Context: an optimization exercise on an open-source flow, tuned for small area and a short achievable clock period. The choices shown serve that exercise and are no tape-out recipe.
At most, simulation tests tie the RTL to the original design; equivalence was not proved.
The series may have gaps, and a smaller design here may also do less where the tests do not look.
Function not checked in runs 8 to 10: the RTL went through the layout flow alone.

Figure 1. Clock distribution (run 1).
The bar under the picture is 50 microns long.
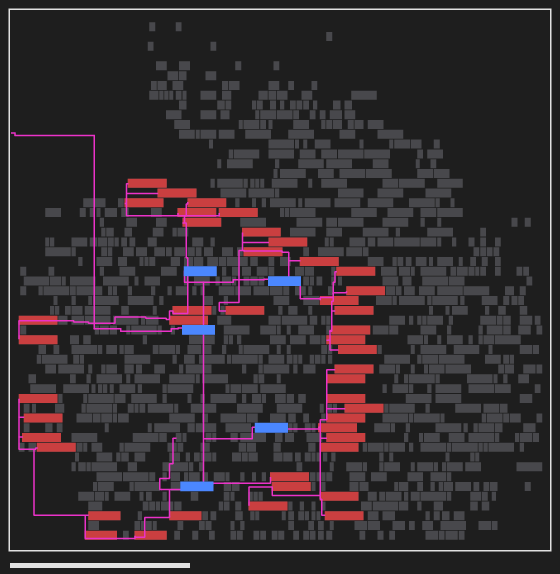
Figure 2. Close-up of the layout (run 1).
The bar under the picture is 5 microns long. Region (103, 103) to (123, 123) microns. Cells in gray, sequential cells in the stronger gray; small squares are vias.
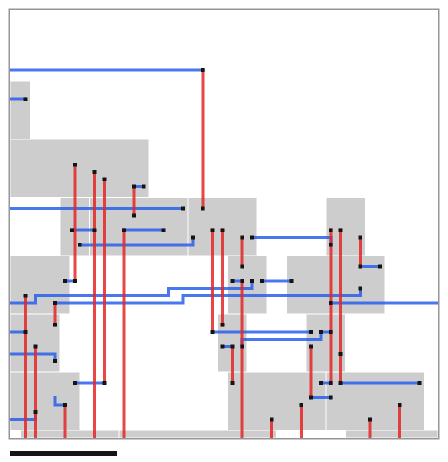
Figure 3. I/O nets highlighted (run 1).
The bar under the picture is 50 microns long.
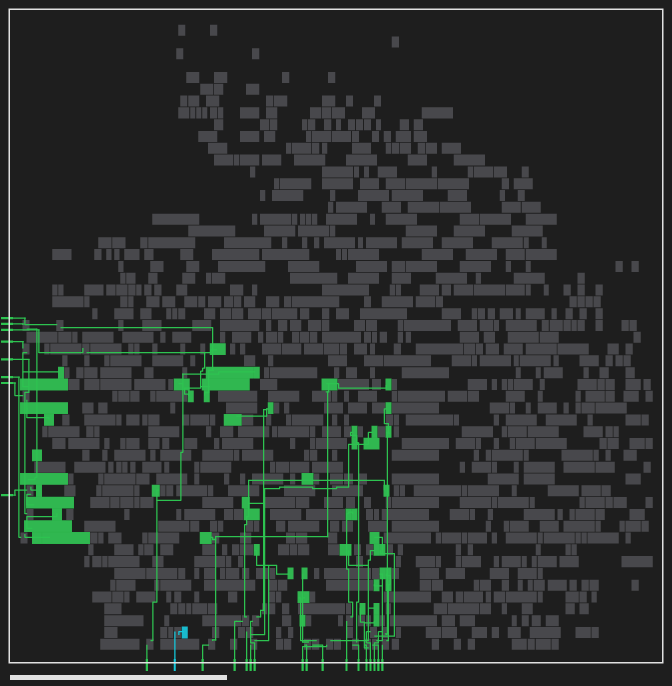
[config.mk]
export PLATFORM = sky130hd
export DESIGN_NAME = CTE
export DESIGN_NICKNAME = CTE
export VERILOG_FILES = /design/flow/design.v
export SDC_FILE = /design/flow/constraint.sdc
export NUM_CORES = 4
export LEC_CHECK = 0
export CAP_MARGIN = 20
export CORE_MARGIN = 2
export CORE_UTILIZATION = 40
export SLEW_MARGIN = 20
[constraint.sdc]
create_clock -name core_clock -period 25.0 [get_ports {clk}]
set_input_delay 5.0000 -clock core_clock [delete_from_list [all_inputs] [get_ports {clk}]]
set_output_delay 5.0000 -clock core_clock [all_outputs]
set_load 0.01 [all_outputs]
[design.v]
`timescale 1ns/10ps
module CTE ( clk, reset, op_mode, in_en, yuv_in, rgb_in, busy, out_valid, rgb_out, yuv_out);
input   clk ;
input   reset ;
input   op_mode;
input   in_en;
output  busy;
output  out_valid;
input   [7:0]   yuv_in;
output  [23:0]  rgb_out;
input   [23:0]  rgb_in;
output  [7:0]   yuv_out;
reg [1:0] cnt;
reg busy_r, valid_r;
reg [23:0] d;
reg [15:0] np;
assign busy = busy_r;
assign out_valid = valid_r;
CTE_m0 M0 (.yy(np[7:0]), .uu(d[23:16]), .vv(d[15:8]), .rgb(rgb_out));
wire [23:0] x = (cnt == 2'd0) ? rgb_in : d;
wire [15:0] na;
CTE_engA ENGA (.xr(x[23:16]), .xg(x[15:8]), .xb(x[7:0]), .su(cnt == 2'd0), .sy(cnt[0]), .sv(cnt == 2'd2), .n(na));
CTE_engB ENGB (.n(np), .q(yuv_out));
always @(posedge clk or posedge reset) begin
    if (reset) begin
        cnt <= 2'd0;
        busy_r <= 1'b0;
        valid_r <= 1'b0;
    end else if (op_mode) begin
        if (in_en) begin
            cnt <= cnt + 2'd1;
            busy_r <= ~cnt[0];
            valid_r <= 1'b1;
        end
    end else begin
        if (busy_r && valid_r) begin
            busy_r <= 1'b0;
            valid_r <= 1'b0;
        end else if (busy_r && cnt == 2'd0) begin
            valid_r <= 1'b1;
        end else if (busy_r) begin
            busy_r <= 1'b0;
            valid_r <= 1'b1;
        end else if (in_en) begin
            cnt <= cnt + 2'd1;
            if (cnt[1]) busy_r <= 1'b1;
            if (cnt == 2'd3) valid_r <= 1'b0;
        end
    end
end
always @(posedge clk) begin
    if (op_mode) begin
        if (in_en && !cnt[0]) d <= rgb_in;
        if (in_en) np <= na;
    end else if (in_en && !busy_r) begin
        if (cnt == 2'd0) d[23:16] <= yuv_in;
        if (cnt == 2'd2) d[15:8] <= yuv_in;
        if (cnt[0]) np[7:0] <= yuv_in;
    end
end
endmodule
module CTE_engA (xr, xg, xb, su, sy, sv, n);
input [7:0] xr, xg, xb;
input su, sy, sv;
output [15:0] n;
wire ea_0 = ((su|sv) & xr[0]);
wire ea_1 = ((su|sv) & xr[1]) | (sy & xr[0]);
wire ea_2 = ((su|sv) & xr[2]) | (sy & xr[1]);
wire ea_3 = ((su|sv) & xr[3]) | (sy & xr[2]);
wire ea_4 = ((su|sv) & xr[4]) | (sy & xr[3]);
wire ea_5 = ((su|sv) & xr[5]) | (sy & xr[4]);
wire ea_6 = ((su|sv) & xr[6]) | (sy & xr[5]);
wire ea_7 = ((su|sv) & xr[7]) | (sy & xr[6]);
wire ea_8 = (sy & xr[7]);
wire ea_9 = (su & ~xr[0]) | (sy & xr[0]);
wire ea_10 = (su & ~xr[1]) | (sy & xr[1]) | (sv & xr[0]);
wire ea_11 = (su & ~xr[2]) | (sy & xr[2]) | (sv & xr[1]);
wire ea_12 = (su & ~xr[3]) | (sy & xr[3]) | (sv & xr[2]);
wire ea_13 = (su & ~xr[4]) | (sy & xr[4]) | (sv & xr[3]);
wire ea_14 = (su & ~xr[5]) | (sy & xr[5]) | (sv & xr[4]);
wire ea_15 = (su & ~xr[6]) | (sy & xr[6]) | (sv & xr[5]);
wire ea_16 = (su & ~xr[7]) | (sy & xr[7]) | (sv & xr[6]);
wire ea_17 = (sv & xr[7]);
wire ea_18 = (sy & xg[0]) | ((su|sv) & ~xg[0]);
wire ea_19 = (sy & xg[1]) | ((su|sv) & ~xg[1]);
wire ea_20 = (sy & xg[2]) | ((su|sv) & ~xg[2]);
wire ea_21 = (sy & xg[3]) | ((su|sv) & ~xg[3]);
wire ea_22 = (sy & xg[4]) | ((su|sv) & ~xg[4]);
wire ea_23 = (sy & xg[5]) | ((su|sv) & ~xg[5]);
wire ea_24 = (sy & xg[6]) | ((su|sv) & ~xg[6]);
wire ea_25 = (sy & xg[7]) | ((su|sv) & ~xg[7]);
wire ea_26 = ((su|sy) & xg[0]);
wire ea_27 = ((su|sy) & xg[1]);
wire ea_28 = ((su|sy) & xg[2]);
wire ea_29 = ((su|sy) & xg[3]);
wire ea_30 = ((su|sy) & xg[4]);
wire ea_31 = ((su|sy) & xg[5]);
wire ea_32 = ((su|sy) & xg[6]);
wire ea_33 = ((su|sy) & xg[7]);
wire ea_34 = (su & xg[0]);
wire ea_35 = (su & xg[1]);
wire ea_36 = (su & xg[2]);
wire ea_37 = (su & xg[3]) | (sy & xg[0]);
wire ea_38 = (su & xg[4]) | (sy & xg[1]);
wire ea_39 = (su & xg[5]) | (sy & xg[2]);
wire ea_40 = (su & xg[6]) | (sy & xg[3]);
wire ea_41 = (su & xg[7]) | (sy & xg[4]);
wire ea_42 = (sy & xg[5]);
wire ea_43 = (sy & xg[6]);
wire ea_44 = (sy & xg[7]);
wire ea_45 = ((su|sy) & xb[0]) | (sv & ~xb[0]);
wire ea_46 = ((su|sy) & xb[1]) | (sv & ~xb[1]);
wire ea_47 = ((su|sy) & xb[2]) | (sv & ~xb[2]);
wire ea_48 = ((su|sy) & xb[3]) | (sv & ~xb[3]);
wire ea_49 = ((su|sy) & xb[4]) | (sv & ~xb[4]);
wire ea_50 = ((su|sy) & xb[5]) | (sv & ~xb[5]);
wire ea_51 = ((su|sy) & xb[6]) | (sv & ~xb[6]);
wire ea_52 = ((su|sy) & xb[7]) | (sv & ~xb[7]);
wire ea_53 = ((su|sy) & xb[0]);
wire ea_54 = ((su|sy) & xb[1]);
wire ea_55 = ((su|sy) & xb[2]);
wire ea_56 = ((su|sy) & xb[3]);
wire ea_57 = ((su|sy) & xb[4]);
wire ea_58 = ((su|sy) & xb[5]);
wire ea_59 = ((su|sy) & xb[6]);
wire ea_60 = ((su|sy) & xb[7]);
wire ea_61 = (sy & xb[0]);
wire ea_62 = (sy & xb[1]);
wire ea_63 = (sy & xb[2]);
wire ea_64 = (sy & xb[3]);
wire ea_65 = (sy & xb[4]);
wire ea_66 = (sy & xb[5]);
wire ea_67 = (su & xb[0]) | (sy & xb[6]);
wire ea_68 = (su & xb[1]) | (sy & xb[7]);
wire ea_69 = (su & xb[2]);
wire ea_70 = (su & xb[3]);
wire ea_71 = (su & xb[4]);
wire ea_72 = (su & xb[5]);
wire ea_73 = (su & xb[6]);
wire ea_74 = (su & xb[7]);
wire ea_75 = sv;
wire ea_76 = su;
wire ea_77 = sy;
wire ea_78 = sy;
wire ea_79 = su|sv;
wire ea_80 = sv;
wire ea_81 = su|sy;
wire ea_82 = su;
wire ea_83 = su|sy;
wire ea_84 = su;
wire ea_85, ea_86;
CTE_ha ea_i87 (.a(ea_0), .b(ea_26), .s(ea_85), .co(ea_86));
wire ea_87, ea_88;
CTE_fa ea_i89 (.a(1'b1), .b(ea_1), .c(ea_27), .s(ea_87), .co(ea_88));
wire ea_89, ea_90;
CTE_fa ea_i91 (.a(ea_2), .b(ea_9), .c(ea_28), .s(ea_89), .co(ea_90));
wire ea_91, ea_92;
CTE_ha ea_i93 (.a(ea_37), .b(ea_47), .s(ea_91), .co(ea_92));
wire ea_93, ea_94;
CTE_fa ea_i95 (.a(ea_3), .b(ea_10), .c(ea_18), .s(ea_93), .co(ea_94));
wire ea_95, ea_96;
CTE_fa ea_i97 (.a(ea_29), .b(ea_38), .c(ea_48), .s(ea_95), .co(ea_96));
wire ea_97, ea_98;
CTE_ha ea_i99 (.a(ea_57), .b(ea_67), .s(ea_97), .co(ea_98));
wire ea_99, ea_100;
CTE_fa ea_i101 (.a(ea_4), .b(ea_11), .c(ea_19), .s(ea_99), .co(ea_100));
wire ea_101, ea_102;
CTE_fa ea_i103 (.a(ea_30), .b(ea_39), .c(ea_49), .s(ea_101), .co(ea_102));
wire ea_103, ea_104;
CTE_fa ea_i105 (.a(ea_58), .b(ea_68), .c(ea_78), .s(ea_103), .co(ea_104));
wire ea_105, ea_106;
CTE_fa ea_i107 (.a(ea_5), .b(ea_12), .c(ea_20), .s(ea_105), .co(ea_106));
wire ea_107, ea_108;
CTE_fa ea_i109 (.a(ea_31), .b(ea_40), .c(ea_50), .s(ea_107), .co(ea_108));
wire ea_109, ea_110;
CTE_fa ea_i111 (.a(ea_59), .b(ea_69), .c(ea_79), .s(ea_109), .co(ea_110));
wire ea_111, ea_112;
CTE_fa ea_i113 (.a(1'b1), .b(ea_6), .c(ea_13), .s(ea_111), .co(ea_112));
wire ea_113, ea_114;
CTE_fa ea_i115 (.a(ea_21), .b(ea_32), .c(ea_41), .s(ea_113), .co(ea_114));
wire ea_115, ea_116;
CTE_fa ea_i117 (.a(ea_51), .b(ea_60), .c(ea_70), .s(ea_115), .co(ea_116));
wire ea_117, ea_118;
CTE_fa ea_i119 (.a(ea_7), .b(ea_14), .c(ea_22), .s(ea_117), .co(ea_118));
wire ea_119, ea_120;
CTE_fa ea_i121 (.a(ea_33), .b(ea_42), .c(ea_52), .s(ea_119), .co(ea_120));
wire ea_121, ea_122;
CTE_fa ea_i123 (.a(ea_8), .b(ea_15), .c(ea_23), .s(ea_121), .co(ea_122));
wire ea_123, ea_124;
CTE_fa ea_i125 (.a(ea_35), .b(ea_45), .c(ea_54), .s(ea_123), .co(ea_124));
wire ea_125, ea_126;
CTE_fa ea_i127 (.a(ea_36), .b(ea_46), .c(ea_55), .s(ea_125), .co(ea_126));
wire ea_127, ea_128;
CTE_ha ea_i129 (.a(ea_65), .b(ea_86), .s(ea_127), .co(ea_128));
wire ea_129, ea_130;
CTE_fa ea_i131 (.a(ea_56), .b(ea_66), .c(ea_76), .s(ea_129), .co(ea_130));
wire ea_131, ea_132;
CTE_fa ea_i133 (.a(ea_88), .b(ea_89), .c(ea_91), .s(ea_131), .co(ea_132));
wire ea_133, ea_134;
CTE_fa ea_i135 (.a(ea_77), .b(ea_90), .c(ea_92), .s(ea_133), .co(ea_134));
wire ea_135, ea_136;
CTE_fa ea_i137 (.a(ea_93), .b(ea_95), .c(ea_97), .s(ea_135), .co(ea_136));
wire ea_137, ea_138;
CTE_fa ea_i139 (.a(ea_94), .b(ea_96), .c(ea_98), .s(ea_137), .co(ea_138));
wire ea_139, ea_140;
CTE_fa ea_i141 (.a(ea_99), .b(ea_101), .c(ea_103), .s(ea_139), .co(ea_140));
wire ea_141, ea_142;
CTE_fa ea_i143 (.a(ea_100), .b(ea_102), .c(ea_104), .s(ea_141), .co(ea_142));
wire ea_143, ea_144;
CTE_fa ea_i145 (.a(ea_105), .b(ea_107), .c(ea_109), .s(ea_143), .co(ea_144));
wire ea_145, ea_146;
CTE_fa ea_i147 (.a(ea_106), .b(ea_108), .c(ea_110), .s(ea_145), .co(ea_146));
wire ea_147, ea_148;
CTE_fa ea_i149 (.a(ea_111), .b(ea_113), .c(ea_115), .s(ea_147), .co(ea_148));
wire ea_149, ea_150;
CTE_fa ea_i151 (.a(ea_71), .b(ea_112), .c(ea_114), .s(ea_149), .co(ea_150));
wire ea_151, ea_152;
CTE_fa ea_i153 (.a(ea_116), .b(ea_117), .c(ea_119), .s(ea_151), .co(ea_152));
wire ea_153, ea_154;
CTE_fa ea_i155 (.a(ea_43), .b(ea_72), .c(ea_80), .s(ea_153), .co(ea_154));
wire ea_155, ea_156;
CTE_fa ea_i157 (.a(ea_118), .b(ea_120), .c(ea_121), .s(ea_155), .co(ea_156));
wire ea_157, ea_158;
CTE_fa ea_i159 (.a(ea_16), .b(ea_24), .c(ea_44), .s(ea_157), .co(ea_158));
wire ea_159, ea_160;
CTE_fa ea_i161 (.a(ea_73), .b(ea_81), .c(ea_122), .s(ea_159), .co(ea_160));
wire ea_161, ea_162;
CTE_fa ea_i163 (.a(ea_17), .b(ea_25), .c(ea_74), .s(ea_161), .co(ea_162));
wire ea_163, ea_164;
CTE_ha ea_i165 (.a(ea_64), .b(ea_75), .s(ea_163), .co(ea_164));
wire ea_165, ea_166;
CTE_fa ea_i167 (.a(ea_124), .b(ea_87), .c(ea_125), .s(ea_165), .co(ea_166));
wire ea_167, ea_168;
CTE_fa ea_i169 (.a(ea_126), .b(ea_129), .c(ea_128), .s(ea_167), .co(ea_168));
wire ea_169, ea_170;
CTE_fa ea_i171 (.a(ea_130), .b(ea_132), .c(ea_133), .s(ea_169), .co(ea_170));
wire ea_171, ea_172;
CTE_fa ea_i173 (.a(ea_134), .b(ea_136), .c(ea_137), .s(ea_171), .co(ea_172));
wire ea_173, ea_174;
CTE_fa ea_i175 (.a(ea_138), .b(ea_140), .c(ea_141), .s(ea_173), .co(ea_174));
wire ea_175, ea_176;
CTE_fa ea_i177 (.a(ea_142), .b(ea_144), .c(ea_145), .s(ea_175), .co(ea_176));
wire ea_177, ea_178;
CTE_fa ea_i179 (.a(ea_146), .b(ea_148), .c(ea_149), .s(ea_177), .co(ea_178));
wire ea_179, ea_180;
CTE_fa ea_i181 (.a(ea_153), .b(ea_150), .c(ea_152), .s(ea_179), .co(ea_180));
wire ea_181, ea_182;
CTE_fa ea_i183 (.a(ea_154), .b(ea_157), .c(ea_156), .s(ea_181), .co(ea_182));
wire ea_183, ea_184;
CTE_fa ea_i185 (.a(ea_82), .b(ea_158), .c(ea_161), .s(ea_183), .co(ea_184));
wire ea_185, ea_186;
CTE_ha ea_i187 (.a(ea_34), .b(ea_53), .s(ea_185), .co(ea_186));
wire ea_187, ea_188;
CTE_fa ea_i189 (.a(ea_85), .b(ea_123), .c(ea_163), .s(ea_187), .co(ea_188));
wire ea_189, ea_190;
CTE_fa ea_i191 (.a(ea_164), .b(ea_127), .c(ea_165), .s(ea_189), .co(ea_190));
wire ea_191, ea_192;
CTE_fa ea_i193 (.a(ea_166), .b(ea_131), .c(ea_167), .s(ea_191), .co(ea_192));
wire ea_193, ea_194;
CTE_fa ea_i195 (.a(ea_135), .b(ea_168), .c(ea_169), .s(ea_193), .co(ea_194));
wire ea_195, ea_196;
CTE_fa ea_i197 (.a(ea_139), .b(ea_170), .c(ea_171), .s(ea_195), .co(ea_196));
wire ea_197, ea_198;
CTE_fa ea_i199 (.a(ea_143), .b(ea_172), .c(ea_173), .s(ea_197), .co(ea_198));
wire ea_199, ea_200;
CTE_fa ea_i201 (.a(ea_147), .b(ea_174), .c(ea_175), .s(ea_199), .co(ea_200));
wire ea_201, ea_202;
CTE_fa ea_i203 (.a(ea_151), .b(ea_176), .c(ea_177), .s(ea_201), .co(ea_202));
wire ea_203, ea_204;
CTE_fa ea_i205 (.a(ea_155), .b(ea_178), .c(ea_179), .s(ea_203), .co(ea_204));
wire ea_205, ea_206;
CTE_fa ea_i207 (.a(ea_159), .b(ea_180), .c(ea_181), .s(ea_205), .co(ea_206));
wire ea_207, ea_208;
CTE_fa ea_i209 (.a(ea_160), .b(ea_183), .c(ea_182), .s(ea_207), .co(ea_208));
wire ea_209, ea_210;
CTE_fa ea_i211 (.a(ea_83), .b(ea_162), .c(ea_184), .s(ea_209), .co(ea_210));
wire ea_211 = 1'b1 ^ ea_61;
wire ea_212 = 1'b1 & ea_61;
wire ea_213 = 1'b1 ^ ea_62;
wire ea_214 = 1'b1 & ea_62;
wire ea_215 = ea_63 ^ ea_185;
wire ea_216 = ea_63 & ea_185;
wire ea_217 = ea_186 ^ ea_187;
wire ea_218 = ea_186 & ea_187;
wire ea_219 = ea_188 ^ ea_189;
wire ea_220 = ea_188 & ea_189;
wire ea_221 = ea_190 ^ ea_191;
wire ea_222 = ea_190 & ea_191;
wire ea_223 = ea_192 ^ ea_193;
wire ea_224 = ea_192 & ea_193;
wire ea_225 = ea_194 ^ ea_195;
wire ea_226 = ea_194 & ea_195;
wire ea_227 = ea_196 ^ ea_197;
wire ea_228 = ea_196 & ea_197;
wire ea_229 = ea_198 ^ ea_199;
wire ea_230 = ea_198 & ea_199;
wire ea_231 = ea_200 ^ ea_201;
wire ea_232 = ea_200 & ea_201;
wire ea_233 = ea_202 ^ ea_203;
wire ea_234 = ea_202 & ea_203;
wire ea_235 = ea_204 ^ ea_205;
wire ea_236 = ea_204 & ea_205;
wire ea_237 = ea_206 ^ ea_207;
wire ea_238 = ea_206 & ea_207;
wire ea_239 = ea_208 ^ ea_209;
wire ea_240 = ea_208 & ea_209;
wire ea_241 = ea_210 ^ ea_84;
wire ea_242 = ea_210 & ea_84;
wire ea_243 = ea_214 | (ea_213 & ea_212);
wire ea_244 = ea_213 & ea_211;
wire ea_245 = ea_216 | (ea_215 & ea_214);
wire ea_246 = ea_215 & ea_213;
wire ea_247 = ea_218 | (ea_217 & ea_216);
wire ea_248 = ea_217 & ea_215;
wire ea_249 = ea_220 | (ea_219 & ea_218);
wire ea_250 = ea_219 & ea_217;
wire ea_251 = ea_222 | (ea_221 & ea_220);
wire ea_252 = ea_221 & ea_219;
wire ea_253 = ea_224 | (ea_223 & ea_222);
wire ea_254 = ea_223 & ea_221;
wire ea_255 = ea_226 | (ea_225 & ea_224);
wire ea_256 = ea_225 & ea_223;
wire ea_257 = ea_228 | (ea_227 & ea_226);
wire ea_258 = ea_227 & ea_225;
wire ea_259 = ea_230 | (ea_229 & ea_228);
wire ea_260 = ea_229 & ea_227;
wire ea_261 = ea_232 | (ea_231 & ea_230);
wire ea_262 = ea_231 & ea_229;
wire ea_263 = ea_234 | (ea_233 & ea_232);
wire ea_264 = ea_233 & ea_231;
wire ea_265 = ea_236 | (ea_235 & ea_234);
wire ea_266 = ea_235 & ea_233;
wire ea_267 = ea_238 | (ea_237 & ea_236);
wire ea_268 = ea_237 & ea_235;
wire ea_269 = ea_240 | (ea_239 & ea_238);
wire ea_270 = ea_239 & ea_237;
wire ea_271 = ea_242 | (ea_241 & ea_240);
wire ea_272 = ea_241 & ea_239;
wire ea_273 = ea_245 | (ea_246 & ea_212);
wire ea_274 = ea_246 & ea_211;
wire ea_275 = ea_247 | (ea_248 & ea_243);
wire ea_276 = ea_248 & ea_244;
wire ea_277 = ea_249 | (ea_250 & ea_245);
wire ea_278 = ea_250 & ea_246;
wire ea_279 = ea_251 | (ea_252 & ea_247);
wire ea_280 = ea_252 & ea_248;
wire ea_281 = ea_253 | (ea_254 & ea_249);
wire ea_282 = ea_254 & ea_250;
wire ea_283 = ea_255 | (ea_256 & ea_251);
wire ea_284 = ea_256 & ea_252;
wire ea_285 = ea_257 | (ea_258 & ea_253);
wire ea_286 = ea_258 & ea_254;
wire ea_287 = ea_259 | (ea_260 & ea_255);
wire ea_288 = ea_260 & ea_256;
wire ea_289 = ea_261 | (ea_262 & ea_257);
wire ea_290 = ea_262 & ea_258;
wire ea_291 = ea_263 | (ea_264 & ea_259);
wire ea_292 = ea_264 & ea_260;
wire ea_293 = ea_265 | (ea_266 & ea_261);
wire ea_294 = ea_266 & ea_262;
wire ea_295 = ea_267 | (ea_268 & ea_263);
wire ea_296 = ea_268 & ea_264;
wire ea_297 = ea_269 | (ea_270 & ea_265);
wire ea_298 = ea_270 & ea_266;
wire ea_299 = ea_271 | (ea_272 & ea_267);
wire ea_300 = ea_272 & ea_268;
wire ea_301 = ea_277 | (ea_278 & ea_212);
wire ea_302 = ea_278 & ea_211;
wire ea_303 = ea_279 | (ea_280 & ea_243);
wire ea_304 = ea_280 & ea_244;
wire ea_305 = ea_281 | (ea_282 & ea_273);
wire ea_306 = ea_282 & ea_274;
wire ea_307 = ea_283 | (ea_284 & ea_275);
wire ea_308 = ea_284 & ea_276;
wire ea_309 = ea_285 | (ea_286 & ea_277);
wire ea_310 = ea_286 & ea_278;
wire ea_311 = ea_287 | (ea_288 & ea_279);
wire ea_312 = ea_288 & ea_280;
wire ea_313 = ea_289 | (ea_290 & ea_281);
wire ea_314 = ea_290 & ea_282;
wire ea_315 = ea_291 | (ea_292 & ea_283);
wire ea_316 = ea_292 & ea_284;
wire ea_317 = ea_293 | (ea_294 & ea_285);
wire ea_318 = ea_294 & ea_286;
wire ea_319 = ea_295 | (ea_296 & ea_287);
wire ea_320 = ea_296 & ea_288;
wire ea_321 = ea_297 | (ea_298 & ea_289);
wire ea_322 = ea_298 & ea_290;
wire ea_323 = ea_299 | (ea_300 & ea_291);
wire ea_324 = ea_300 & ea_292;
wire ea_325 = ea_309 | (ea_310 & ea_212);
wire ea_326 = ea_310 & ea_211;
wire ea_327 = ea_311 | (ea_312 & ea_243);
wire ea_328 = ea_312 & ea_244;
wire ea_329 = ea_313 | (ea_314 & ea_273);
wire ea_330 = ea_314 & ea_274;
wire ea_331 = ea_315 | (ea_316 & ea_275);
wire ea_332 = ea_316 & ea_276;
wire ea_333 = ea_317 | (ea_318 & ea_301);
wire ea_334 = ea_318 & ea_302;
wire ea_335 = ea_319 | (ea_320 & ea_303);
wire ea_336 = ea_320 & ea_304;
wire ea_337 = ea_321 | (ea_322 & ea_305);
wire ea_338 = ea_322 & ea_306;
wire ea_339 = ea_323 | (ea_324 & ea_307);
wire ea_340 = ea_324 & ea_308;
wire ea_341 = ea_213 ^ ea_212;
wire ea_342 = ea_215 ^ ea_243;
wire ea_343 = ea_217 ^ ea_273;
wire ea_344 = ea_219 ^ ea_275;
wire ea_345 = ea_221 ^ ea_301;
wire ea_346 = ea_223 ^ ea_303;
wire ea_347 = ea_225 ^ ea_305;
wire ea_348 = ea_227 ^ ea_307;
wire ea_349 = ea_229 ^ ea_325;
wire ea_350 = ea_231 ^ ea_327;
wire ea_351 = ea_233 ^ ea_329;
wire ea_352 = ea_235 ^ ea_331;
wire ea_353 = ea_237 ^ ea_333;
wire ea_354 = ea_239 ^ ea_335;
wire ea_355 = ea_241 ^ ea_337;
assign n = {ea_355, ea_354, ea_353, ea_352, ea_351, ea_350, ea_349, ea_348, ea_347, ea_346, ea_345, ea_344, ea_343, ea_342, ea_341, ea_211};
endmodule
module CTE_engB (n, q);
input [15:0] n;
output [7:0] q;
wire ea_211 = n[0];
wire ea_341 = n[1];
wire ea_342 = n[2];
wire ea_343 = n[3];
wire ea_344 = n[4];
wire ea_345 = n[5];
wire ea_346 = n[6];
wire ea_347 = n[7];
wire ea_348 = n[8];
wire ea_349 = n[9];
wire ea_350 = n[10];
wire ea_351 = n[11];
wire ea_352 = n[12];
wire ea_353 = n[13];
wire ea_354 = n[14];
wire ea_355 = n[15];
wire eb_0, eb_1;
CTE_ha eb_i2 (.a(ea_211), .b(ea_341), .s(eb_0), .co(eb_1));
wire eb_2, eb_3;
CTE_fa eb_i4 (.a(ea_341), .b(ea_342), .c(ea_346), .s(eb_2), .co(eb_3));
wire eb_4, eb_5;
CTE_fa eb_i6 (.a(ea_342), .b(ea_343), .c(ea_347), .s(eb_4), .co(eb_5));
wire eb_6, eb_7;
CTE_fa eb_i8 (.a(ea_343), .b(ea_344), .c(ea_348), .s(eb_6), .co(eb_7));
wire eb_8, eb_9;
CTE_ha eb_i10 (.a(ea_344), .b(ea_345), .s(eb_8), .co(eb_9));
wire eb_10, eb_11;
CTE_ha eb_i12 (.a(ea_343), .b(ea_344), .s(eb_10), .co(eb_11));
wire eb_12, eb_13;
CTE_fa eb_i14 (.a(ea_211), .b(ea_344), .c(ea_345), .s(eb_12), .co(eb_13));
wire eb_14, eb_15;
CTE_ha eb_i16 (.a(ea_347), .b(ea_350), .s(eb_14), .co(eb_15));
wire eb_16, eb_17;
CTE_fa eb_i18 (.a(eb_0), .b(ea_345), .c(ea_346), .s(eb_16), .co(eb_17));
wire eb_18, eb_19;
CTE_fa eb_i20 (.a(ea_348), .b(ea_351), .c(ea_352), .s(eb_18), .co(eb_19));
wire eb_20, eb_21;
CTE_fa eb_i22 (.a(eb_1), .b(ea_347), .c(ea_349), .s(eb_20), .co(eb_21));
wire eb_22, eb_23;
CTE_fa eb_i24 (.a(ea_352), .b(ea_353), .c(eb_2), .s(eb_22), .co(eb_23));
wire eb_24, eb_25;
CTE_fa eb_i26 (.a(ea_348), .b(eb_3), .c(ea_350), .s(eb_24), .co(eb_25));
wire eb_26, eb_27;
CTE_fa eb_i28 (.a(ea_353), .b(ea_354), .c(eb_4), .s(eb_26), .co(eb_27));
wire eb_28, eb_29;
CTE_fa eb_i30 (.a(eb_5), .b(ea_349), .c(ea_351), .s(eb_28), .co(eb_29));
wire eb_30, eb_31;
CTE_fa eb_i32 (.a(ea_354), .b(ea_355), .c(eb_6), .s(eb_30), .co(eb_31));
wire eb_32, eb_33;
CTE_fa eb_i34 (.a(eb_8), .b(eb_7), .c(ea_349), .s(eb_32), .co(eb_33));
wire eb_34, eb_35;
CTE_fa eb_i36 (.a(ea_350), .b(ea_352), .c(ea_355), .s(eb_34), .co(eb_35));
wire eb_36, eb_37;
CTE_fa eb_i38 (.a(ea_345), .b(eb_9), .c(ea_346), .s(eb_36), .co(eb_37));
wire eb_38, eb_39;
CTE_fa eb_i40 (.a(ea_350), .b(ea_351), .c(ea_353), .s(eb_38), .co(eb_39));
wire eb_40, eb_41;
CTE_fa eb_i42 (.a(ea_346), .b(ea_347), .c(ea_351), .s(eb_40), .co(eb_41));
wire eb_42, eb_43;
CTE_ha eb_i44 (.a(ea_352), .b(ea_354), .s(eb_42), .co(eb_43));
wire eb_44, eb_45;
CTE_fa eb_i46 (.a(ea_347), .b(ea_348), .c(ea_352), .s(eb_44), .co(eb_45));
wire eb_46, eb_47;
CTE_ha eb_i48 (.a(ea_353), .b(ea_355), .s(eb_46), .co(eb_47));
wire eb_48, eb_49;
CTE_fa eb_i50 (.a(ea_348), .b(ea_349), .c(ea_353), .s(eb_48), .co(eb_49));
wire eb_50, eb_51;
CTE_ha eb_i52 (.a(ea_349), .b(ea_350), .s(eb_50), .co(eb_51));
wire eb_52, eb_53;
CTE_ha eb_i54 (.a(eb_10), .b(ea_346), .s(eb_52), .co(eb_53));
wire eb_54, eb_55;
CTE_fa eb_i56 (.a(eb_11), .b(eb_12), .c(ea_351), .s(eb_54), .co(eb_55));
wire eb_56, eb_57;
CTE_fa eb_i58 (.a(eb_13), .b(eb_16), .c(eb_15), .s(eb_56), .co(eb_57));
wire eb_58, eb_59;
CTE_fa eb_i60 (.a(eb_17), .b(eb_19), .c(eb_20), .s(eb_58), .co(eb_59));
wire eb_60, eb_61;
CTE_fa eb_i62 (.a(eb_21), .b(eb_23), .c(eb_24), .s(eb_60), .co(eb_61));
wire eb_62, eb_63;
CTE_fa eb_i64 (.a(eb_25), .b(eb_27), .c(eb_28), .s(eb_62), .co(eb_63));
wire eb_64, eb_65;
CTE_fa eb_i66 (.a(eb_29), .b(eb_31), .c(eb_32), .s(eb_64), .co(eb_65));
wire eb_66, eb_67;
CTE_fa eb_i68 (.a(eb_36), .b(eb_33), .c(eb_35), .s(eb_66), .co(eb_67));
wire eb_68, eb_69;
CTE_fa eb_i70 (.a(eb_37), .b(eb_39), .c(eb_40), .s(eb_68), .co(eb_69));
wire eb_70, eb_71;
CTE_fa eb_i72 (.a(eb_41), .b(eb_43), .c(eb_44), .s(eb_70), .co(eb_71));
wire eb_72, eb_73;
CTE_fa eb_i74 (.a(ea_354), .b(eb_45), .c(eb_47), .s(eb_72), .co(eb_73));
wire eb_74, eb_75;
CTE_fa eb_i76 (.a(ea_354), .b(ea_355), .c(eb_49), .s(eb_74), .co(eb_75));
wire eb_76, eb_77;
CTE_fa eb_i78 (.a(ea_350), .b(ea_351), .c(ea_355), .s(eb_76), .co(eb_77));
wire eb_78, eb_79;
CTE_ha eb_i80 (.a(ea_349), .b(ea_350), .s(eb_78), .co(eb_79));
wire eb_80, eb_81;
CTE_fa eb_i82 (.a(eb_53), .b(eb_14), .c(eb_54), .s(eb_80), .co(eb_81));
wire eb_82, eb_83;
CTE_fa eb_i84 (.a(eb_55), .b(eb_18), .c(eb_56), .s(eb_82), .co(eb_83));
wire eb_84, eb_85;
CTE_fa eb_i86 (.a(eb_22), .b(eb_57), .c(eb_58), .s(eb_84), .co(eb_85));
wire eb_86, eb_87;
CTE_fa eb_i88 (.a(eb_26), .b(eb_59), .c(eb_60), .s(eb_86), .co(eb_87));
wire eb_88, eb_89;
CTE_fa eb_i90 (.a(eb_30), .b(eb_61), .c(eb_62), .s(eb_88), .co(eb_89));
wire eb_90, eb_91;
CTE_fa eb_i92 (.a(eb_34), .b(eb_63), .c(eb_64), .s(eb_90), .co(eb_91));
wire eb_92, eb_93;
CTE_fa eb_i94 (.a(eb_38), .b(eb_65), .c(eb_66), .s(eb_92), .co(eb_93));
wire eb_94, eb_95;
CTE_fa eb_i96 (.a(eb_42), .b(eb_67), .c(eb_68), .s(eb_94), .co(eb_95));
wire eb_96, eb_97;
CTE_fa eb_i98 (.a(eb_46), .b(eb_69), .c(eb_70), .s(eb_96), .co(eb_97));
wire eb_98, eb_99;
CTE_fa eb_i100 (.a(eb_48), .b(eb_71), .c(eb_72), .s(eb_98), .co(eb_99));
wire eb_100, eb_101;
CTE_fa eb_i102 (.a(eb_50), .b(eb_73), .c(eb_74), .s(eb_100), .co(eb_101));
wire eb_102, eb_103;
CTE_fa eb_i104 (.a(eb_51), .b(eb_76), .c(eb_75), .s(eb_102), .co(eb_103));
wire eb_104, eb_105;
CTE_fa eb_i106 (.a(ea_351), .b(ea_352), .c(eb_77), .s(eb_104), .co(eb_105));
wire eb_106, eb_107;
CTE_ha eb_i108 (.a(ea_352), .b(ea_353), .s(eb_106), .co(eb_107));
wire eb_108, eb_109;
CTE_ha eb_i110 (.a(ea_353), .b(ea_354), .s(eb_108), .co(eb_109));
wire eb_110, eb_111;
CTE_ha eb_i112 (.a(ea_354), .b(ea_355), .s(eb_110), .co(eb_111));
wire eb_112 = eb_52 ^ eb_78;
wire eb_113 = eb_52 & eb_78;
wire eb_114 = eb_79 ^ eb_80;
wire eb_115 = eb_79 & eb_80;
wire eb_116 = eb_81 ^ eb_82;
wire eb_117 = eb_81 & eb_82;
wire eb_118 = eb_83 ^ eb_84;
wire eb_119 = eb_83 & eb_84;
wire eb_120 = eb_85 ^ eb_86;
wire eb_121 = eb_85 & eb_86;
wire eb_122 = eb_87 ^ eb_88;
wire eb_123 = eb_87 & eb_88;
wire eb_124 = eb_89 ^ eb_90;
wire eb_125 = eb_89 & eb_90;
wire eb_126 = eb_91 ^ eb_92;
wire eb_127 = eb_91 & eb_92;
wire eb_128 = eb_93 ^ eb_94;
wire eb_129 = eb_93 & eb_94;
wire eb_130 = eb_95 ^ eb_96;
wire eb_131 = eb_95 & eb_96;
wire eb_132 = eb_97 ^ eb_98;
wire eb_133 = eb_97 & eb_98;
wire eb_134 = eb_99 ^ eb_100;
wire eb_135 = eb_99 & eb_100;
wire eb_136 = eb_101 ^ eb_102;
wire eb_137 = eb_101 & eb_102;
wire eb_138 = eb_103 ^ eb_104;
wire eb_139 = eb_103 & eb_104;
wire eb_140 = eb_105 ^ eb_106;
wire eb_141 = eb_105 & eb_106;
wire eb_142 = eb_107 ^ eb_108;
wire eb_143 = eb_107 & eb_108;
wire eb_144 = eb_109 ^ eb_110;
wire eb_145 = eb_109 & eb_110;
wire eb_146 = eb_111 ^ ea_355;
wire eb_147 = eb_111 & ea_355;
wire eb_148 = eb_115 | (eb_114 & eb_113);
wire eb_149 = eb_114 & eb_112;
wire eb_150 = eb_117 | (eb_116 & eb_115);
wire eb_151 = eb_116 & eb_114;
wire eb_152 = eb_119 | (eb_118 & eb_117);
wire eb_153 = eb_118 & eb_116;
wire eb_154 = eb_121 | (eb_120 & eb_119);
wire eb_155 = eb_120 & eb_118;
wire eb_156 = eb_123 | (eb_122 & eb_121);
wire eb_157 = eb_122 & eb_120;
wire eb_158 = eb_125 | (eb_124 & eb_123);
wire eb_159 = eb_124 & eb_122;
wire eb_160 = eb_127 | (eb_126 & eb_125);
wire eb_161 = eb_126 & eb_124;
wire eb_162 = eb_129 | (eb_128 & eb_127);
wire eb_163 = eb_128 & eb_126;
wire eb_164 = eb_131 | (eb_130 & eb_129);
wire eb_165 = eb_130 & eb_128;
wire eb_166 = eb_133 | (eb_132 & eb_131);
wire eb_167 = eb_132 & eb_130;
wire eb_168 = eb_135 | (eb_134 & eb_133);
wire eb_169 = eb_134 & eb_132;
wire eb_170 = eb_137 | (eb_136 & eb_135);
wire eb_171 = eb_136 & eb_134;
wire eb_172 = eb_139 | (eb_138 & eb_137);
wire eb_173 = eb_138 & eb_136;
wire eb_174 = eb_141 | (eb_140 & eb_139);
wire eb_175 = eb_140 & eb_138;
wire eb_176 = eb_143 | (eb_142 & eb_141);
wire eb_177 = eb_142 & eb_140;
wire eb_178 = eb_145 | (eb_144 & eb_143);
wire eb_179 = eb_144 & eb_142;
wire eb_180 = eb_147 | (eb_146 & eb_145);
wire eb_181 = eb_146 & eb_144;
wire eb_182 = eb_150 | (eb_151 & eb_113);
wire eb_183 = eb_151 & eb_112;
wire eb_184 = eb_152 | (eb_153 & eb_148);
wire eb_185 = eb_153 & eb_149;
wire eb_186 = eb_154 | (eb_155 & eb_150);
wire eb_187 = eb_155 & eb_151;
wire eb_188 = eb_156 | (eb_157 & eb_152);
wire eb_189 = eb_157 & eb_153;
wire eb_190 = eb_158 | (eb_159 & eb_154);
wire eb_191 = eb_159 & eb_155;
wire eb_192 = eb_160 | (eb_161 & eb_156);
wire eb_193 = eb_161 & eb_157;
wire eb_194 = eb_162 | (eb_163 & eb_158);
wire eb_195 = eb_163 & eb_159;
wire eb_196 = eb_164 | (eb_165 & eb_160);
wire eb_197 = eb_165 & eb_161;
wire eb_198 = eb_166 | (eb_167 & eb_162);
wire eb_199 = eb_167 & eb_163;
wire eb_200 = eb_168 | (eb_169 & eb_164);
wire eb_201 = eb_169 & eb_165;
wire eb_202 = eb_170 | (eb_171 & eb_166);
wire eb_203 = eb_171 & eb_167;
wire eb_204 = eb_172 | (eb_173 & eb_168);
wire eb_205 = eb_173 & eb_169;
wire eb_206 = eb_174 | (eb_175 & eb_170);
wire eb_207 = eb_175 & eb_171;
wire eb_208 = eb_176 | (eb_177 & eb_172);
wire eb_209 = eb_177 & eb_173;
wire eb_210 = eb_178 | (eb_179 & eb_174);
wire eb_211 = eb_179 & eb_175;
wire eb_212 = eb_180 | (eb_181 & eb_176);
wire eb_213 = eb_181 & eb_177;
wire eb_214 = eb_186 | (eb_187 & eb_113);
wire eb_215 = eb_187 & eb_112;
wire eb_216 = eb_188 | (eb_189 & eb_148);
wire eb_217 = eb_189 & eb_149;
wire eb_218 = eb_190 | (eb_191 & eb_182);
wire eb_219 = eb_191 & eb_183;
wire eb_220 = eb_192 | (eb_193 & eb_184);
wire eb_221 = eb_193 & eb_185;
wire eb_222 = eb_194 | (eb_195 & eb_186);
wire eb_223 = eb_195 & eb_187;
wire eb_224 = eb_196 | (eb_197 & eb_188);
wire eb_225 = eb_197 & eb_189;
wire eb_226 = eb_198 | (eb_199 & eb_190);
wire eb_227 = eb_199 & eb_191;
wire eb_228 = eb_200 | (eb_201 & eb_192);
wire eb_229 = eb_201 & eb_193;
wire eb_230 = eb_202 | (eb_203 & eb_194);
wire eb_231 = eb_203 & eb_195;
wire eb_232 = eb_204 | (eb_205 & eb_196);
wire eb_233 = eb_205 & eb_197;
wire eb_234 = eb_206 | (eb_207 & eb_198);
wire eb_235 = eb_207 & eb_199;
wire eb_236 = eb_208 | (eb_209 & eb_200);
wire eb_237 = eb_209 & eb_201;
wire eb_238 = eb_210 | (eb_211 & eb_202);
wire eb_239 = eb_211 & eb_203;
wire eb_240 = eb_212 | (eb_213 & eb_204);
wire eb_241 = eb_213 & eb_205;
wire eb_242 = eb_222 | (eb_223 & eb_113);
wire eb_243 = eb_223 & eb_112;
wire eb_244 = eb_224 | (eb_225 & eb_148);
wire eb_245 = eb_225 & eb_149;
wire eb_246 = eb_226 | (eb_227 & eb_182);
wire eb_247 = eb_227 & eb_183;
wire eb_248 = eb_228 | (eb_229 & eb_184);
wire eb_249 = eb_229 & eb_185;
wire eb_250 = eb_230 | (eb_231 & eb_214);
wire eb_251 = eb_231 & eb_215;
wire eb_252 = eb_232 | (eb_233 & eb_216);
wire eb_253 = eb_233 & eb_217;
wire eb_254 = eb_234 | (eb_235 & eb_218);
wire eb_255 = eb_235 & eb_219;
wire eb_256 = eb_236 | (eb_237 & eb_220);
wire eb_257 = eb_237 & eb_221;
wire eb_258 = eb_238 | (eb_239 & eb_222);
wire eb_259 = eb_239 & eb_223;
wire eb_260 = eb_240 | (eb_241 & eb_224);
wire eb_261 = eb_241 & eb_225;
wire eb_262 = eb_258 | (eb_259 & eb_113);
wire eb_263 = eb_259 & eb_112;
wire eb_264 = eb_260 | (eb_261 & eb_148);
wire eb_265 = eb_261 & eb_149;
wire eb_266 = eb_114 ^ eb_113;
wire eb_267 = eb_116 ^ eb_148;
wire eb_268 = eb_118 ^ eb_182;
wire eb_269 = eb_120 ^ eb_184;
wire eb_270 = eb_122 ^ eb_214;
wire eb_271 = eb_124 ^ eb_216;
wire eb_272 = eb_126 ^ eb_218;
wire eb_273 = eb_128 ^ eb_220;
wire eb_274 = eb_130 ^ eb_242;
wire eb_275 = eb_132 ^ eb_244;
wire eb_276 = eb_134 ^ eb_246;
wire eb_277 = eb_136 ^ eb_248;
wire eb_278 = eb_138 ^ eb_250;
wire eb_279 = eb_140 ^ eb_252;
wire eb_280 = eb_142 ^ eb_254;
wire eb_281 = eb_144 ^ eb_256;
wire eb_282 = eb_146 ^ eb_262;
assign q = {~eb_282, eb_281, eb_280, eb_279, eb_278, eb_277, eb_276, eb_275};
endmodule
module CTE_m0 (yy, uu, vv, rgb);
input [7:0] yy, uu, vv;
output [23:0] rgb;
wire m0_0 = ~vv[7];
wire m0_1 = ~vv[7];
wire m0_2 = ~vv[7];
wire m0_3, m0_4;
CTE_ha m0_i5 (.a(yy[4]), .b(vv[4]), .s(m0_3), .co(m0_4));
wire m0_5, m0_6;
CTE_ha m0_i7 (.a(yy[5]), .b(vv[5]), .s(m0_5), .co(m0_6));
wire m0_7, m0_8;
CTE_ha m0_i9 (.a(yy[0]), .b(vv[0]), .s(m0_7), .co(m0_8));
wire m0_9, m0_10;
CTE_fa m0_i11 (.a(yy[1]), .b(vv[1]), .c(vv[2]), .s(m0_9), .co(m0_10));
wire m0_11, m0_12;
CTE_fa m0_i13 (.a(yy[2]), .b(vv[2]), .c(vv[3]), .s(m0_11), .co(m0_12));
wire m0_13, m0_14;
CTE_fa m0_i15 (.a(yy[3]), .b(vv[3]), .c(vv[4]), .s(m0_13), .co(m0_14));
wire m0_15, m0_16;
CTE_fa m0_i17 (.a(vv[5]), .b(m0_2), .c(1'b1), .s(m0_15), .co(m0_16));
wire m0_17, m0_18;
CTE_fa m0_i19 (.a(vv[6]), .b(1'b1), .c(m0_4), .s(m0_17), .co(m0_18));
wire m0_19, m0_20;
CTE_fa m0_i21 (.a(yy[6]), .b(vv[6]), .c(m0_1), .s(m0_19), .co(m0_20));
wire m0_21, m0_22;
CTE_ha m0_i23 (.a(vv[0]), .b(vv[2]), .s(m0_21), .co(m0_22));
wire m0_23, m0_24;
CTE_fa m0_i25 (.a(vv[1]), .b(vv[3]), .c(m0_7), .s(m0_23), .co(m0_24));
wire m0_25, m0_26;
CTE_fa m0_i27 (.a(vv[4]), .b(m0_8), .c(m0_9), .s(m0_25), .co(m0_26));
wire m0_27, m0_28;
CTE_fa m0_i29 (.a(vv[5]), .b(m0_10), .c(m0_11), .s(m0_27), .co(m0_28));
wire m0_29, m0_30;
CTE_fa m0_i31 (.a(vv[6]), .b(m0_12), .c(m0_13), .s(m0_29), .co(m0_30));
wire m0_31, m0_32;
CTE_fa m0_i33 (.a(m0_14), .b(m0_3), .c(m0_15), .s(m0_31), .co(m0_32));
wire m0_33, m0_34;
CTE_fa m0_i35 (.a(m0_16), .b(m0_5), .c(m0_17), .s(m0_33), .co(m0_34));
wire m0_35, m0_36;
CTE_fa m0_i37 (.a(m0_6), .b(m0_19), .c(m0_18), .s(m0_35), .co(m0_36));
wire m0_37, m0_38;
CTE_fa m0_i39 (.a(yy[7]), .b(m0_0), .c(m0_20), .s(m0_37), .co(m0_38));
wire m0_39 = 1'b1 ^ m0_21;
wire m0_40 = 1'b1 & m0_21;
wire m0_41 = m0_22 ^ m0_23;
wire m0_42 = m0_22 & m0_23;
wire m0_43 = m0_24 ^ m0_25;
wire m0_44 = m0_24 & m0_25;
wire m0_45 = m0_26 ^ m0_27;
wire m0_46 = m0_26 & m0_27;
wire m0_47 = m0_28 ^ m0_29;
wire m0_48 = m0_28 & m0_29;
wire m0_49 = m0_30 ^ m0_31;
wire m0_50 = m0_30 & m0_31;
wire m0_51 = m0_32 ^ m0_33;
wire m0_52 = m0_32 & m0_33;
wire m0_53 = m0_34 ^ m0_35;
wire m0_54 = m0_34 & m0_35;
wire m0_55 = m0_36 ^ m0_37;
wire m0_56 = m0_36 & m0_37;
wire m0_57 = m0_38 ^ 1'b1;
wire m0_58 = m0_38 & 1'b1;
wire m0_59 = vv[1] & vv[0];
wire m0_60 = m0_42 | (m0_41 & m0_40);
wire m0_61 = m0_41 & m0_39;
wire m0_62 = m0_46 | (m0_45 & m0_44);
wire m0_63 = m0_45 & m0_43;
wire m0_64 = m0_50 | (m0_49 & m0_48);
wire m0_65 = m0_49 & m0_47;
wire m0_66 = m0_54 | (m0_53 & m0_52);
wire m0_67 = m0_53 & m0_51;
wire m0_68 = m0_58 | (m0_57 & m0_56);
wire m0_69 = m0_57 & m0_55;
wire m0_70 = m0_39 & m0_59;
wire m0_71 = m0_61 & m0_59;
wire m0_72 = m0_48 | (m0_47 & m0_62);
wire m0_73 = m0_47 & m0_63;
wire m0_74 = m0_64 | (m0_65 & m0_62);
wire m0_75 = m0_65 & m0_63;
wire m0_76 = m0_56 | (m0_55 & m0_66);
wire m0_77 = m0_55 & m0_67;
wire m0_78 = m0_68 | (m0_69 & m0_66);
wire m0_79 = m0_69 & m0_67;
wire m0_80 = m0_44 | (m0_43 & m0_60);
wire m0_81 = m0_43 & m0_71;
wire m0_82 = m0_62 | (m0_63 & m0_60);
wire m0_83 = m0_63 & m0_71;
wire m0_84 = m0_72 | (m0_73 & m0_60);
wire m0_85 = m0_73 & m0_71;
wire m0_86 = m0_74 | (m0_75 & m0_60);
wire m0_87 = m0_75 & m0_71;
wire m0_88 = 1'b1 & m0_78;
wire m0_89 = 1'b1 & m0_79;
wire m0_90 = m0_52 | (m0_51 & m0_86);
wire m0_91 = m0_51 & m0_87;
wire m0_92 = m0_66 | (m0_67 & m0_86);
wire m0_93 = m0_67 & m0_87;
wire m0_94 = m0_76 | (m0_77 & m0_86);
wire m0_95 = m0_77 & m0_87;
wire m0_96 = m0_78 | (m0_79 & m0_86);
wire m0_97 = m0_79 & m0_87;
wire m0_98 = m0_88 | (m0_89 & m0_86);
wire m0_99 = m0_89 & m0_87;
wire m0_100 = m0_41 ^ m0_40;
wire m0_101 = m0_43 ^ m0_60;
wire m0_102 = m0_45 ^ m0_80;
wire m0_103 = m0_47 ^ m0_82;
wire m0_104 = m0_49 ^ m0_84;
wire m0_105 = m0_51 ^ m0_86;
wire m0_106 = m0_53 ^ m0_90;
wire m0_107 = m0_55 ^ m0_92;
wire m0_108 = m0_57 ^ m0_94;
wire m0_109 = 1'b1 ^ m0_96;
wire m0_110 = ~m0_109 & (m0_108 | m0_100);
wire m0_111 = ~m0_109 & (m0_108 | m0_101);
wire m0_112 = ~m0_109 & (m0_108 | m0_102);
wire m0_113 = ~m0_109 & (m0_108 | m0_103);
wire m0_114 = ~m0_109 & (m0_108 | m0_104);
wire m0_115 = ~m0_109 & (m0_108 | m0_105);
wire m0_116 = ~m0_109 & (m0_108 | m0_106);
wire m0_117 = ~m0_109 & (m0_108 | m0_107);
wire m0_118 = ~uu[0];
wire m0_119 = ~uu[1];
wire m0_120 = ~uu[2];
wire m0_121 = ~uu[3];
wire m0_122 = ~uu[4];
wire m0_123 = ~uu[5];
wire m0_124 = ~uu[6];
wire m0_125 = ~vv[0];
wire m0_126 = ~vv[1];
wire m0_127 = ~vv[2];
wire m0_128 = ~vv[3];
wire m0_129 = ~vv[4];
wire m0_130 = ~vv[5];
wire m0_131 = ~vv[6];
wire m0_132 = ~vv[7];
wire m0_133, m0_134;
CTE_ha m0_i135 (.a(yy[0]), .b(m0_120), .s(m0_133), .co(m0_134));
wire m0_135, m0_136;
CTE_ha m0_i137 (.a(yy[1]), .b(m0_121), .s(m0_135), .co(m0_136));
wire m0_137, m0_138;
CTE_ha m0_i139 (.a(yy[2]), .b(m0_122), .s(m0_137), .co(m0_138));
wire m0_139, m0_140;
CTE_ha m0_i141 (.a(yy[3]), .b(m0_123), .s(m0_139), .co(m0_140));
wire m0_141, m0_142;
CTE_ha m0_i143 (.a(yy[4]), .b(m0_124), .s(m0_141), .co(m0_142));
wire m0_143, m0_144;
CTE_ha m0_i145 (.a(yy[5]), .b(uu[7]), .s(m0_143), .co(m0_144));
wire m0_145, m0_146;
CTE_ha m0_i147 (.a(m0_125), .b(vv[2]), .s(m0_145), .co(m0_146));
wire m0_147, m0_148;
CTE_fa m0_i149 (.a(m0_126), .b(vv[3]), .c(m0_134), .s(m0_147), .co(m0_148));
wire m0_149, m0_150;
CTE_fa m0_i151 (.a(m0_127), .b(vv[4]), .c(m0_136), .s(m0_149), .co(m0_150));
wire m0_151, m0_152;
CTE_fa m0_i153 (.a(m0_128), .b(vv[5]), .c(m0_138), .s(m0_151), .co(m0_152));
wire m0_153, m0_154;
CTE_fa m0_i155 (.a(m0_129), .b(vv[6]), .c(m0_140), .s(m0_153), .co(m0_154));
wire m0_155, m0_156;
CTE_fa m0_i157 (.a(m0_130), .b(m0_132), .c(m0_142), .s(m0_155), .co(m0_156));
wire m0_157, m0_158;
CTE_fa m0_i159 (.a(yy[6]), .b(m0_131), .c(1'b1), .s(m0_157), .co(m0_158));
wire m0_159, m0_160;
CTE_ha m0_i161 (.a(m0_118), .b(vv[0]), .s(m0_159), .co(m0_160));
wire m0_161, m0_162;
CTE_fa m0_i163 (.a(m0_119), .b(vv[1]), .c(1'b1), .s(m0_161), .co(m0_162));
wire m0_163, m0_164;
CTE_fa m0_i165 (.a(1'b1), .b(m0_133), .c(m0_145), .s(m0_163), .co(m0_164));
wire m0_165, m0_166;
CTE_fa m0_i167 (.a(m0_146), .b(m0_135), .c(m0_147), .s(m0_165), .co(m0_166));
wire m0_167, m0_168;
CTE_fa m0_i169 (.a(m0_137), .b(m0_148), .c(m0_149), .s(m0_167), .co(m0_168));
wire m0_169, m0_170;
CTE_fa m0_i171 (.a(m0_139), .b(m0_150), .c(m0_151), .s(m0_169), .co(m0_170));
wire m0_171, m0_172;
CTE_fa m0_i173 (.a(m0_141), .b(m0_152), .c(m0_153), .s(m0_171), .co(m0_172));
wire m0_173, m0_174;
CTE_fa m0_i175 (.a(m0_143), .b(m0_154), .c(m0_155), .s(m0_173), .co(m0_174));
wire m0_175, m0_176;
CTE_fa m0_i177 (.a(m0_144), .b(m0_157), .c(m0_156), .s(m0_175), .co(m0_176));
wire m0_177, m0_178;
CTE_fa m0_i179 (.a(yy[7]), .b(vv[7]), .c(m0_158), .s(m0_177), .co(m0_178));
wire m0_179 = 1'b1 ^ m0_159;
wire m0_180 = 1'b1 & m0_159;
wire m0_181 = m0_160 ^ m0_161;
wire m0_182 = m0_160 & m0_161;
wire m0_183 = m0_162 ^ m0_163;
wire m0_184 = m0_162 & m0_163;
wire m0_185 = m0_164 ^ m0_165;
wire m0_186 = m0_164 & m0_165;
wire m0_187 = m0_166 ^ m0_167;
wire m0_188 = m0_166 & m0_167;
wire m0_189 = m0_168 ^ m0_169;
wire m0_190 = m0_168 & m0_169;
wire m0_191 = m0_170 ^ m0_171;
wire m0_192 = m0_170 & m0_171;
wire m0_193 = m0_172 ^ m0_173;
wire m0_194 = m0_172 & m0_173;
wire m0_195 = m0_174 ^ m0_175;
wire m0_196 = m0_174 & m0_175;
wire m0_197 = m0_176 ^ m0_177;
wire m0_198 = m0_176 & m0_177;
wire m0_199 = m0_178 ^ 1'b1;
wire m0_200 = m0_178 & 1'b1;
wire m0_201 = m0_184 | (m0_183 & m0_182);
wire m0_202 = m0_183 & m0_181;
wire m0_203 = m0_188 | (m0_187 & m0_186);
wire m0_204 = m0_187 & m0_185;
wire m0_205 = m0_192 | (m0_191 & m0_190);
wire m0_206 = m0_191 & m0_189;
wire m0_207 = m0_196 | (m0_195 & m0_194);
wire m0_208 = m0_195 & m0_193;
wire m0_209 = m0_200 | (m0_199 & m0_198);
wire m0_210 = m0_199 & m0_197;
wire m0_211 = m0_182 | (m0_181 & m0_180);
wire m0_212 = m0_201 | (m0_202 & m0_180);
wire m0_213 = m0_190 | (m0_189 & m0_203);
wire m0_214 = m0_189 & m0_204;
wire m0_215 = m0_205 | (m0_206 & m0_203);
wire m0_216 = m0_206 & m0_204;
wire m0_217 = m0_198 | (m0_197 & m0_207);
wire m0_218 = m0_197 & m0_208;
wire m0_219 = m0_209 | (m0_210 & m0_207);
wire m0_220 = m0_210 & m0_208;
wire m0_221 = m0_186 | (m0_185 & m0_212);
wire m0_222 = m0_203 | (m0_204 & m0_212);
wire m0_223 = m0_213 | (m0_214 & m0_212);
wire m0_224 = m0_215 | (m0_216 & m0_212);
wire m0_225 = 1'b1 & m0_219;
wire m0_226 = 1'b1 & m0_220;
wire m0_227 = m0_194 | (m0_193 & m0_224);
wire m0_228 = m0_207 | (m0_208 & m0_224);
wire m0_229 = m0_217 | (m0_218 & m0_224);
wire m0_230 = m0_219 | (m0_220 & m0_224);
wire m0_231 = m0_225 | (m0_226 & m0_224);
wire m0_232 = m0_181 ^ m0_180;
wire m0_233 = m0_183 ^ m0_211;
wire m0_234 = m0_185 ^ m0_212;
wire m0_235 = m0_187 ^ m0_221;
wire m0_236 = m0_189 ^ m0_222;
wire m0_237 = m0_191 ^ m0_223;
wire m0_238 = m0_193 ^ m0_224;
wire m0_239 = m0_195 ^ m0_227;
wire m0_240 = m0_197 ^ m0_228;
wire m0_241 = m0_199 ^ m0_229;
wire m0_242 = 1'b1 ^ m0_230;
wire m0_243 = ~m0_242 & (m0_241 | m0_233);
wire m0_244 = ~m0_242 & (m0_241 | m0_234);
wire m0_245 = ~m0_242 & (m0_241 | m0_235);
wire m0_246 = ~m0_242 & (m0_241 | m0_236);
wire m0_247 = ~m0_242 & (m0_241 | m0_237);
wire m0_248 = ~m0_242 & (m0_241 | m0_238);
wire m0_249 = ~m0_242 & (m0_241 | m0_239);
wire m0_250 = ~m0_242 & (m0_241 | m0_240);
wire m0_251 = ~uu[7];
wire m0_252 = yy[1] ^ uu[0];
wire m0_253 = yy[1] & uu[0];
wire m0_254 = yy[2] ^ uu[1];
wire m0_255 = yy[2] & uu[1];
wire m0_256 = yy[3] ^ uu[2];
wire m0_257 = yy[3] & uu[2];
wire m0_258 = yy[4] ^ uu[3];
wire m0_259 = yy[4] & uu[3];
wire m0_260 = yy[5] ^ uu[4];
wire m0_261 = yy[5] & uu[4];
wire m0_262 = yy[6] ^ uu[5];
wire m0_263 = yy[6] & uu[5];
wire m0_264 = yy[7] ^ uu[6];
wire m0_265 = yy[7] & uu[6];
wire m0_266 = m0_251 ^ 1'b1;
wire m0_267 = m0_251 & 1'b1;
wire m0_268 = m0_252 & yy[0];
wire m0_269 = m0_257 | (m0_256 & m0_255);
wire m0_270 = m0_256 & m0_254;
wire m0_271 = m0_261 | (m0_260 & m0_259);
wire m0_272 = m0_260 & m0_258;
wire m0_273 = m0_265 | (m0_264 & m0_263);
wire m0_274 = m0_264 & m0_262;
wire m0_275 = 1'b1 & m0_267;
wire m0_276 = 1'b1 & m0_266;
wire m0_277 = m0_255 | (m0_254 & m0_253);
wire m0_278 = m0_254 & m0_268;
wire m0_279 = m0_269 | (m0_270 & m0_253);
wire m0_280 = m0_270 & m0_268;
wire m0_281 = m0_263 | (m0_262 & m0_271);
wire m0_282 = m0_262 & m0_272;
wire m0_283 = m0_273 | (m0_274 & m0_271);
wire m0_284 = m0_274 & m0_272;
wire m0_285 = m0_259 | (m0_258 & m0_279);
wire m0_286 = m0_258 & m0_280;
wire m0_287 = m0_271 | (m0_272 & m0_279);
wire m0_288 = m0_272 & m0_280;
wire m0_289 = m0_281 | (m0_282 & m0_279);
wire m0_290 = m0_282 & m0_280;
wire m0_291 = m0_283 | (m0_284 & m0_279);
wire m0_292 = m0_284 & m0_280;
wire m0_293 = m0_267 | (m0_266 & m0_291);
wire m0_294 = m0_266 & m0_292;
wire m0_295 = m0_275 | (m0_276 & m0_291);
wire m0_296 = m0_276 & m0_292;
wire m0_297 = m0_254 ^ m0_253;
wire m0_298 = m0_256 ^ m0_277;
wire m0_299 = m0_258 ^ m0_279;
wire m0_300 = m0_260 ^ m0_285;
wire m0_301 = m0_262 ^ m0_287;
wire m0_302 = m0_264 ^ m0_289;
wire m0_303 = m0_266 ^ m0_291;
wire m0_304 = 1'b1 ^ m0_293;
wire m0_305 = ~m0_304 & (m0_303 | yy[0]);
wire m0_306 = ~m0_304 & (m0_303 | m0_252);
wire m0_307 = ~m0_304 & (m0_303 | m0_297);
wire m0_308 = ~m0_304 & (m0_303 | m0_298);
wire m0_309 = ~m0_304 & (m0_303 | m0_299);
wire m0_310 = ~m0_304 & (m0_303 | m0_300);
wire m0_311 = ~m0_304 & (m0_303 | m0_301);
wire m0_312 = ~m0_304 & (m0_303 | m0_302);
assign rgb = {m0_117, m0_116, m0_115, m0_114, m0_113, m0_112, m0_111, m0_110, m0_250, m0_249, m0_248, m0_247, m0_246, m0_245, m0_244, m0_243, m0_312, m0_311, m0_310, m0_309, m0_308, m0_307, m0_306, m0_305};
endmodule
module CTE_fa (a, b, c, s, co);
input a, b, c; output s, co;
assign s = a ^ b ^ c;
assign co = (a & b) | (a & c) | (b & c);
endmodule
module CTE_ha (a, b, s, co);
input a, b; output s, co;
assign s = a ^ b;
assign co = a & b;
endmodule
[flow/run.sh]
#!/bin/bash
# Standard layout (standard.sh: standard synthesis and ORFS flow), with the
# port buffers made from buf_2 instead of the default delay buffer.
set -euo pipefail
bash standard.sh "BUFFER_PORTS_ARGS=-buffer_cell sky130_fd_sc_hd__buf_2" finish > standard_flow.log 2>&1
[standard.sh]
#!/bin/bash
# synth_recipe.tcl (not shown) runs the flow's synth.tcl, then flattens the netlist and writes it again
# the make line also repeats each setting of config.mk as NAME=value (left out here)
make -C /OpenROAD-flow-scripts/flow DESIGN_CONFIG=/design/flow/config.mk WORK_HOME=/design/flow/orfs CLKGATE_MAP_FILE= SYNTH_SCRIPT=/design/flow/synth_recipe.tcl "${@:-finish}"
==> metrics.md, run 1 <==
| Metric | Value |
|---|---|
| Status | `complete, no violations` |
| Number of stages on the worst setup path | `12` |
| Total of warnings raised by yosys | `1` |
| Tmin final | `9.82 ns` |
| Fraction of the yosys area taken by sequential cells | `15.2%` |
| Crit end category | `output port` |
| Final hold slack | `0.605 ns` |
| Highest cell delay on the worst timing path | `0.57 ns` |
| Slew at the pin closest to its max-slew limit | `1.00 ns` |
| Largest net degree at the start of global routing | `40` |
| Worst-path cell chain | `fa_1 -> fa_1 -> fa_1 -> fa_1 -> ha_1 -> inv_1 -> a2111oi_0 -> a31oi_1 -> o21a_1 -> nor4b_1 -> a311oi_1 -> buf_2` |
| Basic-gate share of the synthesized area counting and, or, nand and nor cells | `10.1%` |
| Launch instance of the worst register-to-register path | `cnt[0]$_DFFE_PP0P_` |
| Endpoint of the worst hold-timing path | `cnt[1]$_DFFE_PP0P_` |
| Inserted Clock Buffers | `5` |
| Capture point of the critical path | `yuv_out[7]` |
| Number of sequential cells in the layout | `44` |
| Met3 track demand over resource in global routing | `1.88%` |
| Leftover overflow at the end of global routing | `0` |
| Mux cell area share after synthesis | `0.732%` |
| DP Area | `8910 sq um` |
| Syn-to-layout area delta | `5.86%` |
| Post-synth design cell area | `8550 sq um` |
| Reg-to-reg critical path endpoint | `np[15]$_DFFE_PP_` |
| Required @ worst endpoint | `20.00 ns` |
| Wire length of the first global-routing pass | `32.7 mm` |
| Commonest cells after routing, fill and taps aside | `172 x inv_1, 127 x fa_1, 98 x ha_1, 71 x nand2_1, 69 x buf_2` |
| Antenna fix cells | `0` |
| Total Routed Length | `19.9 mm` |
| Commonest non-fill, non-tap cell in the layout | `inv_1` |
| Largest family of logic cells by synthesized area | `adder cells` |
| Most instantiated cells after synthesis | `172 x inv_1, 127 x fa_1, 98 x ha_1, 71 x nand2_1` |
| DRC violation count after routing | `0` |
| Setup Viol. Count Final | `0` |
| Ranking of synthesized cells by area | `fa_1 30%, ha_1 14%, edfxtp_1 14%` |
| Largest area contributor in the netlist | `fa_1` |
| Starting utilization of the core area | `40.7%` |
| Max layer used | `met4` |
| CP most frequent cell | `fa_1` |
| Design Area, Final | `9050 sq um` |
| Overall track demand over capacity in global routing | `18.8%` |
| Number of DRC markers in iteration 0 | `291` |
| Critical Path Fanout Max | `8` |
| Post-synthesis register bit count | `44` |
| Root buffer selected by CTS | `clkbuf_16` |
| Buffering overhead | `3.98%` |
| Die X-Extent | `150 microns` |
| Non-clock buffer instance count of the final layout | `71` |
| Post-Syn Area per Cell | `9.38 sq um` |
| Synthesized-area fraction occupied by adder cells | `45.8%` |
| Number of cell rows | `53` |
| Number of sinks driven by the clock tree | `44` |
| R2R Setup Slk | `17.67 ns` |
| Tap Cells | `275` |
| Vias in the first global route | `6276` |
| Register area | `1300 sq um` |
| XOR/XNOR Fraction of Synth Area | `4.20%` |
| Data arrival time of the critical path | `4.82 ns` |
| MaxCap Viol Count | `0` |
| Post-route core utilization | `43.0%` |
| Number of antenna violations at the first check in global routing | `0` |
| Met1 usage | `25.2%` |
| Final-report hold violation count | `0` |
| Die span in y | `150 microns` |
| Number of vias per cell after detailed routing | `5.08` |
| Total of cells resized after clock tree synthesis | `0` |
| Worst setup slack after placement | `15.40 ns` |
| Tightest Hold Check Type | `flop to flop` |
| Biggest area consumer among cell classes | `multi-input combinational cells` |
| Met3 Routed Length | `728 microns` |
| Clock buffer count in the final layout | `6` |
| Core area | `21000 sq um` |
| Net total in the final layout | `1193` |
| Buf/Inv on CP | `2` |
Notes on Figure 1 above:
legend:
  magenta:
    item: clock wires
    length: 705 microns
  red:
    item: flip-flops
    count: 44
  blue:
    item: cells driving clock nets
    count: 5
routed clock nets: 6
Fin Clk Skew: 0.00764 ns
Clock Latency Late Sink: 0.29 ns

Notes on Figure 2 above:
legend:
  blue:
    layer: met1
  red:
    layer: met2
most frequent: ha_1 (5), nor3_1 (2)
sequential cells in the window: 0
cells with their middle in the window: 12

Notes on Figure 3 above:
legend:
  cyan:
    port: reset
    direction: input
    edge: bottom
    end_cells: 1
    wire: 8.40 microns
  green:
    port: rgb_in
    direction: input
    edge: 16 bottom, 8 left
    end_cells: 54
    wire: 1150 microns
I/O pin count: 70
number of input and output port buffers inserted: 69

==> run 2, diff against run 1 <==
--- a/config.mk
+++ b/config.mk
@@ -9,3 +9,4 @@
 export CORE_MARGIN = 2
 export CORE_UTILIZATION = 40
 export SLEW_MARGIN = 20
+export SYNTH_HIERARCHICAL = 1
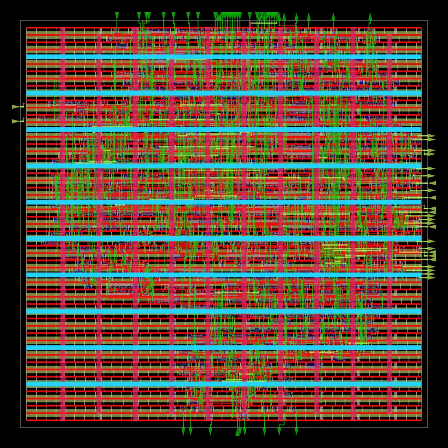
Figure 4: run 2, finished layout with every layer on.
Die Outline Area: 23200 sq um
Die X-Extent: 152 microns
Total Routed Length: 19.2 mm
post-route core utilization: 42.4%
non-filler cells in the finished layout: 1120

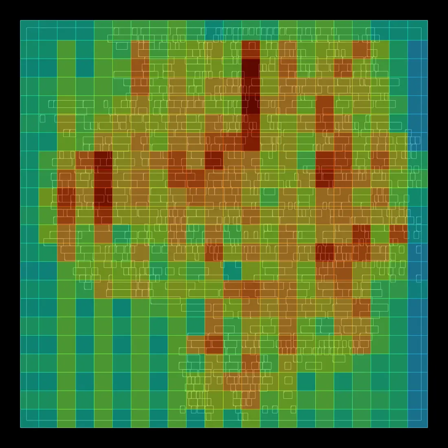
Figure 5: run 2, routing congestion.
average wire per cell in the routed design: 17.2 microns
overall track demand over capacity in global routing: 17.2%

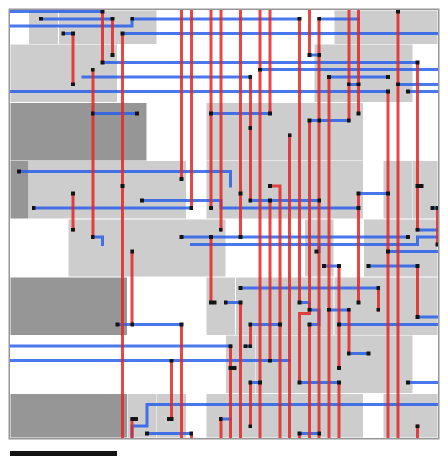
Figure 6: run 2, close-up of the layout.
The bar under the picture is 5 microns long. Region (104, 104) to (124, 124) microns. Cells in gray, sequential cells in the stronger gray; small squares are vias.
legend:
  red:
    layer: met2
  blue:
    layer: met1
netlist names of flops here include: d (1)
sequential cells in the window: 1
most frequent: fa_1 (9), inv_1 (7), ha_1 (4)
cells with their middle in the window: 22

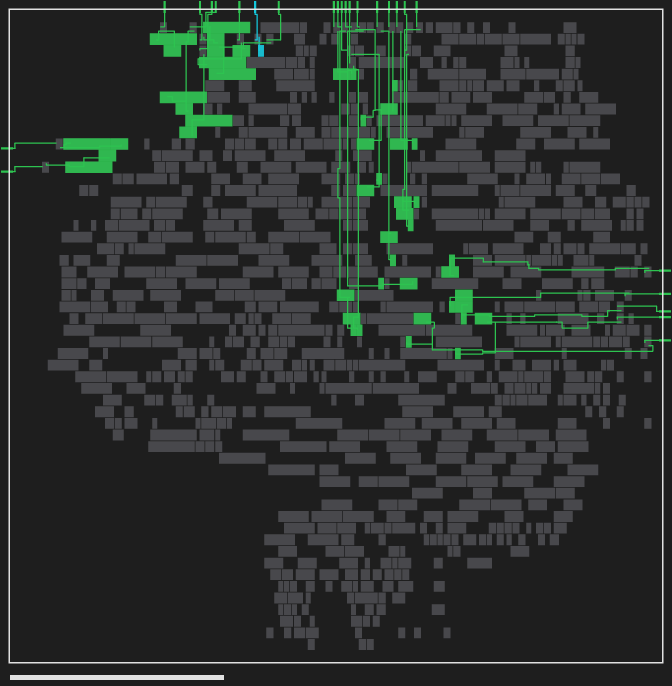
Figure 7: run 2, I/O nets highlighted.
The bar under the picture is 50 microns long.
legend:
  green:
    port: rgb_in
    direction: input
    edge: 17 top, 5 right, 2 left
    end_cells: 48
    wire: 1090 microns
  cyan:
    port: reset
    direction: input
    edge: top
    end_cells: 1
    wire: 10.8 microns

==> run 2 against run 1 <==
  * Still clean on timing, DRC and antenna
  * Utilization decreased by 0.60 points
  * Area after synthesis increased by 3.0%
  * Clock skew about the same
  * Critical path type is now input port to flop
  * Largest cell class unchanged
==> metrics.md, run 2 <==
| Metric | Value |
|---|---|
| Number of stages on the worst setup path | `16` |
| Endpoint of the worst hold-timing path | `valid_r$_DFFE_PP0P_` |
| R2R Setup Slk | `18.67 ns` |
| Reg-to-reg critical path endpoint | `np[15]$_DFFE_PP_` |
| Post-synth design cell area | `8800 sq um` |
| Ranking of synthesized cells by area | `fa_1 31%, edfxtp_1 14%, ha_1 12%` |
| Highest cell delay on the worst timing path | `0.53 ns` |
| Worst setup slack after placement | `15.27 ns` |
| Clock buffer count in the final layout | `6` |
| I/O pin count | `70` |
| Number of sinks driven by the clock tree | `44` |
| Net total in the final layout | `1099` |
| Launch instance of the worst register-to-register path | `cnt[0]$_DFFE_PP0P_` |
| Buffering overhead | `3.92%` |
| DP Area | `9040 sq um` |
| Root buffer selected by CTS | `clkbuf_16` |
| Starting utilization of the core area | `40.6%` |
| Fraction of the yosys area taken by sequential cells | `14.8%` |
| MaxCap Viol Count | `0` |
| Most instantiated cells after synthesis | `137 x fa_1, 87 x ha_1, 67 x nand2_1, 50 x buf_4, 46 x inv_1` |
| Mux cell area share after synthesis | `4.58%` |
| Syn-to-layout area delta | `4.56%` |
| Inserted Clock Buffers | `5` |
| Capture point of the critical path | `np[15]$_DFFE_PP_` |
| Synthesized-area fraction occupied by adder cells | `44.9%` |
| Setup Viol. Count Final | `0` |
| Non-clock buffer instance count of the final layout | `71` |
| Wire length of the first global-routing pass | `32.7 mm` |
| Met3 Routed Length | `622 microns` |
| Final hold slack | `0.569 ns` |
| Core area | `21700 sq um` |
| Number of cell rows | `54` |
| XOR/XNOR Fraction of Synth Area | `2.89%` |
| Number of sequential cells in the layout | `44` |
| Slew at the pin closest to its max-slew limit | `1.02 ns` |
| Basic-gate share of the synthesized area counting and, or, nand and nor cells | `11.4%` |
| Final-report hold violation count | `0` |
| Met3 track demand over resource in global routing | `1.48%` |
| Buf/Inv on CP | `1` |
| Tightest Hold Check Type | `flop to flop` |
| Design Area, Final | `9200 sq um` |
| Leftover overflow at the end of global routing | `0` |
| Fin Clk Skew | `0.00716 ns` |
| Biggest area consumer among cell classes | `multi-input combinational cells` |
| Antenna fix cells | `0` |
| Critical Path Fanout Max | `4` |
| CP most frequent cell | `fa_1` |
| Register area | `1300 sq um` |
| Largest area contributor in the netlist | `fa_1` |
| Number of instances on the worst hold path | `2` |
| Status | `complete, no violations` |
| Number of DRC markers in iteration 0 | `275` |
| Met1 usage | `24.2%` |
| Tmin final | `9.44 ns` |
| Tap Cells | `280` |
| Worst-path cell chain | `buf_2 -> mux2_1 -> and2_1 -> or2_2 -> o21bai_1 -> fa_1 -> fa_1 -> fa_1 -> fa_1 -> ha_1 -> and3_1 -> and2_1 -> nand4_1 -> a31oi_1 -> nor4_1 -> a311oi_1` |
| Total of cells resized after clock tree synthesis | `0` |
| Clock Latency Late Sink | `0.29 ns` |
| Largest family of logic cells by synthesized area | `adder cells` |
| Post-Syn Area per Cell | `10.6 sq um` |
| Largest net degree at the start of global routing | `50` |
| Post-synthesis register bit count | `44` |
| DRC violation count after routing | `0` |
| Required @ worst endpoint | `25.10 ns` |
| Commonest cells after routing, fill and taps aside | `137 x fa_1, 86 x ha_1, 69 x buf_2, 67 x nand2_1, 46 x inv_1` |
| Vias in the first global route | `6240` |
| Total of warnings raised by yosys | `7` |
| Most repeated cell in the gate-level netlist after synthesis | `fa_1` |
==> run 3, diff against run 2 <==
==> run.sh (new file) <==
#!/bin/bash
# synth_recipe.tcl (not shown) runs the flow's synth.tcl, then flattens the netlist and writes it again
# the make line also repeats each setting of config.mk as NAME=value (left out here)
make -C /OpenROAD-flow-scripts/flow DESIGN_CONFIG=/design/flow/config.mk WORK_HOME=/design/flow/orfs CLKGATE_MAP_FILE= SYNTH_SCRIPT=/design/flow/synth_recipe.tcl finish
--- a/config.mk
+++ b/config.mk
@@ -9,4 +9,3 @@
 export CORE_MARGIN = 2
 export CORE_UTILIZATION = 40
 export SLEW_MARGIN = 20
-export SYNTH_HIERARCHICAL = 1
removed: flow/run.sh
removed: standard.sh
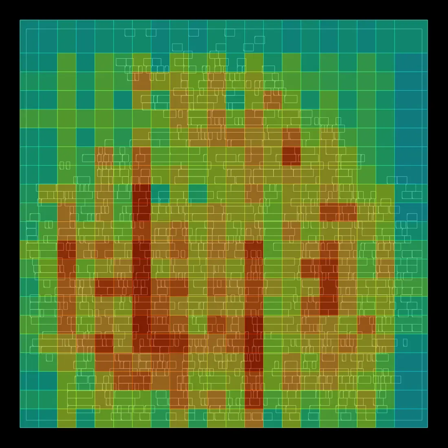
Figure 8: run 3, routing congestion.
overall track demand over capacity in global routing: 18.8%
met3 track demand over resource in global routing: 2.06%
met2 track demand over resource in global routing: 33.1%
global-route layer with the greatest usage: met2
met1 usage: 25.0%

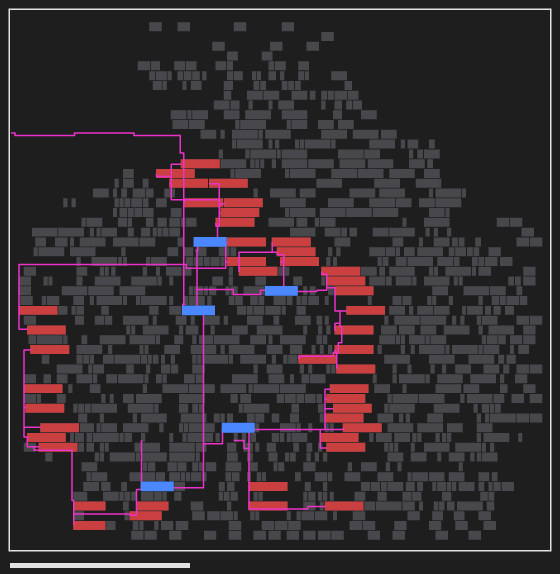
Figure 9: run 3, clock distribution.
The bar under the picture is 50 microns long.
legend:
  blue:
    item: cells driving clock nets
    count: 5
  red:
    item: flip-flops
    count: 44
  magenta:
    item: clock wires
    length: 672 microns
routed clock nets: 6

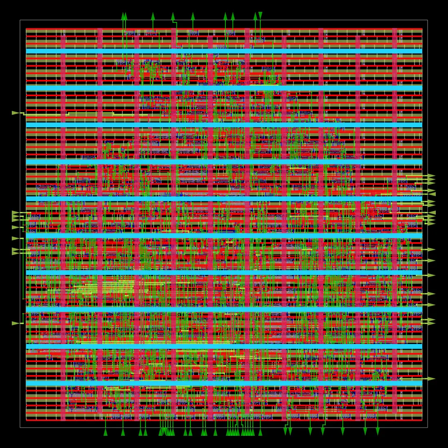
Figure 10: run 3, finished layout with every layer on.
post-route core utilization: 44.7%
Total Routed Length: 19.6 mm
Die Outline Area: 22600 sq um
die span in y: 150 microns

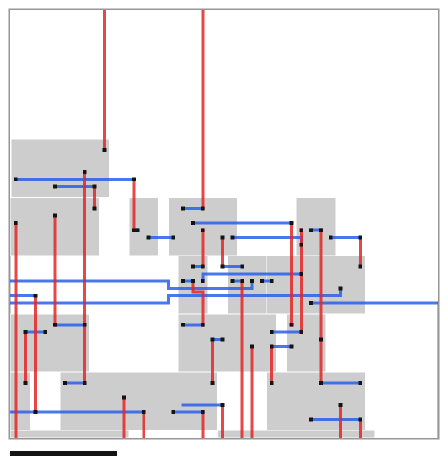
Figure 11: run 3, close-up of the layout.
The bar under the picture is 5 microns long. Region (103, 103) to (123, 123) microns. Cells in gray, sequential cells in the stronger gray; small squares are vias.
legend:
  red:
    layer: met2
  blue:
    layer: met1
cells with their middle in the window: 13
most frequent: ha_1 (4), fa_1 (3), nor3_1 (2)
sequential cells in the window: 0

==> run 3 against run 2 <==
  * Maximum frequency decreased by 7.9%
  * Die area down 2.8%
  * Clock skew rose by 0.00057 ns
  * Via count increased by 2.0%
  * Critical endpoint is now yuv_out[7]
  * Largest cell class unchanged
  * Highest routed layer unchanged
==> metrics.md, run 3 <==
| Metric | Value |
|---|---|
| Clock Latency Late Sink | `0.29 ns` |
| Post-synth design cell area | `8550 sq um` |
| Status | `complete, no violations` |
| Commonest cells after routing, fill and taps aside | `172 x inv_1, 127 x fa_1, 98 x ha_1, 71 x nand2_1, 69 x clkdlybuf4s50_1` |
| Max layer used | `met4` |
| Hold-fix buffer count after cts | `0` |
| Final-report hold violation count | `0` |
| DRC violation count after routing | `0` |
| Leftover overflow at the end of global routing | `0` |
| Required @ worst endpoint | `20.00 ns` |
| CP most frequent cell | `fa_1` |
| Fraction of the yosys area taken by sequential cells | `15.2%` |
| Basic-gate share of the synthesized area counting and, or, nand and nor cells | `10.1%` |
| Largest area contributor in the netlist | `fa_1` |
| Post-synthesis register bit count | `44` |
| Number of input and output port buffers inserted | `69` |
| Global placer's final weighted congestion | `0.891` |
| Mux cell area share after synthesis | `0.732%` |
| Met2 WL | `9.66 mm` |
| Inserted Clock Buffers | `5` |
| Final slew viol count | `0` |
| Multi-input combinational gate total | `637` |
| Count of nets left with antenna violations after detail routing | `0` |
| DP Area | `9270 sq um` |
| Final-layout fill cell count | `2059` |
| Setup Viol. Count Final | `0` |
| Startpoint of the worst hold path | `cnt[1]$_DFFE_PP0P_` |
| Tightest Hold Check Type | `flop to flop` |
| Buf/Inv on CP | `2` |
| Met3 Routed Length | `698 microns` |
| Biggest area consumer among cell classes | `multi-input combinational cells` |
| XOR/XNOR Fraction of Synth Area | `4.20%` |
| Achievable Freq | `97.7 MHz` |
| Die X-Extent | `150 microns` |
| Commonest non-fill, non-tap cell in the layout | `inv_1` |
| Most instantiated cells after synthesis | `172 x inv_1, 127 x fa_1, 98 x ha_1, 71 x nand2_1` |
| Worst setup path startpoint | `np[6]$_DFFE_PP_` |
| Post-Syn Area per Cell | `9.38 sq um` |
| Starting utilization of the core area | `40.7%` |
| Minimum setup slack in the final design | `14.76 ns` |
| Fin Clk Skew | `0.00773 ns` |
| Launch instance of the worst register-to-register path | `cnt[0]$_DFFE_PP0P_` |
| Ranking of synthesized cells by area | `fa_1 30%, ha_1 14%, edfxtp_1 14%` |
| Fraction of synthesized cell area taken by the top area cell type | `29.7%` |
| Placed wire-length estimate | `16.9 mm` |
| Root buffer selected by CTS | `clkbuf_16` |
| Async SR Flop Fraction | `9.09%` |
| Number of stages on the worst setup path | `11` |
| Slew at the pin closest to its max-slew limit | `1.00 ns` |
| Total of warnings raised by yosys | `1` |
| Clock input transition at the sequential cells of the worst setup and hold paths | `0.06 ns` |
| Number of DRC markers in iteration 0 | `287` |
| Worst setup slack after placement | `14.98 ns` |
| Sum Neg Setup Slack | `0 ns` |
| Register ranked first by flip-flop count | `d` |
| Tap Cells | `275` |
| Largest net degree at the start of global routing | `40` |
| Vias in the first global route | `6390` |
| Endpoint of the worst hold-timing path | `cnt[1]$_DFFE_PP0P_` |
| Core area | `21000 sq um` |
| Number of flip-flops under the largest register name | `24` |
| CTS tree | `done` |
| Inverter count | `173` |
| Number of sinks driven by the clock tree | `44` |
| Reg-to-reg critical path endpoint | `np[15]$_DFFE_PP_` |
| I/O pin count | `70` |
| Most repeated cell in the gate-level netlist after synthesis | `inv_1` |
| Buffering overhead | `7.59%` |
| Net total in the final layout | `1194` |
| Capture point of the critical path | `yuv_out[7]` |
| Total number of vias | `6093` |
| Post-CTS Repair Setup Buffers | `0` |
| Depth of the most critical reg-to-reg path | `19` |
| Post-synth top flop | `edfxtp_1` |
| Number of library cell types mapped by synthesis | `53` |
| Non-clock buffer instance count of the final layout | `72` |
| Setup repair after global routing missed its margin | `false` |
| CP Class | `flop to output port` |
| Worst-path cell chain | `fa_1 -> fa_1 -> fa_1 -> fa_1 -> ha_1 -> inv_1 -> a2111oi_0 -> a31oi_1 -> o21a_1 -> a311oi_1 -> clkdlybuf4s50_1` |
| Data arrival time of the critical path | `5.24 ns` |
| Critical Path Fanout Max | `8` |
| R2R Setup Slk | `18.21 ns` |
| Final hold slack | `0.601 ns` |
| Register area | `1300 sq um` |
| Number of instances on the worst hold path | `1` |
| Fraction of layout instances using a drive strength above 1 | `2.68%` |
| M1 wire length | `8.85 mm` |
| Antenna fix cells | `0` |
| H-tree levels | `2` |
| Wire length of the first global-routing pass | `32.8 mm` |
| Design Area, Final | `9400 sq um` |
| Largest family of logic cells by synthesized area | `adder cells` |
| Synthesized-area fraction occupied by adder cells | `45.8%` |
| Tmin final | `10.24 ns` |
| Syn-to-layout area delta | `9.97%` |
| Number of cell rows | `53` |
| Highest cell delay on the worst timing path | `0.59 ns` |
| Total iterations of the first detailed-routing run | `5` |
| Fraction of area in multi-input gates | `66.6%` |
| Number of vias per cell after detailed routing | `5.04` |
| Number of sequential cells in the layout | `44` |
| Number of antenna violations at the first check in global routing | `0` |
| Total of cells resized after clock tree synthesis | `0` |
| Crit end category | `output port` |
| Clock tree buffer depth | `2` |
| Clock buffer count in the final layout | `5` |
| MaxCap Viol Count | `0` |
| Non-filler cells in the finished layout | `1208` |
| Average wire per cell in the routed design | `16.2 microns` |
==> run 4, diff against run 3 <==
==> flow/run.sh (new file) <==
#!/bin/bash
# Standard layout (standard.sh: standard synthesis and ORFS flow), with the
# port buffers made from buf_2 instead of the default delay buffer, and timing repair aiming 18 ns above zero slack.
set -euo pipefail
bash standard.sh "BUFFER_PORTS_ARGS=-buffer_cell sky130_fd_sc_hd__buf_2" "SETUP_SLACK_MARGIN=18" finish > standard_flow.log 2>&1
==> standard.sh (new file) <==
#!/bin/bash
# synth_recipe.tcl (not shown) runs the flow's synth.tcl, then flattens the netlist and writes it again
# the make line also repeats each setting of config.mk as NAME=value (left out here)
make -C /OpenROAD-flow-scripts/flow DESIGN_CONFIG=/design/flow/config.mk WORK_HOME=/design/flow/orfs CLKGATE_MAP_FILE= SYNTH_SCRIPT=/design/flow/synth_recipe.tcl "${@:-finish}"
removed: run.sh
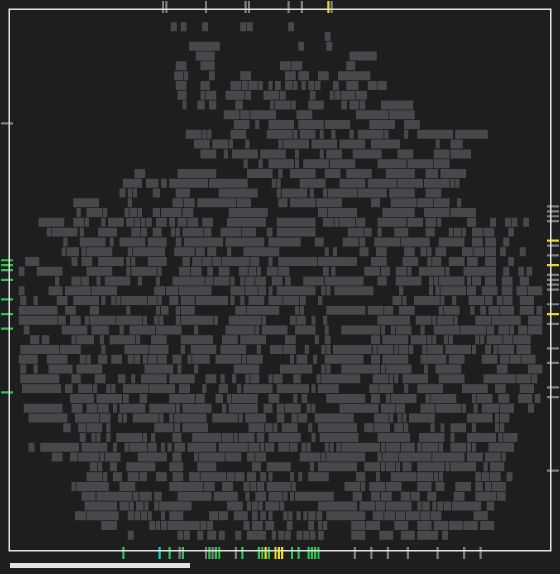
Figure 12: run 4, pin placement.
The bar under the picture is 50 microns long. Pins as bars across the die edge, other pins in gray.
legend:
  cyan:
    port: reset
    pins: 1
    direction: input
    edge: bottom
  yellow:
    port: yuv_in
    pins: 8
    direction: input
    edge: 4 bottom, 3 right, 1 top
  green:
    port: rgb_in
    pins: 24
    direction: input
    edge: 16 bottom, 8 left
all pins by edge: 32 bottom, 20 right, 9 left, 9 top
Die X-Extent: 150 microns

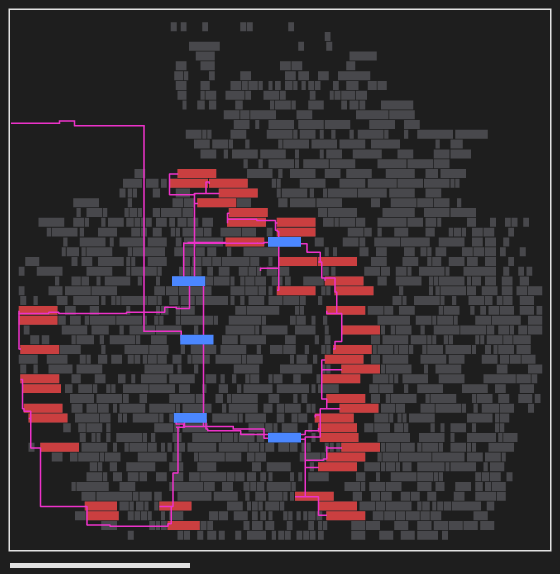
Figure 13: run 4, clock distribution.
The bar under the picture is 50 microns long.
legend:
  blue:
    item: cells driving clock nets
    count: 5
  magenta:
    item: clock wires
    length: 705 microns
  red:
    item: flip-flops
    count: 44
routed clock nets: 6
Fin Clk Skew: 0.0103 ns
Clock Latency Late Sink: 0.30 ns

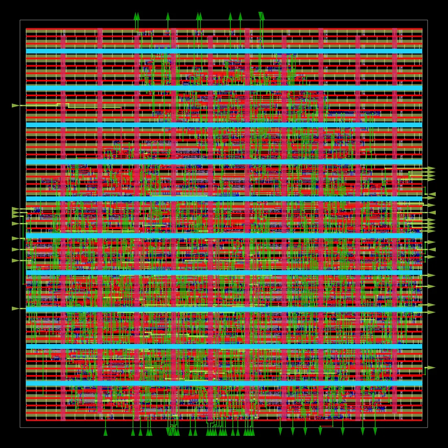
Figure 14: run 4, finished layout with every layer on.
number of cell rows: 53
post-route core utilization: 51.6%
Design Area, Final: 10800 sq um
Total Routed Length: 21.6 mm

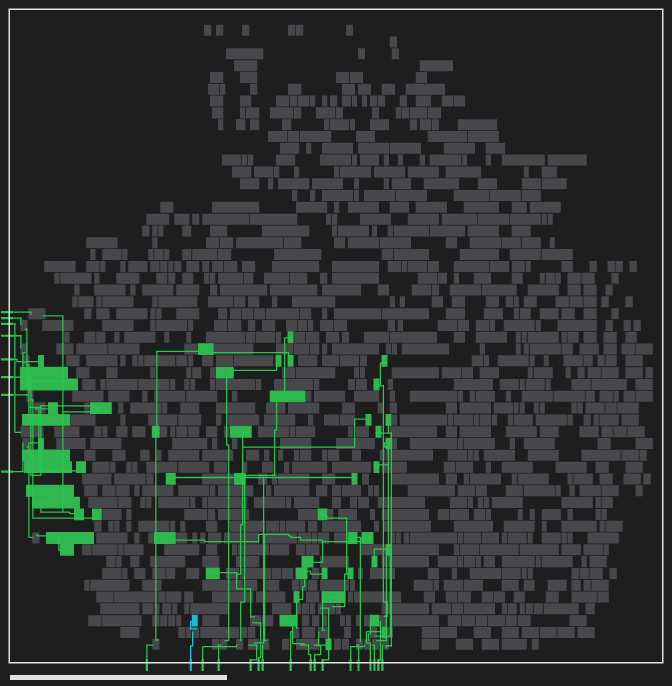
Figure 15: run 4, I/O nets highlighted.
The bar under the picture is 50 microns long.
legend:
  green:
    port: rgb_in
    direction: input
    edge: 16 bottom, 8 left
    end_cells: 54
    wire: 1290 microns
  cyan:
    port: reset
    direction: input
    edge: bottom
    end_cells: 1
    wire: 10.8 microns

==> run 4 against run 3 <==
  * Setup slack improved by 0.92 ns
  * Utilization increased by 6.8 points
==> metrics.md, run 4 <==
| Metric | Value |
|---|---|
| Global placer's final weighted congestion | `0.907` |
| Largest area contributor in the netlist | `fa_1` |
| I/O pin count | `70` |
| Most instantiated cells after synthesis | `172 x inv_1, 127 x fa_1, 98 x ha_1, 71 x nand2_1` |
| Depth of the most critical reg-to-reg path | `20` |
| Fraction of layout instances using a drive strength above 1 | `33.9%` |
| Worst setup slack after placement | `15.53 ns` |
| Leftover overflow at the end of global routing | `0` |
| Setup Viol. Count Final | `0` |
| Worst setup path startpoint | `np[3]$_DFFE_PP_` |
| Number of library cell types mapped by synthesis | `53` |
| Buf/Inv on CP | `2` |
| Final slew viol count | `0` |
| Async SR Flop Fraction | `9.09%` |
| Mux cell area share after synthesis | `0.732%` |
| Vias in the first global route | `6930` |
| Post-synthesis register bit count | `44` |
| Launch instance of the worst register-to-register path | `cnt[0]$_DFFE_PP0P_` |
| MaxCap Viol Count | `0` |
| Placed wire-length estimate | `17.4 mm` |
| Inserted Clock Buffers | `5` |
| Number of sinks driven by the clock tree | `44` |
| Post-Syn Area per Cell | `9.38 sq um` |
| Status | `complete, no violations` |
| Commonest non-fill, non-tap cell in the layout | `inv_1` |
| Die Outline Area | `22600 sq um` |
| Count of nets left with antenna violations after detail routing | `0` |
| Number of DRC markers in iteration 0 | `214` |
| Net total in the final layout | `1262` |
| Number of sequential cells in the layout | `44` |
| Starting utilization of the core area | `40.7%` |
| Biggest area consumer among cell classes | `multi-input combinational cells` |
| Endpoint of the worst hold-timing path | `valid_r$_DFFE_PP0P_` |
| Buffering overhead | `9.86%` |
| Post-synth top flop | `edfxtp_1` |
| Reg-to-reg critical path endpoint | `np[15]$_DFFE_PP_` |
| Setup repair after global routing missed its margin | `true` |
| Hold-fix buffer count after cts | `0` |
| Basic-gate share of the synthesized area counting and, or, nand and nor cells | `10.1%` |
| Total of cells resized after clock tree synthesis | `111` |
| Highest cell delay on the worst timing path | `0.55 ns` |
| Crit end category | `output port` |
| Clock input transition at the sequential cells of the worst setup and hold paths | `0.07 ns` |
| Post-synth design cell area | `8550 sq um` |
| Data arrival time of the critical path | `4.32 ns` |
| Multi-input combinational gate total | `637` |
| Most repeated cell in the gate-level netlist after synthesis | `inv_1` |
| Tmin final | `9.32 ns` |
| H-tree levels | `2` |
| Commonest cells after routing, fill and taps aside | `160 x inv_1, 105 x fa_1, 76 x ha_1, 63 x nand2_1, 54 x buf_4` |
| Syn-to-layout area delta | `26.8%` |
| Clock tree buffer depth | `2` |
| Non-filler cells in the finished layout | `1277` |
| Root buffer selected by CTS | `clkbuf_16` |
| Antenna fix cells | `0` |
| Met2 track demand over resource in global routing | `35.0%` |
| Synthesized-area fraction occupied by adder cells | `45.8%` |
| Fraction of the yosys area taken by sequential cells | `15.2%` |
| Number of stages on the worst setup path | `13` |
| M1 wire length | `9.56 mm` |
| CTS tree | `done` |
| Fraction of synthesized cell area taken by the top area cell type | `29.7%` |
| Core area | `21000 sq um` |
| Largest net degree at the start of global routing | `46` |
| Area of the multi-input gates | `7310 sq um` |
| Total iterations of the first detailed-routing run | `4` |
| Register ranked first by flip-flop count | `d` |
| DP Area | `9270 sq um` |
| Required @ worst endpoint | `20.00 ns` |
| Number of antenna violations at the first check in global routing | `0` |
| Largest family of logic cells by synthesized area | `adder cells` |
| CP Class | `flop to output port` |
| Max layer used | `met4` |
| Total of warnings raised by yosys | `1` |
| Inverter count | `173` |
| Regs by FF count | `d (24), np (16), cnt (2)` |
| R2R Setup Slk | `18.32 ns` |
| Final hold slack | `0.615 ns` |
| Number of flip-flops under the largest register name | `24` |
| Post-CTS Repair Setup Buffers | `47` |
| Ranking of synthesized cells by area | `fa_1 30%, ha_1 14%, edfxtp_1 14%` |
| Total number of vias | `6471` |
| XOR/XNOR Fraction of Synth Area | `4.20%` |
| Tightest Hold Check Type | `flop to flop` |
| Met1 usage | `26.7%` |
| Global-route layer with the greatest usage | `met2` |
| Share of cell area taken by flip-flops and latches | `12.0%` |
| Achievable Freq | `107 MHz` |
| Clock buffer count in the final layout | `6` |
| Met3 Routed Length | `631 microns` |
| Met3 track demand over resource in global routing | `1.91%` |
| Final-layout fill cell count | `1909` |
| Non-clock buffer instance count of the final layout | `140` |
| DRC violation count after routing | `0` |
| Sum Neg Setup Slack | `0 ns` |
| Tap Cells | `275` |
| Met2 WL | `10.8 mm` |
| Register area | `1300 sq um` |
| Average wire per cell in the routed design | `16.9 microns` |
| Fraction of area in multi-input gates | `67.4%` |
| Startpoint of the worst hold path | `valid_r$_DFFE_PP0P_` |
| Final-report hold violation count | `0` |
| Slew at the pin closest to its max-slew limit | `0.891 ns` |
| Critical Path Fanout Max | `4` |
| Number of vias per cell after detailed routing | `5.07` |
==> run 5, diff against run 4 <==
==> flow/run.sh (replaced) <==
#!/bin/bash
# Standard layout (standard.sh: standard synthesis and ORFS flow), with the
# port buffers made from buf_2 instead of the default delay buffer, and timing repair aiming 16.5 ns above zero slack.
set -euo pipefail
bash standard.sh "BUFFER_PORTS_ARGS=-buffer_cell sky130_fd_sc_hd__buf_2" "SETUP_SLACK_MARGIN=16.5" finish > standard_flow.log 2>&1
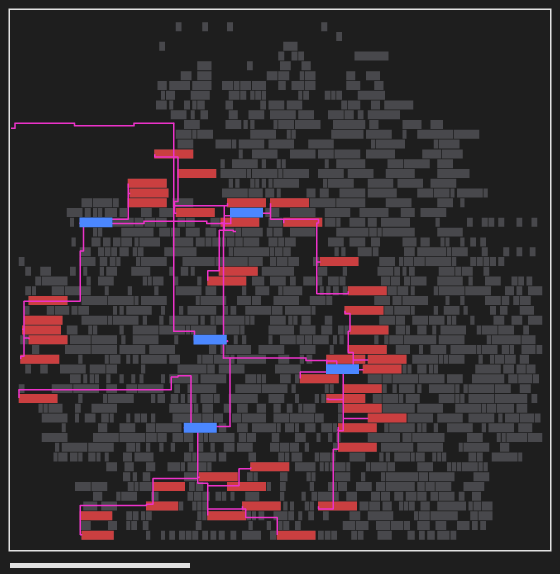
Figure 16: run 5, clock distribution.
The bar under the picture is 50 microns long.
legend:
  magenta:
    item: clock wires
    length: 771 microns
  blue:
    item: cells driving clock nets
    count: 5
  red:
    item: flip-flops
    count: 44
routed clock nets: 6

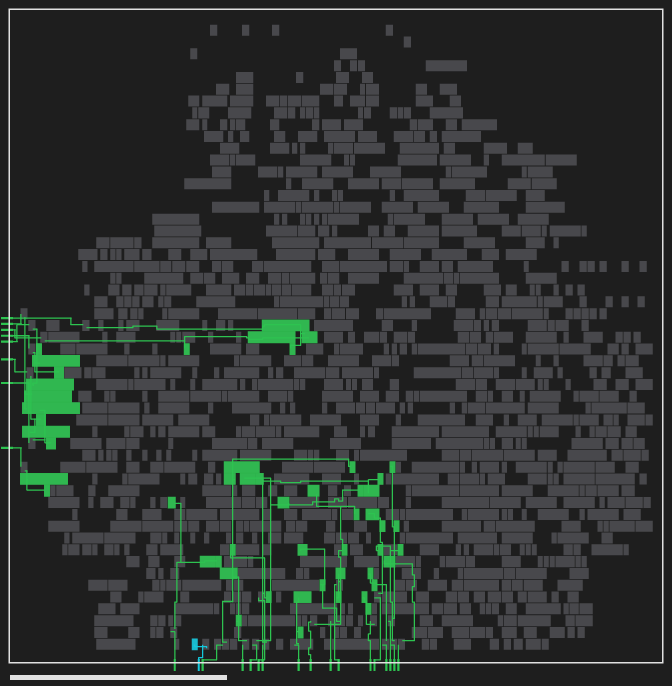
Figure 17: run 5, I/O nets highlighted.
The bar under the picture is 50 microns long.
legend:
  green:
    port: rgb_in
    direction: input
    edge: 16 bottom, 8 left
    end_cells: 54
    wire: 960 microns
  cyan:
    port: reset
    direction: input
    edge: bottom
    end_cells: 1
    wire: 8.10 microns

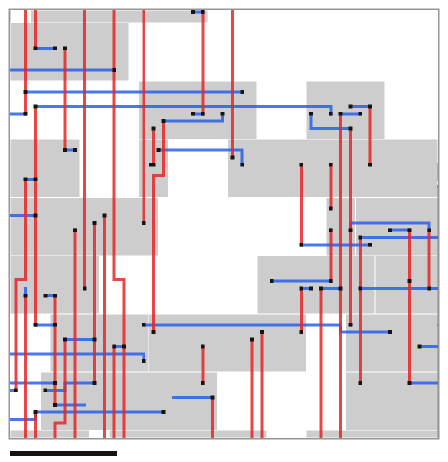
Figure 18: run 5, close-up of the layout.
The bar under the picture is 5 microns long. Region (103, 103) to (123, 123) microns. Cells in gray, sequential cells in the stronger gray; small squares are vias.
legend:
  red:
    layer: met2
  blue:
    layer: met1
most frequent: fa_2 (3), ha_1 (2), ha_2 (2)
sequential cells in the window: 0
cells with their middle in the window: 14

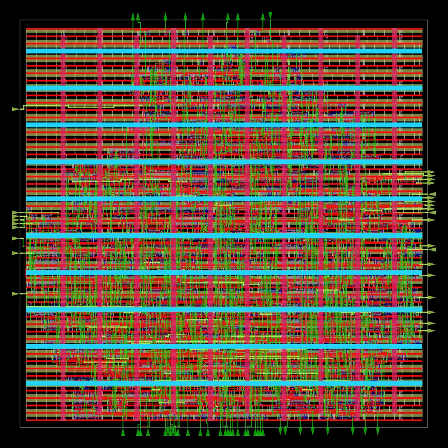
Figure 19: run 5, finished layout with every layer on.
Total Routed Length: 21.4 mm
post-route core utilization: 49.6%
Design Area, Final: 10400 sq um
non-filler cells in the finished layout: 1270

==> run 5 against run 4 <==
  * Routed wire length fell by 0.86%
  * Register-to-register slack got worse by 0.61 ns
  * Die area did not move
  * Maximum frequency increased by 0.14%
  * Utilization is 1.9 points lower
==> metrics.md, run 5 <==
| Metric | Value |
|---|---|
| Die X-Extent | `150 microns` |
| Clock buffer count in the final layout | `5` |
| Core area | `21000 sq um` |
| Total of warnings raised by yosys | `1` |
| Vias in the first global route | `6843` |
| Leftover overflow at the end of global routing | `0` |
| Final-report hold violation count | `0` |
| Reg-to-reg critical path endpoint | `np[15]$_DFFE_PP_` |
| Slew at the pin closest to its max-slew limit | `1.12 ns` |
| Global-route layer with the greatest usage | `met2` |
| Crit end category | `output port` |
| Basic-gate share of the synthesized area counting and, or, nand and nor cells | `10.1%` |
| Number of sequential cells in the layout | `44` |
| Data arrival time of the critical path | `4.31 ns` |
| Number of sinks driven by the clock tree | `44` |
| Antenna fix cells | `0` |
| Tightest Hold Check Type | `flop to flop` |
| Critical Path Fanout Max | `3` |
| Average wire per cell in the routed design | `16.8 microns` |
| Post-synthesis register bit count | `44` |
| Largest area contributor in the netlist | `fa_1` |
| Global placer's final weighted congestion | `0.863` |
| Worst setup path startpoint | `np[0]$_DFFE_PP_` |
| Startpoint of the worst hold path | `cnt[1]$_DFFE_PP0P_` |
| Status | `complete, no violations` |
| Post-synth top flop | `edfxtp_1` |
| Regs by FF count | `d (24), np (16), cnt (2)` |
| Biggest area consumer among cell classes | `multi-input combinational cells` |
| Tmin final | `9.31 ns` |
| Clock input transition at the sequential cells of the worst setup and hold paths | `0.08 ns` |
| Non-clock buffer instance count of the final layout | `133` |
| CP Class | `flop to output port` |
| Fin Clk Skew | `0.0167 ns` |
| Kind of cell adding the most delay to the critical path | `adder cells` |
| I/O pin count | `70` |
| Worst-path cell chain | `buf_6 -> ha_4 -> fa_2 -> fa_1 -> fa_1 -> ha_4 -> nor3_4 -> a2111oi_4 -> a31oi_4 -> o21a_2 -> buf_6 -> o21a_1 -> a21oi_2 -> buf_2` |
| Minimum setup slack in the final design | `15.69 ns` |
| Inserted Clock Buffers | `5` |
| Number of DRC markers in iteration 0 | `321` |
| Fraction of synthesized cell area taken by the top area cell type | `29.7%` |
| Clock tree buffer depth | `2` |
| Mux cell area share after synthesis | `0.732%` |
| Commonest cells after routing, fill and taps aside | `160 x inv_1, 106 x fa_1, 75 x ha_1, 65 x nand2_1, 63 x buf_2` |
| Hold-fix buffer count after cts | `0` |
| Buf/Inv on CP | `3` |
| Post-synth design cell area | `8550 sq um` |
| CTS tree | `done` |
| Async SR Flop Fraction | `9.09%` |
| Tap Cells | `275` |
| Final slew viol count | `0` |
| Die Outline Area | `22600 sq um` |
| Largest net degree at the start of global routing | `40` |
| Most instantiated cells after synthesis | `172 x inv_1, 127 x fa_1, 98 x ha_1, 71 x nand2_1` |
| M1 wire length | `9.38 mm` |
| Endpoint of the worst hold-timing path | `cnt[1]$_DFFE_PP0P_` |
| Ranking of synthesized cells by area | `fa_1 30%, ha_1 14%, edfxtp_1 14%` |
| Number of stages on the worst setup path | `14` |
| Placed wire-length estimate | `16.9 mm` |
| Fraction of layout instances using a drive strength above 1 | `29.9%` |
| Max layer used | `met4` |
| Commonest non-fill, non-tap cell in the layout | `inv_1` |
| Die span in y | `150 microns` |
| Met3 Routed Length | `767 microns` |
| Number of flip-flops under the largest register name | `24` |
| Inverter count | `173` |
| XOR/XNOR Fraction of Synth Area | `4.20%` |
| Met2 track demand over resource in global routing | `35.4%` |
| Sum Neg Setup Slack | `0 ns` |
| Depth of the most critical reg-to-reg path | `21` |
| Worst setup slack after placement | `15.59 ns` |
| Post-Syn Area per Cell | `9.38 sq um` |
| Syn-to-layout area delta | `22.1%` |
| Starting utilization of the core area | `40.7%` |
| Register area | `1300 sq um` |
| Fraction of area in multi-input gates | `67.7%` |
| Fraction of the yosys area taken by sequential cells | `15.2%` |
| Number of library cell types mapped by synthesis | `53` |
| DRC violation count after routing | `0` |
| Achievable Freq | `107 MHz` |
| Buffering overhead | `8.92%` |
| Number of cell rows | `53` |
| Net total in the final layout | `1255` |
| Number of vias per cell after detailed routing | `5.06` |
| DP Area | `9130 sq um` |
| Setup repair after global routing missed its margin | `true` |
| Met3 track demand over resource in global routing | `2.67%` |
| Overall track demand over capacity in global routing | `20.3%` |
| Met2 WL | `10.8 mm` |
| Capture point of the critical path | `yuv_out[6]` |
| Clock Latency Late Sink | `0.31 ns` |
| Met1 usage | `26.7%` |
| R2R Setup Slk | `17.71 ns` |
| Wire length of the first global-routing pass | `35.3 mm` |
| Final-layout fill cell count | `1928` |
| Area of the multi-input gates | `7060 sq um` |
| Launch instance of the worst register-to-register path | `cnt[0]$_DFFE_PP0P_` |
| Root buffer selected by CTS | `clkbuf_16` |
| Post-CTS Repair Setup Buffers | `51` |
| Most repeated cell in the gate-level netlist after synthesis | `inv_1` |
| Required @ worst endpoint | `20.00 ns` |
| Relative area of clock buffers and inverters in the final design | `1.38%` |
| Largest family of logic cells by synthesized area | `adder cells` |
| Number of input and output port buffers inserted | `69` |
| H-tree levels | `2` |
| Count of nets left with antenna violations after detail routing | `0` |
| Final hold slack | `0.602 ns` |
| Total iterations of the first detailed-routing run | `5` |
| MaxCap Viol Count | `0` |
| Register ranked first by flip-flop count | `d` |
## Run 6: files that changed since run 5, shown whole
==> design.v <==
`timescale 1ns/10ps
module CTE ( clk, reset, op_mode, in_en, yuv_in, rgb_in, busy, out_valid, rgb_out, yuv_out);
input   clk ;
input   reset ;
input   op_mode;
input   in_en;
output  busy;
output  out_valid;
input   [7:0]   yuv_in;
output  [23:0]  rgb_out;
input   [23:0]  rgb_in;
output  [7:0]   yuv_out;
reg [1:0] cnt;
reg busy_r, valid_r;
reg [23:0] d;
reg [15:0] np;
assign busy = busy_r;
assign out_valid = valid_r;
wire [7:0] yy = np[7:0], uu = d[23:16], vv = d[15:8];
wire [23:0] rgb;
assign rgb_out = rgb;
wire m0_0 = ~vv[7];
wire m0_1 = ~vv[7];
wire m0_2 = ~vv[7];
wire m0_3, m0_4;
CTE_ha m0_i5 (.a(yy[4]), .b(vv[4]), .s(m0_3), .co(m0_4));
wire m0_5, m0_6;
CTE_ha m0_i7 (.a(yy[5]), .b(vv[5]), .s(m0_5), .co(m0_6));
wire m0_7, m0_8;
CTE_ha m0_i9 (.a(yy[0]), .b(vv[0]), .s(m0_7), .co(m0_8));
wire m0_9, m0_10;
CTE_fa m0_i11 (.a(yy[1]), .b(vv[1]), .c(vv[2]), .s(m0_9), .co(m0_10));
wire m0_11, m0_12;
CTE_fa m0_i13 (.a(yy[2]), .b(vv[2]), .c(vv[3]), .s(m0_11), .co(m0_12));
wire m0_13, m0_14;
CTE_fa m0_i15 (.a(yy[3]), .b(vv[3]), .c(vv[4]), .s(m0_13), .co(m0_14));
wire m0_15, m0_16;
CTE_fa m0_i17 (.a(vv[5]), .b(m0_2), .c(1'b1), .s(m0_15), .co(m0_16));
wire m0_17, m0_18;
CTE_fa m0_i19 (.a(vv[6]), .b(1'b1), .c(m0_4), .s(m0_17), .co(m0_18));
wire m0_19, m0_20;
CTE_fa m0_i21 (.a(yy[6]), .b(vv[6]), .c(m0_1), .s(m0_19), .co(m0_20));
wire m0_21, m0_22;
CTE_ha m0_i23 (.a(vv[0]), .b(vv[2]), .s(m0_21), .co(m0_22));
wire m0_23, m0_24;
CTE_fa m0_i25 (.a(vv[1]), .b(vv[3]), .c(m0_7), .s(m0_23), .co(m0_24));
wire m0_25, m0_26;
CTE_fa m0_i27 (.a(vv[4]), .b(m0_8), .c(m0_9), .s(m0_25), .co(m0_26));
wire m0_27, m0_28;
CTE_fa m0_i29 (.a(vv[5]), .b(m0_10), .c(m0_11), .s(m0_27), .co(m0_28));
wire m0_29, m0_30;
CTE_fa m0_i31 (.a(vv[6]), .b(m0_12), .c(m0_13), .s(m0_29), .co(m0_30));
wire m0_31, m0_32;
CTE_fa m0_i33 (.a(m0_14), .b(m0_3), .c(m0_15), .s(m0_31), .co(m0_32));
wire m0_33, m0_34;
CTE_fa m0_i35 (.a(m0_16), .b(m0_5), .c(m0_17), .s(m0_33), .co(m0_34));
wire m0_35, m0_36;
CTE_fa m0_i37 (.a(m0_6), .b(m0_19), .c(m0_18), .s(m0_35), .co(m0_36));
wire m0_37, m0_38;
CTE_fa m0_i39 (.a(yy[7]), .b(m0_0), .c(m0_20), .s(m0_37), .co(m0_38));
wire m0_39 = 1'b1 ^ m0_21;
wire m0_40 = 1'b1 & m0_21;
wire m0_41 = m0_22 ^ m0_23;
wire m0_42 = m0_22 & m0_23;
wire m0_43 = m0_24 ^ m0_25;
wire m0_44 = m0_24 & m0_25;
wire m0_45 = m0_26 ^ m0_27;
wire m0_46 = m0_26 & m0_27;
wire m0_47 = m0_28 ^ m0_29;
wire m0_48 = m0_28 & m0_29;
wire m0_49 = m0_30 ^ m0_31;
wire m0_50 = m0_30 & m0_31;
wire m0_51 = m0_32 ^ m0_33;
wire m0_52 = m0_32 & m0_33;
wire m0_53 = m0_34 ^ m0_35;
wire m0_54 = m0_34 & m0_35;
wire m0_55 = m0_36 ^ m0_37;
wire m0_56 = m0_36 & m0_37;
wire m0_57 = m0_38 ^ 1'b1;
wire m0_58 = m0_38 & 1'b1;
wire m0_59 = vv[1] & vv[0];
wire m0_60 = m0_42 | (m0_41 & m0_40);
wire m0_61 = m0_41 & m0_39;
wire m0_62 = m0_46 | (m0_45 & m0_44);
wire m0_63 = m0_45 & m0_43;
wire m0_64 = m0_50 | (m0_49 & m0_48);
wire m0_65 = m0_49 & m0_47;
wire m0_66 = m0_54 | (m0_53 & m0_52);
wire m0_67 = m0_53 & m0_51;
wire m0_68 = m0_58 | (m0_57 & m0_56);
wire m0_69 = m0_57 & m0_55;
wire m0_70 = m0_39 & m0_59;
wire m0_71 = m0_61 & m0_59;
wire m0_72 = m0_48 | (m0_47 & m0_62);
wire m0_73 = m0_47 & m0_63;
wire m0_74 = m0_64 | (m0_65 & m0_62);
wire m0_75 = m0_65 & m0_63;
wire m0_76 = m0_56 | (m0_55 & m0_66);
wire m0_77 = m0_55 & m0_67;
wire m0_78 = m0_68 | (m0_69 & m0_66);
wire m0_79 = m0_69 & m0_67;
wire m0_80 = m0_44 | (m0_43 & m0_60);
wire m0_81 = m0_43 & m0_71;
wire m0_82 = m0_62 | (m0_63 & m0_60);
wire m0_83 = m0_63 & m0_71;
wire m0_84 = m0_72 | (m0_73 & m0_60);
wire m0_85 = m0_73 & m0_71;
wire m0_86 = m0_74 | (m0_75 & m0_60);
wire m0_87 = m0_75 & m0_71;
wire m0_88 = 1'b1 & m0_78;
wire m0_89 = 1'b1 & m0_79;
wire m0_90 = m0_52 | (m0_51 & m0_86);
wire m0_91 = m0_51 & m0_87;
wire m0_92 = m0_66 | (m0_67 & m0_86);
wire m0_93 = m0_67 & m0_87;
wire m0_94 = m0_76 | (m0_77 & m0_86);
wire m0_95 = m0_77 & m0_87;
wire m0_96 = m0_78 | (m0_79 & m0_86);
wire m0_97 = m0_79 & m0_87;
wire m0_98 = m0_88 | (m0_89 & m0_86);
wire m0_99 = m0_89 & m0_87;
wire m0_100 = m0_41 ^ m0_40;
wire m0_101 = m0_43 ^ m0_60;
wire m0_102 = m0_45 ^ m0_80;
wire m0_103 = m0_47 ^ m0_82;
wire m0_104 = m0_49 ^ m0_84;
wire m0_105 = m0_51 ^ m0_86;
wire m0_106 = m0_53 ^ m0_90;
wire m0_107 = m0_55 ^ m0_92;
wire m0_108 = m0_57 ^ m0_94;
wire m0_109 = 1'b1 ^ m0_96;
wire m0_110 = ~m0_109 & (m0_108 | m0_100);
wire m0_111 = ~m0_109 & (m0_108 | m0_101);
wire m0_112 = ~m0_109 & (m0_108 | m0_102);
wire m0_113 = ~m0_109 & (m0_108 | m0_103);
wire m0_114 = ~m0_109 & (m0_108 | m0_104);
wire m0_115 = ~m0_109 & (m0_108 | m0_105);
wire m0_116 = ~m0_109 & (m0_108 | m0_106);
wire m0_117 = ~m0_109 & (m0_108 | m0_107);
wire m0_118 = ~uu[0];
wire m0_119 = ~uu[1];
wire m0_120 = ~uu[2];
wire m0_121 = ~uu[3];
wire m0_122 = ~uu[4];
wire m0_123 = ~uu[5];
wire m0_124 = ~uu[6];
wire m0_125 = ~vv[0];
wire m0_126 = ~vv[1];
wire m0_127 = ~vv[2];
wire m0_128 = ~vv[3];
wire m0_129 = ~vv[4];
wire m0_130 = ~vv[5];
wire m0_131 = ~vv[6];
wire m0_132 = ~vv[7];
wire m0_133, m0_134;
CTE_ha m0_i135 (.a(yy[0]), .b(m0_120), .s(m0_133), .co(m0_134));
wire m0_135, m0_136;
CTE_ha m0_i137 (.a(yy[1]), .b(m0_121), .s(m0_135), .co(m0_136));
wire m0_137, m0_138;
CTE_ha m0_i139 (.a(yy[2]), .b(m0_122), .s(m0_137), .co(m0_138));
wire m0_139, m0_140;
CTE_ha m0_i141 (.a(yy[3]), .b(m0_123), .s(m0_139), .co(m0_140));
wire m0_141, m0_142;
CTE_ha m0_i143 (.a(yy[4]), .b(m0_124), .s(m0_141), .co(m0_142));
wire m0_143, m0_144;
CTE_ha m0_i145 (.a(yy[5]), .b(uu[7]), .s(m0_143), .co(m0_144));
wire m0_145, m0_146;
CTE_ha m0_i147 (.a(m0_125), .b(vv[2]), .s(m0_145), .co(m0_146));
wire m0_147, m0_148;
CTE_fa m0_i149 (.a(m0_126), .b(vv[3]), .c(m0_134), .s(m0_147), .co(m0_148));
wire m0_149, m0_150;
CTE_fa m0_i151 (.a(m0_127), .b(vv[4]), .c(m0_136), .s(m0_149), .co(m0_150));
wire m0_151, m0_152;
CTE_fa m0_i153 (.a(m0_128), .b(vv[5]), .c(m0_138), .s(m0_151), .co(m0_152));
wire m0_153, m0_154;
CTE_fa m0_i155 (.a(m0_129), .b(vv[6]), .c(m0_140), .s(m0_153), .co(m0_154));
wire m0_155, m0_156;
CTE_fa m0_i157 (.a(m0_130), .b(m0_132), .c(m0_142), .s(m0_155), .co(m0_156));
wire m0_157, m0_158;
CTE_fa m0_i159 (.a(yy[6]), .b(m0_131), .c(1'b1), .s(m0_157), .co(m0_158));
wire m0_159, m0_160;
CTE_ha m0_i161 (.a(m0_118), .b(vv[0]), .s(m0_159), .co(m0_160));
wire m0_161, m0_162;
CTE_fa m0_i163 (.a(m0_119), .b(vv[1]), .c(1'b1), .s(m0_161), .co(m0_162));
wire m0_163, m0_164;
CTE_fa m0_i165 (.a(1'b1), .b(m0_133), .c(m0_145), .s(m0_163), .co(m0_164));
wire m0_165, m0_166;
CTE_fa m0_i167 (.a(m0_146), .b(m0_135), .c(m0_147), .s(m0_165), .co(m0_166));
wire m0_167, m0_168;
CTE_fa m0_i169 (.a(m0_137), .b(m0_148), .c(m0_149), .s(m0_167), .co(m0_168));
wire m0_169, m0_170;
CTE_fa m0_i171 (.a(m0_139), .b(m0_150), .c(m0_151), .s(m0_169), .co(m0_170));
wire m0_171, m0_172;
CTE_fa m0_i173 (.a(m0_141), .b(m0_152), .c(m0_153), .s(m0_171), .co(m0_172));
wire m0_173, m0_174;
CTE_fa m0_i175 (.a(m0_143), .b(m0_154), .c(m0_155), .s(m0_173), .co(m0_174));
wire m0_175, m0_176;
CTE_fa m0_i177 (.a(m0_144), .b(m0_157), .c(m0_156), .s(m0_175), .co(m0_176));
wire m0_177, m0_178;
CTE_fa m0_i179 (.a(yy[7]), .b(vv[7]), .c(m0_158), .s(m0_177), .co(m0_178));
wire m0_179 = 1'b1 ^ m0_159;
wire m0_180 = 1'b1 & m0_159;
wire m0_181 = m0_160 ^ m0_161;
wire m0_182 = m0_160 & m0_161;
wire m0_183 = m0_162 ^ m0_163;
wire m0_184 = m0_162 & m0_163;
wire m0_185 = m0_164 ^ m0_165;
wire m0_186 = m0_164 & m0_165;
wire m0_187 = m0_166 ^ m0_167;
wire m0_188 = m0_166 & m0_167;
wire m0_189 = m0_168 ^ m0_169;
wire m0_190 = m0_168 & m0_169;
wire m0_191 = m0_170 ^ m0_171;
wire m0_192 = m0_170 & m0_171;
wire m0_193 = m0_172 ^ m0_173;
wire m0_194 = m0_172 & m0_173;
wire m0_195 = m0_174 ^ m0_175;
wire m0_196 = m0_174 & m0_175;
wire m0_197 = m0_176 ^ m0_177;
wire m0_198 = m0_176 & m0_177;
wire m0_199 = m0_178 ^ 1'b1;
wire m0_200 = m0_178 & 1'b1;
wire m0_201 = m0_184 | (m0_183 & m0_182);
wire m0_202 = m0_183 & m0_181;
wire m0_203 = m0_188 | (m0_187 & m0_186);
wire m0_204 = m0_187 & m0_185;
wire m0_205 = m0_192 | (m0_191 & m0_190);
wire m0_206 = m0_191 & m0_189;
wire m0_207 = m0_196 | (m0_195 & m0_194);
wire m0_208 = m0_195 & m0_193;
wire m0_209 = m0_200 | (m0_199 & m0_198);
wire m0_210 = m0_199 & m0_197;
wire m0_211 = m0_182 | (m0_181 & m0_180);
wire m0_212 = m0_201 | (m0_202 & m0_180);
wire m0_213 = m0_190 | (m0_189 & m0_203);
wire m0_214 = m0_189 & m0_204;
wire m0_215 = m0_205 | (m0_206 & m0_203);
wire m0_216 = m0_206 & m0_204;
wire m0_217 = m0_198 | (m0_197 & m0_207);
wire m0_218 = m0_197 & m0_208;
wire m0_219 = m0_209 | (m0_210 & m0_207);
wire m0_220 = m0_210 & m0_208;
wire m0_221 = m0_186 | (m0_185 & m0_212);
wire m0_222 = m0_203 | (m0_204 & m0_212);
wire m0_223 = m0_213 | (m0_214 & m0_212);
wire m0_224 = m0_215 | (m0_216 & m0_212);
wire m0_225 = 1'b1 & m0_219;
wire m0_226 = 1'b1 & m0_220;
wire m0_227 = m0_194 | (m0_193 & m0_224);
wire m0_228 = m0_207 | (m0_208 & m0_224);
wire m0_229 = m0_217 | (m0_218 & m0_224);
wire m0_230 = m0_219 | (m0_220 & m0_224);
wire m0_231 = m0_225 | (m0_226 & m0_224);
wire m0_232 = m0_181 ^ m0_180;
wire m0_233 = m0_183 ^ m0_211;
wire m0_234 = m0_185 ^ m0_212;
wire m0_235 = m0_187 ^ m0_221;
wire m0_236 = m0_189 ^ m0_222;
wire m0_237 = m0_191 ^ m0_223;
wire m0_238 = m0_193 ^ m0_224;
wire m0_239 = m0_195 ^ m0_227;
wire m0_240 = m0_197 ^ m0_228;
wire m0_241 = m0_199 ^ m0_229;
wire m0_242 = 1'b1 ^ m0_230;
wire m0_243 = ~m0_242 & (m0_241 | m0_233);
wire m0_244 = ~m0_242 & (m0_241 | m0_234);
wire m0_245 = ~m0_242 & (m0_241 | m0_235);
wire m0_246 = ~m0_242 & (m0_241 | m0_236);
wire m0_247 = ~m0_242 & (m0_241 | m0_237);
wire m0_248 = ~m0_242 & (m0_241 | m0_238);
wire m0_249 = ~m0_242 & (m0_241 | m0_239);
wire m0_250 = ~m0_242 & (m0_241 | m0_240);
wire m0_251 = ~uu[7];
wire m0_252 = yy[1] ^ uu[0];
wire m0_253 = yy[1] & uu[0];
wire m0_254 = yy[2] ^ uu[1];
wire m0_255 = yy[2] & uu[1];
wire m0_256 = yy[3] ^ uu[2];
wire m0_257 = yy[3] & uu[2];
wire m0_258 = yy[4] ^ uu[3];
wire m0_259 = yy[4] & uu[3];
wire m0_260 = yy[5] ^ uu[4];
wire m0_261 = yy[5] & uu[4];
wire m0_262 = yy[6] ^ uu[5];
wire m0_263 = yy[6] & uu[5];
wire m0_264 = yy[7] ^ uu[6];
wire m0_265 = yy[7] & uu[6];
wire m0_266 = m0_251 ^ 1'b1;
wire m0_267 = m0_251 & 1'b1;
wire m0_268 = m0_252 & yy[0];
wire m0_269 = m0_257 | (m0_256 & m0_255);
wire m0_270 = m0_256 & m0_254;
wire m0_271 = m0_261 | (m0_260 & m0_259);
wire m0_272 = m0_260 & m0_258;
wire m0_273 = m0_265 | (m0_264 & m0_263);
wire m0_274 = m0_264 & m0_262;
wire m0_275 = 1'b1 & m0_267;
wire m0_276 = 1'b1 & m0_266;
wire m0_277 = m0_255 | (m0_254 & m0_253);
wire m0_278 = m0_254 & m0_268;
wire m0_279 = m0_269 | (m0_270 & m0_253);
wire m0_280 = m0_270 & m0_268;
wire m0_281 = m0_263 | (m0_262 & m0_271);
wire m0_282 = m0_262 & m0_272;
wire m0_283 = m0_273 | (m0_274 & m0_271);
wire m0_284 = m0_274 & m0_272;
wire m0_285 = m0_259 | (m0_258 & m0_279);
wire m0_286 = m0_258 & m0_280;
wire m0_287 = m0_271 | (m0_272 & m0_279);
wire m0_288 = m0_272 & m0_280;
wire m0_289 = m0_281 | (m0_282 & m0_279);
wire m0_290 = m0_282 & m0_280;
wire m0_291 = m0_283 | (m0_284 & m0_279);
wire m0_292 = m0_284 & m0_280;
wire m0_293 = m0_267 | (m0_266 & m0_291);
wire m0_294 = m0_266 & m0_292;
wire m0_295 = m0_275 | (m0_276 & m0_291);
wire m0_296 = m0_276 & m0_292;
wire m0_297 = m0_254 ^ m0_253;
wire m0_298 = m0_256 ^ m0_277;
wire m0_299 = m0_258 ^ m0_279;
wire m0_300 = m0_260 ^ m0_285;
wire m0_301 = m0_262 ^ m0_287;
wire m0_302 = m0_264 ^ m0_289;
wire m0_303 = m0_266 ^ m0_291;
wire m0_304 = 1'b1 ^ m0_293;
wire m0_305 = ~m0_304 & (m0_303 | yy[0]);
wire m0_306 = ~m0_304 & (m0_303 | m0_252);
wire m0_307 = ~m0_304 & (m0_303 | m0_297);
wire m0_308 = ~m0_304 & (m0_303 | m0_298);
wire m0_309 = ~m0_304 & (m0_303 | m0_299);
wire m0_310 = ~m0_304 & (m0_303 | m0_300);
wire m0_311 = ~m0_304 & (m0_303 | m0_301);
wire m0_312 = ~m0_304 & (m0_303 | m0_302);
assign rgb = {m0_117, m0_116, m0_115, m0_114, m0_113, m0_112, m0_111, m0_110, m0_250, m0_249, m0_248, m0_247, m0_246, m0_245, m0_244, m0_243, m0_312, m0_311, m0_310, m0_309, m0_308, m0_307, m0_306, m0_305};
wire [23:0] x = (cnt == 2'd0) ? rgb_in : d;
wire [7:0] xr = x[23:16], xg = x[15:8], xb = x[7:0];
wire su = (cnt == 2'd0), sy = cnt[0], sv = (cnt == 2'd2);
wire [15:0] na;
wire [7:0] q;
assign yuv_out = q;
wire ea_0 = ((su|sv) & xr[0]);
wire ea_1 = ((su|sv) & xr[1]) | (sy & xr[0]);
wire ea_2 = ((su|sv) & xr[2]) | (sy & xr[1]);
wire ea_3 = ((su|sv) & xr[3]) | (sy & xr[2]);
wire ea_4 = ((su|sv) & xr[4]) | (sy & xr[3]);
wire ea_5 = ((su|sv) & xr[5]) | (sy & xr[4]);
wire ea_6 = ((su|sv) & xr[6]) | (sy & xr[5]);
wire ea_7 = ((su|sv) & xr[7]) | (sy & xr[6]);
wire ea_8 = (sy & xr[7]);
wire ea_9 = (su & ~xr[0]) | (sy & xr[0]);
wire ea_10 = (su & ~xr[1]) | (sy & xr[1]) | (sv & xr[0]);
wire ea_11 = (su & ~xr[2]) | (sy & xr[2]) | (sv & xr[1]);
wire ea_12 = (su & ~xr[3]) | (sy & xr[3]) | (sv & xr[2]);
wire ea_13 = (su & ~xr[4]) | (sy & xr[4]) | (sv & xr[3]);
wire ea_14 = (su & ~xr[5]) | (sy & xr[5]) | (sv & xr[4]);
wire ea_15 = (su & ~xr[6]) | (sy & xr[6]) | (sv & xr[5]);
wire ea_16 = (su & ~xr[7]) | (sy & xr[7]) | (sv & xr[6]);
wire ea_17 = (sv & xr[7]);
wire ea_18 = (sy & xg[0]) | ((su|sv) & ~xg[0]);
wire ea_19 = (sy & xg[1]) | ((su|sv) & ~xg[1]);
wire ea_20 = (sy & xg[2]) | ((su|sv) & ~xg[2]);
wire ea_21 = (sy & xg[3]) | ((su|sv) & ~xg[3]);
wire ea_22 = (sy & xg[4]) | ((su|sv) & ~xg[4]);
wire ea_23 = (sy & xg[5]) | ((su|sv) & ~xg[5]);
wire ea_24 = (sy & xg[6]) | ((su|sv) & ~xg[6]);
wire ea_25 = (sy & xg[7]) | ((su|sv) & ~xg[7]);
wire ea_26 = ((su|sy) & xg[0]);
wire ea_27 = ((su|sy) & xg[1]);
wire ea_28 = ((su|sy) & xg[2]);
wire ea_29 = ((su|sy) & xg[3]);
wire ea_30 = ((su|sy) & xg[4]);
wire ea_31 = ((su|sy) & xg[5]);
wire ea_32 = ((su|sy) & xg[6]);
wire ea_33 = ((su|sy) & xg[7]);
wire ea_34 = (su & xg[0]);
wire ea_35 = (su & xg[1]);
wire ea_36 = (su & xg[2]);
wire ea_37 = (su & xg[3]) | (sy & xg[0]);
wire ea_38 = (su & xg[4]) | (sy & xg[1]);
wire ea_39 = (su & xg[5]) | (sy & xg[2]);
wire ea_40 = (su & xg[6]) | (sy & xg[3]);
wire ea_41 = (su & xg[7]) | (sy & xg[4]);
wire ea_42 = (sy & xg[5]);
wire ea_43 = (sy & xg[6]);
wire ea_44 = (sy & xg[7]);
wire ea_45 = ((su|sy) & xb[0]) | (sv & ~xb[0]);
wire ea_46 = ((su|sy) & xb[1]) | (sv & ~xb[1]);
wire ea_47 = ((su|sy) & xb[2]) | (sv & ~xb[2]);
wire ea_48 = ((su|sy) & xb[3]) | (sv & ~xb[3]);
wire ea_49 = ((su|sy) & xb[4]) | (sv & ~xb[4]);
wire ea_50 = ((su|sy) & xb[5]) | (sv & ~xb[5]);
wire ea_51 = ((su|sy) & xb[6]) | (sv & ~xb[6]);
wire ea_52 = ((su|sy) & xb[7]) | (sv & ~xb[7]);
wire ea_53 = ((su|sy) & xb[0]);
wire ea_54 = ((su|sy) & xb[1]);
wire ea_55 = ((su|sy) & xb[2]);
wire ea_56 = ((su|sy) & xb[3]);
wire ea_57 = ((su|sy) & xb[4]);
wire ea_58 = ((su|sy) & xb[5]);
wire ea_59 = ((su|sy) & xb[6]);
wire ea_60 = ((su|sy) & xb[7]);
wire ea_61 = (sy & xb[0]);
wire ea_62 = (sy & xb[1]);
wire ea_63 = (sy & xb[2]);
wire ea_64 = (sy & xb[3]);
wire ea_65 = (sy & xb[4]);
wire ea_66 = (sy & xb[5]);
wire ea_67 = (su & xb[0]) | (sy & xb[6]);
wire ea_68 = (su & xb[1]) | (sy & xb[7]);
wire ea_69 = (su & xb[2]);
wire ea_70 = (su & xb[3]);
wire ea_71 = (su & xb[4]);
wire ea_72 = (su & xb[5]);
wire ea_73 = (su & xb[6]);
wire ea_74 = (su & xb[7]);
wire ea_75 = sv;
wire ea_76 = su;
wire ea_77 = sy;
wire ea_78 = sy;
wire ea_79 = su|sv;
wire ea_80 = sv;
wire ea_81 = su|sy;
wire ea_82 = su;
wire ea_83 = su|sy;
wire ea_84 = su;
wire ea_85, ea_86;
CTE_ha ea_i87 (.a(ea_0), .b(ea_26), .s(ea_85), .co(ea_86));
wire ea_87, ea_88;
CTE_fa ea_i89 (.a(1'b1), .b(ea_1), .c(ea_27), .s(ea_87), .co(ea_88));
wire ea_89, ea_90;
CTE_fa ea_i91 (.a(ea_2), .b(ea_9), .c(ea_28), .s(ea_89), .co(ea_90));
wire ea_91, ea_92;
CTE_ha ea_i93 (.a(ea_37), .b(ea_47), .s(ea_91), .co(ea_92));
wire ea_93, ea_94;
CTE_fa ea_i95 (.a(ea_3), .b(ea_10), .c(ea_18), .s(ea_93), .co(ea_94));
wire ea_95, ea_96;
CTE_fa ea_i97 (.a(ea_29), .b(ea_38), .c(ea_48), .s(ea_95), .co(ea_96));
wire ea_97, ea_98;
CTE_ha ea_i99 (.a(ea_57), .b(ea_67), .s(ea_97), .co(ea_98));
wire ea_99, ea_100;
CTE_fa ea_i101 (.a(ea_4), .b(ea_11), .c(ea_19), .s(ea_99), .co(ea_100));
wire ea_101, ea_102;
CTE_fa ea_i103 (.a(ea_30), .b(ea_39), .c(ea_49), .s(ea_101), .co(ea_102));
wire ea_103, ea_104;
CTE_fa ea_i105 (.a(ea_58), .b(ea_68), .c(ea_78), .s(ea_103), .co(ea_104));
wire ea_105, ea_106;
CTE_fa ea_i107 (.a(ea_5), .b(ea_12), .c(ea_20), .s(ea_105), .co(ea_106));
wire ea_107, ea_108;
CTE_fa ea_i109 (.a(ea_31), .b(ea_40), .c(ea_50), .s(ea_107), .co(ea_108));
wire ea_109, ea_110;
CTE_fa ea_i111 (.a(ea_59), .b(ea_69), .c(ea_79), .s(ea_109), .co(ea_110));
wire ea_111, ea_112;
CTE_fa ea_i113 (.a(1'b1), .b(ea_6), .c(ea_13), .s(ea_111), .co(ea_112));
wire ea_113, ea_114;
CTE_fa ea_i115 (.a(ea_21), .b(ea_32), .c(ea_41), .s(ea_113), .co(ea_114));
wire ea_115, ea_116;
CTE_fa ea_i117 (.a(ea_51), .b(ea_60), .c(ea_70), .s(ea_115), .co(ea_116));
wire ea_117, ea_118;
CTE_fa ea_i119 (.a(ea_7), .b(ea_14), .c(ea_22), .s(ea_117), .co(ea_118));
wire ea_119, ea_120;
CTE_fa ea_i121 (.a(ea_33), .b(ea_42), .c(ea_52), .s(ea_119), .co(ea_120));
wire ea_121, ea_122;
CTE_fa ea_i123 (.a(ea_8), .b(ea_15), .c(ea_23), .s(ea_121), .co(ea_122));
wire ea_123, ea_124;
CTE_fa ea_i125 (.a(ea_35), .b(ea_45), .c(ea_54), .s(ea_123), .co(ea_124));
wire ea_125, ea_126;
CTE_fa ea_i127 (.a(ea_36), .b(ea_46), .c(ea_55), .s(ea_125), .co(ea_126));
wire ea_127, ea_128;
CTE_ha ea_i129 (.a(ea_65), .b(ea_86), .s(ea_127), .co(ea_128));
wire ea_129, ea_130;
CTE_fa ea_i131 (.a(ea_56), .b(ea_66), .c(ea_76), .s(ea_129), .co(ea_130));
wire ea_131, ea_132;
CTE_fa ea_i133 (.a(ea_88), .b(ea_89), .c(ea_91), .s(ea_131), .co(ea_132));
wire ea_133, ea_134;
CTE_fa ea_i135 (.a(ea_77), .b(ea_90), .c(ea_92), .s(ea_133), .co(ea_134));
wire ea_135, ea_136;
CTE_fa ea_i137 (.a(ea_93), .b(ea_95), .c(ea_97), .s(ea_135), .co(ea_136));
wire ea_137, ea_138;
CTE_fa ea_i139 (.a(ea_94), .b(ea_96), .c(ea_98), .s(ea_137), .co(ea_138));
wire ea_139, ea_140;
CTE_fa ea_i141 (.a(ea_99), .b(ea_101), .c(ea_103), .s(ea_139), .co(ea_140));
wire ea_141, ea_142;
CTE_fa ea_i143 (.a(ea_100), .b(ea_102), .c(ea_104), .s(ea_141), .co(ea_142));
wire ea_143, ea_144;
CTE_fa ea_i145 (.a(ea_105), .b(ea_107), .c(ea_109), .s(ea_143), .co(ea_144));
wire ea_145, ea_146;
CTE_fa ea_i147 (.a(ea_106), .b(ea_108), .c(ea_110), .s(ea_145), .co(ea_146));
wire ea_147, ea_148;
CTE_fa ea_i149 (.a(ea_111), .b(ea_113), .c(ea_115), .s(ea_147), .co(ea_148));
wire ea_149, ea_150;
CTE_fa ea_i151 (.a(ea_71), .b(ea_112), .c(ea_114), .s(ea_149), .co(ea_150));
wire ea_151, ea_152;
CTE_fa ea_i153 (.a(ea_116), .b(ea_117), .c(ea_119), .s(ea_151), .co(ea_152));
wire ea_153, ea_154;
CTE_fa ea_i155 (.a(ea_43), .b(ea_72), .c(ea_80), .s(ea_153), .co(ea_154));
wire ea_155, ea_156;
CTE_fa ea_i157 (.a(ea_118), .b(ea_120), .c(ea_121), .s(ea_155), .co(ea_156));
wire ea_157, ea_158;
CTE_fa ea_i159 (.a(ea_16), .b(ea_24), .c(ea_44), .s(ea_157), .co(ea_158));
wire ea_159, ea_160;
CTE_fa ea_i161 (.a(ea_73), .b(ea_81), .c(ea_122), .s(ea_159), .co(ea_160));
wire ea_161, ea_162;
CTE_fa ea_i163 (.a(ea_17), .b(ea_25), .c(ea_74), .s(ea_161), .co(ea_162));
wire ea_163, ea_164;
CTE_ha ea_i165 (.a(ea_64), .b(ea_75), .s(ea_163), .co(ea_164));
wire ea_165, ea_166;
CTE_fa ea_i167 (.a(ea_124), .b(ea_87), .c(ea_125), .s(ea_165), .co(ea_166));
wire ea_167, ea_168;
CTE_fa ea_i169 (.a(ea_126), .b(ea_129), .c(ea_128), .s(ea_167), .co(ea_168));
wire ea_169, ea_170;
CTE_fa ea_i171 (.a(ea_130), .b(ea_132), .c(ea_133), .s(ea_169), .co(ea_170));
wire ea_171, ea_172;
CTE_fa ea_i173 (.a(ea_134), .b(ea_136), .c(ea_137), .s(ea_171), .co(ea_172));
wire ea_173, ea_174;
CTE_fa ea_i175 (.a(ea_138), .b(ea_140), .c(ea_141), .s(ea_173), .co(ea_174));
wire ea_175, ea_176;
CTE_fa ea_i177 (.a(ea_142), .b(ea_144), .c(ea_145), .s(ea_175), .co(ea_176));
wire ea_177, ea_178;
CTE_fa ea_i179 (.a(ea_146), .b(ea_148), .c(ea_149), .s(ea_177), .co(ea_178));
wire ea_179, ea_180;
CTE_fa ea_i181 (.a(ea_153), .b(ea_150), .c(ea_152), .s(ea_179), .co(ea_180));
wire ea_181, ea_182;
CTE_fa ea_i183 (.a(ea_154), .b(ea_157), .c(ea_156), .s(ea_181), .co(ea_182));
wire ea_183, ea_184;
CTE_fa ea_i185 (.a(ea_82), .b(ea_158), .c(ea_161), .s(ea_183), .co(ea_184));
wire ea_185, ea_186;
CTE_ha ea_i187 (.a(ea_34), .b(ea_53), .s(ea_185), .co(ea_186));
wire ea_187, ea_188;
CTE_fa ea_i189 (.a(ea_85), .b(ea_123), .c(ea_163), .s(ea_187), .co(ea_188));
wire ea_189, ea_190;
CTE_fa ea_i191 (.a(ea_164), .b(ea_127), .c(ea_165), .s(ea_189), .co(ea_190));
wire ea_191, ea_192;
CTE_fa ea_i193 (.a(ea_166), .b(ea_131), .c(ea_167), .s(ea_191), .co(ea_192));
wire ea_193, ea_194;
CTE_fa ea_i195 (.a(ea_135), .b(ea_168), .c(ea_169), .s(ea_193), .co(ea_194));
wire ea_195, ea_196;
CTE_fa ea_i197 (.a(ea_139), .b(ea_170), .c(ea_171), .s(ea_195), .co(ea_196));
wire ea_197, ea_198;
CTE_fa ea_i199 (.a(ea_143), .b(ea_172), .c(ea_173), .s(ea_197), .co(ea_198));
wire ea_199, ea_200;
CTE_fa ea_i201 (.a(ea_147), .b(ea_174), .c(ea_175), .s(ea_199), .co(ea_200));
wire ea_201, ea_202;
CTE_fa ea_i203 (.a(ea_151), .b(ea_176), .c(ea_177), .s(ea_201), .co(ea_202));
wire ea_203, ea_204;
CTE_fa ea_i205 (.a(ea_155), .b(ea_178), .c(ea_179), .s(ea_203), .co(ea_204));
wire ea_205, ea_206;
CTE_fa ea_i207 (.a(ea_159), .b(ea_180), .c(ea_181), .s(ea_205), .co(ea_206));
wire ea_207, ea_208;
CTE_fa ea_i209 (.a(ea_160), .b(ea_183), .c(ea_182), .s(ea_207), .co(ea_208));
wire ea_209, ea_210;
CTE_fa ea_i211 (.a(ea_83), .b(ea_162), .c(ea_184), .s(ea_209), .co(ea_210));
wire ea_211 = 1'b1 ^ ea_61;
wire ea_212 = 1'b1 & ea_61;
wire ea_213 = 1'b1 ^ ea_62;
wire ea_214 = 1'b1 & ea_62;
wire ea_215 = ea_63 ^ ea_185;
wire ea_216 = ea_63 & ea_185;
wire ea_217 = ea_186 ^ ea_187;
wire ea_218 = ea_186 & ea_187;
wire ea_219 = ea_188 ^ ea_189;
wire ea_220 = ea_188 & ea_189;
wire ea_221 = ea_190 ^ ea_191;
wire ea_222 = ea_190 & ea_191;
wire ea_223 = ea_192 ^ ea_193;
wire ea_224 = ea_192 & ea_193;
wire ea_225 = ea_194 ^ ea_195;
wire ea_226 = ea_194 & ea_195;
wire ea_227 = ea_196 ^ ea_197;
wire ea_228 = ea_196 & ea_197;
wire ea_229 = ea_198 ^ ea_199;
wire ea_230 = ea_198 & ea_199;
wire ea_231 = ea_200 ^ ea_201;
wire ea_232 = ea_200 & ea_201;
wire ea_233 = ea_202 ^ ea_203;
wire ea_234 = ea_202 & ea_203;
wire ea_235 = ea_204 ^ ea_205;
wire ea_236 = ea_204 & ea_205;
wire ea_237 = ea_206 ^ ea_207;
wire ea_238 = ea_206 & ea_207;
wire ea_239 = ea_208 ^ ea_209;
wire ea_240 = ea_208 & ea_209;
wire ea_241 = ea_210 ^ ea_84;
wire ea_242 = ea_210 & ea_84;
wire ea_243 = ea_214 | (ea_213 & ea_212);
wire ea_244 = ea_213 & ea_211;
wire ea_245 = ea_216 | (ea_215 & ea_214);
wire ea_246 = ea_215 & ea_213;
wire ea_247 = ea_218 | (ea_217 & ea_216);
wire ea_248 = ea_217 & ea_215;
wire ea_249 = ea_220 | (ea_219 & ea_218);
wire ea_250 = ea_219 & ea_217;
wire ea_251 = ea_222 | (ea_221 & ea_220);
wire ea_252 = ea_221 & ea_219;
wire ea_253 = ea_224 | (ea_223 & ea_222);
wire ea_254 = ea_223 & ea_221;
wire ea_255 = ea_226 | (ea_225 & ea_224);
wire ea_256 = ea_225 & ea_223;
wire ea_257 = ea_228 | (ea_227 & ea_226);
wire ea_258 = ea_227 & ea_225;
wire ea_259 = ea_230 | (ea_229 & ea_228);
wire ea_260 = ea_229 & ea_227;
wire ea_261 = ea_232 | (ea_231 & ea_230);
wire ea_262 = ea_231 & ea_229;
wire ea_263 = ea_234 | (ea_233 & ea_232);
wire ea_264 = ea_233 & ea_231;
wire ea_265 = ea_236 | (ea_235 & ea_234);
wire ea_266 = ea_235 & ea_233;
wire ea_267 = ea_238 | (ea_237 & ea_236);
wire ea_268 = ea_237 & ea_235;
wire ea_269 = ea_240 | (ea_239 & ea_238);
wire ea_270 = ea_239 & ea_237;
wire ea_271 = ea_242 | (ea_241 & ea_240);
wire ea_272 = ea_241 & ea_239;
wire ea_273 = ea_245 | (ea_246 & ea_212);
wire ea_274 = ea_246 & ea_211;
wire ea_275 = ea_247 | (ea_248 & ea_243);
wire ea_276 = ea_248 & ea_244;
wire ea_277 = ea_249 | (ea_250 & ea_245);
wire ea_278 = ea_250 & ea_246;
wire ea_279 = ea_251 | (ea_252 & ea_247);
wire ea_280 = ea_252 & ea_248;
wire ea_281 = ea_253 | (ea_254 & ea_249);
wire ea_282 = ea_254 & ea_250;
wire ea_283 = ea_255 | (ea_256 & ea_251);
wire ea_284 = ea_256 & ea_252;
wire ea_285 = ea_257 | (ea_258 & ea_253);
wire ea_286 = ea_258 & ea_254;
wire ea_287 = ea_259 | (ea_260 & ea_255);
wire ea_288 = ea_260 & ea_256;
wire ea_289 = ea_261 | (ea_262 & ea_257);
wire ea_290 = ea_262 & ea_258;
wire ea_291 = ea_263 | (ea_264 & ea_259);
wire ea_292 = ea_264 & ea_260;
wire ea_293 = ea_265 | (ea_266 & ea_261);
wire ea_294 = ea_266 & ea_262;
wire ea_295 = ea_267 | (ea_268 & ea_263);
wire ea_296 = ea_268 & ea_264;
wire ea_297 = ea_269 | (ea_270 & ea_265);
wire ea_298 = ea_270 & ea_266;
wire ea_299 = ea_271 | (ea_272 & ea_267);
wire ea_300 = ea_272 & ea_268;
wire ea_301 = ea_277 | (ea_278 & ea_212);
wire ea_302 = ea_278 & ea_211;
wire ea_303 = ea_279 | (ea_280 & ea_243);
wire ea_304 = ea_280 & ea_244;
wire ea_305 = ea_281 | (ea_282 & ea_273);
wire ea_306 = ea_282 & ea_274;
wire ea_307 = ea_283 | (ea_284 & ea_275);
wire ea_308 = ea_284 & ea_276;
wire ea_309 = ea_285 | (ea_286 & ea_277);
wire ea_310 = ea_286 & ea_278;
wire ea_311 = ea_287 | (ea_288 & ea_279);
wire ea_312 = ea_288 & ea_280;
wire ea_313 = ea_289 | (ea_290 & ea_281);
wire ea_314 = ea_290 & ea_282;
wire ea_315 = ea_291 | (ea_292 & ea_283);
wire ea_316 = ea_292 & ea_284;
wire ea_317 = ea_293 | (ea_294 & ea_285);
wire ea_318 = ea_294 & ea_286;
wire ea_319 = ea_295 | (ea_296 & ea_287);
wire ea_320 = ea_296 & ea_288;
wire ea_321 = ea_297 | (ea_298 & ea_289);
wire ea_322 = ea_298 & ea_290;
wire ea_323 = ea_299 | (ea_300 & ea_291);
wire ea_324 = ea_300 & ea_292;
wire ea_325 = ea_309 | (ea_310 & ea_212);
wire ea_326 = ea_310 & ea_211;
wire ea_327 = ea_311 | (ea_312 & ea_243);
wire ea_328 = ea_312 & ea_244;
wire ea_329 = ea_313 | (ea_314 & ea_273);
wire ea_330 = ea_314 & ea_274;
wire ea_331 = ea_315 | (ea_316 & ea_275);
wire ea_332 = ea_316 & ea_276;
wire ea_333 = ea_317 | (ea_318 & ea_301);
wire ea_334 = ea_318 & ea_302;
wire ea_335 = ea_319 | (ea_320 & ea_303);
wire ea_336 = ea_320 & ea_304;
wire ea_337 = ea_321 | (ea_322 & ea_305);
wire ea_338 = ea_322 & ea_306;
wire ea_339 = ea_323 | (ea_324 & ea_307);
wire ea_340 = ea_324 & ea_308;
wire ea_341 = ea_213 ^ ea_212;
wire ea_342 = ea_215 ^ ea_243;
wire ea_343 = ea_217 ^ ea_273;
wire ea_344 = ea_219 ^ ea_275;
wire ea_345 = ea_221 ^ ea_301;
wire ea_346 = ea_223 ^ ea_303;
wire ea_347 = ea_225 ^ ea_305;
wire ea_348 = ea_227 ^ ea_307;
wire ea_349 = ea_229 ^ ea_325;
wire ea_350 = ea_231 ^ ea_327;
wire ea_351 = ea_233 ^ ea_329;
wire ea_352 = ea_235 ^ ea_331;
wire ea_353 = ea_237 ^ ea_333;
wire ea_354 = ea_239 ^ ea_335;
wire ea_355 = ea_241 ^ ea_337;
assign na = {ea_355, ea_354, ea_353, ea_352, ea_351, ea_350, ea_349, ea_348, ea_347, ea_346, ea_345, ea_344, ea_343, ea_342, ea_341, ea_211};
wire eb_n211 = np[0];
wire eb_n341 = np[1];
wire eb_n342 = np[2];
wire eb_n343 = np[3];
wire eb_n344 = np[4];
wire eb_n345 = np[5];
wire eb_n346 = np[6];
wire eb_n347 = np[7];
wire eb_n348 = np[8];
wire eb_n349 = np[9];
wire eb_n350 = np[10];
wire eb_n351 = np[11];
wire eb_n352 = np[12];
wire eb_n353 = np[13];
wire eb_n354 = np[14];
wire eb_n355 = np[15];
wire eb_0, eb_1;
CTE_ha eb_i2 (.a(eb_n211), .b(eb_n341), .s(eb_0), .co(eb_1));
wire eb_2, eb_3;
CTE_fa eb_i4 (.a(eb_n341), .b(eb_n342), .c(eb_n346), .s(eb_2), .co(eb_3));
wire eb_4, eb_5;
CTE_fa eb_i6 (.a(eb_n342), .b(eb_n343), .c(eb_n347), .s(eb_4), .co(eb_5));
wire eb_6, eb_7;
CTE_fa eb_i8 (.a(eb_n343), .b(eb_n344), .c(eb_n348), .s(eb_6), .co(eb_7));
wire eb_8, eb_9;
CTE_ha eb_i10 (.a(eb_n344), .b(eb_n345), .s(eb_8), .co(eb_9));
wire eb_10, eb_11;
CTE_ha eb_i12 (.a(eb_n343), .b(eb_n344), .s(eb_10), .co(eb_11));
wire eb_12, eb_13;
CTE_fa eb_i14 (.a(eb_n211), .b(eb_n344), .c(eb_n345), .s(eb_12), .co(eb_13));
wire eb_14, eb_15;
CTE_ha eb_i16 (.a(eb_n347), .b(eb_n350), .s(eb_14), .co(eb_15));
wire eb_16, eb_17;
CTE_fa eb_i18 (.a(eb_0), .b(eb_n345), .c(eb_n346), .s(eb_16), .co(eb_17));
wire eb_18, eb_19;
CTE_fa eb_i20 (.a(eb_n348), .b(eb_n351), .c(eb_n352), .s(eb_18), .co(eb_19));
wire eb_20, eb_21;
CTE_fa eb_i22 (.a(eb_1), .b(eb_n347), .c(eb_n349), .s(eb_20), .co(eb_21));
wire eb_22, eb_23;
CTE_fa eb_i24 (.a(eb_n352), .b(eb_n353), .c(eb_2), .s(eb_22), .co(eb_23));
wire eb_24, eb_25;
CTE_fa eb_i26 (.a(eb_n348), .b(eb_3), .c(eb_n350), .s(eb_24), .co(eb_25));
wire eb_26, eb_27;
CTE_fa eb_i28 (.a(eb_n353), .b(eb_n354), .c(eb_4), .s(eb_26), .co(eb_27));
wire eb_28, eb_29;
CTE_fa eb_i30 (.a(eb_5), .b(eb_n349), .c(eb_n351), .s(eb_28), .co(eb_29));
wire eb_30, eb_31;
CTE_fa eb_i32 (.a(eb_n354), .b(eb_n355), .c(eb_6), .s(eb_30), .co(eb_31));
wire eb_32, eb_33;
CTE_fa eb_i34 (.a(eb_8), .b(eb_7), .c(eb_n349), .s(eb_32), .co(eb_33));
wire eb_34, eb_35;
CTE_fa eb_i36 (.a(eb_n350), .b(eb_n352), .c(eb_n355), .s(eb_34), .co(eb_35));
wire eb_36, eb_37;
CTE_fa eb_i38 (.a(eb_n345), .b(eb_9), .c(eb_n346), .s(eb_36), .co(eb_37));
wire eb_38, eb_39;
CTE_fa eb_i40 (.a(eb_n350), .b(eb_n351), .c(eb_n353), .s(eb_38), .co(eb_39));
wire eb_40, eb_41;
CTE_fa eb_i42 (.a(eb_n346), .b(eb_n347), .c(eb_n351), .s(eb_40), .co(eb_41));
wire eb_42, eb_43;
CTE_ha eb_i44 (.a(eb_n352), .b(eb_n354), .s(eb_42), .co(eb_43));
wire eb_44, eb_45;
CTE_fa eb_i46 (.a(eb_n347), .b(eb_n348), .c(eb_n352), .s(eb_44), .co(eb_45));
wire eb_46, eb_47;
CTE_ha eb_i48 (.a(eb_n353), .b(eb_n355), .s(eb_46), .co(eb_47));
wire eb_48, eb_49;
CTE_fa eb_i50 (.a(eb_n348), .b(eb_n349), .c(eb_n353), .s(eb_48), .co(eb_49));
wire eb_50, eb_51;
CTE_ha eb_i52 (.a(eb_n349), .b(eb_n350), .s(eb_50), .co(eb_51));
wire eb_52, eb_53;
CTE_ha eb_i54 (.a(eb_10), .b(eb_n346), .s(eb_52), .co(eb_53));
wire eb_54, eb_55;
CTE_fa eb_i56 (.a(eb_11), .b(eb_12), .c(eb_n351), .s(eb_54), .co(eb_55));
wire eb_56, eb_57;
CTE_fa eb_i58 (.a(eb_13), .b(eb_16), .c(eb_15), .s(eb_56), .co(eb_57));
wire eb_58, eb_59;
CTE_fa eb_i60 (.a(eb_17), .b(eb_19), .c(eb_20), .s(eb_58), .co(eb_59));
wire eb_60, eb_61;
CTE_fa eb_i62 (.a(eb_21), .b(eb_23), .c(eb_24), .s(eb_60), .co(eb_61));
wire eb_62, eb_63;
CTE_fa eb_i64 (.a(eb_25), .b(eb_27), .c(eb_28), .s(eb_62), .co(eb_63));
wire eb_64, eb_65;
CTE_fa eb_i66 (.a(eb_29), .b(eb_31), .c(eb_32), .s(eb_64), .co(eb_65));
wire eb_66, eb_67;
CTE_fa eb_i68 (.a(eb_36), .b(eb_33), .c(eb_35), .s(eb_66), .co(eb_67));
wire eb_68, eb_69;
CTE_fa eb_i70 (.a(eb_37), .b(eb_39), .c(eb_40), .s(eb_68), .co(eb_69));
wire eb_70, eb_71;
CTE_fa eb_i72 (.a(eb_41), .b(eb_43), .c(eb_44), .s(eb_70), .co(eb_71));
wire eb_72, eb_73;
CTE_fa eb_i74 (.a(eb_n354), .b(eb_45), .c(eb_47), .s(eb_72), .co(eb_73));
wire eb_74, eb_75;
CTE_fa eb_i76 (.a(eb_n354), .b(eb_n355), .c(eb_49), .s(eb_74), .co(eb_75));
wire eb_76, eb_77;
CTE_fa eb_i78 (.a(eb_n350), .b(eb_n351), .c(eb_n355), .s(eb_76), .co(eb_77));
wire eb_78, eb_79;
CTE_ha eb_i80 (.a(eb_n349), .b(eb_n350), .s(eb_78), .co(eb_79));
wire eb_80, eb_81;
CTE_fa eb_i82 (.a(eb_53), .b(eb_14), .c(eb_54), .s(eb_80), .co(eb_81));
wire eb_82, eb_83;
CTE_fa eb_i84 (.a(eb_55), .b(eb_18), .c(eb_56), .s(eb_82), .co(eb_83));
wire eb_84, eb_85;
CTE_fa eb_i86 (.a(eb_22), .b(eb_57), .c(eb_58), .s(eb_84), .co(eb_85));
wire eb_86, eb_87;
CTE_fa eb_i88 (.a(eb_26), .b(eb_59), .c(eb_60), .s(eb_86), .co(eb_87));
wire eb_88, eb_89;
CTE_fa eb_i90 (.a(eb_30), .b(eb_61), .c(eb_62), .s(eb_88), .co(eb_89));
wire eb_90, eb_91;
CTE_fa eb_i92 (.a(eb_34), .b(eb_63), .c(eb_64), .s(eb_90), .co(eb_91));
wire eb_92, eb_93;
CTE_fa eb_i94 (.a(eb_38), .b(eb_65), .c(eb_66), .s(eb_92), .co(eb_93));
wire eb_94, eb_95;
CTE_fa eb_i96 (.a(eb_42), .b(eb_67), .c(eb_68), .s(eb_94), .co(eb_95));
wire eb_96, eb_97;
CTE_fa eb_i98 (.a(eb_46), .b(eb_69), .c(eb_70), .s(eb_96), .co(eb_97));
wire eb_98, eb_99;
CTE_fa eb_i100 (.a(eb_48), .b(eb_71), .c(eb_72), .s(eb_98), .co(eb_99));
wire eb_100, eb_101;
CTE_fa eb_i102 (.a(eb_50), .b(eb_73), .c(eb_74), .s(eb_100), .co(eb_101));
wire eb_102, eb_103;
CTE_fa eb_i104 (.a(eb_51), .b(eb_76), .c(eb_75), .s(eb_102), .co(eb_103));
wire eb_104, eb_105;
CTE_fa eb_i106 (.a(eb_n351), .b(eb_n352), .c(eb_77), .s(eb_104), .co(eb_105));
wire eb_106, eb_107;
CTE_ha eb_i108 (.a(eb_n352), .b(eb_n353), .s(eb_106), .co(eb_107));
wire eb_108, eb_109;
CTE_ha eb_i110 (.a(eb_n353), .b(eb_n354), .s(eb_108), .co(eb_109));
wire eb_110, eb_111;
CTE_ha eb_i112 (.a(eb_n354), .b(eb_n355), .s(eb_110), .co(eb_111));
wire eb_112 = eb_52 ^ eb_78;
wire eb_113 = eb_52 & eb_78;
wire eb_114 = eb_79 ^ eb_80;
wire eb_115 = eb_79 & eb_80;
wire eb_116 = eb_81 ^ eb_82;
wire eb_117 = eb_81 & eb_82;
wire eb_118 = eb_83 ^ eb_84;
wire eb_119 = eb_83 & eb_84;
wire eb_120 = eb_85 ^ eb_86;
wire eb_121 = eb_85 & eb_86;
wire eb_122 = eb_87 ^ eb_88;
wire eb_123 = eb_87 & eb_88;
wire eb_124 = eb_89 ^ eb_90;
wire eb_125 = eb_89 & eb_90;
wire eb_126 = eb_91 ^ eb_92;
wire eb_127 = eb_91 & eb_92;
wire eb_128 = eb_93 ^ eb_94;
wire eb_129 = eb_93 & eb_94;
wire eb_130 = eb_95 ^ eb_96;
wire eb_131 = eb_95 & eb_96;
wire eb_132 = eb_97 ^ eb_98;
wire eb_133 = eb_97 & eb_98;
wire eb_134 = eb_99 ^ eb_100;
wire eb_135 = eb_99 & eb_100;
wire eb_136 = eb_101 ^ eb_102;
wire eb_137 = eb_101 & eb_102;
wire eb_138 = eb_103 ^ eb_104;
wire eb_139 = eb_103 & eb_104;
wire eb_140 = eb_105 ^ eb_106;
wire eb_141 = eb_105 & eb_106;
wire eb_142 = eb_107 ^ eb_108;
wire eb_143 = eb_107 & eb_108;
wire eb_144 = eb_109 ^ eb_110;
wire eb_145 = eb_109 & eb_110;
wire eb_146 = eb_111 ^ eb_n355;
wire eb_147 = eb_111 & eb_n355;
wire eb_148 = eb_115 | (eb_114 & eb_113);
wire eb_149 = eb_114 & eb_112;
wire eb_150 = eb_117 | (eb_116 & eb_115);
wire eb_151 = eb_116 & eb_114;
wire eb_152 = eb_119 | (eb_118 & eb_117);
wire eb_153 = eb_118 & eb_116;
wire eb_154 = eb_121 | (eb_120 & eb_119);
wire eb_155 = eb_120 & eb_118;
wire eb_156 = eb_123 | (eb_122 & eb_121);
wire eb_157 = eb_122 & eb_120;
wire eb_158 = eb_125 | (eb_124 & eb_123);
wire eb_159 = eb_124 & eb_122;
wire eb_160 = eb_127 | (eb_126 & eb_125);
wire eb_161 = eb_126 & eb_124;
wire eb_162 = eb_129 | (eb_128 & eb_127);
wire eb_163 = eb_128 & eb_126;
wire eb_164 = eb_131 | (eb_130 & eb_129);
wire eb_165 = eb_130 & eb_128;
wire eb_166 = eb_133 | (eb_132 & eb_131);
wire eb_167 = eb_132 & eb_130;
wire eb_168 = eb_135 | (eb_134 & eb_133);
wire eb_169 = eb_134 & eb_132;
wire eb_170 = eb_137 | (eb_136 & eb_135);
wire eb_171 = eb_136 & eb_134;
wire eb_172 = eb_139 | (eb_138 & eb_137);
wire eb_173 = eb_138 & eb_136;
wire eb_174 = eb_141 | (eb_140 & eb_139);
wire eb_175 = eb_140 & eb_138;
wire eb_176 = eb_143 | (eb_142 & eb_141);
wire eb_177 = eb_142 & eb_140;
wire eb_178 = eb_145 | (eb_144 & eb_143);
wire eb_179 = eb_144 & eb_142;
wire eb_180 = eb_147 | (eb_146 & eb_145);
wire eb_181 = eb_146 & eb_144;
wire eb_182 = eb_150 | (eb_151 & eb_113);
wire eb_183 = eb_151 & eb_112;
wire eb_184 = eb_152 | (eb_153 & eb_148);
wire eb_185 = eb_153 & eb_149;
wire eb_186 = eb_154 | (eb_155 & eb_150);
wire eb_187 = eb_155 & eb_151;
wire eb_188 = eb_156 | (eb_157 & eb_152);
wire eb_189 = eb_157 & eb_153;
wire eb_190 = eb_158 | (eb_159 & eb_154);
wire eb_191 = eb_159 & eb_155;
wire eb_192 = eb_160 | (eb_161 & eb_156);
wire eb_193 = eb_161 & eb_157;
wire eb_194 = eb_162 | (eb_163 & eb_158);
wire eb_195 = eb_163 & eb_159;
wire eb_196 = eb_164 | (eb_165 & eb_160);
wire eb_197 = eb_165 & eb_161;
wire eb_198 = eb_166 | (eb_167 & eb_162);
wire eb_199 = eb_167 & eb_163;
wire eb_200 = eb_168 | (eb_169 & eb_164);
wire eb_201 = eb_169 & eb_165;
wire eb_202 = eb_170 | (eb_171 & eb_166);
wire eb_203 = eb_171 & eb_167;
wire eb_204 = eb_172 | (eb_173 & eb_168);
wire eb_205 = eb_173 & eb_169;
wire eb_206 = eb_174 | (eb_175 & eb_170);
wire eb_207 = eb_175 & eb_171;
wire eb_208 = eb_176 | (eb_177 & eb_172);
wire eb_209 = eb_177 & eb_173;
wire eb_210 = eb_178 | (eb_179 & eb_174);
wire eb_211 = eb_179 & eb_175;
wire eb_212 = eb_180 | (eb_181 & eb_176);
wire eb_213 = eb_181 & eb_177;
wire eb_214 = eb_186 | (eb_187 & eb_113);
wire eb_215 = eb_187 & eb_112;
wire eb_216 = eb_188 | (eb_189 & eb_148);
wire eb_217 = eb_189 & eb_149;
wire eb_218 = eb_190 | (eb_191 & eb_182);
wire eb_219 = eb_191 & eb_183;
wire eb_220 = eb_192 | (eb_193 & eb_184);
wire eb_221 = eb_193 & eb_185;
wire eb_222 = eb_194 | (eb_195 & eb_186);
wire eb_223 = eb_195 & eb_187;
wire eb_224 = eb_196 | (eb_197 & eb_188);
wire eb_225 = eb_197 & eb_189;
wire eb_226 = eb_198 | (eb_199 & eb_190);
wire eb_227 = eb_199 & eb_191;
wire eb_228 = eb_200 | (eb_201 & eb_192);
wire eb_229 = eb_201 & eb_193;
wire eb_230 = eb_202 | (eb_203 & eb_194);
wire eb_231 = eb_203 & eb_195;
wire eb_232 = eb_204 | (eb_205 & eb_196);
wire eb_233 = eb_205 & eb_197;
wire eb_234 = eb_206 | (eb_207 & eb_198);
wire eb_235 = eb_207 & eb_199;
wire eb_236 = eb_208 | (eb_209 & eb_200);
wire eb_237 = eb_209 & eb_201;
wire eb_238 = eb_210 | (eb_211 & eb_202);
wire eb_239 = eb_211 & eb_203;
wire eb_240 = eb_212 | (eb_213 & eb_204);
wire eb_241 = eb_213 & eb_205;
wire eb_242 = eb_222 | (eb_223 & eb_113);
wire eb_243 = eb_223 & eb_112;
wire eb_244 = eb_224 | (eb_225 & eb_148);
wire eb_245 = eb_225 & eb_149;
wire eb_246 = eb_226 | (eb_227 & eb_182);
wire eb_247 = eb_227 & eb_183;
wire eb_248 = eb_228 | (eb_229 & eb_184);
wire eb_249 = eb_229 & eb_185;
wire eb_250 = eb_230 | (eb_231 & eb_214);
wire eb_251 = eb_231 & eb_215;
wire eb_252 = eb_232 | (eb_233 & eb_216);
wire eb_253 = eb_233 & eb_217;
wire eb_254 = eb_234 | (eb_235 & eb_218);
wire eb_255 = eb_235 & eb_219;
wire eb_256 = eb_236 | (eb_237 & eb_220);
wire eb_257 = eb_237 & eb_221;
wire eb_258 = eb_238 | (eb_239 & eb_222);
wire eb_259 = eb_239 & eb_223;
wire eb_260 = eb_240 | (eb_241 & eb_224);
wire eb_261 = eb_241 & eb_225;
wire eb_262 = eb_258 | (eb_259 & eb_113);
wire eb_263 = eb_259 & eb_112;
wire eb_264 = eb_260 | (eb_261 & eb_148);
wire eb_265 = eb_261 & eb_149;
wire eb_266 = eb_114 ^ eb_113;
wire eb_267 = eb_116 ^ eb_148;
wire eb_268 = eb_118 ^ eb_182;
wire eb_269 = eb_120 ^ eb_184;
wire eb_270 = eb_122 ^ eb_214;
wire eb_271 = eb_124 ^ eb_216;
wire eb_272 = eb_126 ^ eb_218;
wire eb_273 = eb_128 ^ eb_220;
wire eb_274 = eb_130 ^ eb_242;
wire eb_275 = eb_132 ^ eb_244;
wire eb_276 = eb_134 ^ eb_246;
wire eb_277 = eb_136 ^ eb_248;
wire eb_278 = eb_138 ^ eb_250;
wire eb_279 = eb_140 ^ eb_252;
wire eb_280 = eb_142 ^ eb_254;
wire eb_281 = eb_144 ^ eb_256;
wire eb_282 = eb_146 ^ eb_262;
assign q = {~eb_282, eb_281, eb_280, eb_279, eb_278, eb_277, eb_276, eb_275};
always @(posedge clk or posedge reset) begin
    if (reset) begin
        cnt <= 2'd0;
        busy_r <= 1'b0;
        valid_r <= 1'b0;
    end else if (op_mode) begin
        if (in_en) begin
            cnt <= cnt + 2'd1;
            busy_r <= ~cnt[0];
            valid_r <= 1'b1;
        end
    end else begin
        if (busy_r && valid_r) begin
            busy_r <= 1'b0;
            valid_r <= 1'b0;
        end else if (busy_r && cnt == 2'd0) begin
            valid_r <= 1'b1;
        end else if (busy_r) begin
            busy_r <= 1'b0;
            valid_r <= 1'b1;
        end else if (in_en) begin
            cnt <= cnt + 2'd1;
            if (cnt[1]) busy_r <= 1'b1;
            if (cnt == 2'd3) valid_r <= 1'b0;
        end
    end
end
always @(posedge clk) begin
    if (op_mode) begin
        if (in_en && !cnt[0]) d <= rgb_in;
        if (in_en) np <= na;
    end else if (in_en && !busy_r) begin
        if (cnt == 2'd0) d[23:16] <= yuv_in;
        if (cnt == 2'd2) d[15:8] <= yuv_in;
        if (cnt[0]) np[7:0] <= yuv_in;
    end
end
endmodule
module CTE_fa (a, b, c, s, co);
input a, b, c; output s, co;
assign s = a ^ b ^ c;
assign co = (a & b) | (a & c) | (b & c);
endmodule
module CTE_ha (a, b, s, co);
input a, b; output s, co;
assign s = a ^ b;
assign co = a & b;
endmodule
==> flow/run.sh <==
#!/bin/bash
# Standard layout (standard.sh: standard synthesis and ORFS flow), with the
# port buffers made from buf_2 instead of the default delay buffer.
set -euo pipefail
bash standard.sh "BUFFER_PORTS_ARGS=-buffer_cell sky130_fd_sc_hd__buf_2" finish > standard_flow.log 2>&1
==> config.mk <==
export PLATFORM = sky130hd
export DESIGN_NAME = CTE
export DESIGN_NICKNAME = CTE
export VERILOG_FILES = /design/flow/design.v
export SDC_FILE = /design/flow/constraint.sdc
export NUM_CORES = 4
export LEC_CHECK = 0
export CAP_MARGIN = 20
export CORE_MARGIN = 2
export CORE_UTILIZATION = 65
export SLEW_MARGIN = 20
export SYNTH_HIERARCHICAL = 1
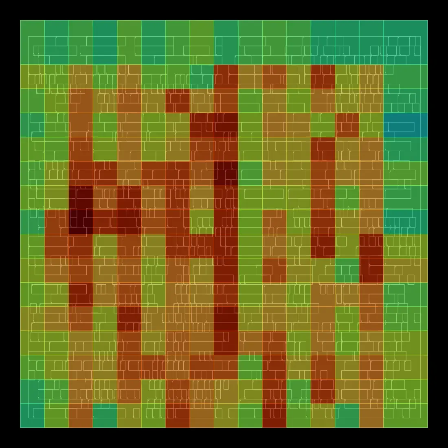
Figure 20: run 6, routing congestion.
met2 track demand over resource in global routing: 54.2%
met1 usage: 42.2%
average wire per cell in the routed design: 19.4 microns
met3 track demand over resource in global routing: 3.14%

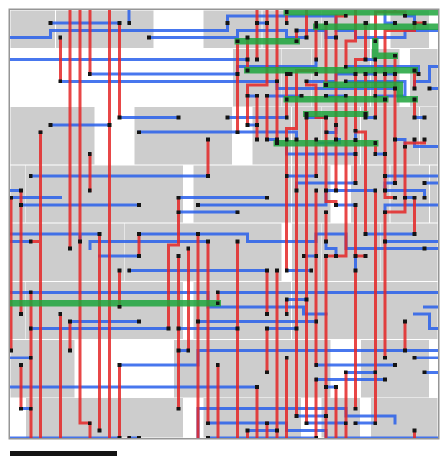
Figure 21: run 6, close-up of the layout.
The bar under the picture is 5 microns long. Region (77, 77) to (97, 97) microns. Cells in gray, sequential cells in the stronger gray; small squares are vias.
legend:
  green:
    layer: met3
  blue:
    layer: met1
  red:
    layer: met2
most frequent: fa_1 (8), ha_1 (6)
cells with their middle in the window: 35
sequential cells in the window: 0

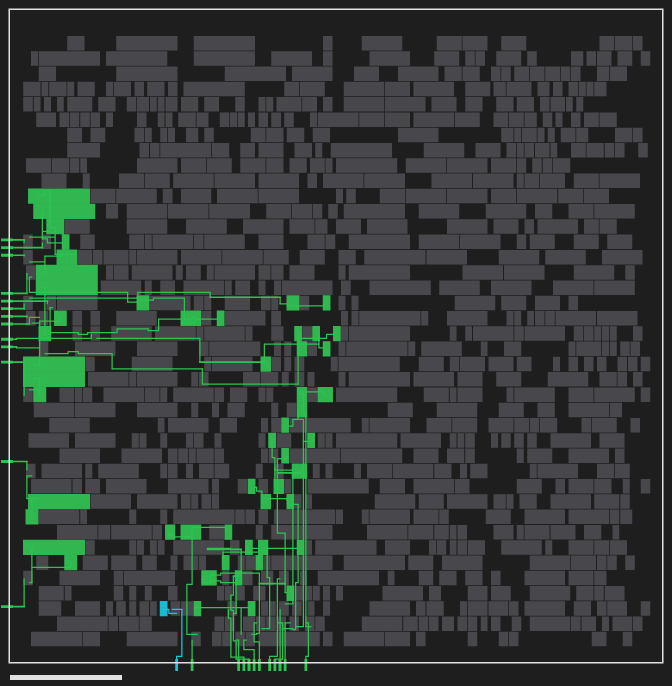
Figure 22: run 6, I/O nets highlighted.
The bar under the picture is 20 microns long.
legend:
  cyan:
    port: reset
    direction: input
    edge: bottom
    end_cells: 1
    wire: 14.8 microns
  green:
    port: rgb_in
    direction: input
    edge: 13 left, 11 bottom
    end_cells: 57
    wire: 872 microns

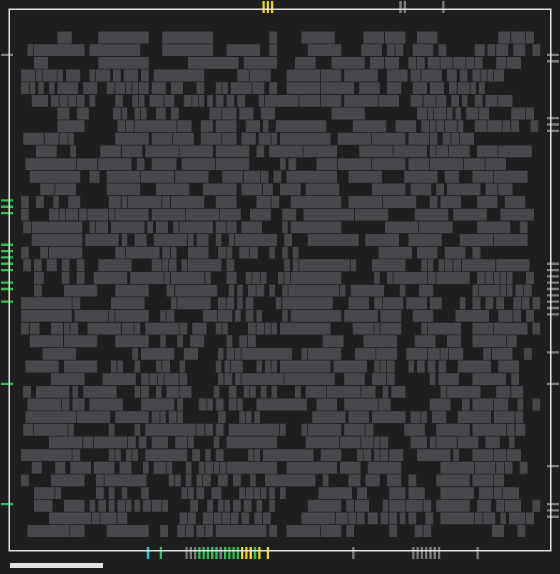
Figure 23: run 6, pin placement.
The bar under the picture is 20 microns long. Pins as bars across the die edge, other pins in gray.
legend:
  yellow:
    port: yuv_in
    pins: 8
    direction: input
    edge: 5 bottom, 3 top
  cyan:
    port: reset
    pins: 1
    direction: input
    edge: bottom
  green:
    port: rgb_in
    pins: 24
    direction: input
    edge: 13 left, 11 bottom
all pins by edge: 30 bottom, 20 right, 14 left, 6 top

==> run 6 against run 5 <==
  * Still clean
  * Worst hold slack gained 0.032 ns
  * Non-clock buffer count shrank 63
  * Setup slack lost 0.43 ns
  * Clock skew shrank 0.0082 ns
  * Synthesized cell count shrank 11%
  * Die area shrank 40%
  * Area after synthesis shrank 4.5%
  * Final area shrank 18%
  * Via count shrank 5.5%
  * Maximum frequency shrank 4.5%
  * Largest cell class unchanged
==> metrics.md, run 6 <==
| Metric | Value |
|---|---|
| Data arrival time of the critical path | `4.74 ns` |
| Register area | `1300 sq um` |
| Most instantiated cells after synthesis | `137 x fa_1, 88 x ha_1, 88 x nand2_1, 61 x o21ai_0` |
| Depth of the most critical reg-to-reg path | `17` |
| Setup repair after global routing missed its margin | `false` |
| Largest net degree at the start of global routing | `34` |
| Global placer's final weighted congestion | `0.946` |
| Minimum setup slack in the final design | `15.26 ns` |
| Clock input transition at the sequential cells of the worst setup and hold paths | `0.06 ns` |
| Core area | `12200 sq um` |
| Met3 Routed Length | `881 microns` |
| Buf/Inv on CP | `1` |
| Kind of cell adding the most delay to the critical path | `adder cells` |
| Register ranked first by flip-flop count | `d` |
| Clock Latency Late Sink | `0.30 ns` |
| Async SR Flop Fraction | `9.09%` |
| Most repeated cell in the gate-level netlist after synthesis | `fa_1` |
| Clock buffer count in the final layout | `5` |
| Post-route core utilization | `70.7%` |
| Net total in the final layout | `1103` |
| Total number of vias | `6070` |
| Sum Neg Setup Slack | `0 ns` |
| Largest area contributor in the netlist | `fa_1` |
| XOR/XNOR Fraction of Synth Area | `3.86%` |
| H-tree levels | `2` |
| Leftover overflow at the end of global routing | `0` |
| Non-filler cells in the finished layout | `1011` |
| Reg-to-reg critical path endpoint | `np[15]$_DFFE_PP_` |
| Status | `complete, no violations` |
| Final-layout fill cell count | `969` |
| Wire length of the first global-routing pass | `31.9 mm` |
| Final slew viol count | `0` |
| Achievable Freq | `103 MHz` |
| Starting utilization of the core area | `67.1%` |
| R2R Setup Slk | `17.50 ns` |
| Highest cell delay on the worst timing path | `0.76 ns` |
| Number of cell rows | `40` |
| Startpoint of the worst hold path | `valid_r$_DFFE_PP0P_` |
| Total iterations of the first detailed-routing run | `5` |
| I/O pin count | `70` |
| Number of instances on the worst hold path | `2` |
| CP Class | `flop to output port` |
| Biggest area consumer among cell classes | `multi-input combinational cells` |
| Setup Viol. Count Final | `0` |
| Design Area, Final | `8590 sq um` |
| Inverter count | `44` |
| Required @ worst endpoint | `20.00 ns` |
| M1 wire length | `8.27 mm` |
| Final-report hold violation count | `0` |
| Number of flops mapped to enable cells by yosys | `40` |
| Fraction of the yosys area taken by sequential cells | `15.9%` |
| Critical Path Fanout Max | `8` |
| Basic-gate share of the synthesized area counting and, or, nand and nor cells | `10.9%` |
| Global-route layer with the greatest usage | `met2` |
| Number of input and output port buffers inserted | `69` |
| Compound-cell area share of the yosys netlist | `15.0%` |
| Inserted Clock Buffers | `5` |
| Multi-input combinational gate total | `677` |
| Area of the multi-input gates | `6400 sq um` |
| Commonest cells after routing, fill and taps aside | `137 x fa_1, 88 x nand2_1, 88 x ha_1, 69 x buf_2, 61 x o21ai_0` |
| Antenna fix cells | `0` |
| Commonest non-fill, non-tap cell in the layout | `fa_1` |
| Number of sinks driven by the clock tree | `44` |
| Total of warnings raised by yosys | `7` |
| Fin Clk Skew | `0.00851 ns` |
| Ratio of final minimum period to clock period | `39.0%` |
| Worst setup path startpoint | `np[7]$_DFFE_PP_` |
| Post-CTS Repair Setup Buffers | `0` |
| Mux cell area share after synthesis | `0.260%` |
| Number of DRC markers in iteration 0 | `601` |
| Vias in the first global route | `6316` |
| CP most frequent cell | `fa_1` |
| Root buffer selected by CTS | `clkbuf_16` |
| Die X-Extent | `116 microns` |
| Total Routed Length | `19.6 mm` |
| Number of library cell types mapped by synthesis | `57` |
| Largest family of logic cells by synthesized area | `adder cells` |
| Launch instance of the worst register-to-register path | `cnt[0]$_DFFE_PP0P_` |
| Regs by FF count | `d (24), np (16), cnt (2)` |
| Total of cells resized after clock tree synthesis | `0` |
| Syn-to-layout area delta | `5.26%` |
| Tap Cells | `168` |
| Non-clock buffer instance count of the final layout | `70` |
| Fraction of synthesized cell area taken by the top area cell type | `33.6%` |
| Crit end category | `output port` |
| Die span in y | `116 microns` |
| Endpoint of the worst hold-timing path | `valid_r$_DFFE_PP0P_` |
| Number of vias per cell after detailed routing | `6.00` |
| CTS tree | `done` |
| Share of cell area taken by flip-flops and latches | `15.1%` |
| Number of flip-flops under the largest register name | `24` |
| MaxCap Viol Count | `0` |
| Number of sequential cells in the layout | `44` |
| DRC violation count after routing | `0` |
| Die Outline Area | `13500 sq um` |
| Tightest Hold Check Type | `flop to flop` |
| Hold-fix buffer count after cts | `0` |
| Post-synthesis register bit count | `44` |
| Count of nets left with antenna violations after detail routing | `0` |
| Post-synth design cell area | `8170 sq um` |
| Placed wire-length estimate | `16.7 mm` |
| Number of antenna violations at the first check in global routing | `0` |
| Buffering overhead | `4.11%` |
| Clock tree buffer depth | `2` |
| Post-Syn Area per Cell | `10.0 sq um` |
| Relative area of clock buffers and inverters in the final design | `1.95%` |
| Ranking of synthesized cells by area | `fa_1 34%, edfxtp_1 15%, ha_1 13%` |
| Number of stages on the worst setup path | `12` |
| Synthesized-area fraction occupied by adder cells | `48.1%` |
==> run 7, diff against run 6 <==
--- a/config.mk
+++ b/config.mk
@@ -7,6 +7,6 @@
 export LEC_CHECK = 0
 export CAP_MARGIN = 20
 export CORE_MARGIN = 2
-export CORE_UTILIZATION = 65
+export CORE_UTILIZATION = 40
 export SLEW_MARGIN = 20
 export SYNTH_HIERARCHICAL = 1
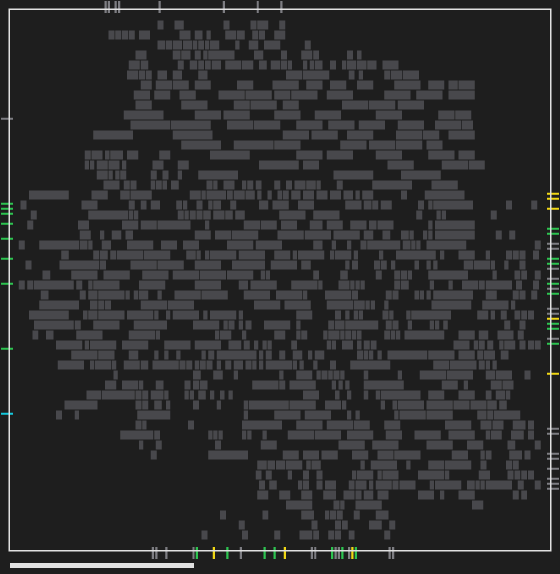
Figure 24: run 7, pin placement.
The bar under the picture is 50 microns long. Pins as bars across the die edge, other pins in gray.
legend:
  green:
    port: rgb_in
    pins: 24
    direction: input
    edge: 9 right, 8 left, 7 bottom
  yellow:
    port: yuv_in
    pins: 8
    direction: input
    edge: 5 right, 3 bottom
  cyan:
    port: reset
    pins: 1
    direction: input
    edge: left
die span in y: 147 microns
Die X-Extent: 147 microns

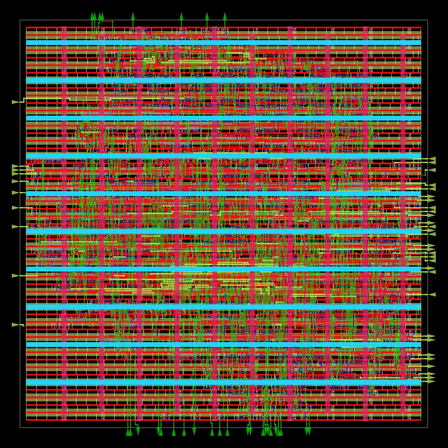
Figure 25: run 7, finished layout with every layer on.
Total Routed Length: 19.8 mm
post-route core utilization: 43.2%
Design Area, Final: 8690 sq um
Die Outline Area: 21600 sq um

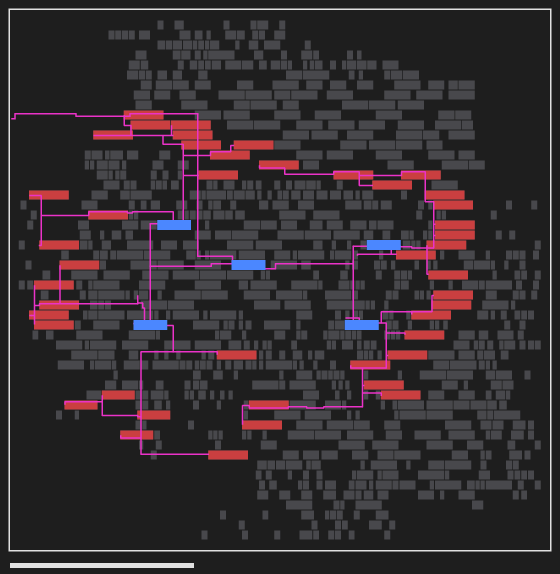
Figure 26: run 7, clock distribution.
The bar under the picture is 50 microns long.
legend:
  blue:
    item: cells driving clock nets
    count: 5
  red:
    item: flip-flops
    count: 44
  magenta:
    item: clock wires
    length: 768 microns
routed clock nets: 6
Fin Clk Skew: 0.00820 ns

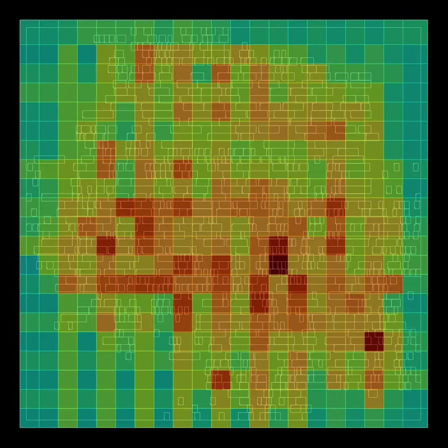
Figure 27: run 7, routing congestion.
met1 usage: 29.4%
overall track demand over capacity in global routing: 19.6%

==> run 7 against run 6 <==
  * Sequential share of layout area shrank 0.17 points
  * Via count shrank 0.96%
  * Synthesized cell count is the same
  * Maximum frequency shrank 0.56%
  * Area after synthesis is the same
  * Highest routed layer unchanged
==> metrics.md, run 7 <==
| Metric | Value |
|---|---|
| CP Class | `flop to output port` |
| Mux cell area share after synthesis | `0.260%` |
| Wire length of the first global-routing pass | `33.1 mm` |
| # placed instances | `1105` |
| Setup Viol. Count Final | `0` |
| Number of library cell types mapped by synthesis | `57` |
| Net total in the final layout | `1103` |
| Ratio of final minimum period to clock period | `39.2%` |
| Synthesized instance count | `814` |
| Slew at the pin closest to its max-slew limit | `0.940 ns` |
| Fraction of the yosys area taken by sequential cells | `15.9%` |
| CP most frequent cell | `fa_1` |
| Critical path launch point type | `flop` |
| R2R Setup Slk | `17.40 ns` |
| Commonest non-fill, non-tap cell in the layout | `fa_1` |
| Core area | `20100 sq um` |
| Compound-cell area share of the yosys netlist | `15.0%` |
| Hold-fix buffer count after cts | `0` |
| Largest net degree at the start of global routing | `35` |
| Minimum setup slack in the final design | `15.20 ns` |
| Register area | `1300 sq um` |
| Fraction of area in multi-input gates | `73.6%` |
| Number of flops mapped to enable cells by yosys | `40` |
| Basic-gate share of the synthesized area counting and, or, nand and nor cells | `10.9%` |
| Endpoint of the worst hold-timing path | `valid_r$_DFFE_PP0P_` |
| Fraction of layout instances using a drive strength above 1 | `9.85%` |
| Final hold slack | `0.619 ns` |
| Total of cells resized after clock tree synthesis | `0` |
| Final-report hold violation count | `0` |
| DP Area | `8550 sq um` |
| XOR/XNOR Fraction of Synth Area | `3.86%` |
| Depth of the most critical reg-to-reg path | `17` |
| Number of stages on the worst setup path | `12` |
| Fraction of synthesized cell area taken by the top area cell type | `33.6%` |
| Final slew viol count | `0` |
| DRC violation count after routing | `0` |
| Crit end category | `output port` |
| Critical Path Fanout Max | `8` |
| Met2 WL | `8.75 mm` |
| Worst slew margin | `37.3%` |
| Number of input and output port buffers inserted | `69` |
| Number of sinks driven by the clock tree | `44` |
| Largest area contributor in the netlist | `fa_1` |
| CTS tree | `done` |
| Total number of vias | `6012` |
| Leftover overflow at the end of global routing | `0` |
| Data arrival time of the critical path | `4.80 ns` |
| Startpoint of the worst hold path | `valid_r$_DFFE_PP0P_` |
| Met3 track demand over resource in global routing | `2.86%` |
| Number of antenna violations at the first check in global routing | `0` |
| Ranking of synthesized cells by area | `fa_1 34%, edfxtp_1 15%, ha_1 13%` |
| Relative area of clock buffers and inverters in the final design | `1.57%` |
| Average wire per cell in the routed design | `17.8 microns` |
| Highest cell delay on the worst timing path | `0.76 ns` |
| Setup repair after global routing missed its margin | `false` |
| Capture point of the critical path | `yuv_out[7]` |
| Clock tree buffer depth | `2` |
| Post-synth design cell area | `8170 sq um` |
| Count of nets left with antenna violations after detail routing | `0` |
| Launch instance of the worst register-to-register path | `cnt[0]$_DFFE_PP0P_` |
| Achievable Freq | `102 MHz` |
| Number of DRC markers in iteration 0 | `485` |
| Non-filler cells in the finished layout | `1113` |
| I/O pin count | `70` |
| Number of vias per cell after detailed routing | `5.40` |
| Global placer's final weighted congestion | `0.901` |
| Number of sequential cells in the layout | `44` |
| Vias in the first global route | `6151` |
| H-tree levels | `2` |
| Sum Neg Setup Slack | `0 ns` |
| Inverter count | `44` |
| Inserted Clock Buffers | `5` |
| Max layer used | `met4` |
| Met2 track demand over resource in global routing | `30.0%` |
| Share of cell area taken by flip-flops and latches | `15.0%` |
| Required @ worst endpoint | `20.00 ns` |
| Global-route layer with the greatest usage | `met2` |
| Number of flip-flops under the largest register name | `24` |
| Post-synthesis register bit count | `44` |
| Root buffer selected by CTS | `clkbuf_16` |
| Worst setup slack after placement | `15.53 ns` |
| Antenna fix cells | `0` |
| Synthesized-area fraction occupied by adder cells | `48.1%` |
| Met3 Routed Length | `1.14 mm` |
| Biggest area consumer among cell classes | `multi-input combinational cells` |
| Final-layout fill cell count | `1972` |
| Regs by FF count | `d (24), np (16), cnt (2)` |
| Buf/Inv on CP | `1` |
| Post-synth top flop | `edfxtp_1` |
| Buffering overhead | `4.06%` |
| Kind of cell adding the most delay to the critical path | `adder cells` |
| M1 wire length | `9.51 mm` |
| Status | `complete, no violations` |
| Commonest cells after routing, fill and taps aside | `137 x fa_1, 88 x nand2_1, 88 x ha_1, 69 x buf_2, 61 x o21ai_0` |
| Tmin final | `9.80 ns` |
| Total of warnings raised by yosys | `7` |
| Total iterations of the first detailed-routing run | `5` |
| Register ranked first by flip-flop count | `d` |
| MaxCap Viol Count | `0` |
| Most instantiated cells after synthesis | `137 x fa_1, 88 x ha_1, 88 x nand2_1, 61 x o21ai_0` |
| Non-clock buffer instance count of the final layout | `70` |
| Worst-path cell chain | `fa_1 -> fa_1 -> fa_1 -> fa_1 -> ha_1 -> a21oi_1 -> o211ai_1 -> o21bai_1 -> a221oi_1 -> o21ai_0 -> xnor2_1 -> buf_2` |
| Most repeated cell in the gate-level netlist after synthesis | `fa_1` |
| Slowest stage cell, crit path | `edfxtp_1` |
| Number of instances on the worst hold path | `2` |
| Tightest Hold Check Type | `flop to flop` |
| Area of the multi-input gates | `6400 sq um` |
| Clock Latency Late Sink | `0.30 ns` |
| Syn-to-layout area delta | `6.44%` |
| Post-CTS Repair Setup Buffers | `0` |
| Largest family of logic cells by synthesized area | `adder cells` |
| Tap Cells | `270` |
| Clock input transition at the sequential cells of the worst setup and hold paths | `0.07 ns` |
| Number of cell rows | `52` |
| Reg-to-reg critical path endpoint | `np[15]$_DFFE_PP_` |
| Multi-input combinational gate total | `677` |
| Post-Syn Area per Cell | `10.0 sq um` |
| Starting utilization of the core area | `40.6%` |
| Async SR Flop Fraction | `9.09%` |
| Placed wire-length estimate | `16.7 mm` |
| Worst setup path startpoint | `np[7]$_DFFE_PP_` |
| Clock buffer count in the final layout | `7` |
==> run 8, diff against run 7 <==
--- a/design.v
+++ b/design.v
@@ -16,7 +16,7 @@
 reg [15:0] np;
 assign busy = busy_r;
 assign out_valid = valid_r;
-wire [7:0] yy = np[7:0], uu = d[23:16], vv = d[15:8];
+wire [7:0] yy = d[7:0], uu = d[23:16], vv = d[15:8];
 wire [23:0] rgb;
 assign rgb_out = rgb;
 wire m0_0 = ~vv[7];
@@ -1030,7 +1030,7 @@
     end else if (in_en && !busy_r) begin
         if (cnt == 2'd0) d[23:16] <= yuv_in;
         if (cnt == 2'd2) d[15:8] <= yuv_in;
-        if (cnt[0]) np[7:0] <= yuv_in;
+        if (cnt[0]) d[7:0] <= yuv_in;
     end
 end
 endmodule
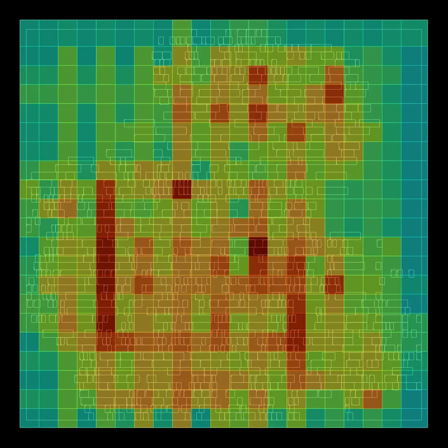
Figure 28: run 8, routing congestion.
overall track demand over capacity in global routing: 18.1%
met3 track demand over resource in global routing: 2.07%
met1 usage: 27.2%

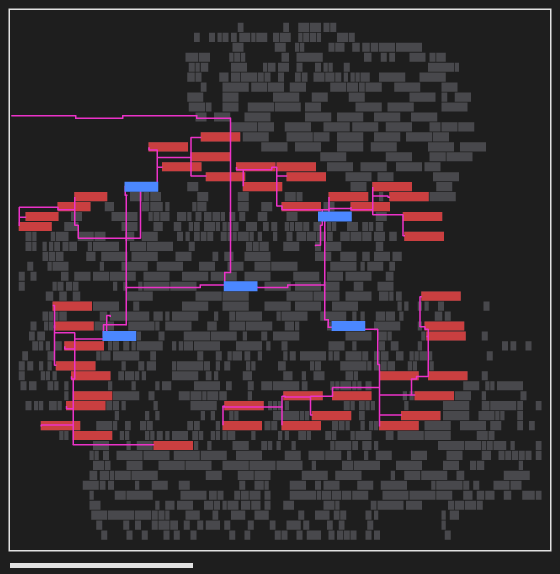
Figure 29: run 8, clock distribution.
The bar under the picture is 50 microns long.
legend:
  blue:
    item: cells driving clock nets
    count: 5
  magenta:
    item: clock wires
    length: 724 microns
  red:
    item: flip-flops
    count: 44
routed clock nets: 6
Fin Clk Skew: 0.00880 ns

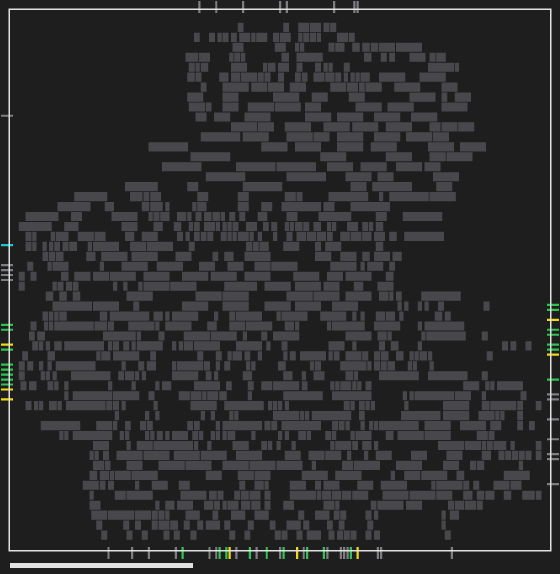
Figure 30: run 8, pin placement.
The bar under the picture is 50 microns long. Pins as bars across the die edge, other pins in gray.
legend:
  green:
    port: rgb_in
    pins: 24
    direction: input
    edge: 9 bottom, 8 left, 7 right
  cyan:
    port: reset
    pins: 1
    direction: input
    edge: left
  yellow:
    port: yuv_in
    pins: 8
    direction: input
    edge: 3 bottom, 3 left, 2 right

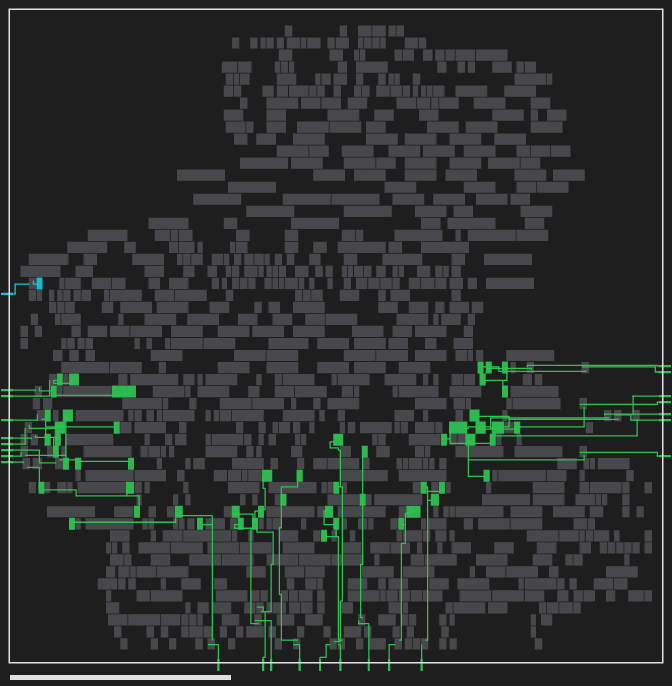
Figure 31: run 8, I/O nets highlighted.
The bar under the picture is 50 microns long.
legend:
  green:
    port: rgb_in
    direction: input
    edge: 9 bottom, 8 left, 7 right
    end_cells: 57
    wire: 1020 microns
  cyan:
    port: reset
    direction: input
    edge: left
    end_cells: 1
    wire: 7.90 microns

==> run 8 against run 7 <==
  * Global-route usage decreased by 1.5 points
  * Non-clock buffer count increased by 2
  * Register-to-register slack improved by 0.97 ns
  * Setup slack improved by 0.49 ns
  * Routed wire length decreased by 5.8%
  * Synthesized cell count increased by 2.3%
  * Sequential cell count unchanged
  * Via count decreased by 0.30%
  * Critical path depth unchanged
  * Final area increased by 1.3%
==> metrics.md, run 8 <==
| Metric | Value |
|---|---|
| Compound-cell area share of the yosys netlist | `13.5%` |
| Biggest area consumer among cell classes | `multi-input combinational cells` |
| R2R Setup Slk | `18.37 ns` |
| Synthesized-area fraction occupied by adder cells | `47.8%` |
| Vias in the first global route | `6012` |
| DRC violation count after routing | `0` |
| Total iterations of the first detailed-routing run | `5` |
| CTS tree | `done` |
| Basic-gate share of the synthesized area counting and, or, nand and nor cells | `12.8%` |
| Global placer's final weighted congestion | `0.866` |
| H-tree levels | `2` |
| Most instantiated cells after synthesis | `137 x fa_1, 97 x nand2_1, 88 x ha_1, 66 x a21oi_1, 58 x nor2_1` |
| Achievable Freq | `107 MHz` |
| Kind of cell adding the most delay to the critical path | `adder cells` |
| # placed instances | `1125` |
| Status | `complete, no violations` |
| Inserted Clock Buffers | `5` |
| Number of sequential cells in the layout | `44` |
| Synthesized instance count | `833` |
| Met2 track demand over resource in global routing | `28.6%` |
| MaxCap Viol Count | `0` |
| CP most frequent cell | `fa_1` |
| Met2 WL | `8.57 mm` |
| Final slew viol count | `0` |
| Total number of vias | `5994` |
| Multi-input combinational gate total | `697` |
| Design Area, Final | `8800 sq um` |
| Startpoint of the worst hold path | `valid_r$_DFFE_PP0P_` |
| Data arrival time of the critical path | `4.31 ns` |
| Endpoint of the worst hold-timing path | `valid_r$_DFFE_PP0P_` |
| Crit end category | `output port` |
| Number of cell rows | `52` |
| Largest family of logic cells by synthesized area | `adder cells` |
| Clock buffer count in the final layout | `5` |
| Average wire per cell in the routed design | `16.5 microns` |
| Register area | `1300 sq um` |
| Global-route layer with the greatest usage | `met2` |
| Number of vias per cell after detailed routing | `5.29` |
| Number of DRC markers in iteration 0 | `383` |
| Starting utilization of the core area | `40.7%` |
| Launch instance of the worst register-to-register path | `cnt[0]$_DFFE_PP0P_` |
| Clock tree buffer depth | `2` |
| Max layer used | `met5` |
| Most repeated cell in the gate-level netlist after synthesis | `fa_1` |
| Required @ worst endpoint | `20.00 ns` |
| Critical Path Fanout Max | `5` |
| Core area | `20200 sq um` |
| Final hold slack | `0.622 ns` |
| Relative area of clock buffers and inverters in the final design | `1.90%` |
| Post-CTS Repair Setup Buffers | `0` |
| Post-synthesis register bit count | `44` |
| Tap Cells | `270` |
| Wire length of the first global-routing pass | `31.3 mm` |
| Number of flops mapped to enable cells by yosys | `40` |
| Number of flip-flops under the largest register name | `24` |
| Die Outline Area | `21800 sq um` |
| Regs by FF count | `d (24), np (16), cnt (2)` |
| Critical path launch point type | `flop` |
| Fraction of layout instances using a drive strength above 1 | `10.5%` |
| Net total in the final layout | `1123` |
| Setup Viol. Count Final | `0` |
| Clock Latency Late Sink | `0.30 ns` |
| Ratio of final minimum period to clock period | `37.2%` |
| Tmin final | `9.31 ns` |
| Mux cell area share after synthesis | `0.622%` |
| Root buffer selected by CTS | `clkbuf_16` |
| Setup repair after global routing missed its margin | `false` |
| DP Area | `8640 sq um` |
| Ranking of synthesized cells by area | `fa_1 33%, edfxtp_1 15%, ha_1 13%` |
| Minimum setup slack in the final design | `15.69 ns` |
| Worst slew margin | `31.0%` |
| Area of the multi-input gates | `6470 sq um` |
| CP Class | `flop to output port` |
| Total of warnings raised by yosys | `7` |
| Sum Neg Setup Slack | `0 ns` |
| Hold-fix buffer count after cts | `0` |
| Clock input transition at the sequential cells of the worst setup and hold paths | `0.06 ns` |
| Inverter count | `42` |
| Register ranked first by flip-flop count | `d` |
| Fraction of area in multi-input gates | `73.5%` |
| Die span in y | `148 microns` |
| Worst-path cell chain | `fa_1 -> fa_1 -> fa_1 -> fa_1 -> ha_1 -> a21oi_1 -> o211ai_1 -> o2111ai_1 -> nand3_1 -> or2_2 -> xor2_1 -> buf_2` |
| Number of stages on the worst setup path | `12` |
| Die X-Extent | `148 microns` |
| Final-report hold violation count | `0` |
| Slowest stage cell, crit path | `fa_1` |
| Slew at the pin closest to its max-slew limit | `1.03 ns` |
| Buffering overhead | `4.18%` |
| Share of cell area taken by flip-flops and latches | `14.8%` |
| I/O pin count | `70` |
| Highest cell delay on the worst timing path | `0.56 ns` |
| Number of antenna violations at the first check in global routing | `1` |
| Reg-to-reg critical path endpoint | `np[15]$_DFFE_PP_` |
| Async SR Flop Fraction | `9.09%` |
| Capture point of the critical path | `yuv_out[6]` |
| M1 wire length | `9.04 mm` |
| Non-clock buffer instance count of the final layout | `72` |
| Placed wire-length estimate | `15.8 mm` |
| Final-layout fill cell count | `1981` |
| Tightest Hold Check Type | `flop to flop` |
| Number of sinks driven by the clock tree | `44` |
| Buf/Inv on CP | `1` |
| Worst setup slack after placement | `15.68 ns` |
| Fraction of synthesized cell area taken by the top area cell type | `33.3%` |
| Post-route core utilization | `43.5%` |
| Depth of the most critical reg-to-reg path | `18` |
| Commonest non-fill, non-tap cell in the layout | `fa_1` |
| Post-synth design cell area | `8240 sq um` |
| Worst setup path startpoint | `np[7]$_DFFE_PP_` |
| Largest area contributor in the netlist | `fa_1` |
| Total of cells resized after clock tree synthesis | `0` |
| Met3 Routed Length | `853 microns` |
| Non-filler cells in the finished layout | `1133` |
| Number of instances on the worst hold path | `2` |
==> run 9, diff against run 8 <==
--- a/design.v
+++ b/design.v
@@ -333,87 +333,87 @@
 wire m0_311 = ~m0_304 & (m0_303 | m0_301);
 wire m0_312 = ~m0_304 & (m0_303 | m0_302);
 assign rgb = {m0_117, m0_116, m0_115, m0_114, m0_113, m0_112, m0_111, m0_110, m0_250, m0_249, m0_248, m0_247, m0_246, m0_245, m0_244, m0_243, m0_312, m0_311, m0_310, m0_309, m0_308, m0_307, m0_306, m0_305};
-wire [23:0] x = (cnt == 2'd0) ? rgb_in : d;
-wire [7:0] xr = x[23:16], xg = x[15:8], xb = x[7:0];
+wire [7:0] ir = rgb_in[23:16], ig = rgb_in[15:8], ib = rgb_in[7:0];
+wire [7:0] dr = d[23:16], dg = d[15:8], db = d[7:0];
 wire su = (cnt == 2'd0), sy = cnt[0], sv = (cnt == 2'd2);
 wire [15:0] na;
 wire [7:0] q;
 assign yuv_out = q;
-wire ea_0 = ((su|sv) & xr[0]);
-wire ea_1 = ((su|sv) & xr[1]) | (sy & xr[0]);
-wire ea_2 = ((su|sv) & xr[2]) | (sy & xr[1]);
-wire ea_3 = ((su|sv) & xr[3]) | (sy & xr[2]);
-wire ea_4 = ((su|sv) & xr[4]) | (sy & xr[3]);
-wire ea_5 = ((su|sv) & xr[5]) | (sy & xr[4]);
-wire ea_6 = ((su|sv) & xr[6]) | (sy & xr[5]);
-wire ea_7 = ((su|sv) & xr[7]) | (sy & xr[6]);
-wire ea_8 = (sy & xr[7]);
-wire ea_9 = (su & ~xr[0]) | (sy & xr[0]);
-wire ea_10 = (su & ~xr[1]) | (sy & xr[1]) | (sv & xr[0]);
-wire ea_11 = (su & ~xr[2]) | (sy & xr[2]) | (sv & xr[1]);
-wire ea_12 = (su & ~xr[3]) | (sy & xr[3]) | (sv & xr[2]);
-wire ea_13 = (su & ~xr[4]) | (sy & xr[4]) | (sv & xr[3]);
-wire ea_14 = (su & ~xr[5]) | (sy & xr[5]) | (sv & xr[4]);
-wire ea_15 = (su & ~xr[6]) | (sy & xr[6]) | (sv & xr[5]);
-wire ea_16 = (su & ~xr[7]) | (sy & xr[7]) | (sv & xr[6]);
-wire ea_17 = (sv & xr[7]);
-wire ea_18 = (sy & xg[0]) | ((su|sv) & ~xg[0]);
-wire ea_19 = (sy & xg[1]) | ((su|sv) & ~xg[1]);
-wire ea_20 = (sy & xg[2]) | ((su|sv) & ~xg[2]);
-wire ea_21 = (sy & xg[3]) | ((su|sv) & ~xg[3]);
-wire ea_22 = (sy & xg[4]) | ((su|sv) & ~xg[4]);
-wire ea_23 = (sy & xg[5]) | ((su|sv) & ~xg[5]);
-wire ea_24 = (sy & xg[6]) | ((su|sv) & ~xg[6]);
-wire ea_25 = (sy & xg[7]) | ((su|sv) & ~xg[7]);
-wire ea_26 = ((su|sy) & xg[0]);
-wire ea_27 = ((su|sy) & xg[1]);
-wire ea_28 = ((su|sy) & xg[2]);
-wire ea_29 = ((su|sy) & xg[3]);
-wire ea_30 = ((su|sy) & xg[4]);
-wire ea_31 = ((su|sy) & xg[5]);
-wire ea_32 = ((su|sy) & xg[6]);
-wire ea_33 = ((su|sy) & xg[7]);
-wire ea_34 = (su & xg[0]);
-wire ea_35 = (su & xg[1]);
-wire ea_36 = (su & xg[2]);
-wire ea_37 = (su & xg[3]) | (sy & xg[0]);
-wire ea_38 = (su & xg[4]) | (sy & xg[1]);
-wire ea_39 = (su & xg[5]) | (sy & xg[2]);
-wire ea_40 = (su & xg[6]) | (sy & xg[3]);
-wire ea_41 = (su & xg[7]) | (sy & xg[4]);
-wire ea_42 = (sy & xg[5]);
-wire ea_43 = (sy & xg[6]);
-wire ea_44 = (sy & xg[7]);
-wire ea_45 = ((su|sy) & xb[0]) | (sv & ~xb[0]);
-wire ea_46 = ((su|sy) & xb[1]) | (sv & ~xb[1]);
-wire ea_47 = ((su|sy) & xb[2]) | (sv & ~xb[2]);
-wire ea_48 = ((su|sy) & xb[3]) | (sv & ~xb[3]);
-wire ea_49 = ((su|sy) & xb[4]) | (sv & ~xb[4]);
-wire ea_50 = ((su|sy) & xb[5]) | (sv & ~xb[5]);
-wire ea_51 = ((su|sy) & xb[6]) | (sv & ~xb[6]);
-wire ea_52 = ((su|sy) & xb[7]) | (sv & ~xb[7]);
-wire ea_53 = ((su|sy) & xb[0]);
-wire ea_54 = ((su|sy) & xb[1]);
-wire ea_55 = ((su|sy) & xb[2]);
-wire ea_56 = ((su|sy) & xb[3]);
-wire ea_57 = ((su|sy) & xb[4]);
-wire ea_58 = ((su|sy) & xb[5]);
-wire ea_59 = ((su|sy) & xb[6]);
-wire ea_60 = ((su|sy) & xb[7]);
-wire ea_61 = (sy & xb[0]);
-wire ea_62 = (sy & xb[1]);
-wire ea_63 = (sy & xb[2]);
-wire ea_64 = (sy & xb[3]);
-wire ea_65 = (sy & xb[4]);
-wire ea_66 = (sy & xb[5]);
-wire ea_67 = (su & xb[0]) | (sy & xb[6]);
-wire ea_68 = (su & xb[1]) | (sy & xb[7]);
-wire ea_69 = (su & xb[2]);
-wire ea_70 = (su & xb[3]);
-wire ea_71 = (su & xb[4]);
-wire ea_72 = (su & xb[5]);
-wire ea_73 = (su & xb[6]);
-wire ea_74 = (su & xb[7]);
+wire ea_0 = (su & ir[0]) | (sv & dr[0]);
+wire ea_1 = (su & ir[1]) | (sv & dr[1]) | (sy & dr[0]);
+wire ea_2 = (su & ir[2]) | (sv & dr[2]) | (sy & dr[1]);
+wire ea_3 = (su & ir[3]) | (sv & dr[3]) | (sy & dr[2]);
+wire ea_4 = (su & ir[4]) | (sv & dr[4]) | (sy & dr[3]);
+wire ea_5 = (su & ir[5]) | (sv & dr[5]) | (sy & dr[4]);
+wire ea_6 = (su & ir[6]) | (sv & dr[6]) | (sy & dr[5]);
+wire ea_7 = (su & ir[7]) | (sv & dr[7]) | (sy & dr[6]);
+wire ea_8 = (sy & dr[7]);
+wire ea_9 = (su & ~ir[0]) | (sy & dr[0]);
+wire ea_10 = (su & ~ir[1]) | (sy & dr[1]) | (sv & dr[0]);
+wire ea_11 = (su & ~ir[2]) | (sy & dr[2]) | (sv & dr[1]);
+wire ea_12 = (su & ~ir[3]) | (sy & dr[3]) | (sv & dr[2]);
+wire ea_13 = (su & ~ir[4]) | (sy & dr[4]) | (sv & dr[3]);
+wire ea_14 = (su & ~ir[5]) | (sy & dr[5]) | (sv & dr[4]);
+wire ea_15 = (su & ~ir[6]) | (sy & dr[6]) | (sv & dr[5]);
+wire ea_16 = (su & ~ir[7]) | (sy & dr[7]) | (sv & dr[6]);
+wire ea_17 = (sv & dr[7]);
+wire ea_18 = (sy & dg[0]) | (su & ~ig[0]) | (sv & ~dg[0]);
+wire ea_19 = (sy & dg[1]) | (su & ~ig[1]) | (sv & ~dg[1]);
+wire ea_20 = (sy & dg[2]) | (su & ~ig[2]) | (sv & ~dg[2]);
+wire ea_21 = (sy & dg[3]) | (su & ~ig[3]) | (sv & ~dg[3]);
+wire ea_22 = (sy & dg[4]) | (su & ~ig[4]) | (sv & ~dg[4]);
+wire ea_23 = (sy & dg[5]) | (su & ~ig[5]) | (sv & ~dg[5]);
+wire ea_24 = (sy & dg[6]) | (su & ~ig[6]) | (sv & ~dg[6]);
+wire ea_25 = (sy & dg[7]) | (su & ~ig[7]) | (sv & ~dg[7]);
+wire ea_26 = (su & ig[0]) | (sy & dg[0]);
+wire ea_27 = (su & ig[1]) | (sy & dg[1]);
+wire ea_28 = (su & ig[2]) | (sy & dg[2]);
+wire ea_29 = (su & ig[3]) | (sy & dg[3]);
+wire ea_30 = (su & ig[4]) | (sy & dg[4]);
+wire ea_31 = (su & ig[5]) | (sy & dg[5]);
+wire ea_32 = (su & ig[6]) | (sy & dg[6]);
+wire ea_33 = (su & ig[7]) | (sy & dg[7]);
+wire ea_34 = (su & ig[0]);
+wire ea_35 = (su & ig[1]);
+wire ea_36 = (su & ig[2]);
+wire ea_37 = (su & ig[3]) | (sy & dg[0]);
+wire ea_38 = (su & ig[4]) | (sy & dg[1]);
+wire ea_39 = (su & ig[5]) | (sy & dg[2]);
+wire ea_40 = (su & ig[6]) | (sy & dg[3]);
+wire ea_41 = (su & ig[7]) | (sy & dg[4]);
+wire ea_42 = (sy & dg[5]);
+wire ea_43 = (sy & dg[6]);
+wire ea_44 = (sy & dg[7]);
+wire ea_45 = (su & ib[0]) | (sy & db[0]) | (sv & ~db[0]);
+wire ea_46 = (su & ib[1]) | (sy & db[1]) | (sv & ~db[1]);
+wire ea_47 = (su & ib[2]) | (sy & db[2]) | (sv & ~db[2]);
+wire ea_48 = (su & ib[3]) | (sy & db[3]) | (sv & ~db[3]);
+wire ea_49 = (su & ib[4]) | (sy & db[4]) | (sv & ~db[4]);
+wire ea_50 = (su & ib[5]) | (sy & db[5]) | (sv & ~db[5]);
+wire ea_51 = (su & ib[6]) | (sy & db[6]) | (sv & ~db[6]);
+wire ea_52 = (su & ib[7]) | (sy & db[7]) | (sv & ~db[7]);
+wire ea_53 = (su & ib[0]) | (sy & db[0]);
+wire ea_54 = (su & ib[1]) | (sy & db[1]);
+wire ea_55 = (su & ib[2]) | (sy & db[2]);
+wire ea_56 = (su & ib[3]) | (sy & db[3]);
+wire ea_57 = (su & ib[4]) | (sy & db[4]);
+wire ea_58 = (su & ib[5]) | (sy & db[5]);
+wire ea_59 = (su & ib[6]) | (sy & db[6]);
+wire ea_60 = (su & ib[7]) | (sy & db[7]);
+wire ea_61 = (sy & db[0]);
+wire ea_62 = (sy & db[1]);
+wire ea_63 = (sy & db[2]);
+wire ea_64 = (sy & db[3]);
+wire ea_65 = (sy & db[4]);
+wire ea_66 = (sy & db[5]);
+wire ea_67 = (su & ib[0]) | (sy & db[6]);
+wire ea_68 = (su & ib[1]) | (sy & db[7]);
+wire ea_69 = (su & ib[2]);
+wire ea_70 = (su & ib[3]);
+wire ea_71 = (su & ib[4]);
+wire ea_72 = (su & ib[5]);
+wire ea_73 = (su & ib[6]);
+wire ea_74 = (su & ib[7]);
 wire ea_75 = sv;
 wire ea_76 = su;
 wire ea_77 = sy;
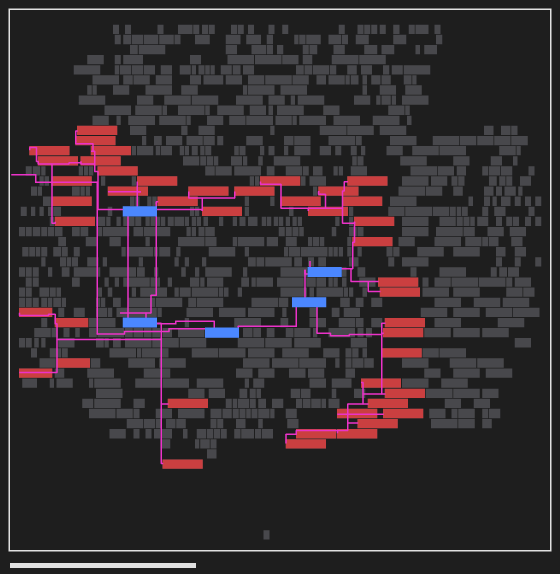
Figure 32: run 9, clock distribution.
The bar under the picture is 50 microns long.
legend:
  red:
    item: flip-flops
    count: 44
  magenta:
    item: clock wires
    length: 691 microns
  blue:
    item: cells driving clock nets
    count: 5
routed clock nets: 6

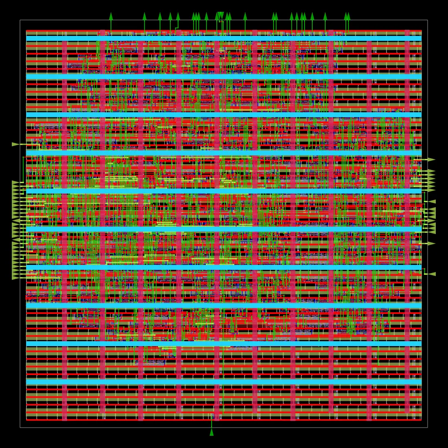
Figure 33: run 9, finished layout with every layer on.
non-filler cells in the finished layout: 1058
Design Area, Final: 8540 sq um
Die X-Extent: 145 microns
Total Routed Length: 18.4 mm

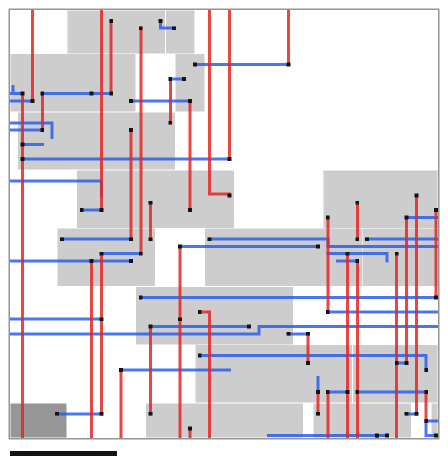
Figure 34: run 9, close-up of the layout.
The bar under the picture is 5 microns long. Region (99, 99) to (119, 119) microns. Cells in gray, sequential cells in the stronger gray; small squares are vias.
legend:
  blue:
    layer: met1
  red:
    layer: met2
most frequent: fa_1 (8), ha_1 (4), inv_1 (2)
sequential cells in the window: 0
cells with their middle in the window: 14

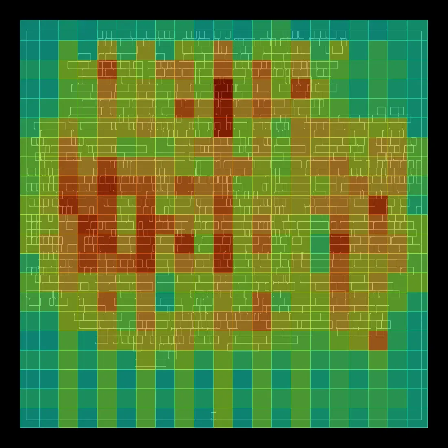
Figure 35: run 9, routing congestion.
average wire per cell in the routed design: 17.4 microns
post-route core utilization: 43.8%

==> run 9 against run 8 <==
  * Still clean
  * Maximum frequency is 0.59% lower
  * Via count is 8.1% lower
  * Sequential cell count stayed put
  * Clock-buffer cell count is 1 higher
  * Die area is 3.0% lower
  * Utilization is 0.25 points higher
  * Clock skew is 0.00061 ns higher
  * Critical path type unchanged
  * Critical endpoint is now yuv_out[7]
  * Largest cell class unchanged
  * Highest routed layer is now met4
==> metrics.md, run 9 <==
| Metric | Value |
|---|---|
| Reg-to-reg critical path endpoint | `np[13]$_DFFE_PP_` |
| # placed instances | `1050` |
| M1 wire length | `8.69 mm` |
| Fraction of area in multi-input gates | `72.9%` |
| Number of flops mapped to enable cells by yosys | `40` |
| Largest area contributor in the netlist | `fa_1` |
| Minimum setup slack in the final design | `15.63 ns` |
| CP Class | `flop to output port` |
| Fin Clk Skew | `0.00941 ns` |
| Launch instance of the worst register-to-register path | `cnt[0]$_DFFE_PP0P_` |
| Clock input transition at the sequential cells of the worst setup and hold paths | `0.07 ns` |
| Commonest non-fill, non-tap cell in the layout | `fa_1` |
| Slew at the pin closest to its max-slew limit | `0.900 ns` |
| Async SR Flop Fraction | `9.09%` |
| Slowest stage cell, crit path | `fa_1` |
| Met2 WL | `8.83 mm` |
| MaxCap Viol Count | `0` |
| Buffering overhead | `4.22%` |
| Net total in the final layout | `1053` |
| Inserted Clock Buffers | `5` |
| Sum Neg Setup Slack | `0 ns` |
| Required @ worst endpoint | `20.00 ns` |
| Final hold slack | `0.612 ns` |
| Total of warnings raised by yosys | `7` |
| Worst-path cell chain | `fa_1 -> fa_1 -> fa_1 -> fa_1 -> ha_1 -> a211o_1 -> o2111ai_1 -> o21ai_0 -> a211oi_1 -> o21ai_0 -> xnor2_1 -> buf_2` |
| Post-synth top flop | `edfxtp_1` |
| Post-synth design cell area | `7990 sq um` |
| Regs by FF count | `d (24), np (16), cnt (2)` |
| Number of vias per cell after detailed routing | `5.21` |
| Capture point of the critical path | `yuv_out[7]` |
| H-tree levels | `2` |
| Most repeated cell in the gate-level netlist after synthesis | `fa_1` |
| Final-report hold violation count | `0` |
| Fraction of synthesized cell area taken by the top area cell type | `34.3%` |
| Non-clock buffer instance count of the final layout | `71` |
| Root buffer selected by CTS | `clkbuf_16` |
| Clock buffer count in the final layout | `6` |
| Startpoint of the worst hold path | `valid_r$_DFFE_PP0P_` |
| Number of cell rows | `51` |
| Leftover overflow at the end of global routing | `0` |
| Mux cell area share after synthesis | `0.141%` |
| Met3 track demand over resource in global routing | `1.79%` |
| Total of cells resized after clock tree synthesis | `0` |
| Data arrival time of the critical path | `4.37 ns` |
| Number of input and output port buffers inserted | `69` |
| Tap Cells | `265` |
| Met3 Routed Length | `769 microns` |
| Buf/Inv on CP | `1` |
| Worst setup path startpoint | `np[7]$_DFFE_PP_` |
| Most instantiated cells after synthesis | `137 x fa_1, 113 x nand2_1, 88 x ha_1, 41 x a21oi_1, 41 x inv_1` |
| Setup repair after global routing missed its margin | `false` |
| Inverter count | `43` |
| Biggest area consumer among cell classes | `multi-input combinational cells` |
| Number of antenna violations at the first check in global routing | `0` |
| Total iterations of the first detailed-routing run | `5` |
| Fraction of the yosys area taken by sequential cells | `16.3%` |
| Antenna fix cells | `0` |
| Status | `complete, no violations` |
| Global placer's final weighted congestion | `0.872` |
| Total number of vias | `5511` |
| Highest cell delay on the worst timing path | `0.56 ns` |
| Basic-gate share of the synthesized area counting and, or, nand and nor cells | `11.8%` |
| Count of nets left with antenna violations after detail routing | `0` |
| Final-layout fill cell count | `1897` |
| Met2 track demand over resource in global routing | `29.9%` |
| Register area | `1300 sq um` |
| Crit end category | `output port` |
| Post-Syn Area per Cell | `10.5 sq um` |
| DP Area | `8380 sq um` |
| Syn-to-layout area delta | `7.00%` |
| I/O pin count | `70` |
| Number of library cell types mapped by synthesis | `57` |
| Fraction of layout instances using a drive strength above 1 | `12.5%` |
| Multi-input combinational gate total | `627` |
| Kind of cell adding the most delay to the critical path | `adder cells` |
| Ranking of synthesized cells by area | `fa_1 34%, edfxtp_1 15%, ha_1 14%` |
| Endpoint of the worst hold-timing path | `busy_r$_DFFE_PP0P_` |
| XOR/XNOR Fraction of Synth Area | `3.84%` |
| Core area | `19500 sq um` |
| Tightest Hold Check Type | `flop to flop` |
--- run 10: outline of the changes from run 9 ---
design.v: 1046 -> 965 lines; modules unchanged: 2
  CTE: edited, 1035 -> 954 lines
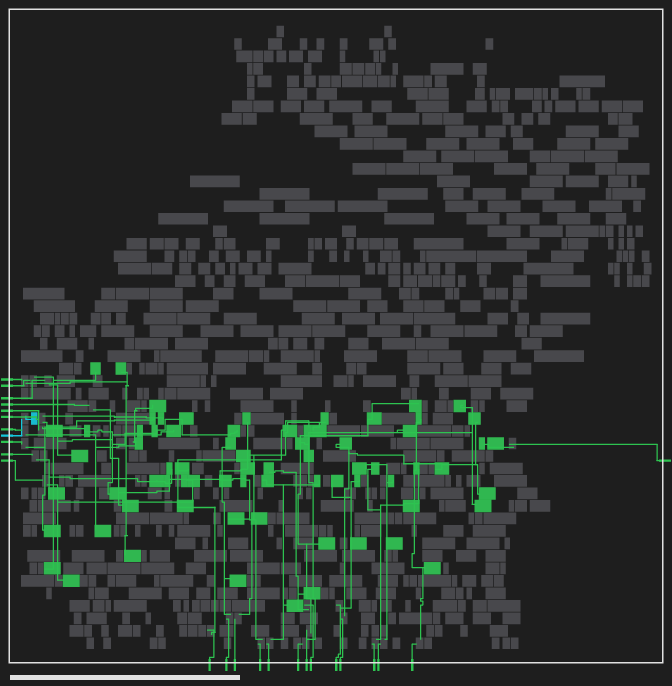
Figure 36: run 10, I/O nets highlighted.
The bar under the picture is 50 microns long.
legend:
  cyan:
    port: reset
    direction: input
    edge: left
    end_cells: 1
    wire: 7.90 microns
  green:
    port: rgb_in
    direction: input
    edge: 13 bottom, 10 left, 1 right
    end_cells: 72
    wire: 1590 microns

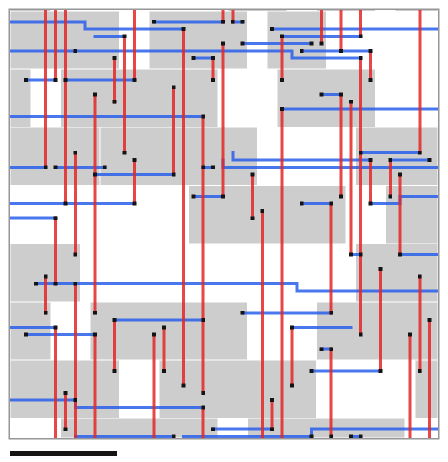
Figure 37: run 10, close-up of the layout.
The bar under the picture is 5 microns long. Region (97, 97) to (117, 117) microns. Cells in gray, sequential cells in the stronger gray; small squares are vias.
legend:
  blue:
    layer: met1
  red:
    layer: met2
cells with their middle in the window: 14
most frequent: fa_1 (10), ha_1 (3), a211oi_1 (1)
sequential cells in the window: 0

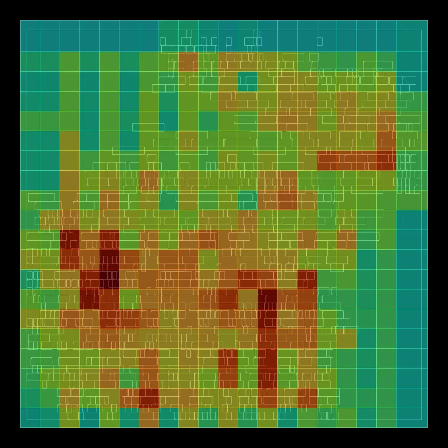
Figure 38: run 10, routing congestion.
met1 usage: 27.5%
overall track demand over capacity in global routing: 19.1%
post-route core utilization: 43.3%
average wire per cell in the routed design: 17.8 microns

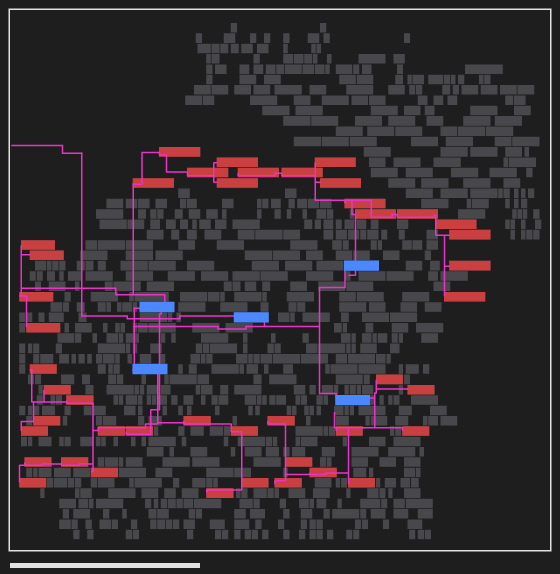
Figure 39: run 10, clock distribution.
The bar under the picture is 50 microns long.
legend:
  red:
    item: flip-flops
    count: 44
  magenta:
    item: clock wires
    length: 797 microns
  blue:
    item: cells driving clock nets
    count: 5
routed clock nets: 6
Fin Clk Skew: 0.00908 ns

==> run 10 against run 9 <==
  * Final area shrank 5.2%
  * Critical path depth grew 4
  * Setup slack lost 0.90 ns
  * Clock-buffer cell count is the same
  * Critical path type is now input port to flop
==> metrics.md, run 10 <==
| Metric | Value |
|---|---|
| DRC violation count after routing | `0` |
| Number of DRC markers in iteration 0 | `456` |
| Final hold slack | `0.554 ns` |
| Post-synth design cell area | `7620 sq um` |
| # placed instances | `1005` |
| Ratio of final minimum period to clock period | `41.1%` |
| Kind of cell adding the most delay to the critical path | `adder cells` |
| Post-synthesis register bit count | `44` |
| Starting utilization of the core area | `40.7%` |
| Buffering overhead | `4.36%` |
| Number of input and output port buffers inserted | `69` |
| Post-synth top flop | `dfxtp_1` |
| XOR/XNOR Fraction of Synth Area | `3.56%` |
| Number of flops mapped to enable cells by yosys | `16` |
| Hold-fix buffer count after cts | `0` |
| Leftover overflow at the end of global routing | `0` |
| Number of library cell types mapped by synthesis | `60` |
| Met2 WL | `8.34 mm` |
| Total of warnings raised by yosys | `7` |
| Number of vias per cell after detailed routing | `5.56` |
| Area of the multi-input gates | `6090 sq um` |
| Sum Neg Setup Slack | `0 ns` |
| Post-Syn Area per Cell | `10.1 sq um` |
| Status | `complete, no violations` |
| Total number of vias | `5630` |
| Number of instances on the worst hold path | `1` |
| Setup Viol. Count Final | `0` |
| Number of sinks driven by the clock tree | `44` |
| Number of cell rows | `50` |
| Minimum setup slack in the final design | `14.73 ns` |
| Achievable Freq | `97.4 MHz` |
| Number of flip-flops under the largest register name | `24` |
| CP Class | `input port to flop` |
| Highest cell delay on the worst timing path | `0.78 ns` |
| Relative area of clock buffers and inverters in the final design | `2.01%` |
| Placed wire-length estimate | `14.9 mm` |
| Met3 track demand over resource in global routing | `2.39%` |
| Final slew viol count | `0` |
| Non-filler cells in the finished layout | `1013` |
| Required @ worst endpoint | `25.05 ns` |
| Largest family of logic cells by synthesized area | `adder cells` |
| Post-CTS Repair Setup Buffers | `0` |
| Met3 Routed Length | `694 microns` |
| Compound-cell area share of the yosys netlist | `15.2%` |
| Net total in the final layout | `1019` |
| Count of nets left with antenna violations after detail routing | `0` |
| Number of stages on the worst setup path | `16` |
| CP most frequent cell | `fa_1` |
| Async SR Flop Fraction | `9.09%` |
| Commonest cells after routing, fill and taps aside | `128 x fa_1, 77 x nand2_1, 77 x ha_1, 69 x buf_2, 47 x nor2_1` |
| Inserted Clock Buffers | `5` |
| Die X-Extent | `142 microns` |
| Basic-gate share of the synthesized area counting and, or, nand and nor cells | `10.5%` |
| Most repeated cell in the gate-level netlist after synthesis | `fa_1` |
| Total of cells resized after clock tree synthesis | `0` |
| Commonest non-fill, non-tap cell in the layout | `fa_1` |
| Final-layout fill cell count | `1825` |
| Crit end category | `flop` |
| Synthesized instance count | `756` |
| Syn-to-layout area delta | `6.24%` |
| Worst slew margin | `44.7%` |
| Global placer's final weighted congestion | `0.912` |
| Total Routed Length | `18.0 mm` |
| DP Area | `7940 sq um` |
| Tightest Hold Check Type | `flop to flop` |
| Startpoint of the worst hold path | `valid_r$_DFFE_PP0P_` |
| Worst-path cell chain | `buf_2 -> nand2_1 -> clkinv_1 -> nand2_1 -> o21ai_0 -> fa_1 -> fa_1 -> fa_1 -> fa_1 -> ha_1 -> a211o_1 -> a31oi_1 -> o211ai_1 -> a31o_1 -> a21oi_2 -> xnor2_1` |
| Vias in the first global route | `5741` |
| Clock input transition at the sequential cells of the worst setup and hold paths | `0.07 ns` |
| Number of sequential cells in the layout | `44` |
| Clock tree buffer depth | `2` |
| Met2 track demand over resource in global routing | `30.5%` |
| Register ranked first by flip-flop count | `d` |
| CTS tree | `done` |
| Max layer used | `met4` |
| Buf/Inv on CP | `2` |
| Fraction of layout instances using a drive strength above 1 | `12.8%` |
| Endpoint of the worst hold-timing path | `valid_r$_DFFE_PP0P_` |
| Depth of the most critical reg-to-reg path | `17` |
| Register area | `1060 sq um` |
| R2R Setup Slk | `18.52 ns` |
| Slew at the pin closest to its max-slew limit | `0.829 ns` |
==> run 11, diff against run 10 <==
--- a/design.v
+++ b/design.v
@@ -226,7 +226,8 @@
 assign rgb = {m0_7, m0_6, m0_5, m0_4, m0_3, m0_2, m0_1, m0_0, m0_140, m0_139, m0_138, m0_137, m0_136, m0_135, m0_134, m0_133, m0_202, m0_201, m0_200, m0_199, m0_198, m0_197, m0_196, m0_195};
 wire [7:0] ir = rgb_in[23:16], ig = rgb_in[15:8], ib = rgb_in[7:0];
 wire [7:0] dr = d[23:16], dg = d[15:8], db = d[7:0];
-wire su = op_mode & (cnt == 2'd0), sy = op_mode & cnt[0], sv = op_mode & (cnt == 2'd2), sz = ~op_mode;
+wire sz = ((cnt == 2'd3) & ~(busy_r & valid_r)) | ((cnt == 2'd0) & busy_r);
+wire su = (cnt == 2'd0) & ~busy_r, sy = cnt[0] & ~sz, sv = (cnt == 2'd2);
 wire [15:0] na;
 wire [7:0] q;
 assign yuv_out = q;
@@ -940,13 +941,10 @@
     end
 end
 always @(posedge clk) begin
+    if (in_en || sz) np <= na;
     if (op_mode) begin
         if (in_en && !cnt[0]) d <= rgb_in;
-        if (in_en) np <= na;
-    end else begin
-        np <= na;
-    end
-    if (!op_mode && in_en && !busy_r) begin
+    end else if (in_en && !busy_r) begin
         if (cnt == 2'd0) d[23:16] <= yuv_in;
         if (cnt == 2'd2) d[15:8] <= yuv_in;
         if (cnt[0]) d[7:0] <= yuv_in;
--- a/config.mk
+++ b/config.mk
@@ -5,6 +5,7 @@
 export SDC_FILE = /design/flow/constraint.sdc
 export NUM_CORES = 4
 export LEC_CHECK = 0
+export ABC_CLOCK_PERIOD_IN_PS = 4500
 export CAP_MARGIN = 20
 export CORE_MARGIN = 2
 export CORE_UTILIZATION = 40
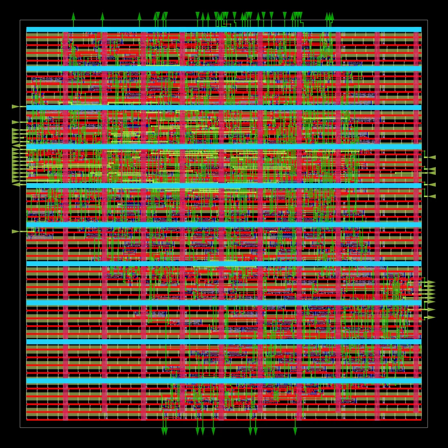
Figure 40: run 11, finished layout with every layer on.
die span in y: 142 microns
Design Area, Final: 8110 sq um
Die X-Extent: 142 microns
non-filler cells in the finished layout: 1000

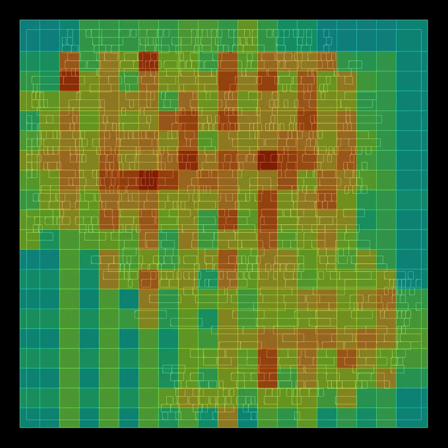
Figure 41: run 11, routing congestion.
met2 track demand over resource in global routing: 28.4%
post-route core utilization: 43.3%
overall track demand over capacity in global routing: 17.7%
average wire per cell in the routed design: 17.1 microns
met3 track demand over resource in global routing: 2.42%

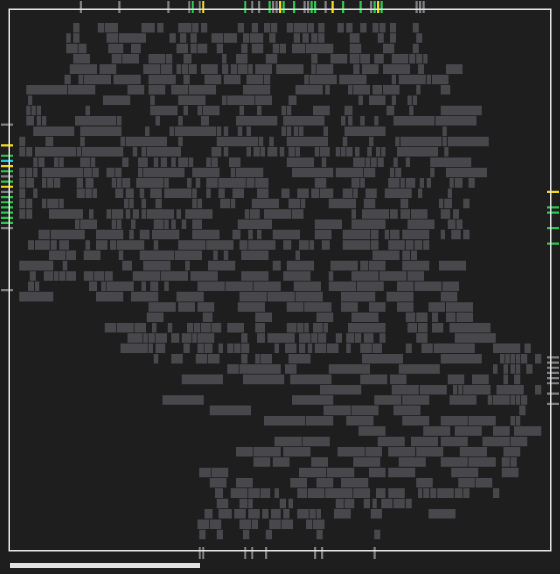
Figure 42: run 11, pin placement.
The bar under the picture is 50 microns long. Pins as bars across the die edge, other pins in gray.
legend:
  yellow:
    port: yuv_in
    pins: 8
    direction: input
    edge: 4 top, 3 left, 1 right
  cyan:
    port: reset
    pins: 1
    direction: input
    edge: left
  green:
    port: rgb_in
    pins: 24
    direction: input
    edge: 11 top, 9 left, 4 right
all pins by edge: 31 top, 18 left, 13 right, 8 bottom

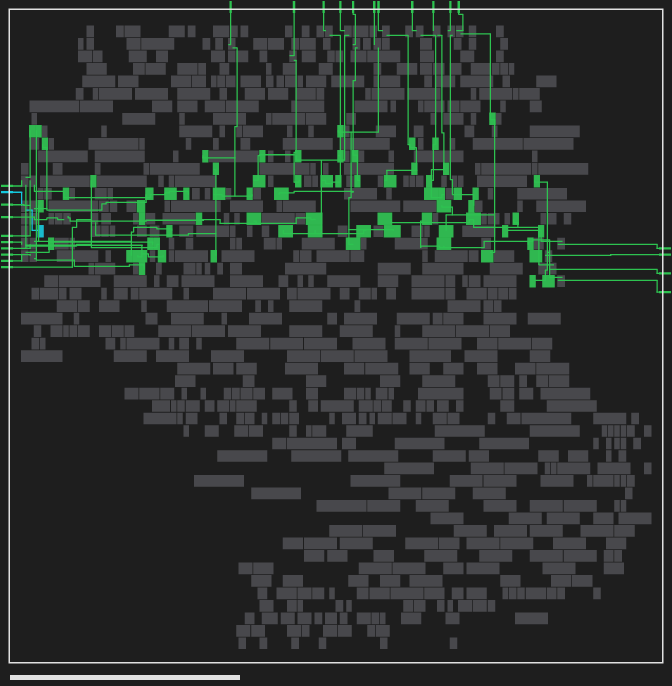
Figure 43: run 11, I/O nets highlighted.
The bar under the picture is 50 microns long.
legend:
  green:
    port: rgb_in
    direction: input
    edge: 11 top, 9 left, 4 right
    end_cells: 70
    wire: 1370 microns
  cyan:
    port: reset
    direction: input
    edge: left
    end_cells: 1
    wire: 12.3 microns

==> run 11 against run 10 <==
  * Worst hold slack better by 0.044 ns
  * Utilization about the same
  * Global-route usage fell by 1.3 points
  * Die area barely moved
  * Clock skew decreased by 0.0043 ns
  * First-iteration DRC count is 25% lower
  * Critical path type is now flop to output port
  * Largest cell class unchanged
==> metrics.md, run 11 <==
| Metric | Value |
|---|---|
| Status | `complete, no violations` |
| Final-report hold violation count | `0` |
| Required @ worst endpoint | `20.00 ns` |
| Relative area of clock buffers and inverters in the final design | `1.73%` |
| Number of vias per cell after detailed routing | `5.35` |
| DP Area | `7970 sq um` |
| Fin Clk Skew | `0.00476 ns` |
| Final hold slack | `0.598 ns` |
| Biggest area consumer among cell classes | `multi-input combinational cells` |
| Number of DRC markers in iteration 0 | `342` |
| Fraction of layout instances using a drive strength above 1 | `11.1%` |
| XOR/XNOR Fraction of Synth Area | `3.68%` |
| Depth of the most critical reg-to-reg path | `16` |
| Global placer's final weighted congestion | `0.851` |
| Core area | `18700 sq um` |
| Achievable Freq | `107 MHz` |
| Multi-input combinational gate total | `603` |
| CTS tree | `done` |
| Root buffer selected by CTS | `clkbuf_16` |
| Starting utilization of the core area | `40.7%` |
| Largest area contributor in the netlist | `fa_1` |
| Buf/Inv on CP | `1` |
| Met3 Routed Length | `818 microns` |
| Regs by FF count | `d (24), np (16), cnt (2)` |
| Tightest Hold Check Type | `flop to flop` |
| Clock buffer count in the final layout | `6` |
| Total of warnings raised by yosys | `7` |
| Global-route layer with the greatest usage | `met2` |
| Total number of vias | `5349` |
| Highest cell delay on the worst timing path | `0.59 ns` |
| Commonest cells after routing, fill and taps aside | `128 x fa_1, 115 x nand2_1, 77 x ha_1, 69 x buf_2, 40 x edfxtp_1` |
| Clock input transition at the sequential cells of the worst setup and hold paths | `0.07 ns` |
| Post-synth top flop | `edfxtp_1` |
| Clock Latency Late Sink | `0.29 ns` |
| Final slew viol count | `0` |
| Capture point of the critical path | `yuv_out[7]` |
| Number of stages on the worst setup path | `12` |
| Post-CTS Repair Setup Buffers | `0` |
| Number of flops mapped to enable cells by yosys | `40` |
| CP most frequent cell | `fa_1` |
| # placed instances | `992` |
| Buffering overhead | `4.45%` |
| Setup Viol. Count Final | `0` |
| Leftover overflow at the end of global routing | `0` |
| DRC violation count after routing | `0` |
| Hold-fix buffer count after cts | `0` |
| Register area | `1300 sq um` |
| M1 wire length | `8.20 mm` |
| Most instantiated cells after synthesis | `128 x fa_1, 115 x nand2_1, 77 x ha_1, 40 x edfxtp_1, 39 x a21oi_1` |
| H-tree levels | `2` |
| Fraction of area in multi-input gates | `72.3%` |
| Commonest non-fill, non-tap cell in the layout | `fa_1` |
| Worst setup path startpoint | `np[8]$_DFFE_PP_` |
| MaxCap Viol Count | `0` |
| Fraction of the yosys area taken by sequential cells | `17.1%` |
| R2R Setup Slk | `18.83 ns` |
| Kind of cell adding the most delay to the critical path | `adder cells` |
| Minimum setup slack in the final design | `15.61 ns` |
| Vias in the first global route | `5402` |
| Ranking of synthesized cells by area | `fa_1 34%, edfxtp_1 16%, ha_1 13%` |
| Post-Syn Area per Cell | `10.3 sq um` |
| Synthesized instance count | `738` |
| Crit end category | `output port` |
| Wire length of the first global-routing pass | `28.2 mm` |
| Number of flip-flops under the largest register name | `24` |
| Largest family of logic cells by synthesized area | `adder cells` |
| Data arrival time of the critical path | `4.39 ns` |
| Total iterations of the first detailed-routing run | `5` |
| Antenna fix cells | `0` |
| Tmin final | `9.39 ns` |
| Slew at the pin closest to its max-slew limit | `1.06 ns` |
| Share of cell area taken by flip-flops and latches | `16.1%` |
| Die Outline Area | `20200 sq um` |
| Basic-gate share of the synthesized area counting and, or, nand and nor cells | `12.6%` |
| Largest net degree at the start of global routing | `41` |
| Critical path launch point type | `flop` |
| Mux cell area share after synthesis | `0.296%` |
| Post-synthesis register bit count | `44` |
| Launch instance of the worst register-to-register path | `cnt[0]$_DFFE_PP0P_` |
| Sum Neg Setup Slack | `0 ns` |
| Number of library cell types mapped by synthesis | `55` |
| Net total in the final layout | `1006` |
| Async SR Flop Fraction | `9.09%` |
| I/O pin count | `70` |
| Met1 usage | `26.6%` |
| Max layer used | `met4` |
| Fraction of synthesized cell area taken by the top area cell type | `33.6%` |
| Worst-path cell chain | `fa_1 -> fa_1 -> fa_1 -> fa_1 -> ha_1 -> a21oi_1 -> o21ai_1 -> o21ai_1 -> a21oi_1 -> a2111oi_0 -> a221oi_1 -> buf_2` |
| Number of sequential cells in the layout | `44` |
| Number of cell rows | `50` |
| Compound-cell area share of the yosys netlist | `13.0%` |
| Met2 WL | `7.98 mm` |
| Number of sinks driven by the clock tree | `44` |
| Slowest stage cell, crit path | `edfxtp_1` |
| CP Class | `flop to output port` |
| Startpoint of the worst hold path | `cnt[0]$_DFFE_PP0P_` |
| Total Routed Length | `17.1 mm` |
| Number of antenna violations at the first check in global routing | `0` |
| Post-synth design cell area | `7620 sq um` |
| Total of cells resized after clock tree synthesis | `0` |
| Number of input and output port buffers inserted | `69` |
| Synthesized-area fraction occupied by adder cells | `47.2%` |
| Register ranked first by flip-flop count | `d` |
| Syn-to-layout area delta | `6.37%` |
| Final-layout fill cell count | `1805` |
| Worst slew margin | `29.1%` |
| Inserted Clock Buffers | `5` |
| Placed wire-length estimate | `14.4 mm` |
| Endpoint of the worst hold-timing path | `cnt[0]$_DFFE_PP0P_` |
| Worst setup slack after placement | `15.90 ns` |
| Count of nets left with antenna violations after detail routing | `0` |
| Setup repair after global routing missed its margin | `false` |
| Clock tree buffer depth | `2` |
| Critical Path Fanout Max | `6` |
| Inverter count | `40` |
| Tap Cells | `234` |
| Most repeated cell in the gate-level netlist after synthesis | `fa_1` |
| Non-clock buffer instance count of the final layout | `71` |
| Reg-to-reg critical path endpoint | `np[13]$_DFFE_PP_` |
| Number of instances on the worst hold path | `1` |
| Ratio of final minimum period to clock period | `37.5%` |
| Area of the multi-input gates | `5860 sq um` |
==> run 12, diff against run 11 <==
--- a/config.mk
+++ b/config.mk
@@ -5,7 +5,7 @@
 export SDC_FILE = /design/flow/constraint.sdc
 export NUM_CORES = 4
 export LEC_CHECK = 0
-export ABC_CLOCK_PERIOD_IN_PS = 4500
+export ABC_AREA = 1
 export CAP_MARGIN = 20
 export CORE_MARGIN = 2
 export CORE_UTILIZATION = 40
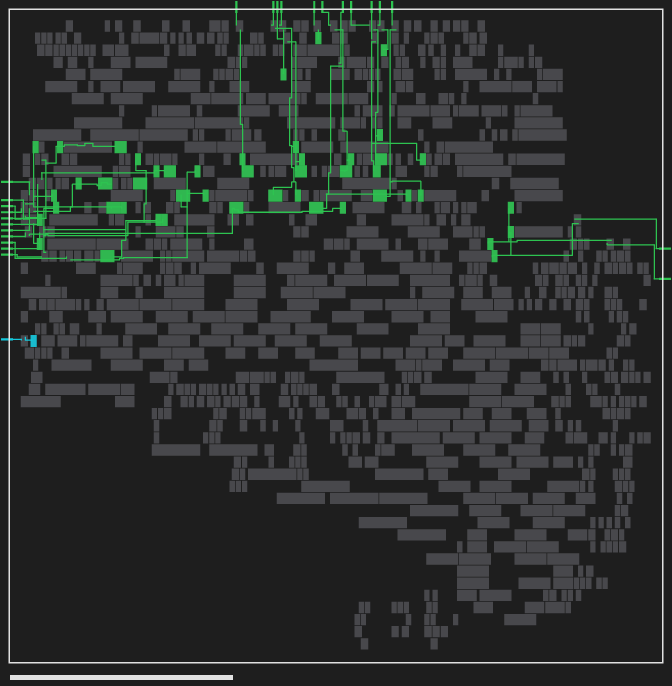
Figure 44: run 12, I/O nets highlighted.
The bar under the picture is 50 microns long.
legend:
  cyan:
    port: reset
    direction: input
    edge: left
    end_cells: 1
    wire: 4.50 microns
  green:
    port: rgb_in
    direction: input
    edge: 11 left, 11 top, 2 right
    end_cells: 47
    wire: 987 microns

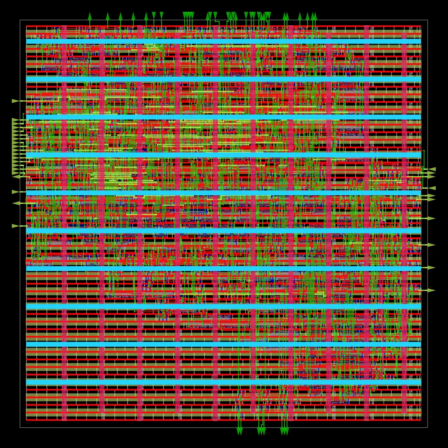
Figure 45: run 12, finished layout with every layer on.
Die Outline Area: 21400 sq um
Total Routed Length: 20.6 mm
non-filler cells in the finished layout: 1242

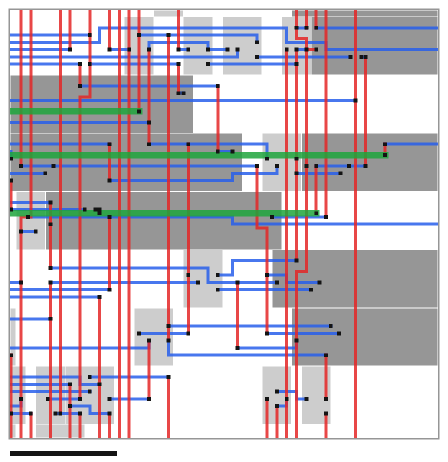
Figure 46: run 12, close-up of the layout.
The bar under the picture is 5 microns long. Region (100, 100) to (120, 120) microns. Cells in gray, sequential cells in the stronger gray; small squares are vias.
legend:
  red:
    layer: met2
  blue:
    layer: met1
  green:
    layer: met3
cells with their middle in the window: 20
most frequent: edfxtp_1 (7), nand2_1 (5), o21ai_0 (4)
netlist names of flops here include: d (7)
sequential cells in the window: 7

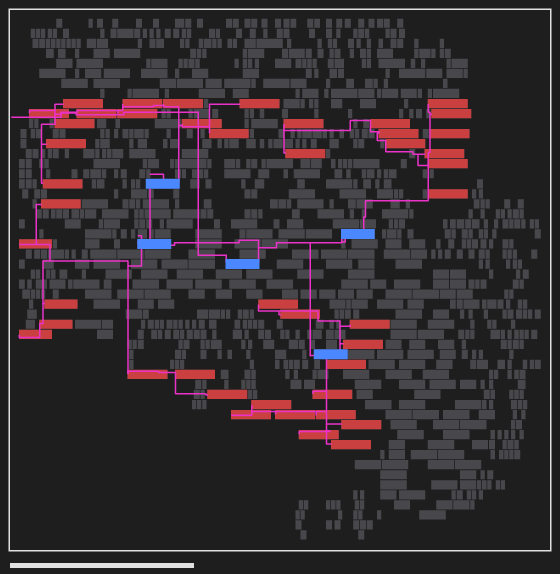
Figure 47: run 12, clock distribution.
The bar under the picture is 50 microns long.
legend:
  blue:
    item: cells driving clock nets
    count: 5
  magenta:
    item: clock wires
    length: 746 microns
  red:
    item: flip-flops
    count: 44
routed clock nets: 6

==> run 12 against run 11 <==
  * Critical endpoint is now yuv_out[4]
  * Register-to-register slack improved by 0.53 ns
  * Utilization fell by 0.27 points
  * Sequential cell count is the same
  * Worst hold slack lost 0.030 ns
  * Synthesized cell count increased by 27%
  * Routed wire length rose by 21%
  * First-iteration DRC count up 28%
==> metrics.md, run 12 <==
| Metric | Value |
|---|---|
| Status | `complete, no violations` |
| Setup Viol. Count Final | `0` |
| Synthesized instance count | `939` |
| Most instantiated cells after synthesis | `217 x nand2_1, 128 x fa_1, 110 x inv_1, 77 x ha_1, 77 x nor2_1` |
| Register ranked first by flip-flop count | `d` |
| Slowest stage cell, crit path | `edfxtp_1` |
| Number of stages on the worst setup path | `12` |
| Total iterations of the first detailed-routing run | `5` |
| Fraction of the yosys area taken by sequential cells | `16.0%` |
| Die span in y | `146 microns` |
| Required @ worst endpoint | `20.00 ns` |
| Post-Syn Area per Cell | `8.64 sq um` |
| Critical Path Fanout Max | `6` |
| DP Area | `8490 sq um` |
| Fin Clk Skew | `0.00661 ns` |
| Clock buffer count in the final layout | `6` |
| Hold-fix buffer count after cts | `0` |
| Post-synth top flop | `edfxtp_1` |
| Reg-to-reg critical path endpoint | `np[11]$_DFFE_PP_` |
| Commonest non-fill, non-tap cell in the layout | `nand2_1` |
| R2R Setup Slk | `19.36 ns` |
| Net total in the final layout | `1212` |
| Kind of cell adding the most delay to the critical path | `adder cells` |
| Number of flip-flops under the largest register name | `24` |
| Total number of vias | `6447` |
| CP Class | `flop to output port` |
| Commonest cells after routing, fill and taps aside | `217 x nand2_1, 128 x fa_1, 110 x inv_1, 77 x nor2_1, 77 x ha_1` |
| Capture point of the critical path | `yuv_out[4]` |
| Number of flops mapped to enable cells by yosys | `40` |
| CP most frequent cell | `fa_1` |
| Met1 usage | `29.8%` |
| Final-layout fill cell count | `2072` |
| Mux cell area share after synthesis | `0%` |
| Wire length of the first global-routing pass | `33.4 mm` |
| Global-route layer with the greatest usage | `met2` |
| Highest cell delay on the worst timing path | `0.63 ns` |
| Setup repair after global routing missed its margin | `false` |
| Die X-Extent | `146 microns` |
| Post-synth design cell area | `8110 sq um` |
| Buf/Inv on CP | `1` |
| Post-CTS Repair Setup Buffers | `0` |
| Sum Neg Setup Slack | `0 ns` |
| Clock input transition at the sequential cells of the worst setup and hold paths | `0.07 ns` |
| Leftover overflow at the end of global routing | `0` |
| XOR/XNOR Fraction of Synth Area | `1.84%` |
| Biggest area consumer among cell classes | `multi-input combinational cells` |
| Fraction of area in multi-input gates | `70.4%` |
| Final slew viol count | `0` |
| Launch instance of the worst register-to-register path | `cnt[0]$_DFFE_PP0P_` |
| Worst setup path startpoint | `np[8]$_DFFE_PP_` |
| Fraction of layout instances using a drive strength above 1 | `9.77%` |
| Number of sinks driven by the clock tree | `44` |
| Number of antenna violations at the first check in global routing | `0` |
| Met2 track demand over resource in global routing | `31.6%` |
| Register area | `1300 sq um` |
| Non-clock buffer instance count of the final layout | `69` |
| Clock tree buffer depth | `2` |
| Tap Cells | `270` |
| Minimum setup slack in the final design | `16.00 ns` |
| Overall track demand over capacity in global routing | `19.8%` |
| Slew at the pin closest to its max-slew limit | `1.12 ns` |
| # placed instances | `1234` |
| Number of DRC markers in iteration 0 | `438` |
| Most repeated cell in the gate-level netlist after synthesis | `nand2_1` |
| Number of input and output port buffers inserted | `69` |
| Core area | `20000 sq um` |
| Endpoint of the worst hold-timing path | `valid_r$_DFFE_PP0P_` |
| DRC violation count after routing | `0` |
| CTS tree | `done` |
| I/O pin count | `70` |
| MaxCap Viol Count | `0` |
| Buffering overhead | `4.00%` |
| Compound-cell area share of the yosys netlist | `10.8%` |
| Largest family of logic cells by synthesized area | `adder cells` |
| Regs by FF count | `d (24), np (16), cnt (2)` |
| Largest net degree at the start of global routing | `44` |
| H-tree levels | `2` |
| Met2 WL | `9.46 mm` |
| Number of sequential cells in the layout | `44` |
| Count of nets left with antenna violations after detail routing | `0` |
| Tightest Hold Check Type | `flop to flop` |
| Antenna fix cells | `0` |
| Met3 Routed Length | `1.16 mm` |
| Inserted Clock Buffers | `5` |
| Largest area contributor in the netlist | `fa_1` |
| Startpoint of the worst hold path | `valid_r$_DFFE_PP0P_` |
| Average wire per cell in the routed design | `16.6 microns` |
| Data arrival time of the critical path | `4.00 ns` |
| Worst slew margin | `25.6%` |
| Starting utilization of the core area | `40.5%` |
| Global placer's final weighted congestion | `0.926` |
| Clock Latency Late Sink | `0.29 ns` |
| Max layer used | `met4` |
| Vias in the first global route | `6323` |
| Fraction of synthesized cell area taken by the top area cell type | `31.6%` |
| Async SR Flop Fraction | `9.09%` |
| Total of warnings raised by yosys | `7` |
| Multi-input combinational gate total | `737` |
| Relative area of clock buffers and inverters in the final design | `1.62%` |
| Final hold slack | `0.568 ns` |
==> run 13, diff against run 12 <==
--- a/config.mk
+++ b/config.mk
@@ -5,7 +5,6 @@
 export SDC_FILE = /design/flow/constraint.sdc
 export NUM_CORES = 4
 export LEC_CHECK = 0
-export ABC_AREA = 1
 export CAP_MARGIN = 20
 export CORE_MARGIN = 2
 export CORE_UTILIZATION = 40
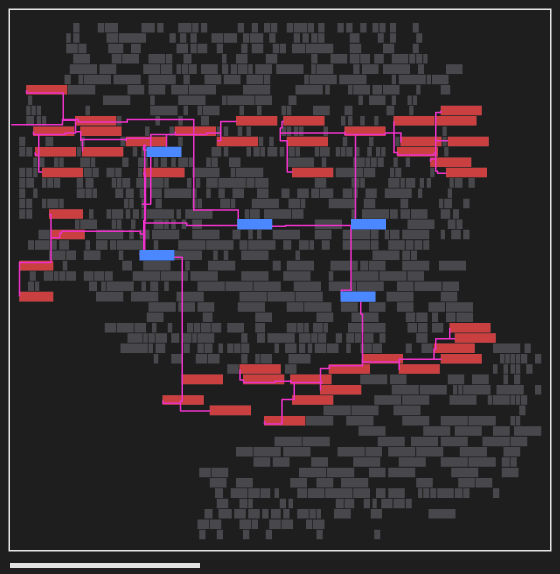
Figure 48: run 13, clock distribution.
The bar under the picture is 50 microns long.
legend:
  magenta:
    item: clock wires
    length: 720 microns
  red:
    item: flip-flops
    count: 44
  blue:
    item: cells driving clock nets
    count: 5
routed clock nets: 6

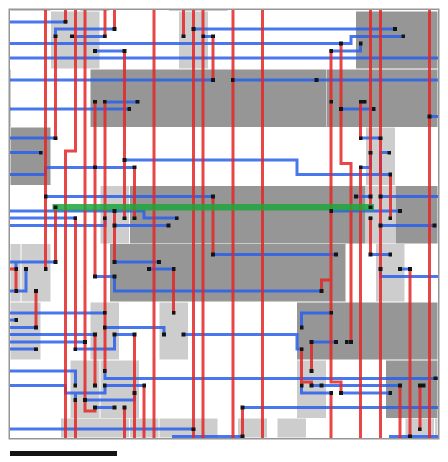
Figure 49: run 13, close-up of the layout.
The bar under the picture is 5 microns long. Region (97, 97) to (117, 117) microns. Cells in gray, sequential cells in the stronger gray; small squares are vias.
legend:
  red:
    layer: met2
  blue:
    layer: met1
  green:
    layer: met3
most frequent: nand2_1 (10), edfxtp_1 (4), o21ai_1 (2)
cells with their middle in the window: 17
sequential cells in the window: 4
netlist names of flops here include: d (4)

==> run 13 against run 12 <==
  * Non-clock buffer count grew 2
  * Maximum frequency shrank 4.1%
  * Routed wire length shrank 17%
  * Worst hold slack gained 0.030 ns
  * Synthesized cell count decreased by 21%
  * Sequential share of layout area increased by 0.97 points
  * Die area decreased by 5.9%
  * Final cell count decreased by 19%
  * Area after synthesis fell by 6.0%
  * Highest routed layer unchanged
==> metrics.md, run 13 <==
| Metric | Value |
|---|---|
| Status | `complete, no violations` |
| Register area | `1300 sq um` |
| Largest area contributor in the netlist | `fa_1` |
| Highest cell delay on the worst timing path | `0.59 ns` |
| Setup Viol. Count Final | `0` |
| I/O pin count | `70` |
| Number of cell rows | `50` |
| Async SR Flop Fraction | `9.09%` |
| Clock tree buffer depth | `2` |
| Compound-cell area share of the yosys netlist | `13.0%` |
| Number of flops mapped to enable cells by yosys | `40` |
| Non-filler cells in the finished layout | `1000` |
| Critical path launch point type | `flop` |
| # placed instances | `992` |
| Share of cell area taken by flip-flops and latches | `16.1%` |
| Data arrival time of the critical path | `4.39 ns` |
| MaxCap Viol Count | `0` |
| CTS tree | `done` |
| Count of nets left with antenna violations after detail routing | `0` |
| Fraction of synthesized cell area taken by the top area cell type | `33.6%` |
| Fraction of layout instances using a drive strength above 1 | `11.1%` |
| Reg-to-reg critical path endpoint | `np[13]$_DFFE_PP_` |
| Number of sequential cells in the layout | `44` |
| Global-route layer with the greatest usage | `met2` |
| Total of warnings raised by yosys | `7` |
| Met3 track demand over resource in global routing | `2.42%` |
| DP Area | `7970 sq um` |
| Final hold slack | `0.598 ns` |
| Fraction of the yosys area taken by sequential cells | `17.1%` |
| Ratio of final minimum period to clock period | `37.5%` |
| Post-Syn Area per Cell | `10.3 sq um` |
| CP most frequent cell | `fa_1` |
| Area of the multi-input gates | `5860 sq um` |
| Required @ worst endpoint | `20.00 ns` |
| Fin Clk Skew | `0.00476 ns` |
| Total of cells resized after clock tree synthesis | `0` |
| Final slew viol count | `0` |
| Final-report hold violation count | `0` |
| Inserted Clock Buffers | `5` |
| CP Class | `flop to output port` |
| Final-layout fill cell count | `1805` |
| Endpoint of the worst hold-timing path | `cnt[0]$_DFFE_PP0P_` |
| Number of sinks driven by the clock tree | `44` |
| Launch instance of the worst register-to-register path | `cnt[0]$_DFFE_PP0P_` |
| Wire length of the first global-routing pass | `28.2 mm` |
| DRC violation count after routing | `0` |
| Setup repair after global routing missed its margin | `false` |
| Number of library cell types mapped by synthesis | `55` |
| Basic-gate share of the synthesized area counting and, or, nand and nor cells | `12.6%` |
| Achievable Freq | `107 MHz` |
| Post-synthesis register bit count | `44` |
| R2R Setup Slk | `18.83 ns` |
| Synthesized instance count | `738` |
| Core area | `18700 sq um` |
| Vias in the first global route | `5402` |
| Tightest Hold Check Type | `flop to flop` |
| Fraction of area in multi-input gates | `72.3%` |
| Capture point of the critical path | `yuv_out[7]` |
| Slew at the pin closest to its max-slew limit | `1.06 ns` |
| Design Area, Final | `8110 sq um` |
| Number of flip-flops under the largest register name | `24` |
| Met3 Routed Length | `818 microns` |
| Register ranked first by flip-flop count | `d` |
| Crit end category | `output port` |
| Number of stages on the worst setup path | `12` |
| Starting utilization of the core area | `40.7%` |
| Minimum setup slack in the final design | `15.61 ns` |
| Met2 WL | `7.98 mm` |
| Die X-Extent | `142 microns` |
| Startpoint of the worst hold path | `cnt[0]$_DFFE_PP0P_` |
| Met1 usage | `26.6%` |
| XOR/XNOR Fraction of Synth Area | `3.68%` |
| Kind of cell adding the most delay to the critical path | `adder cells` |
| Most repeated cell in the gate-level netlist after synthesis | `fa_1` |
| Commonest cells after routing, fill and taps aside | `128 x fa_1, 115 x nand2_1, 77 x ha_1, 69 x buf_2, 40 x edfxtp_1` |
| Post-CTS Repair Setup Buffers | `0` |
| Hold-fix buffer count after cts | `0` |
| Syn-to-layout area delta | `6.37%` |
| Worst slew margin | `29.1%` |
| Number of input and output port buffers inserted | `69` |
| Number of instances on the worst hold path | `1` |
| Clock Latency Late Sink | `0.29 ns` |
| Total iterations of the first detailed-routing run | `5` |
| Worst setup path startpoint | `np[8]$_DFFE_PP_` |
| Net total in the final layout | `1006` |
| Worst setup slack after placement | `15.90 ns` |
| Clock input transition at the sequential cells of the worst setup and hold paths | `0.07 ns` |
| Relative area of clock buffers and inverters in the final design | `1.73%` |
| Sum Neg Setup Slack | `0 ns` |
| Largest net degree at the start of global routing | `41` |
| Die span in y | `142 microns` |
| Biggest area consumer among cell classes | `multi-input combinational cells` |
| Critical Path Fanout Max | `6` |
| Largest family of logic cells by synthesized area | `adder cells` |
| Mux cell area share after synthesis | `0.296%` |
| M1 wire length | `8.20 mm` |
| Number of antenna violations at the first check in global routing | `0` |
| Leftover overflow at the end of global routing | `0` |
| Post-synth design cell area | `7620 sq um` |
| Global placer's final weighted congestion | `0.851` |
| Ranking of synthesized cells by area | `fa_1 34%, edfxtp_1 16%, ha_1 13%` |
| Number of DRC markers in iteration 0 | `342` |
| Regs by FF count | `d (24), np (16), cnt (2)` |
| Tmin final | `9.39 ns` |
| Post-route core utilization | `43.3%` |
| Tap Cells | `234` |
| Root buffer selected by CTS | `clkbuf_16` |
| Slowest stage cell, crit path | `edfxtp_1` |
| Synthesized-area fraction occupied by adder cells | `47.2%` |
| Non-clock buffer instance count of the final layout | `71` |
| Buf/Inv on CP | `1` |
| Worst-path cell chain | `fa_1 -> fa_1 -> fa_1 -> fa_1 -> ha_1 -> a21oi_1 -> o21ai_1 -> o21ai_1 -> a21oi_1 -> a2111oi_0 -> a221oi_1 -> buf_2` |
| Antenna fix cells | `0` |
| Placed wire-length estimate | `14.4 mm` |
| Average wire per cell in the routed design | `17.1 microns` |
| Die Outline Area | `20200 sq um` |
| Commonest non-fill, non-tap cell in the layout | `fa_1` |
| Number of vias per cell after detailed routing | `5.35` |
| Most instantiated cells after synthesis | `128 x fa_1, 115 x nand2_1, 77 x ha_1, 40 x edfxtp_1, 39 x a21oi_1` |

==> gallery <==
I/O nets highlighted.
The bar under the picture is 50 microns long.
(a)
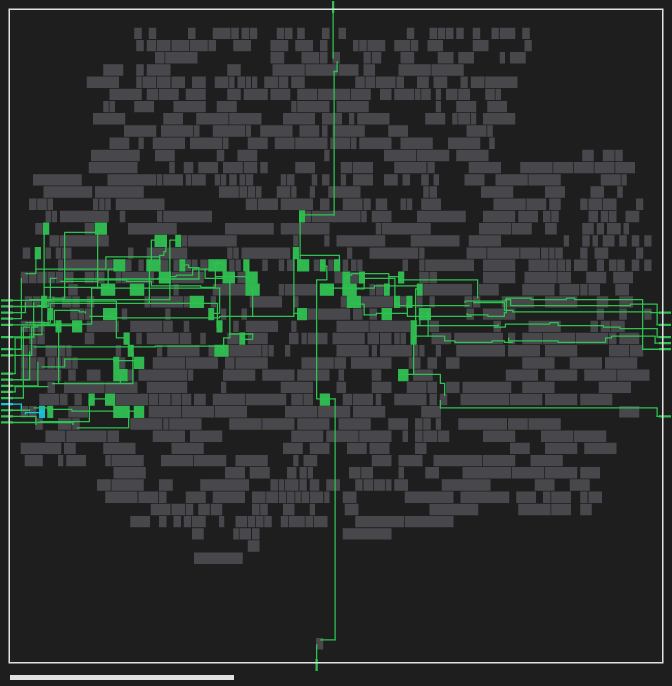
(b)
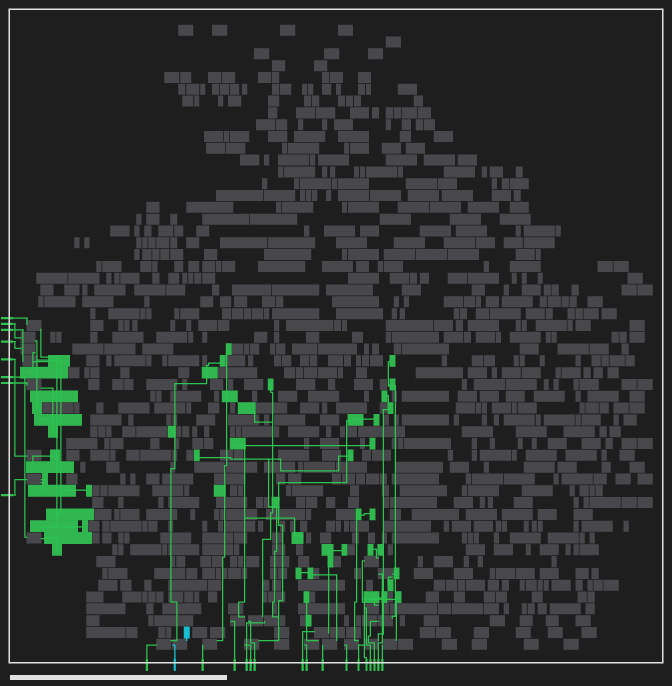
(c)
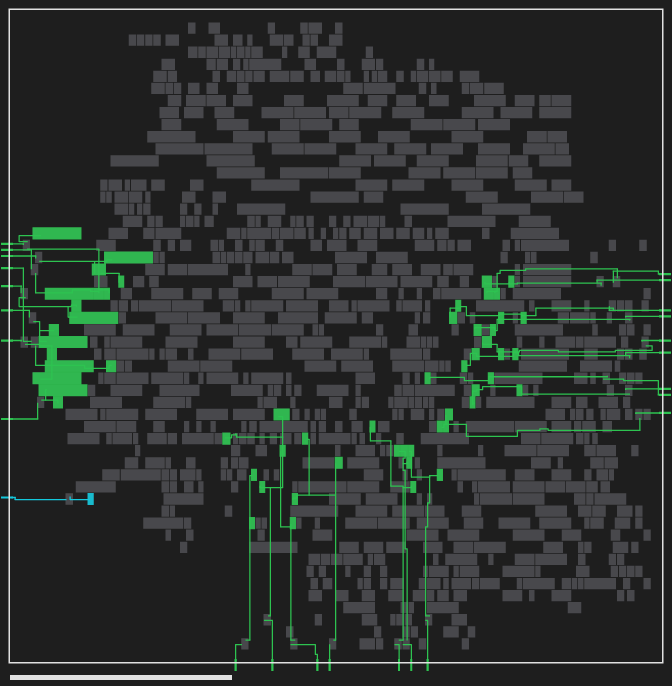
run 3 -> (b)
run 9 -> (a)
run 7 -> (c)

re-timing with driven ports:
In the flow no input, the clock included, has a driving cell. The finished layouts below were timed again as built, in two steps. Step 1 (the two cells are an assumption about what drives the block):
set clk [get_ports {clk}]
set_driving_cell -lib_cell sky130_fd_sc_hd__clkbuf_16 $clk
set_driving_cell -lib_cell sky130_fd_sc_hd__buf_2 [delete_from_list [all_inputs] $clk]
Step 2 times the ports against the registers' clock, not the clock port: input delays grow and output delays shrink by t, the midpoint of the rising clock arrivals with the driver on. a / b / c = no drivers / after step 1 / after step 2; a / b = the first two.
run	t (ns)	slack for setup (ns)	hold slack, ns	worst setup path after step 2	worst data-port slew with drivers (ns)
run 1	0.326	15.182 / 15.143 / 15.358	0.605 / 0.605 / 0.605	input to register	0.04
run 2	0.320	15.564 / 15.584 / 15.264	0.569 / 0.569 / 0.569	input to register	0.03
run 3	0.325	14.760 / 14.724 / 15.038	0.601 / 0.601 / 0.601	input to register	0.05
run 4	0.329	15.677 / 15.638 / 15.838	0.615 / 0.615 / 0.615	input to register	0.06
run 5	0.339	15.690 / 15.649 / 15.813	0.602 / 0.602 / 0.602	input to register	0.05
run 6	0.331	15.256 / 15.218 / 15.511	0.634 / 0.634 / 0.634	input to register	0.05
run 7	0.328	15.200 / 15.163 / 15.467	0.619 / 0.619 / 0.619	input to register	0.04
run 8	0.333	15.689 / 15.651 / 15.665	0.622 / 0.622 / 0.622	input to register	0.04
run 9	0.330	15.634 / 15.592 / 15.721	0.612 / 0.612 / 0.612	input to register	0.07
run 10	0.334	14.730 / 14.751 / 14.418	0.554 / 0.554 / 0.554	input to register	0.04
run 11	0.327	15.614 / 15.576 / 15.903	0.598 / 0.598 / 0.598	register to output	0.04
run 12	0.332	16.001 / 15.960 / 16.176	0.568 / 0.568 / 0.568	input to register	0.04
run 13	0.327	15.614 / 15.576 / 15.903	0.598 / 0.598 / 0.598	register to output	0.04
After both steps every run listed still meets setup and hold. The setup slack of run 10, which loses most, moves by +0.021 ns with the drivers and by -0.312 ns with both steps.
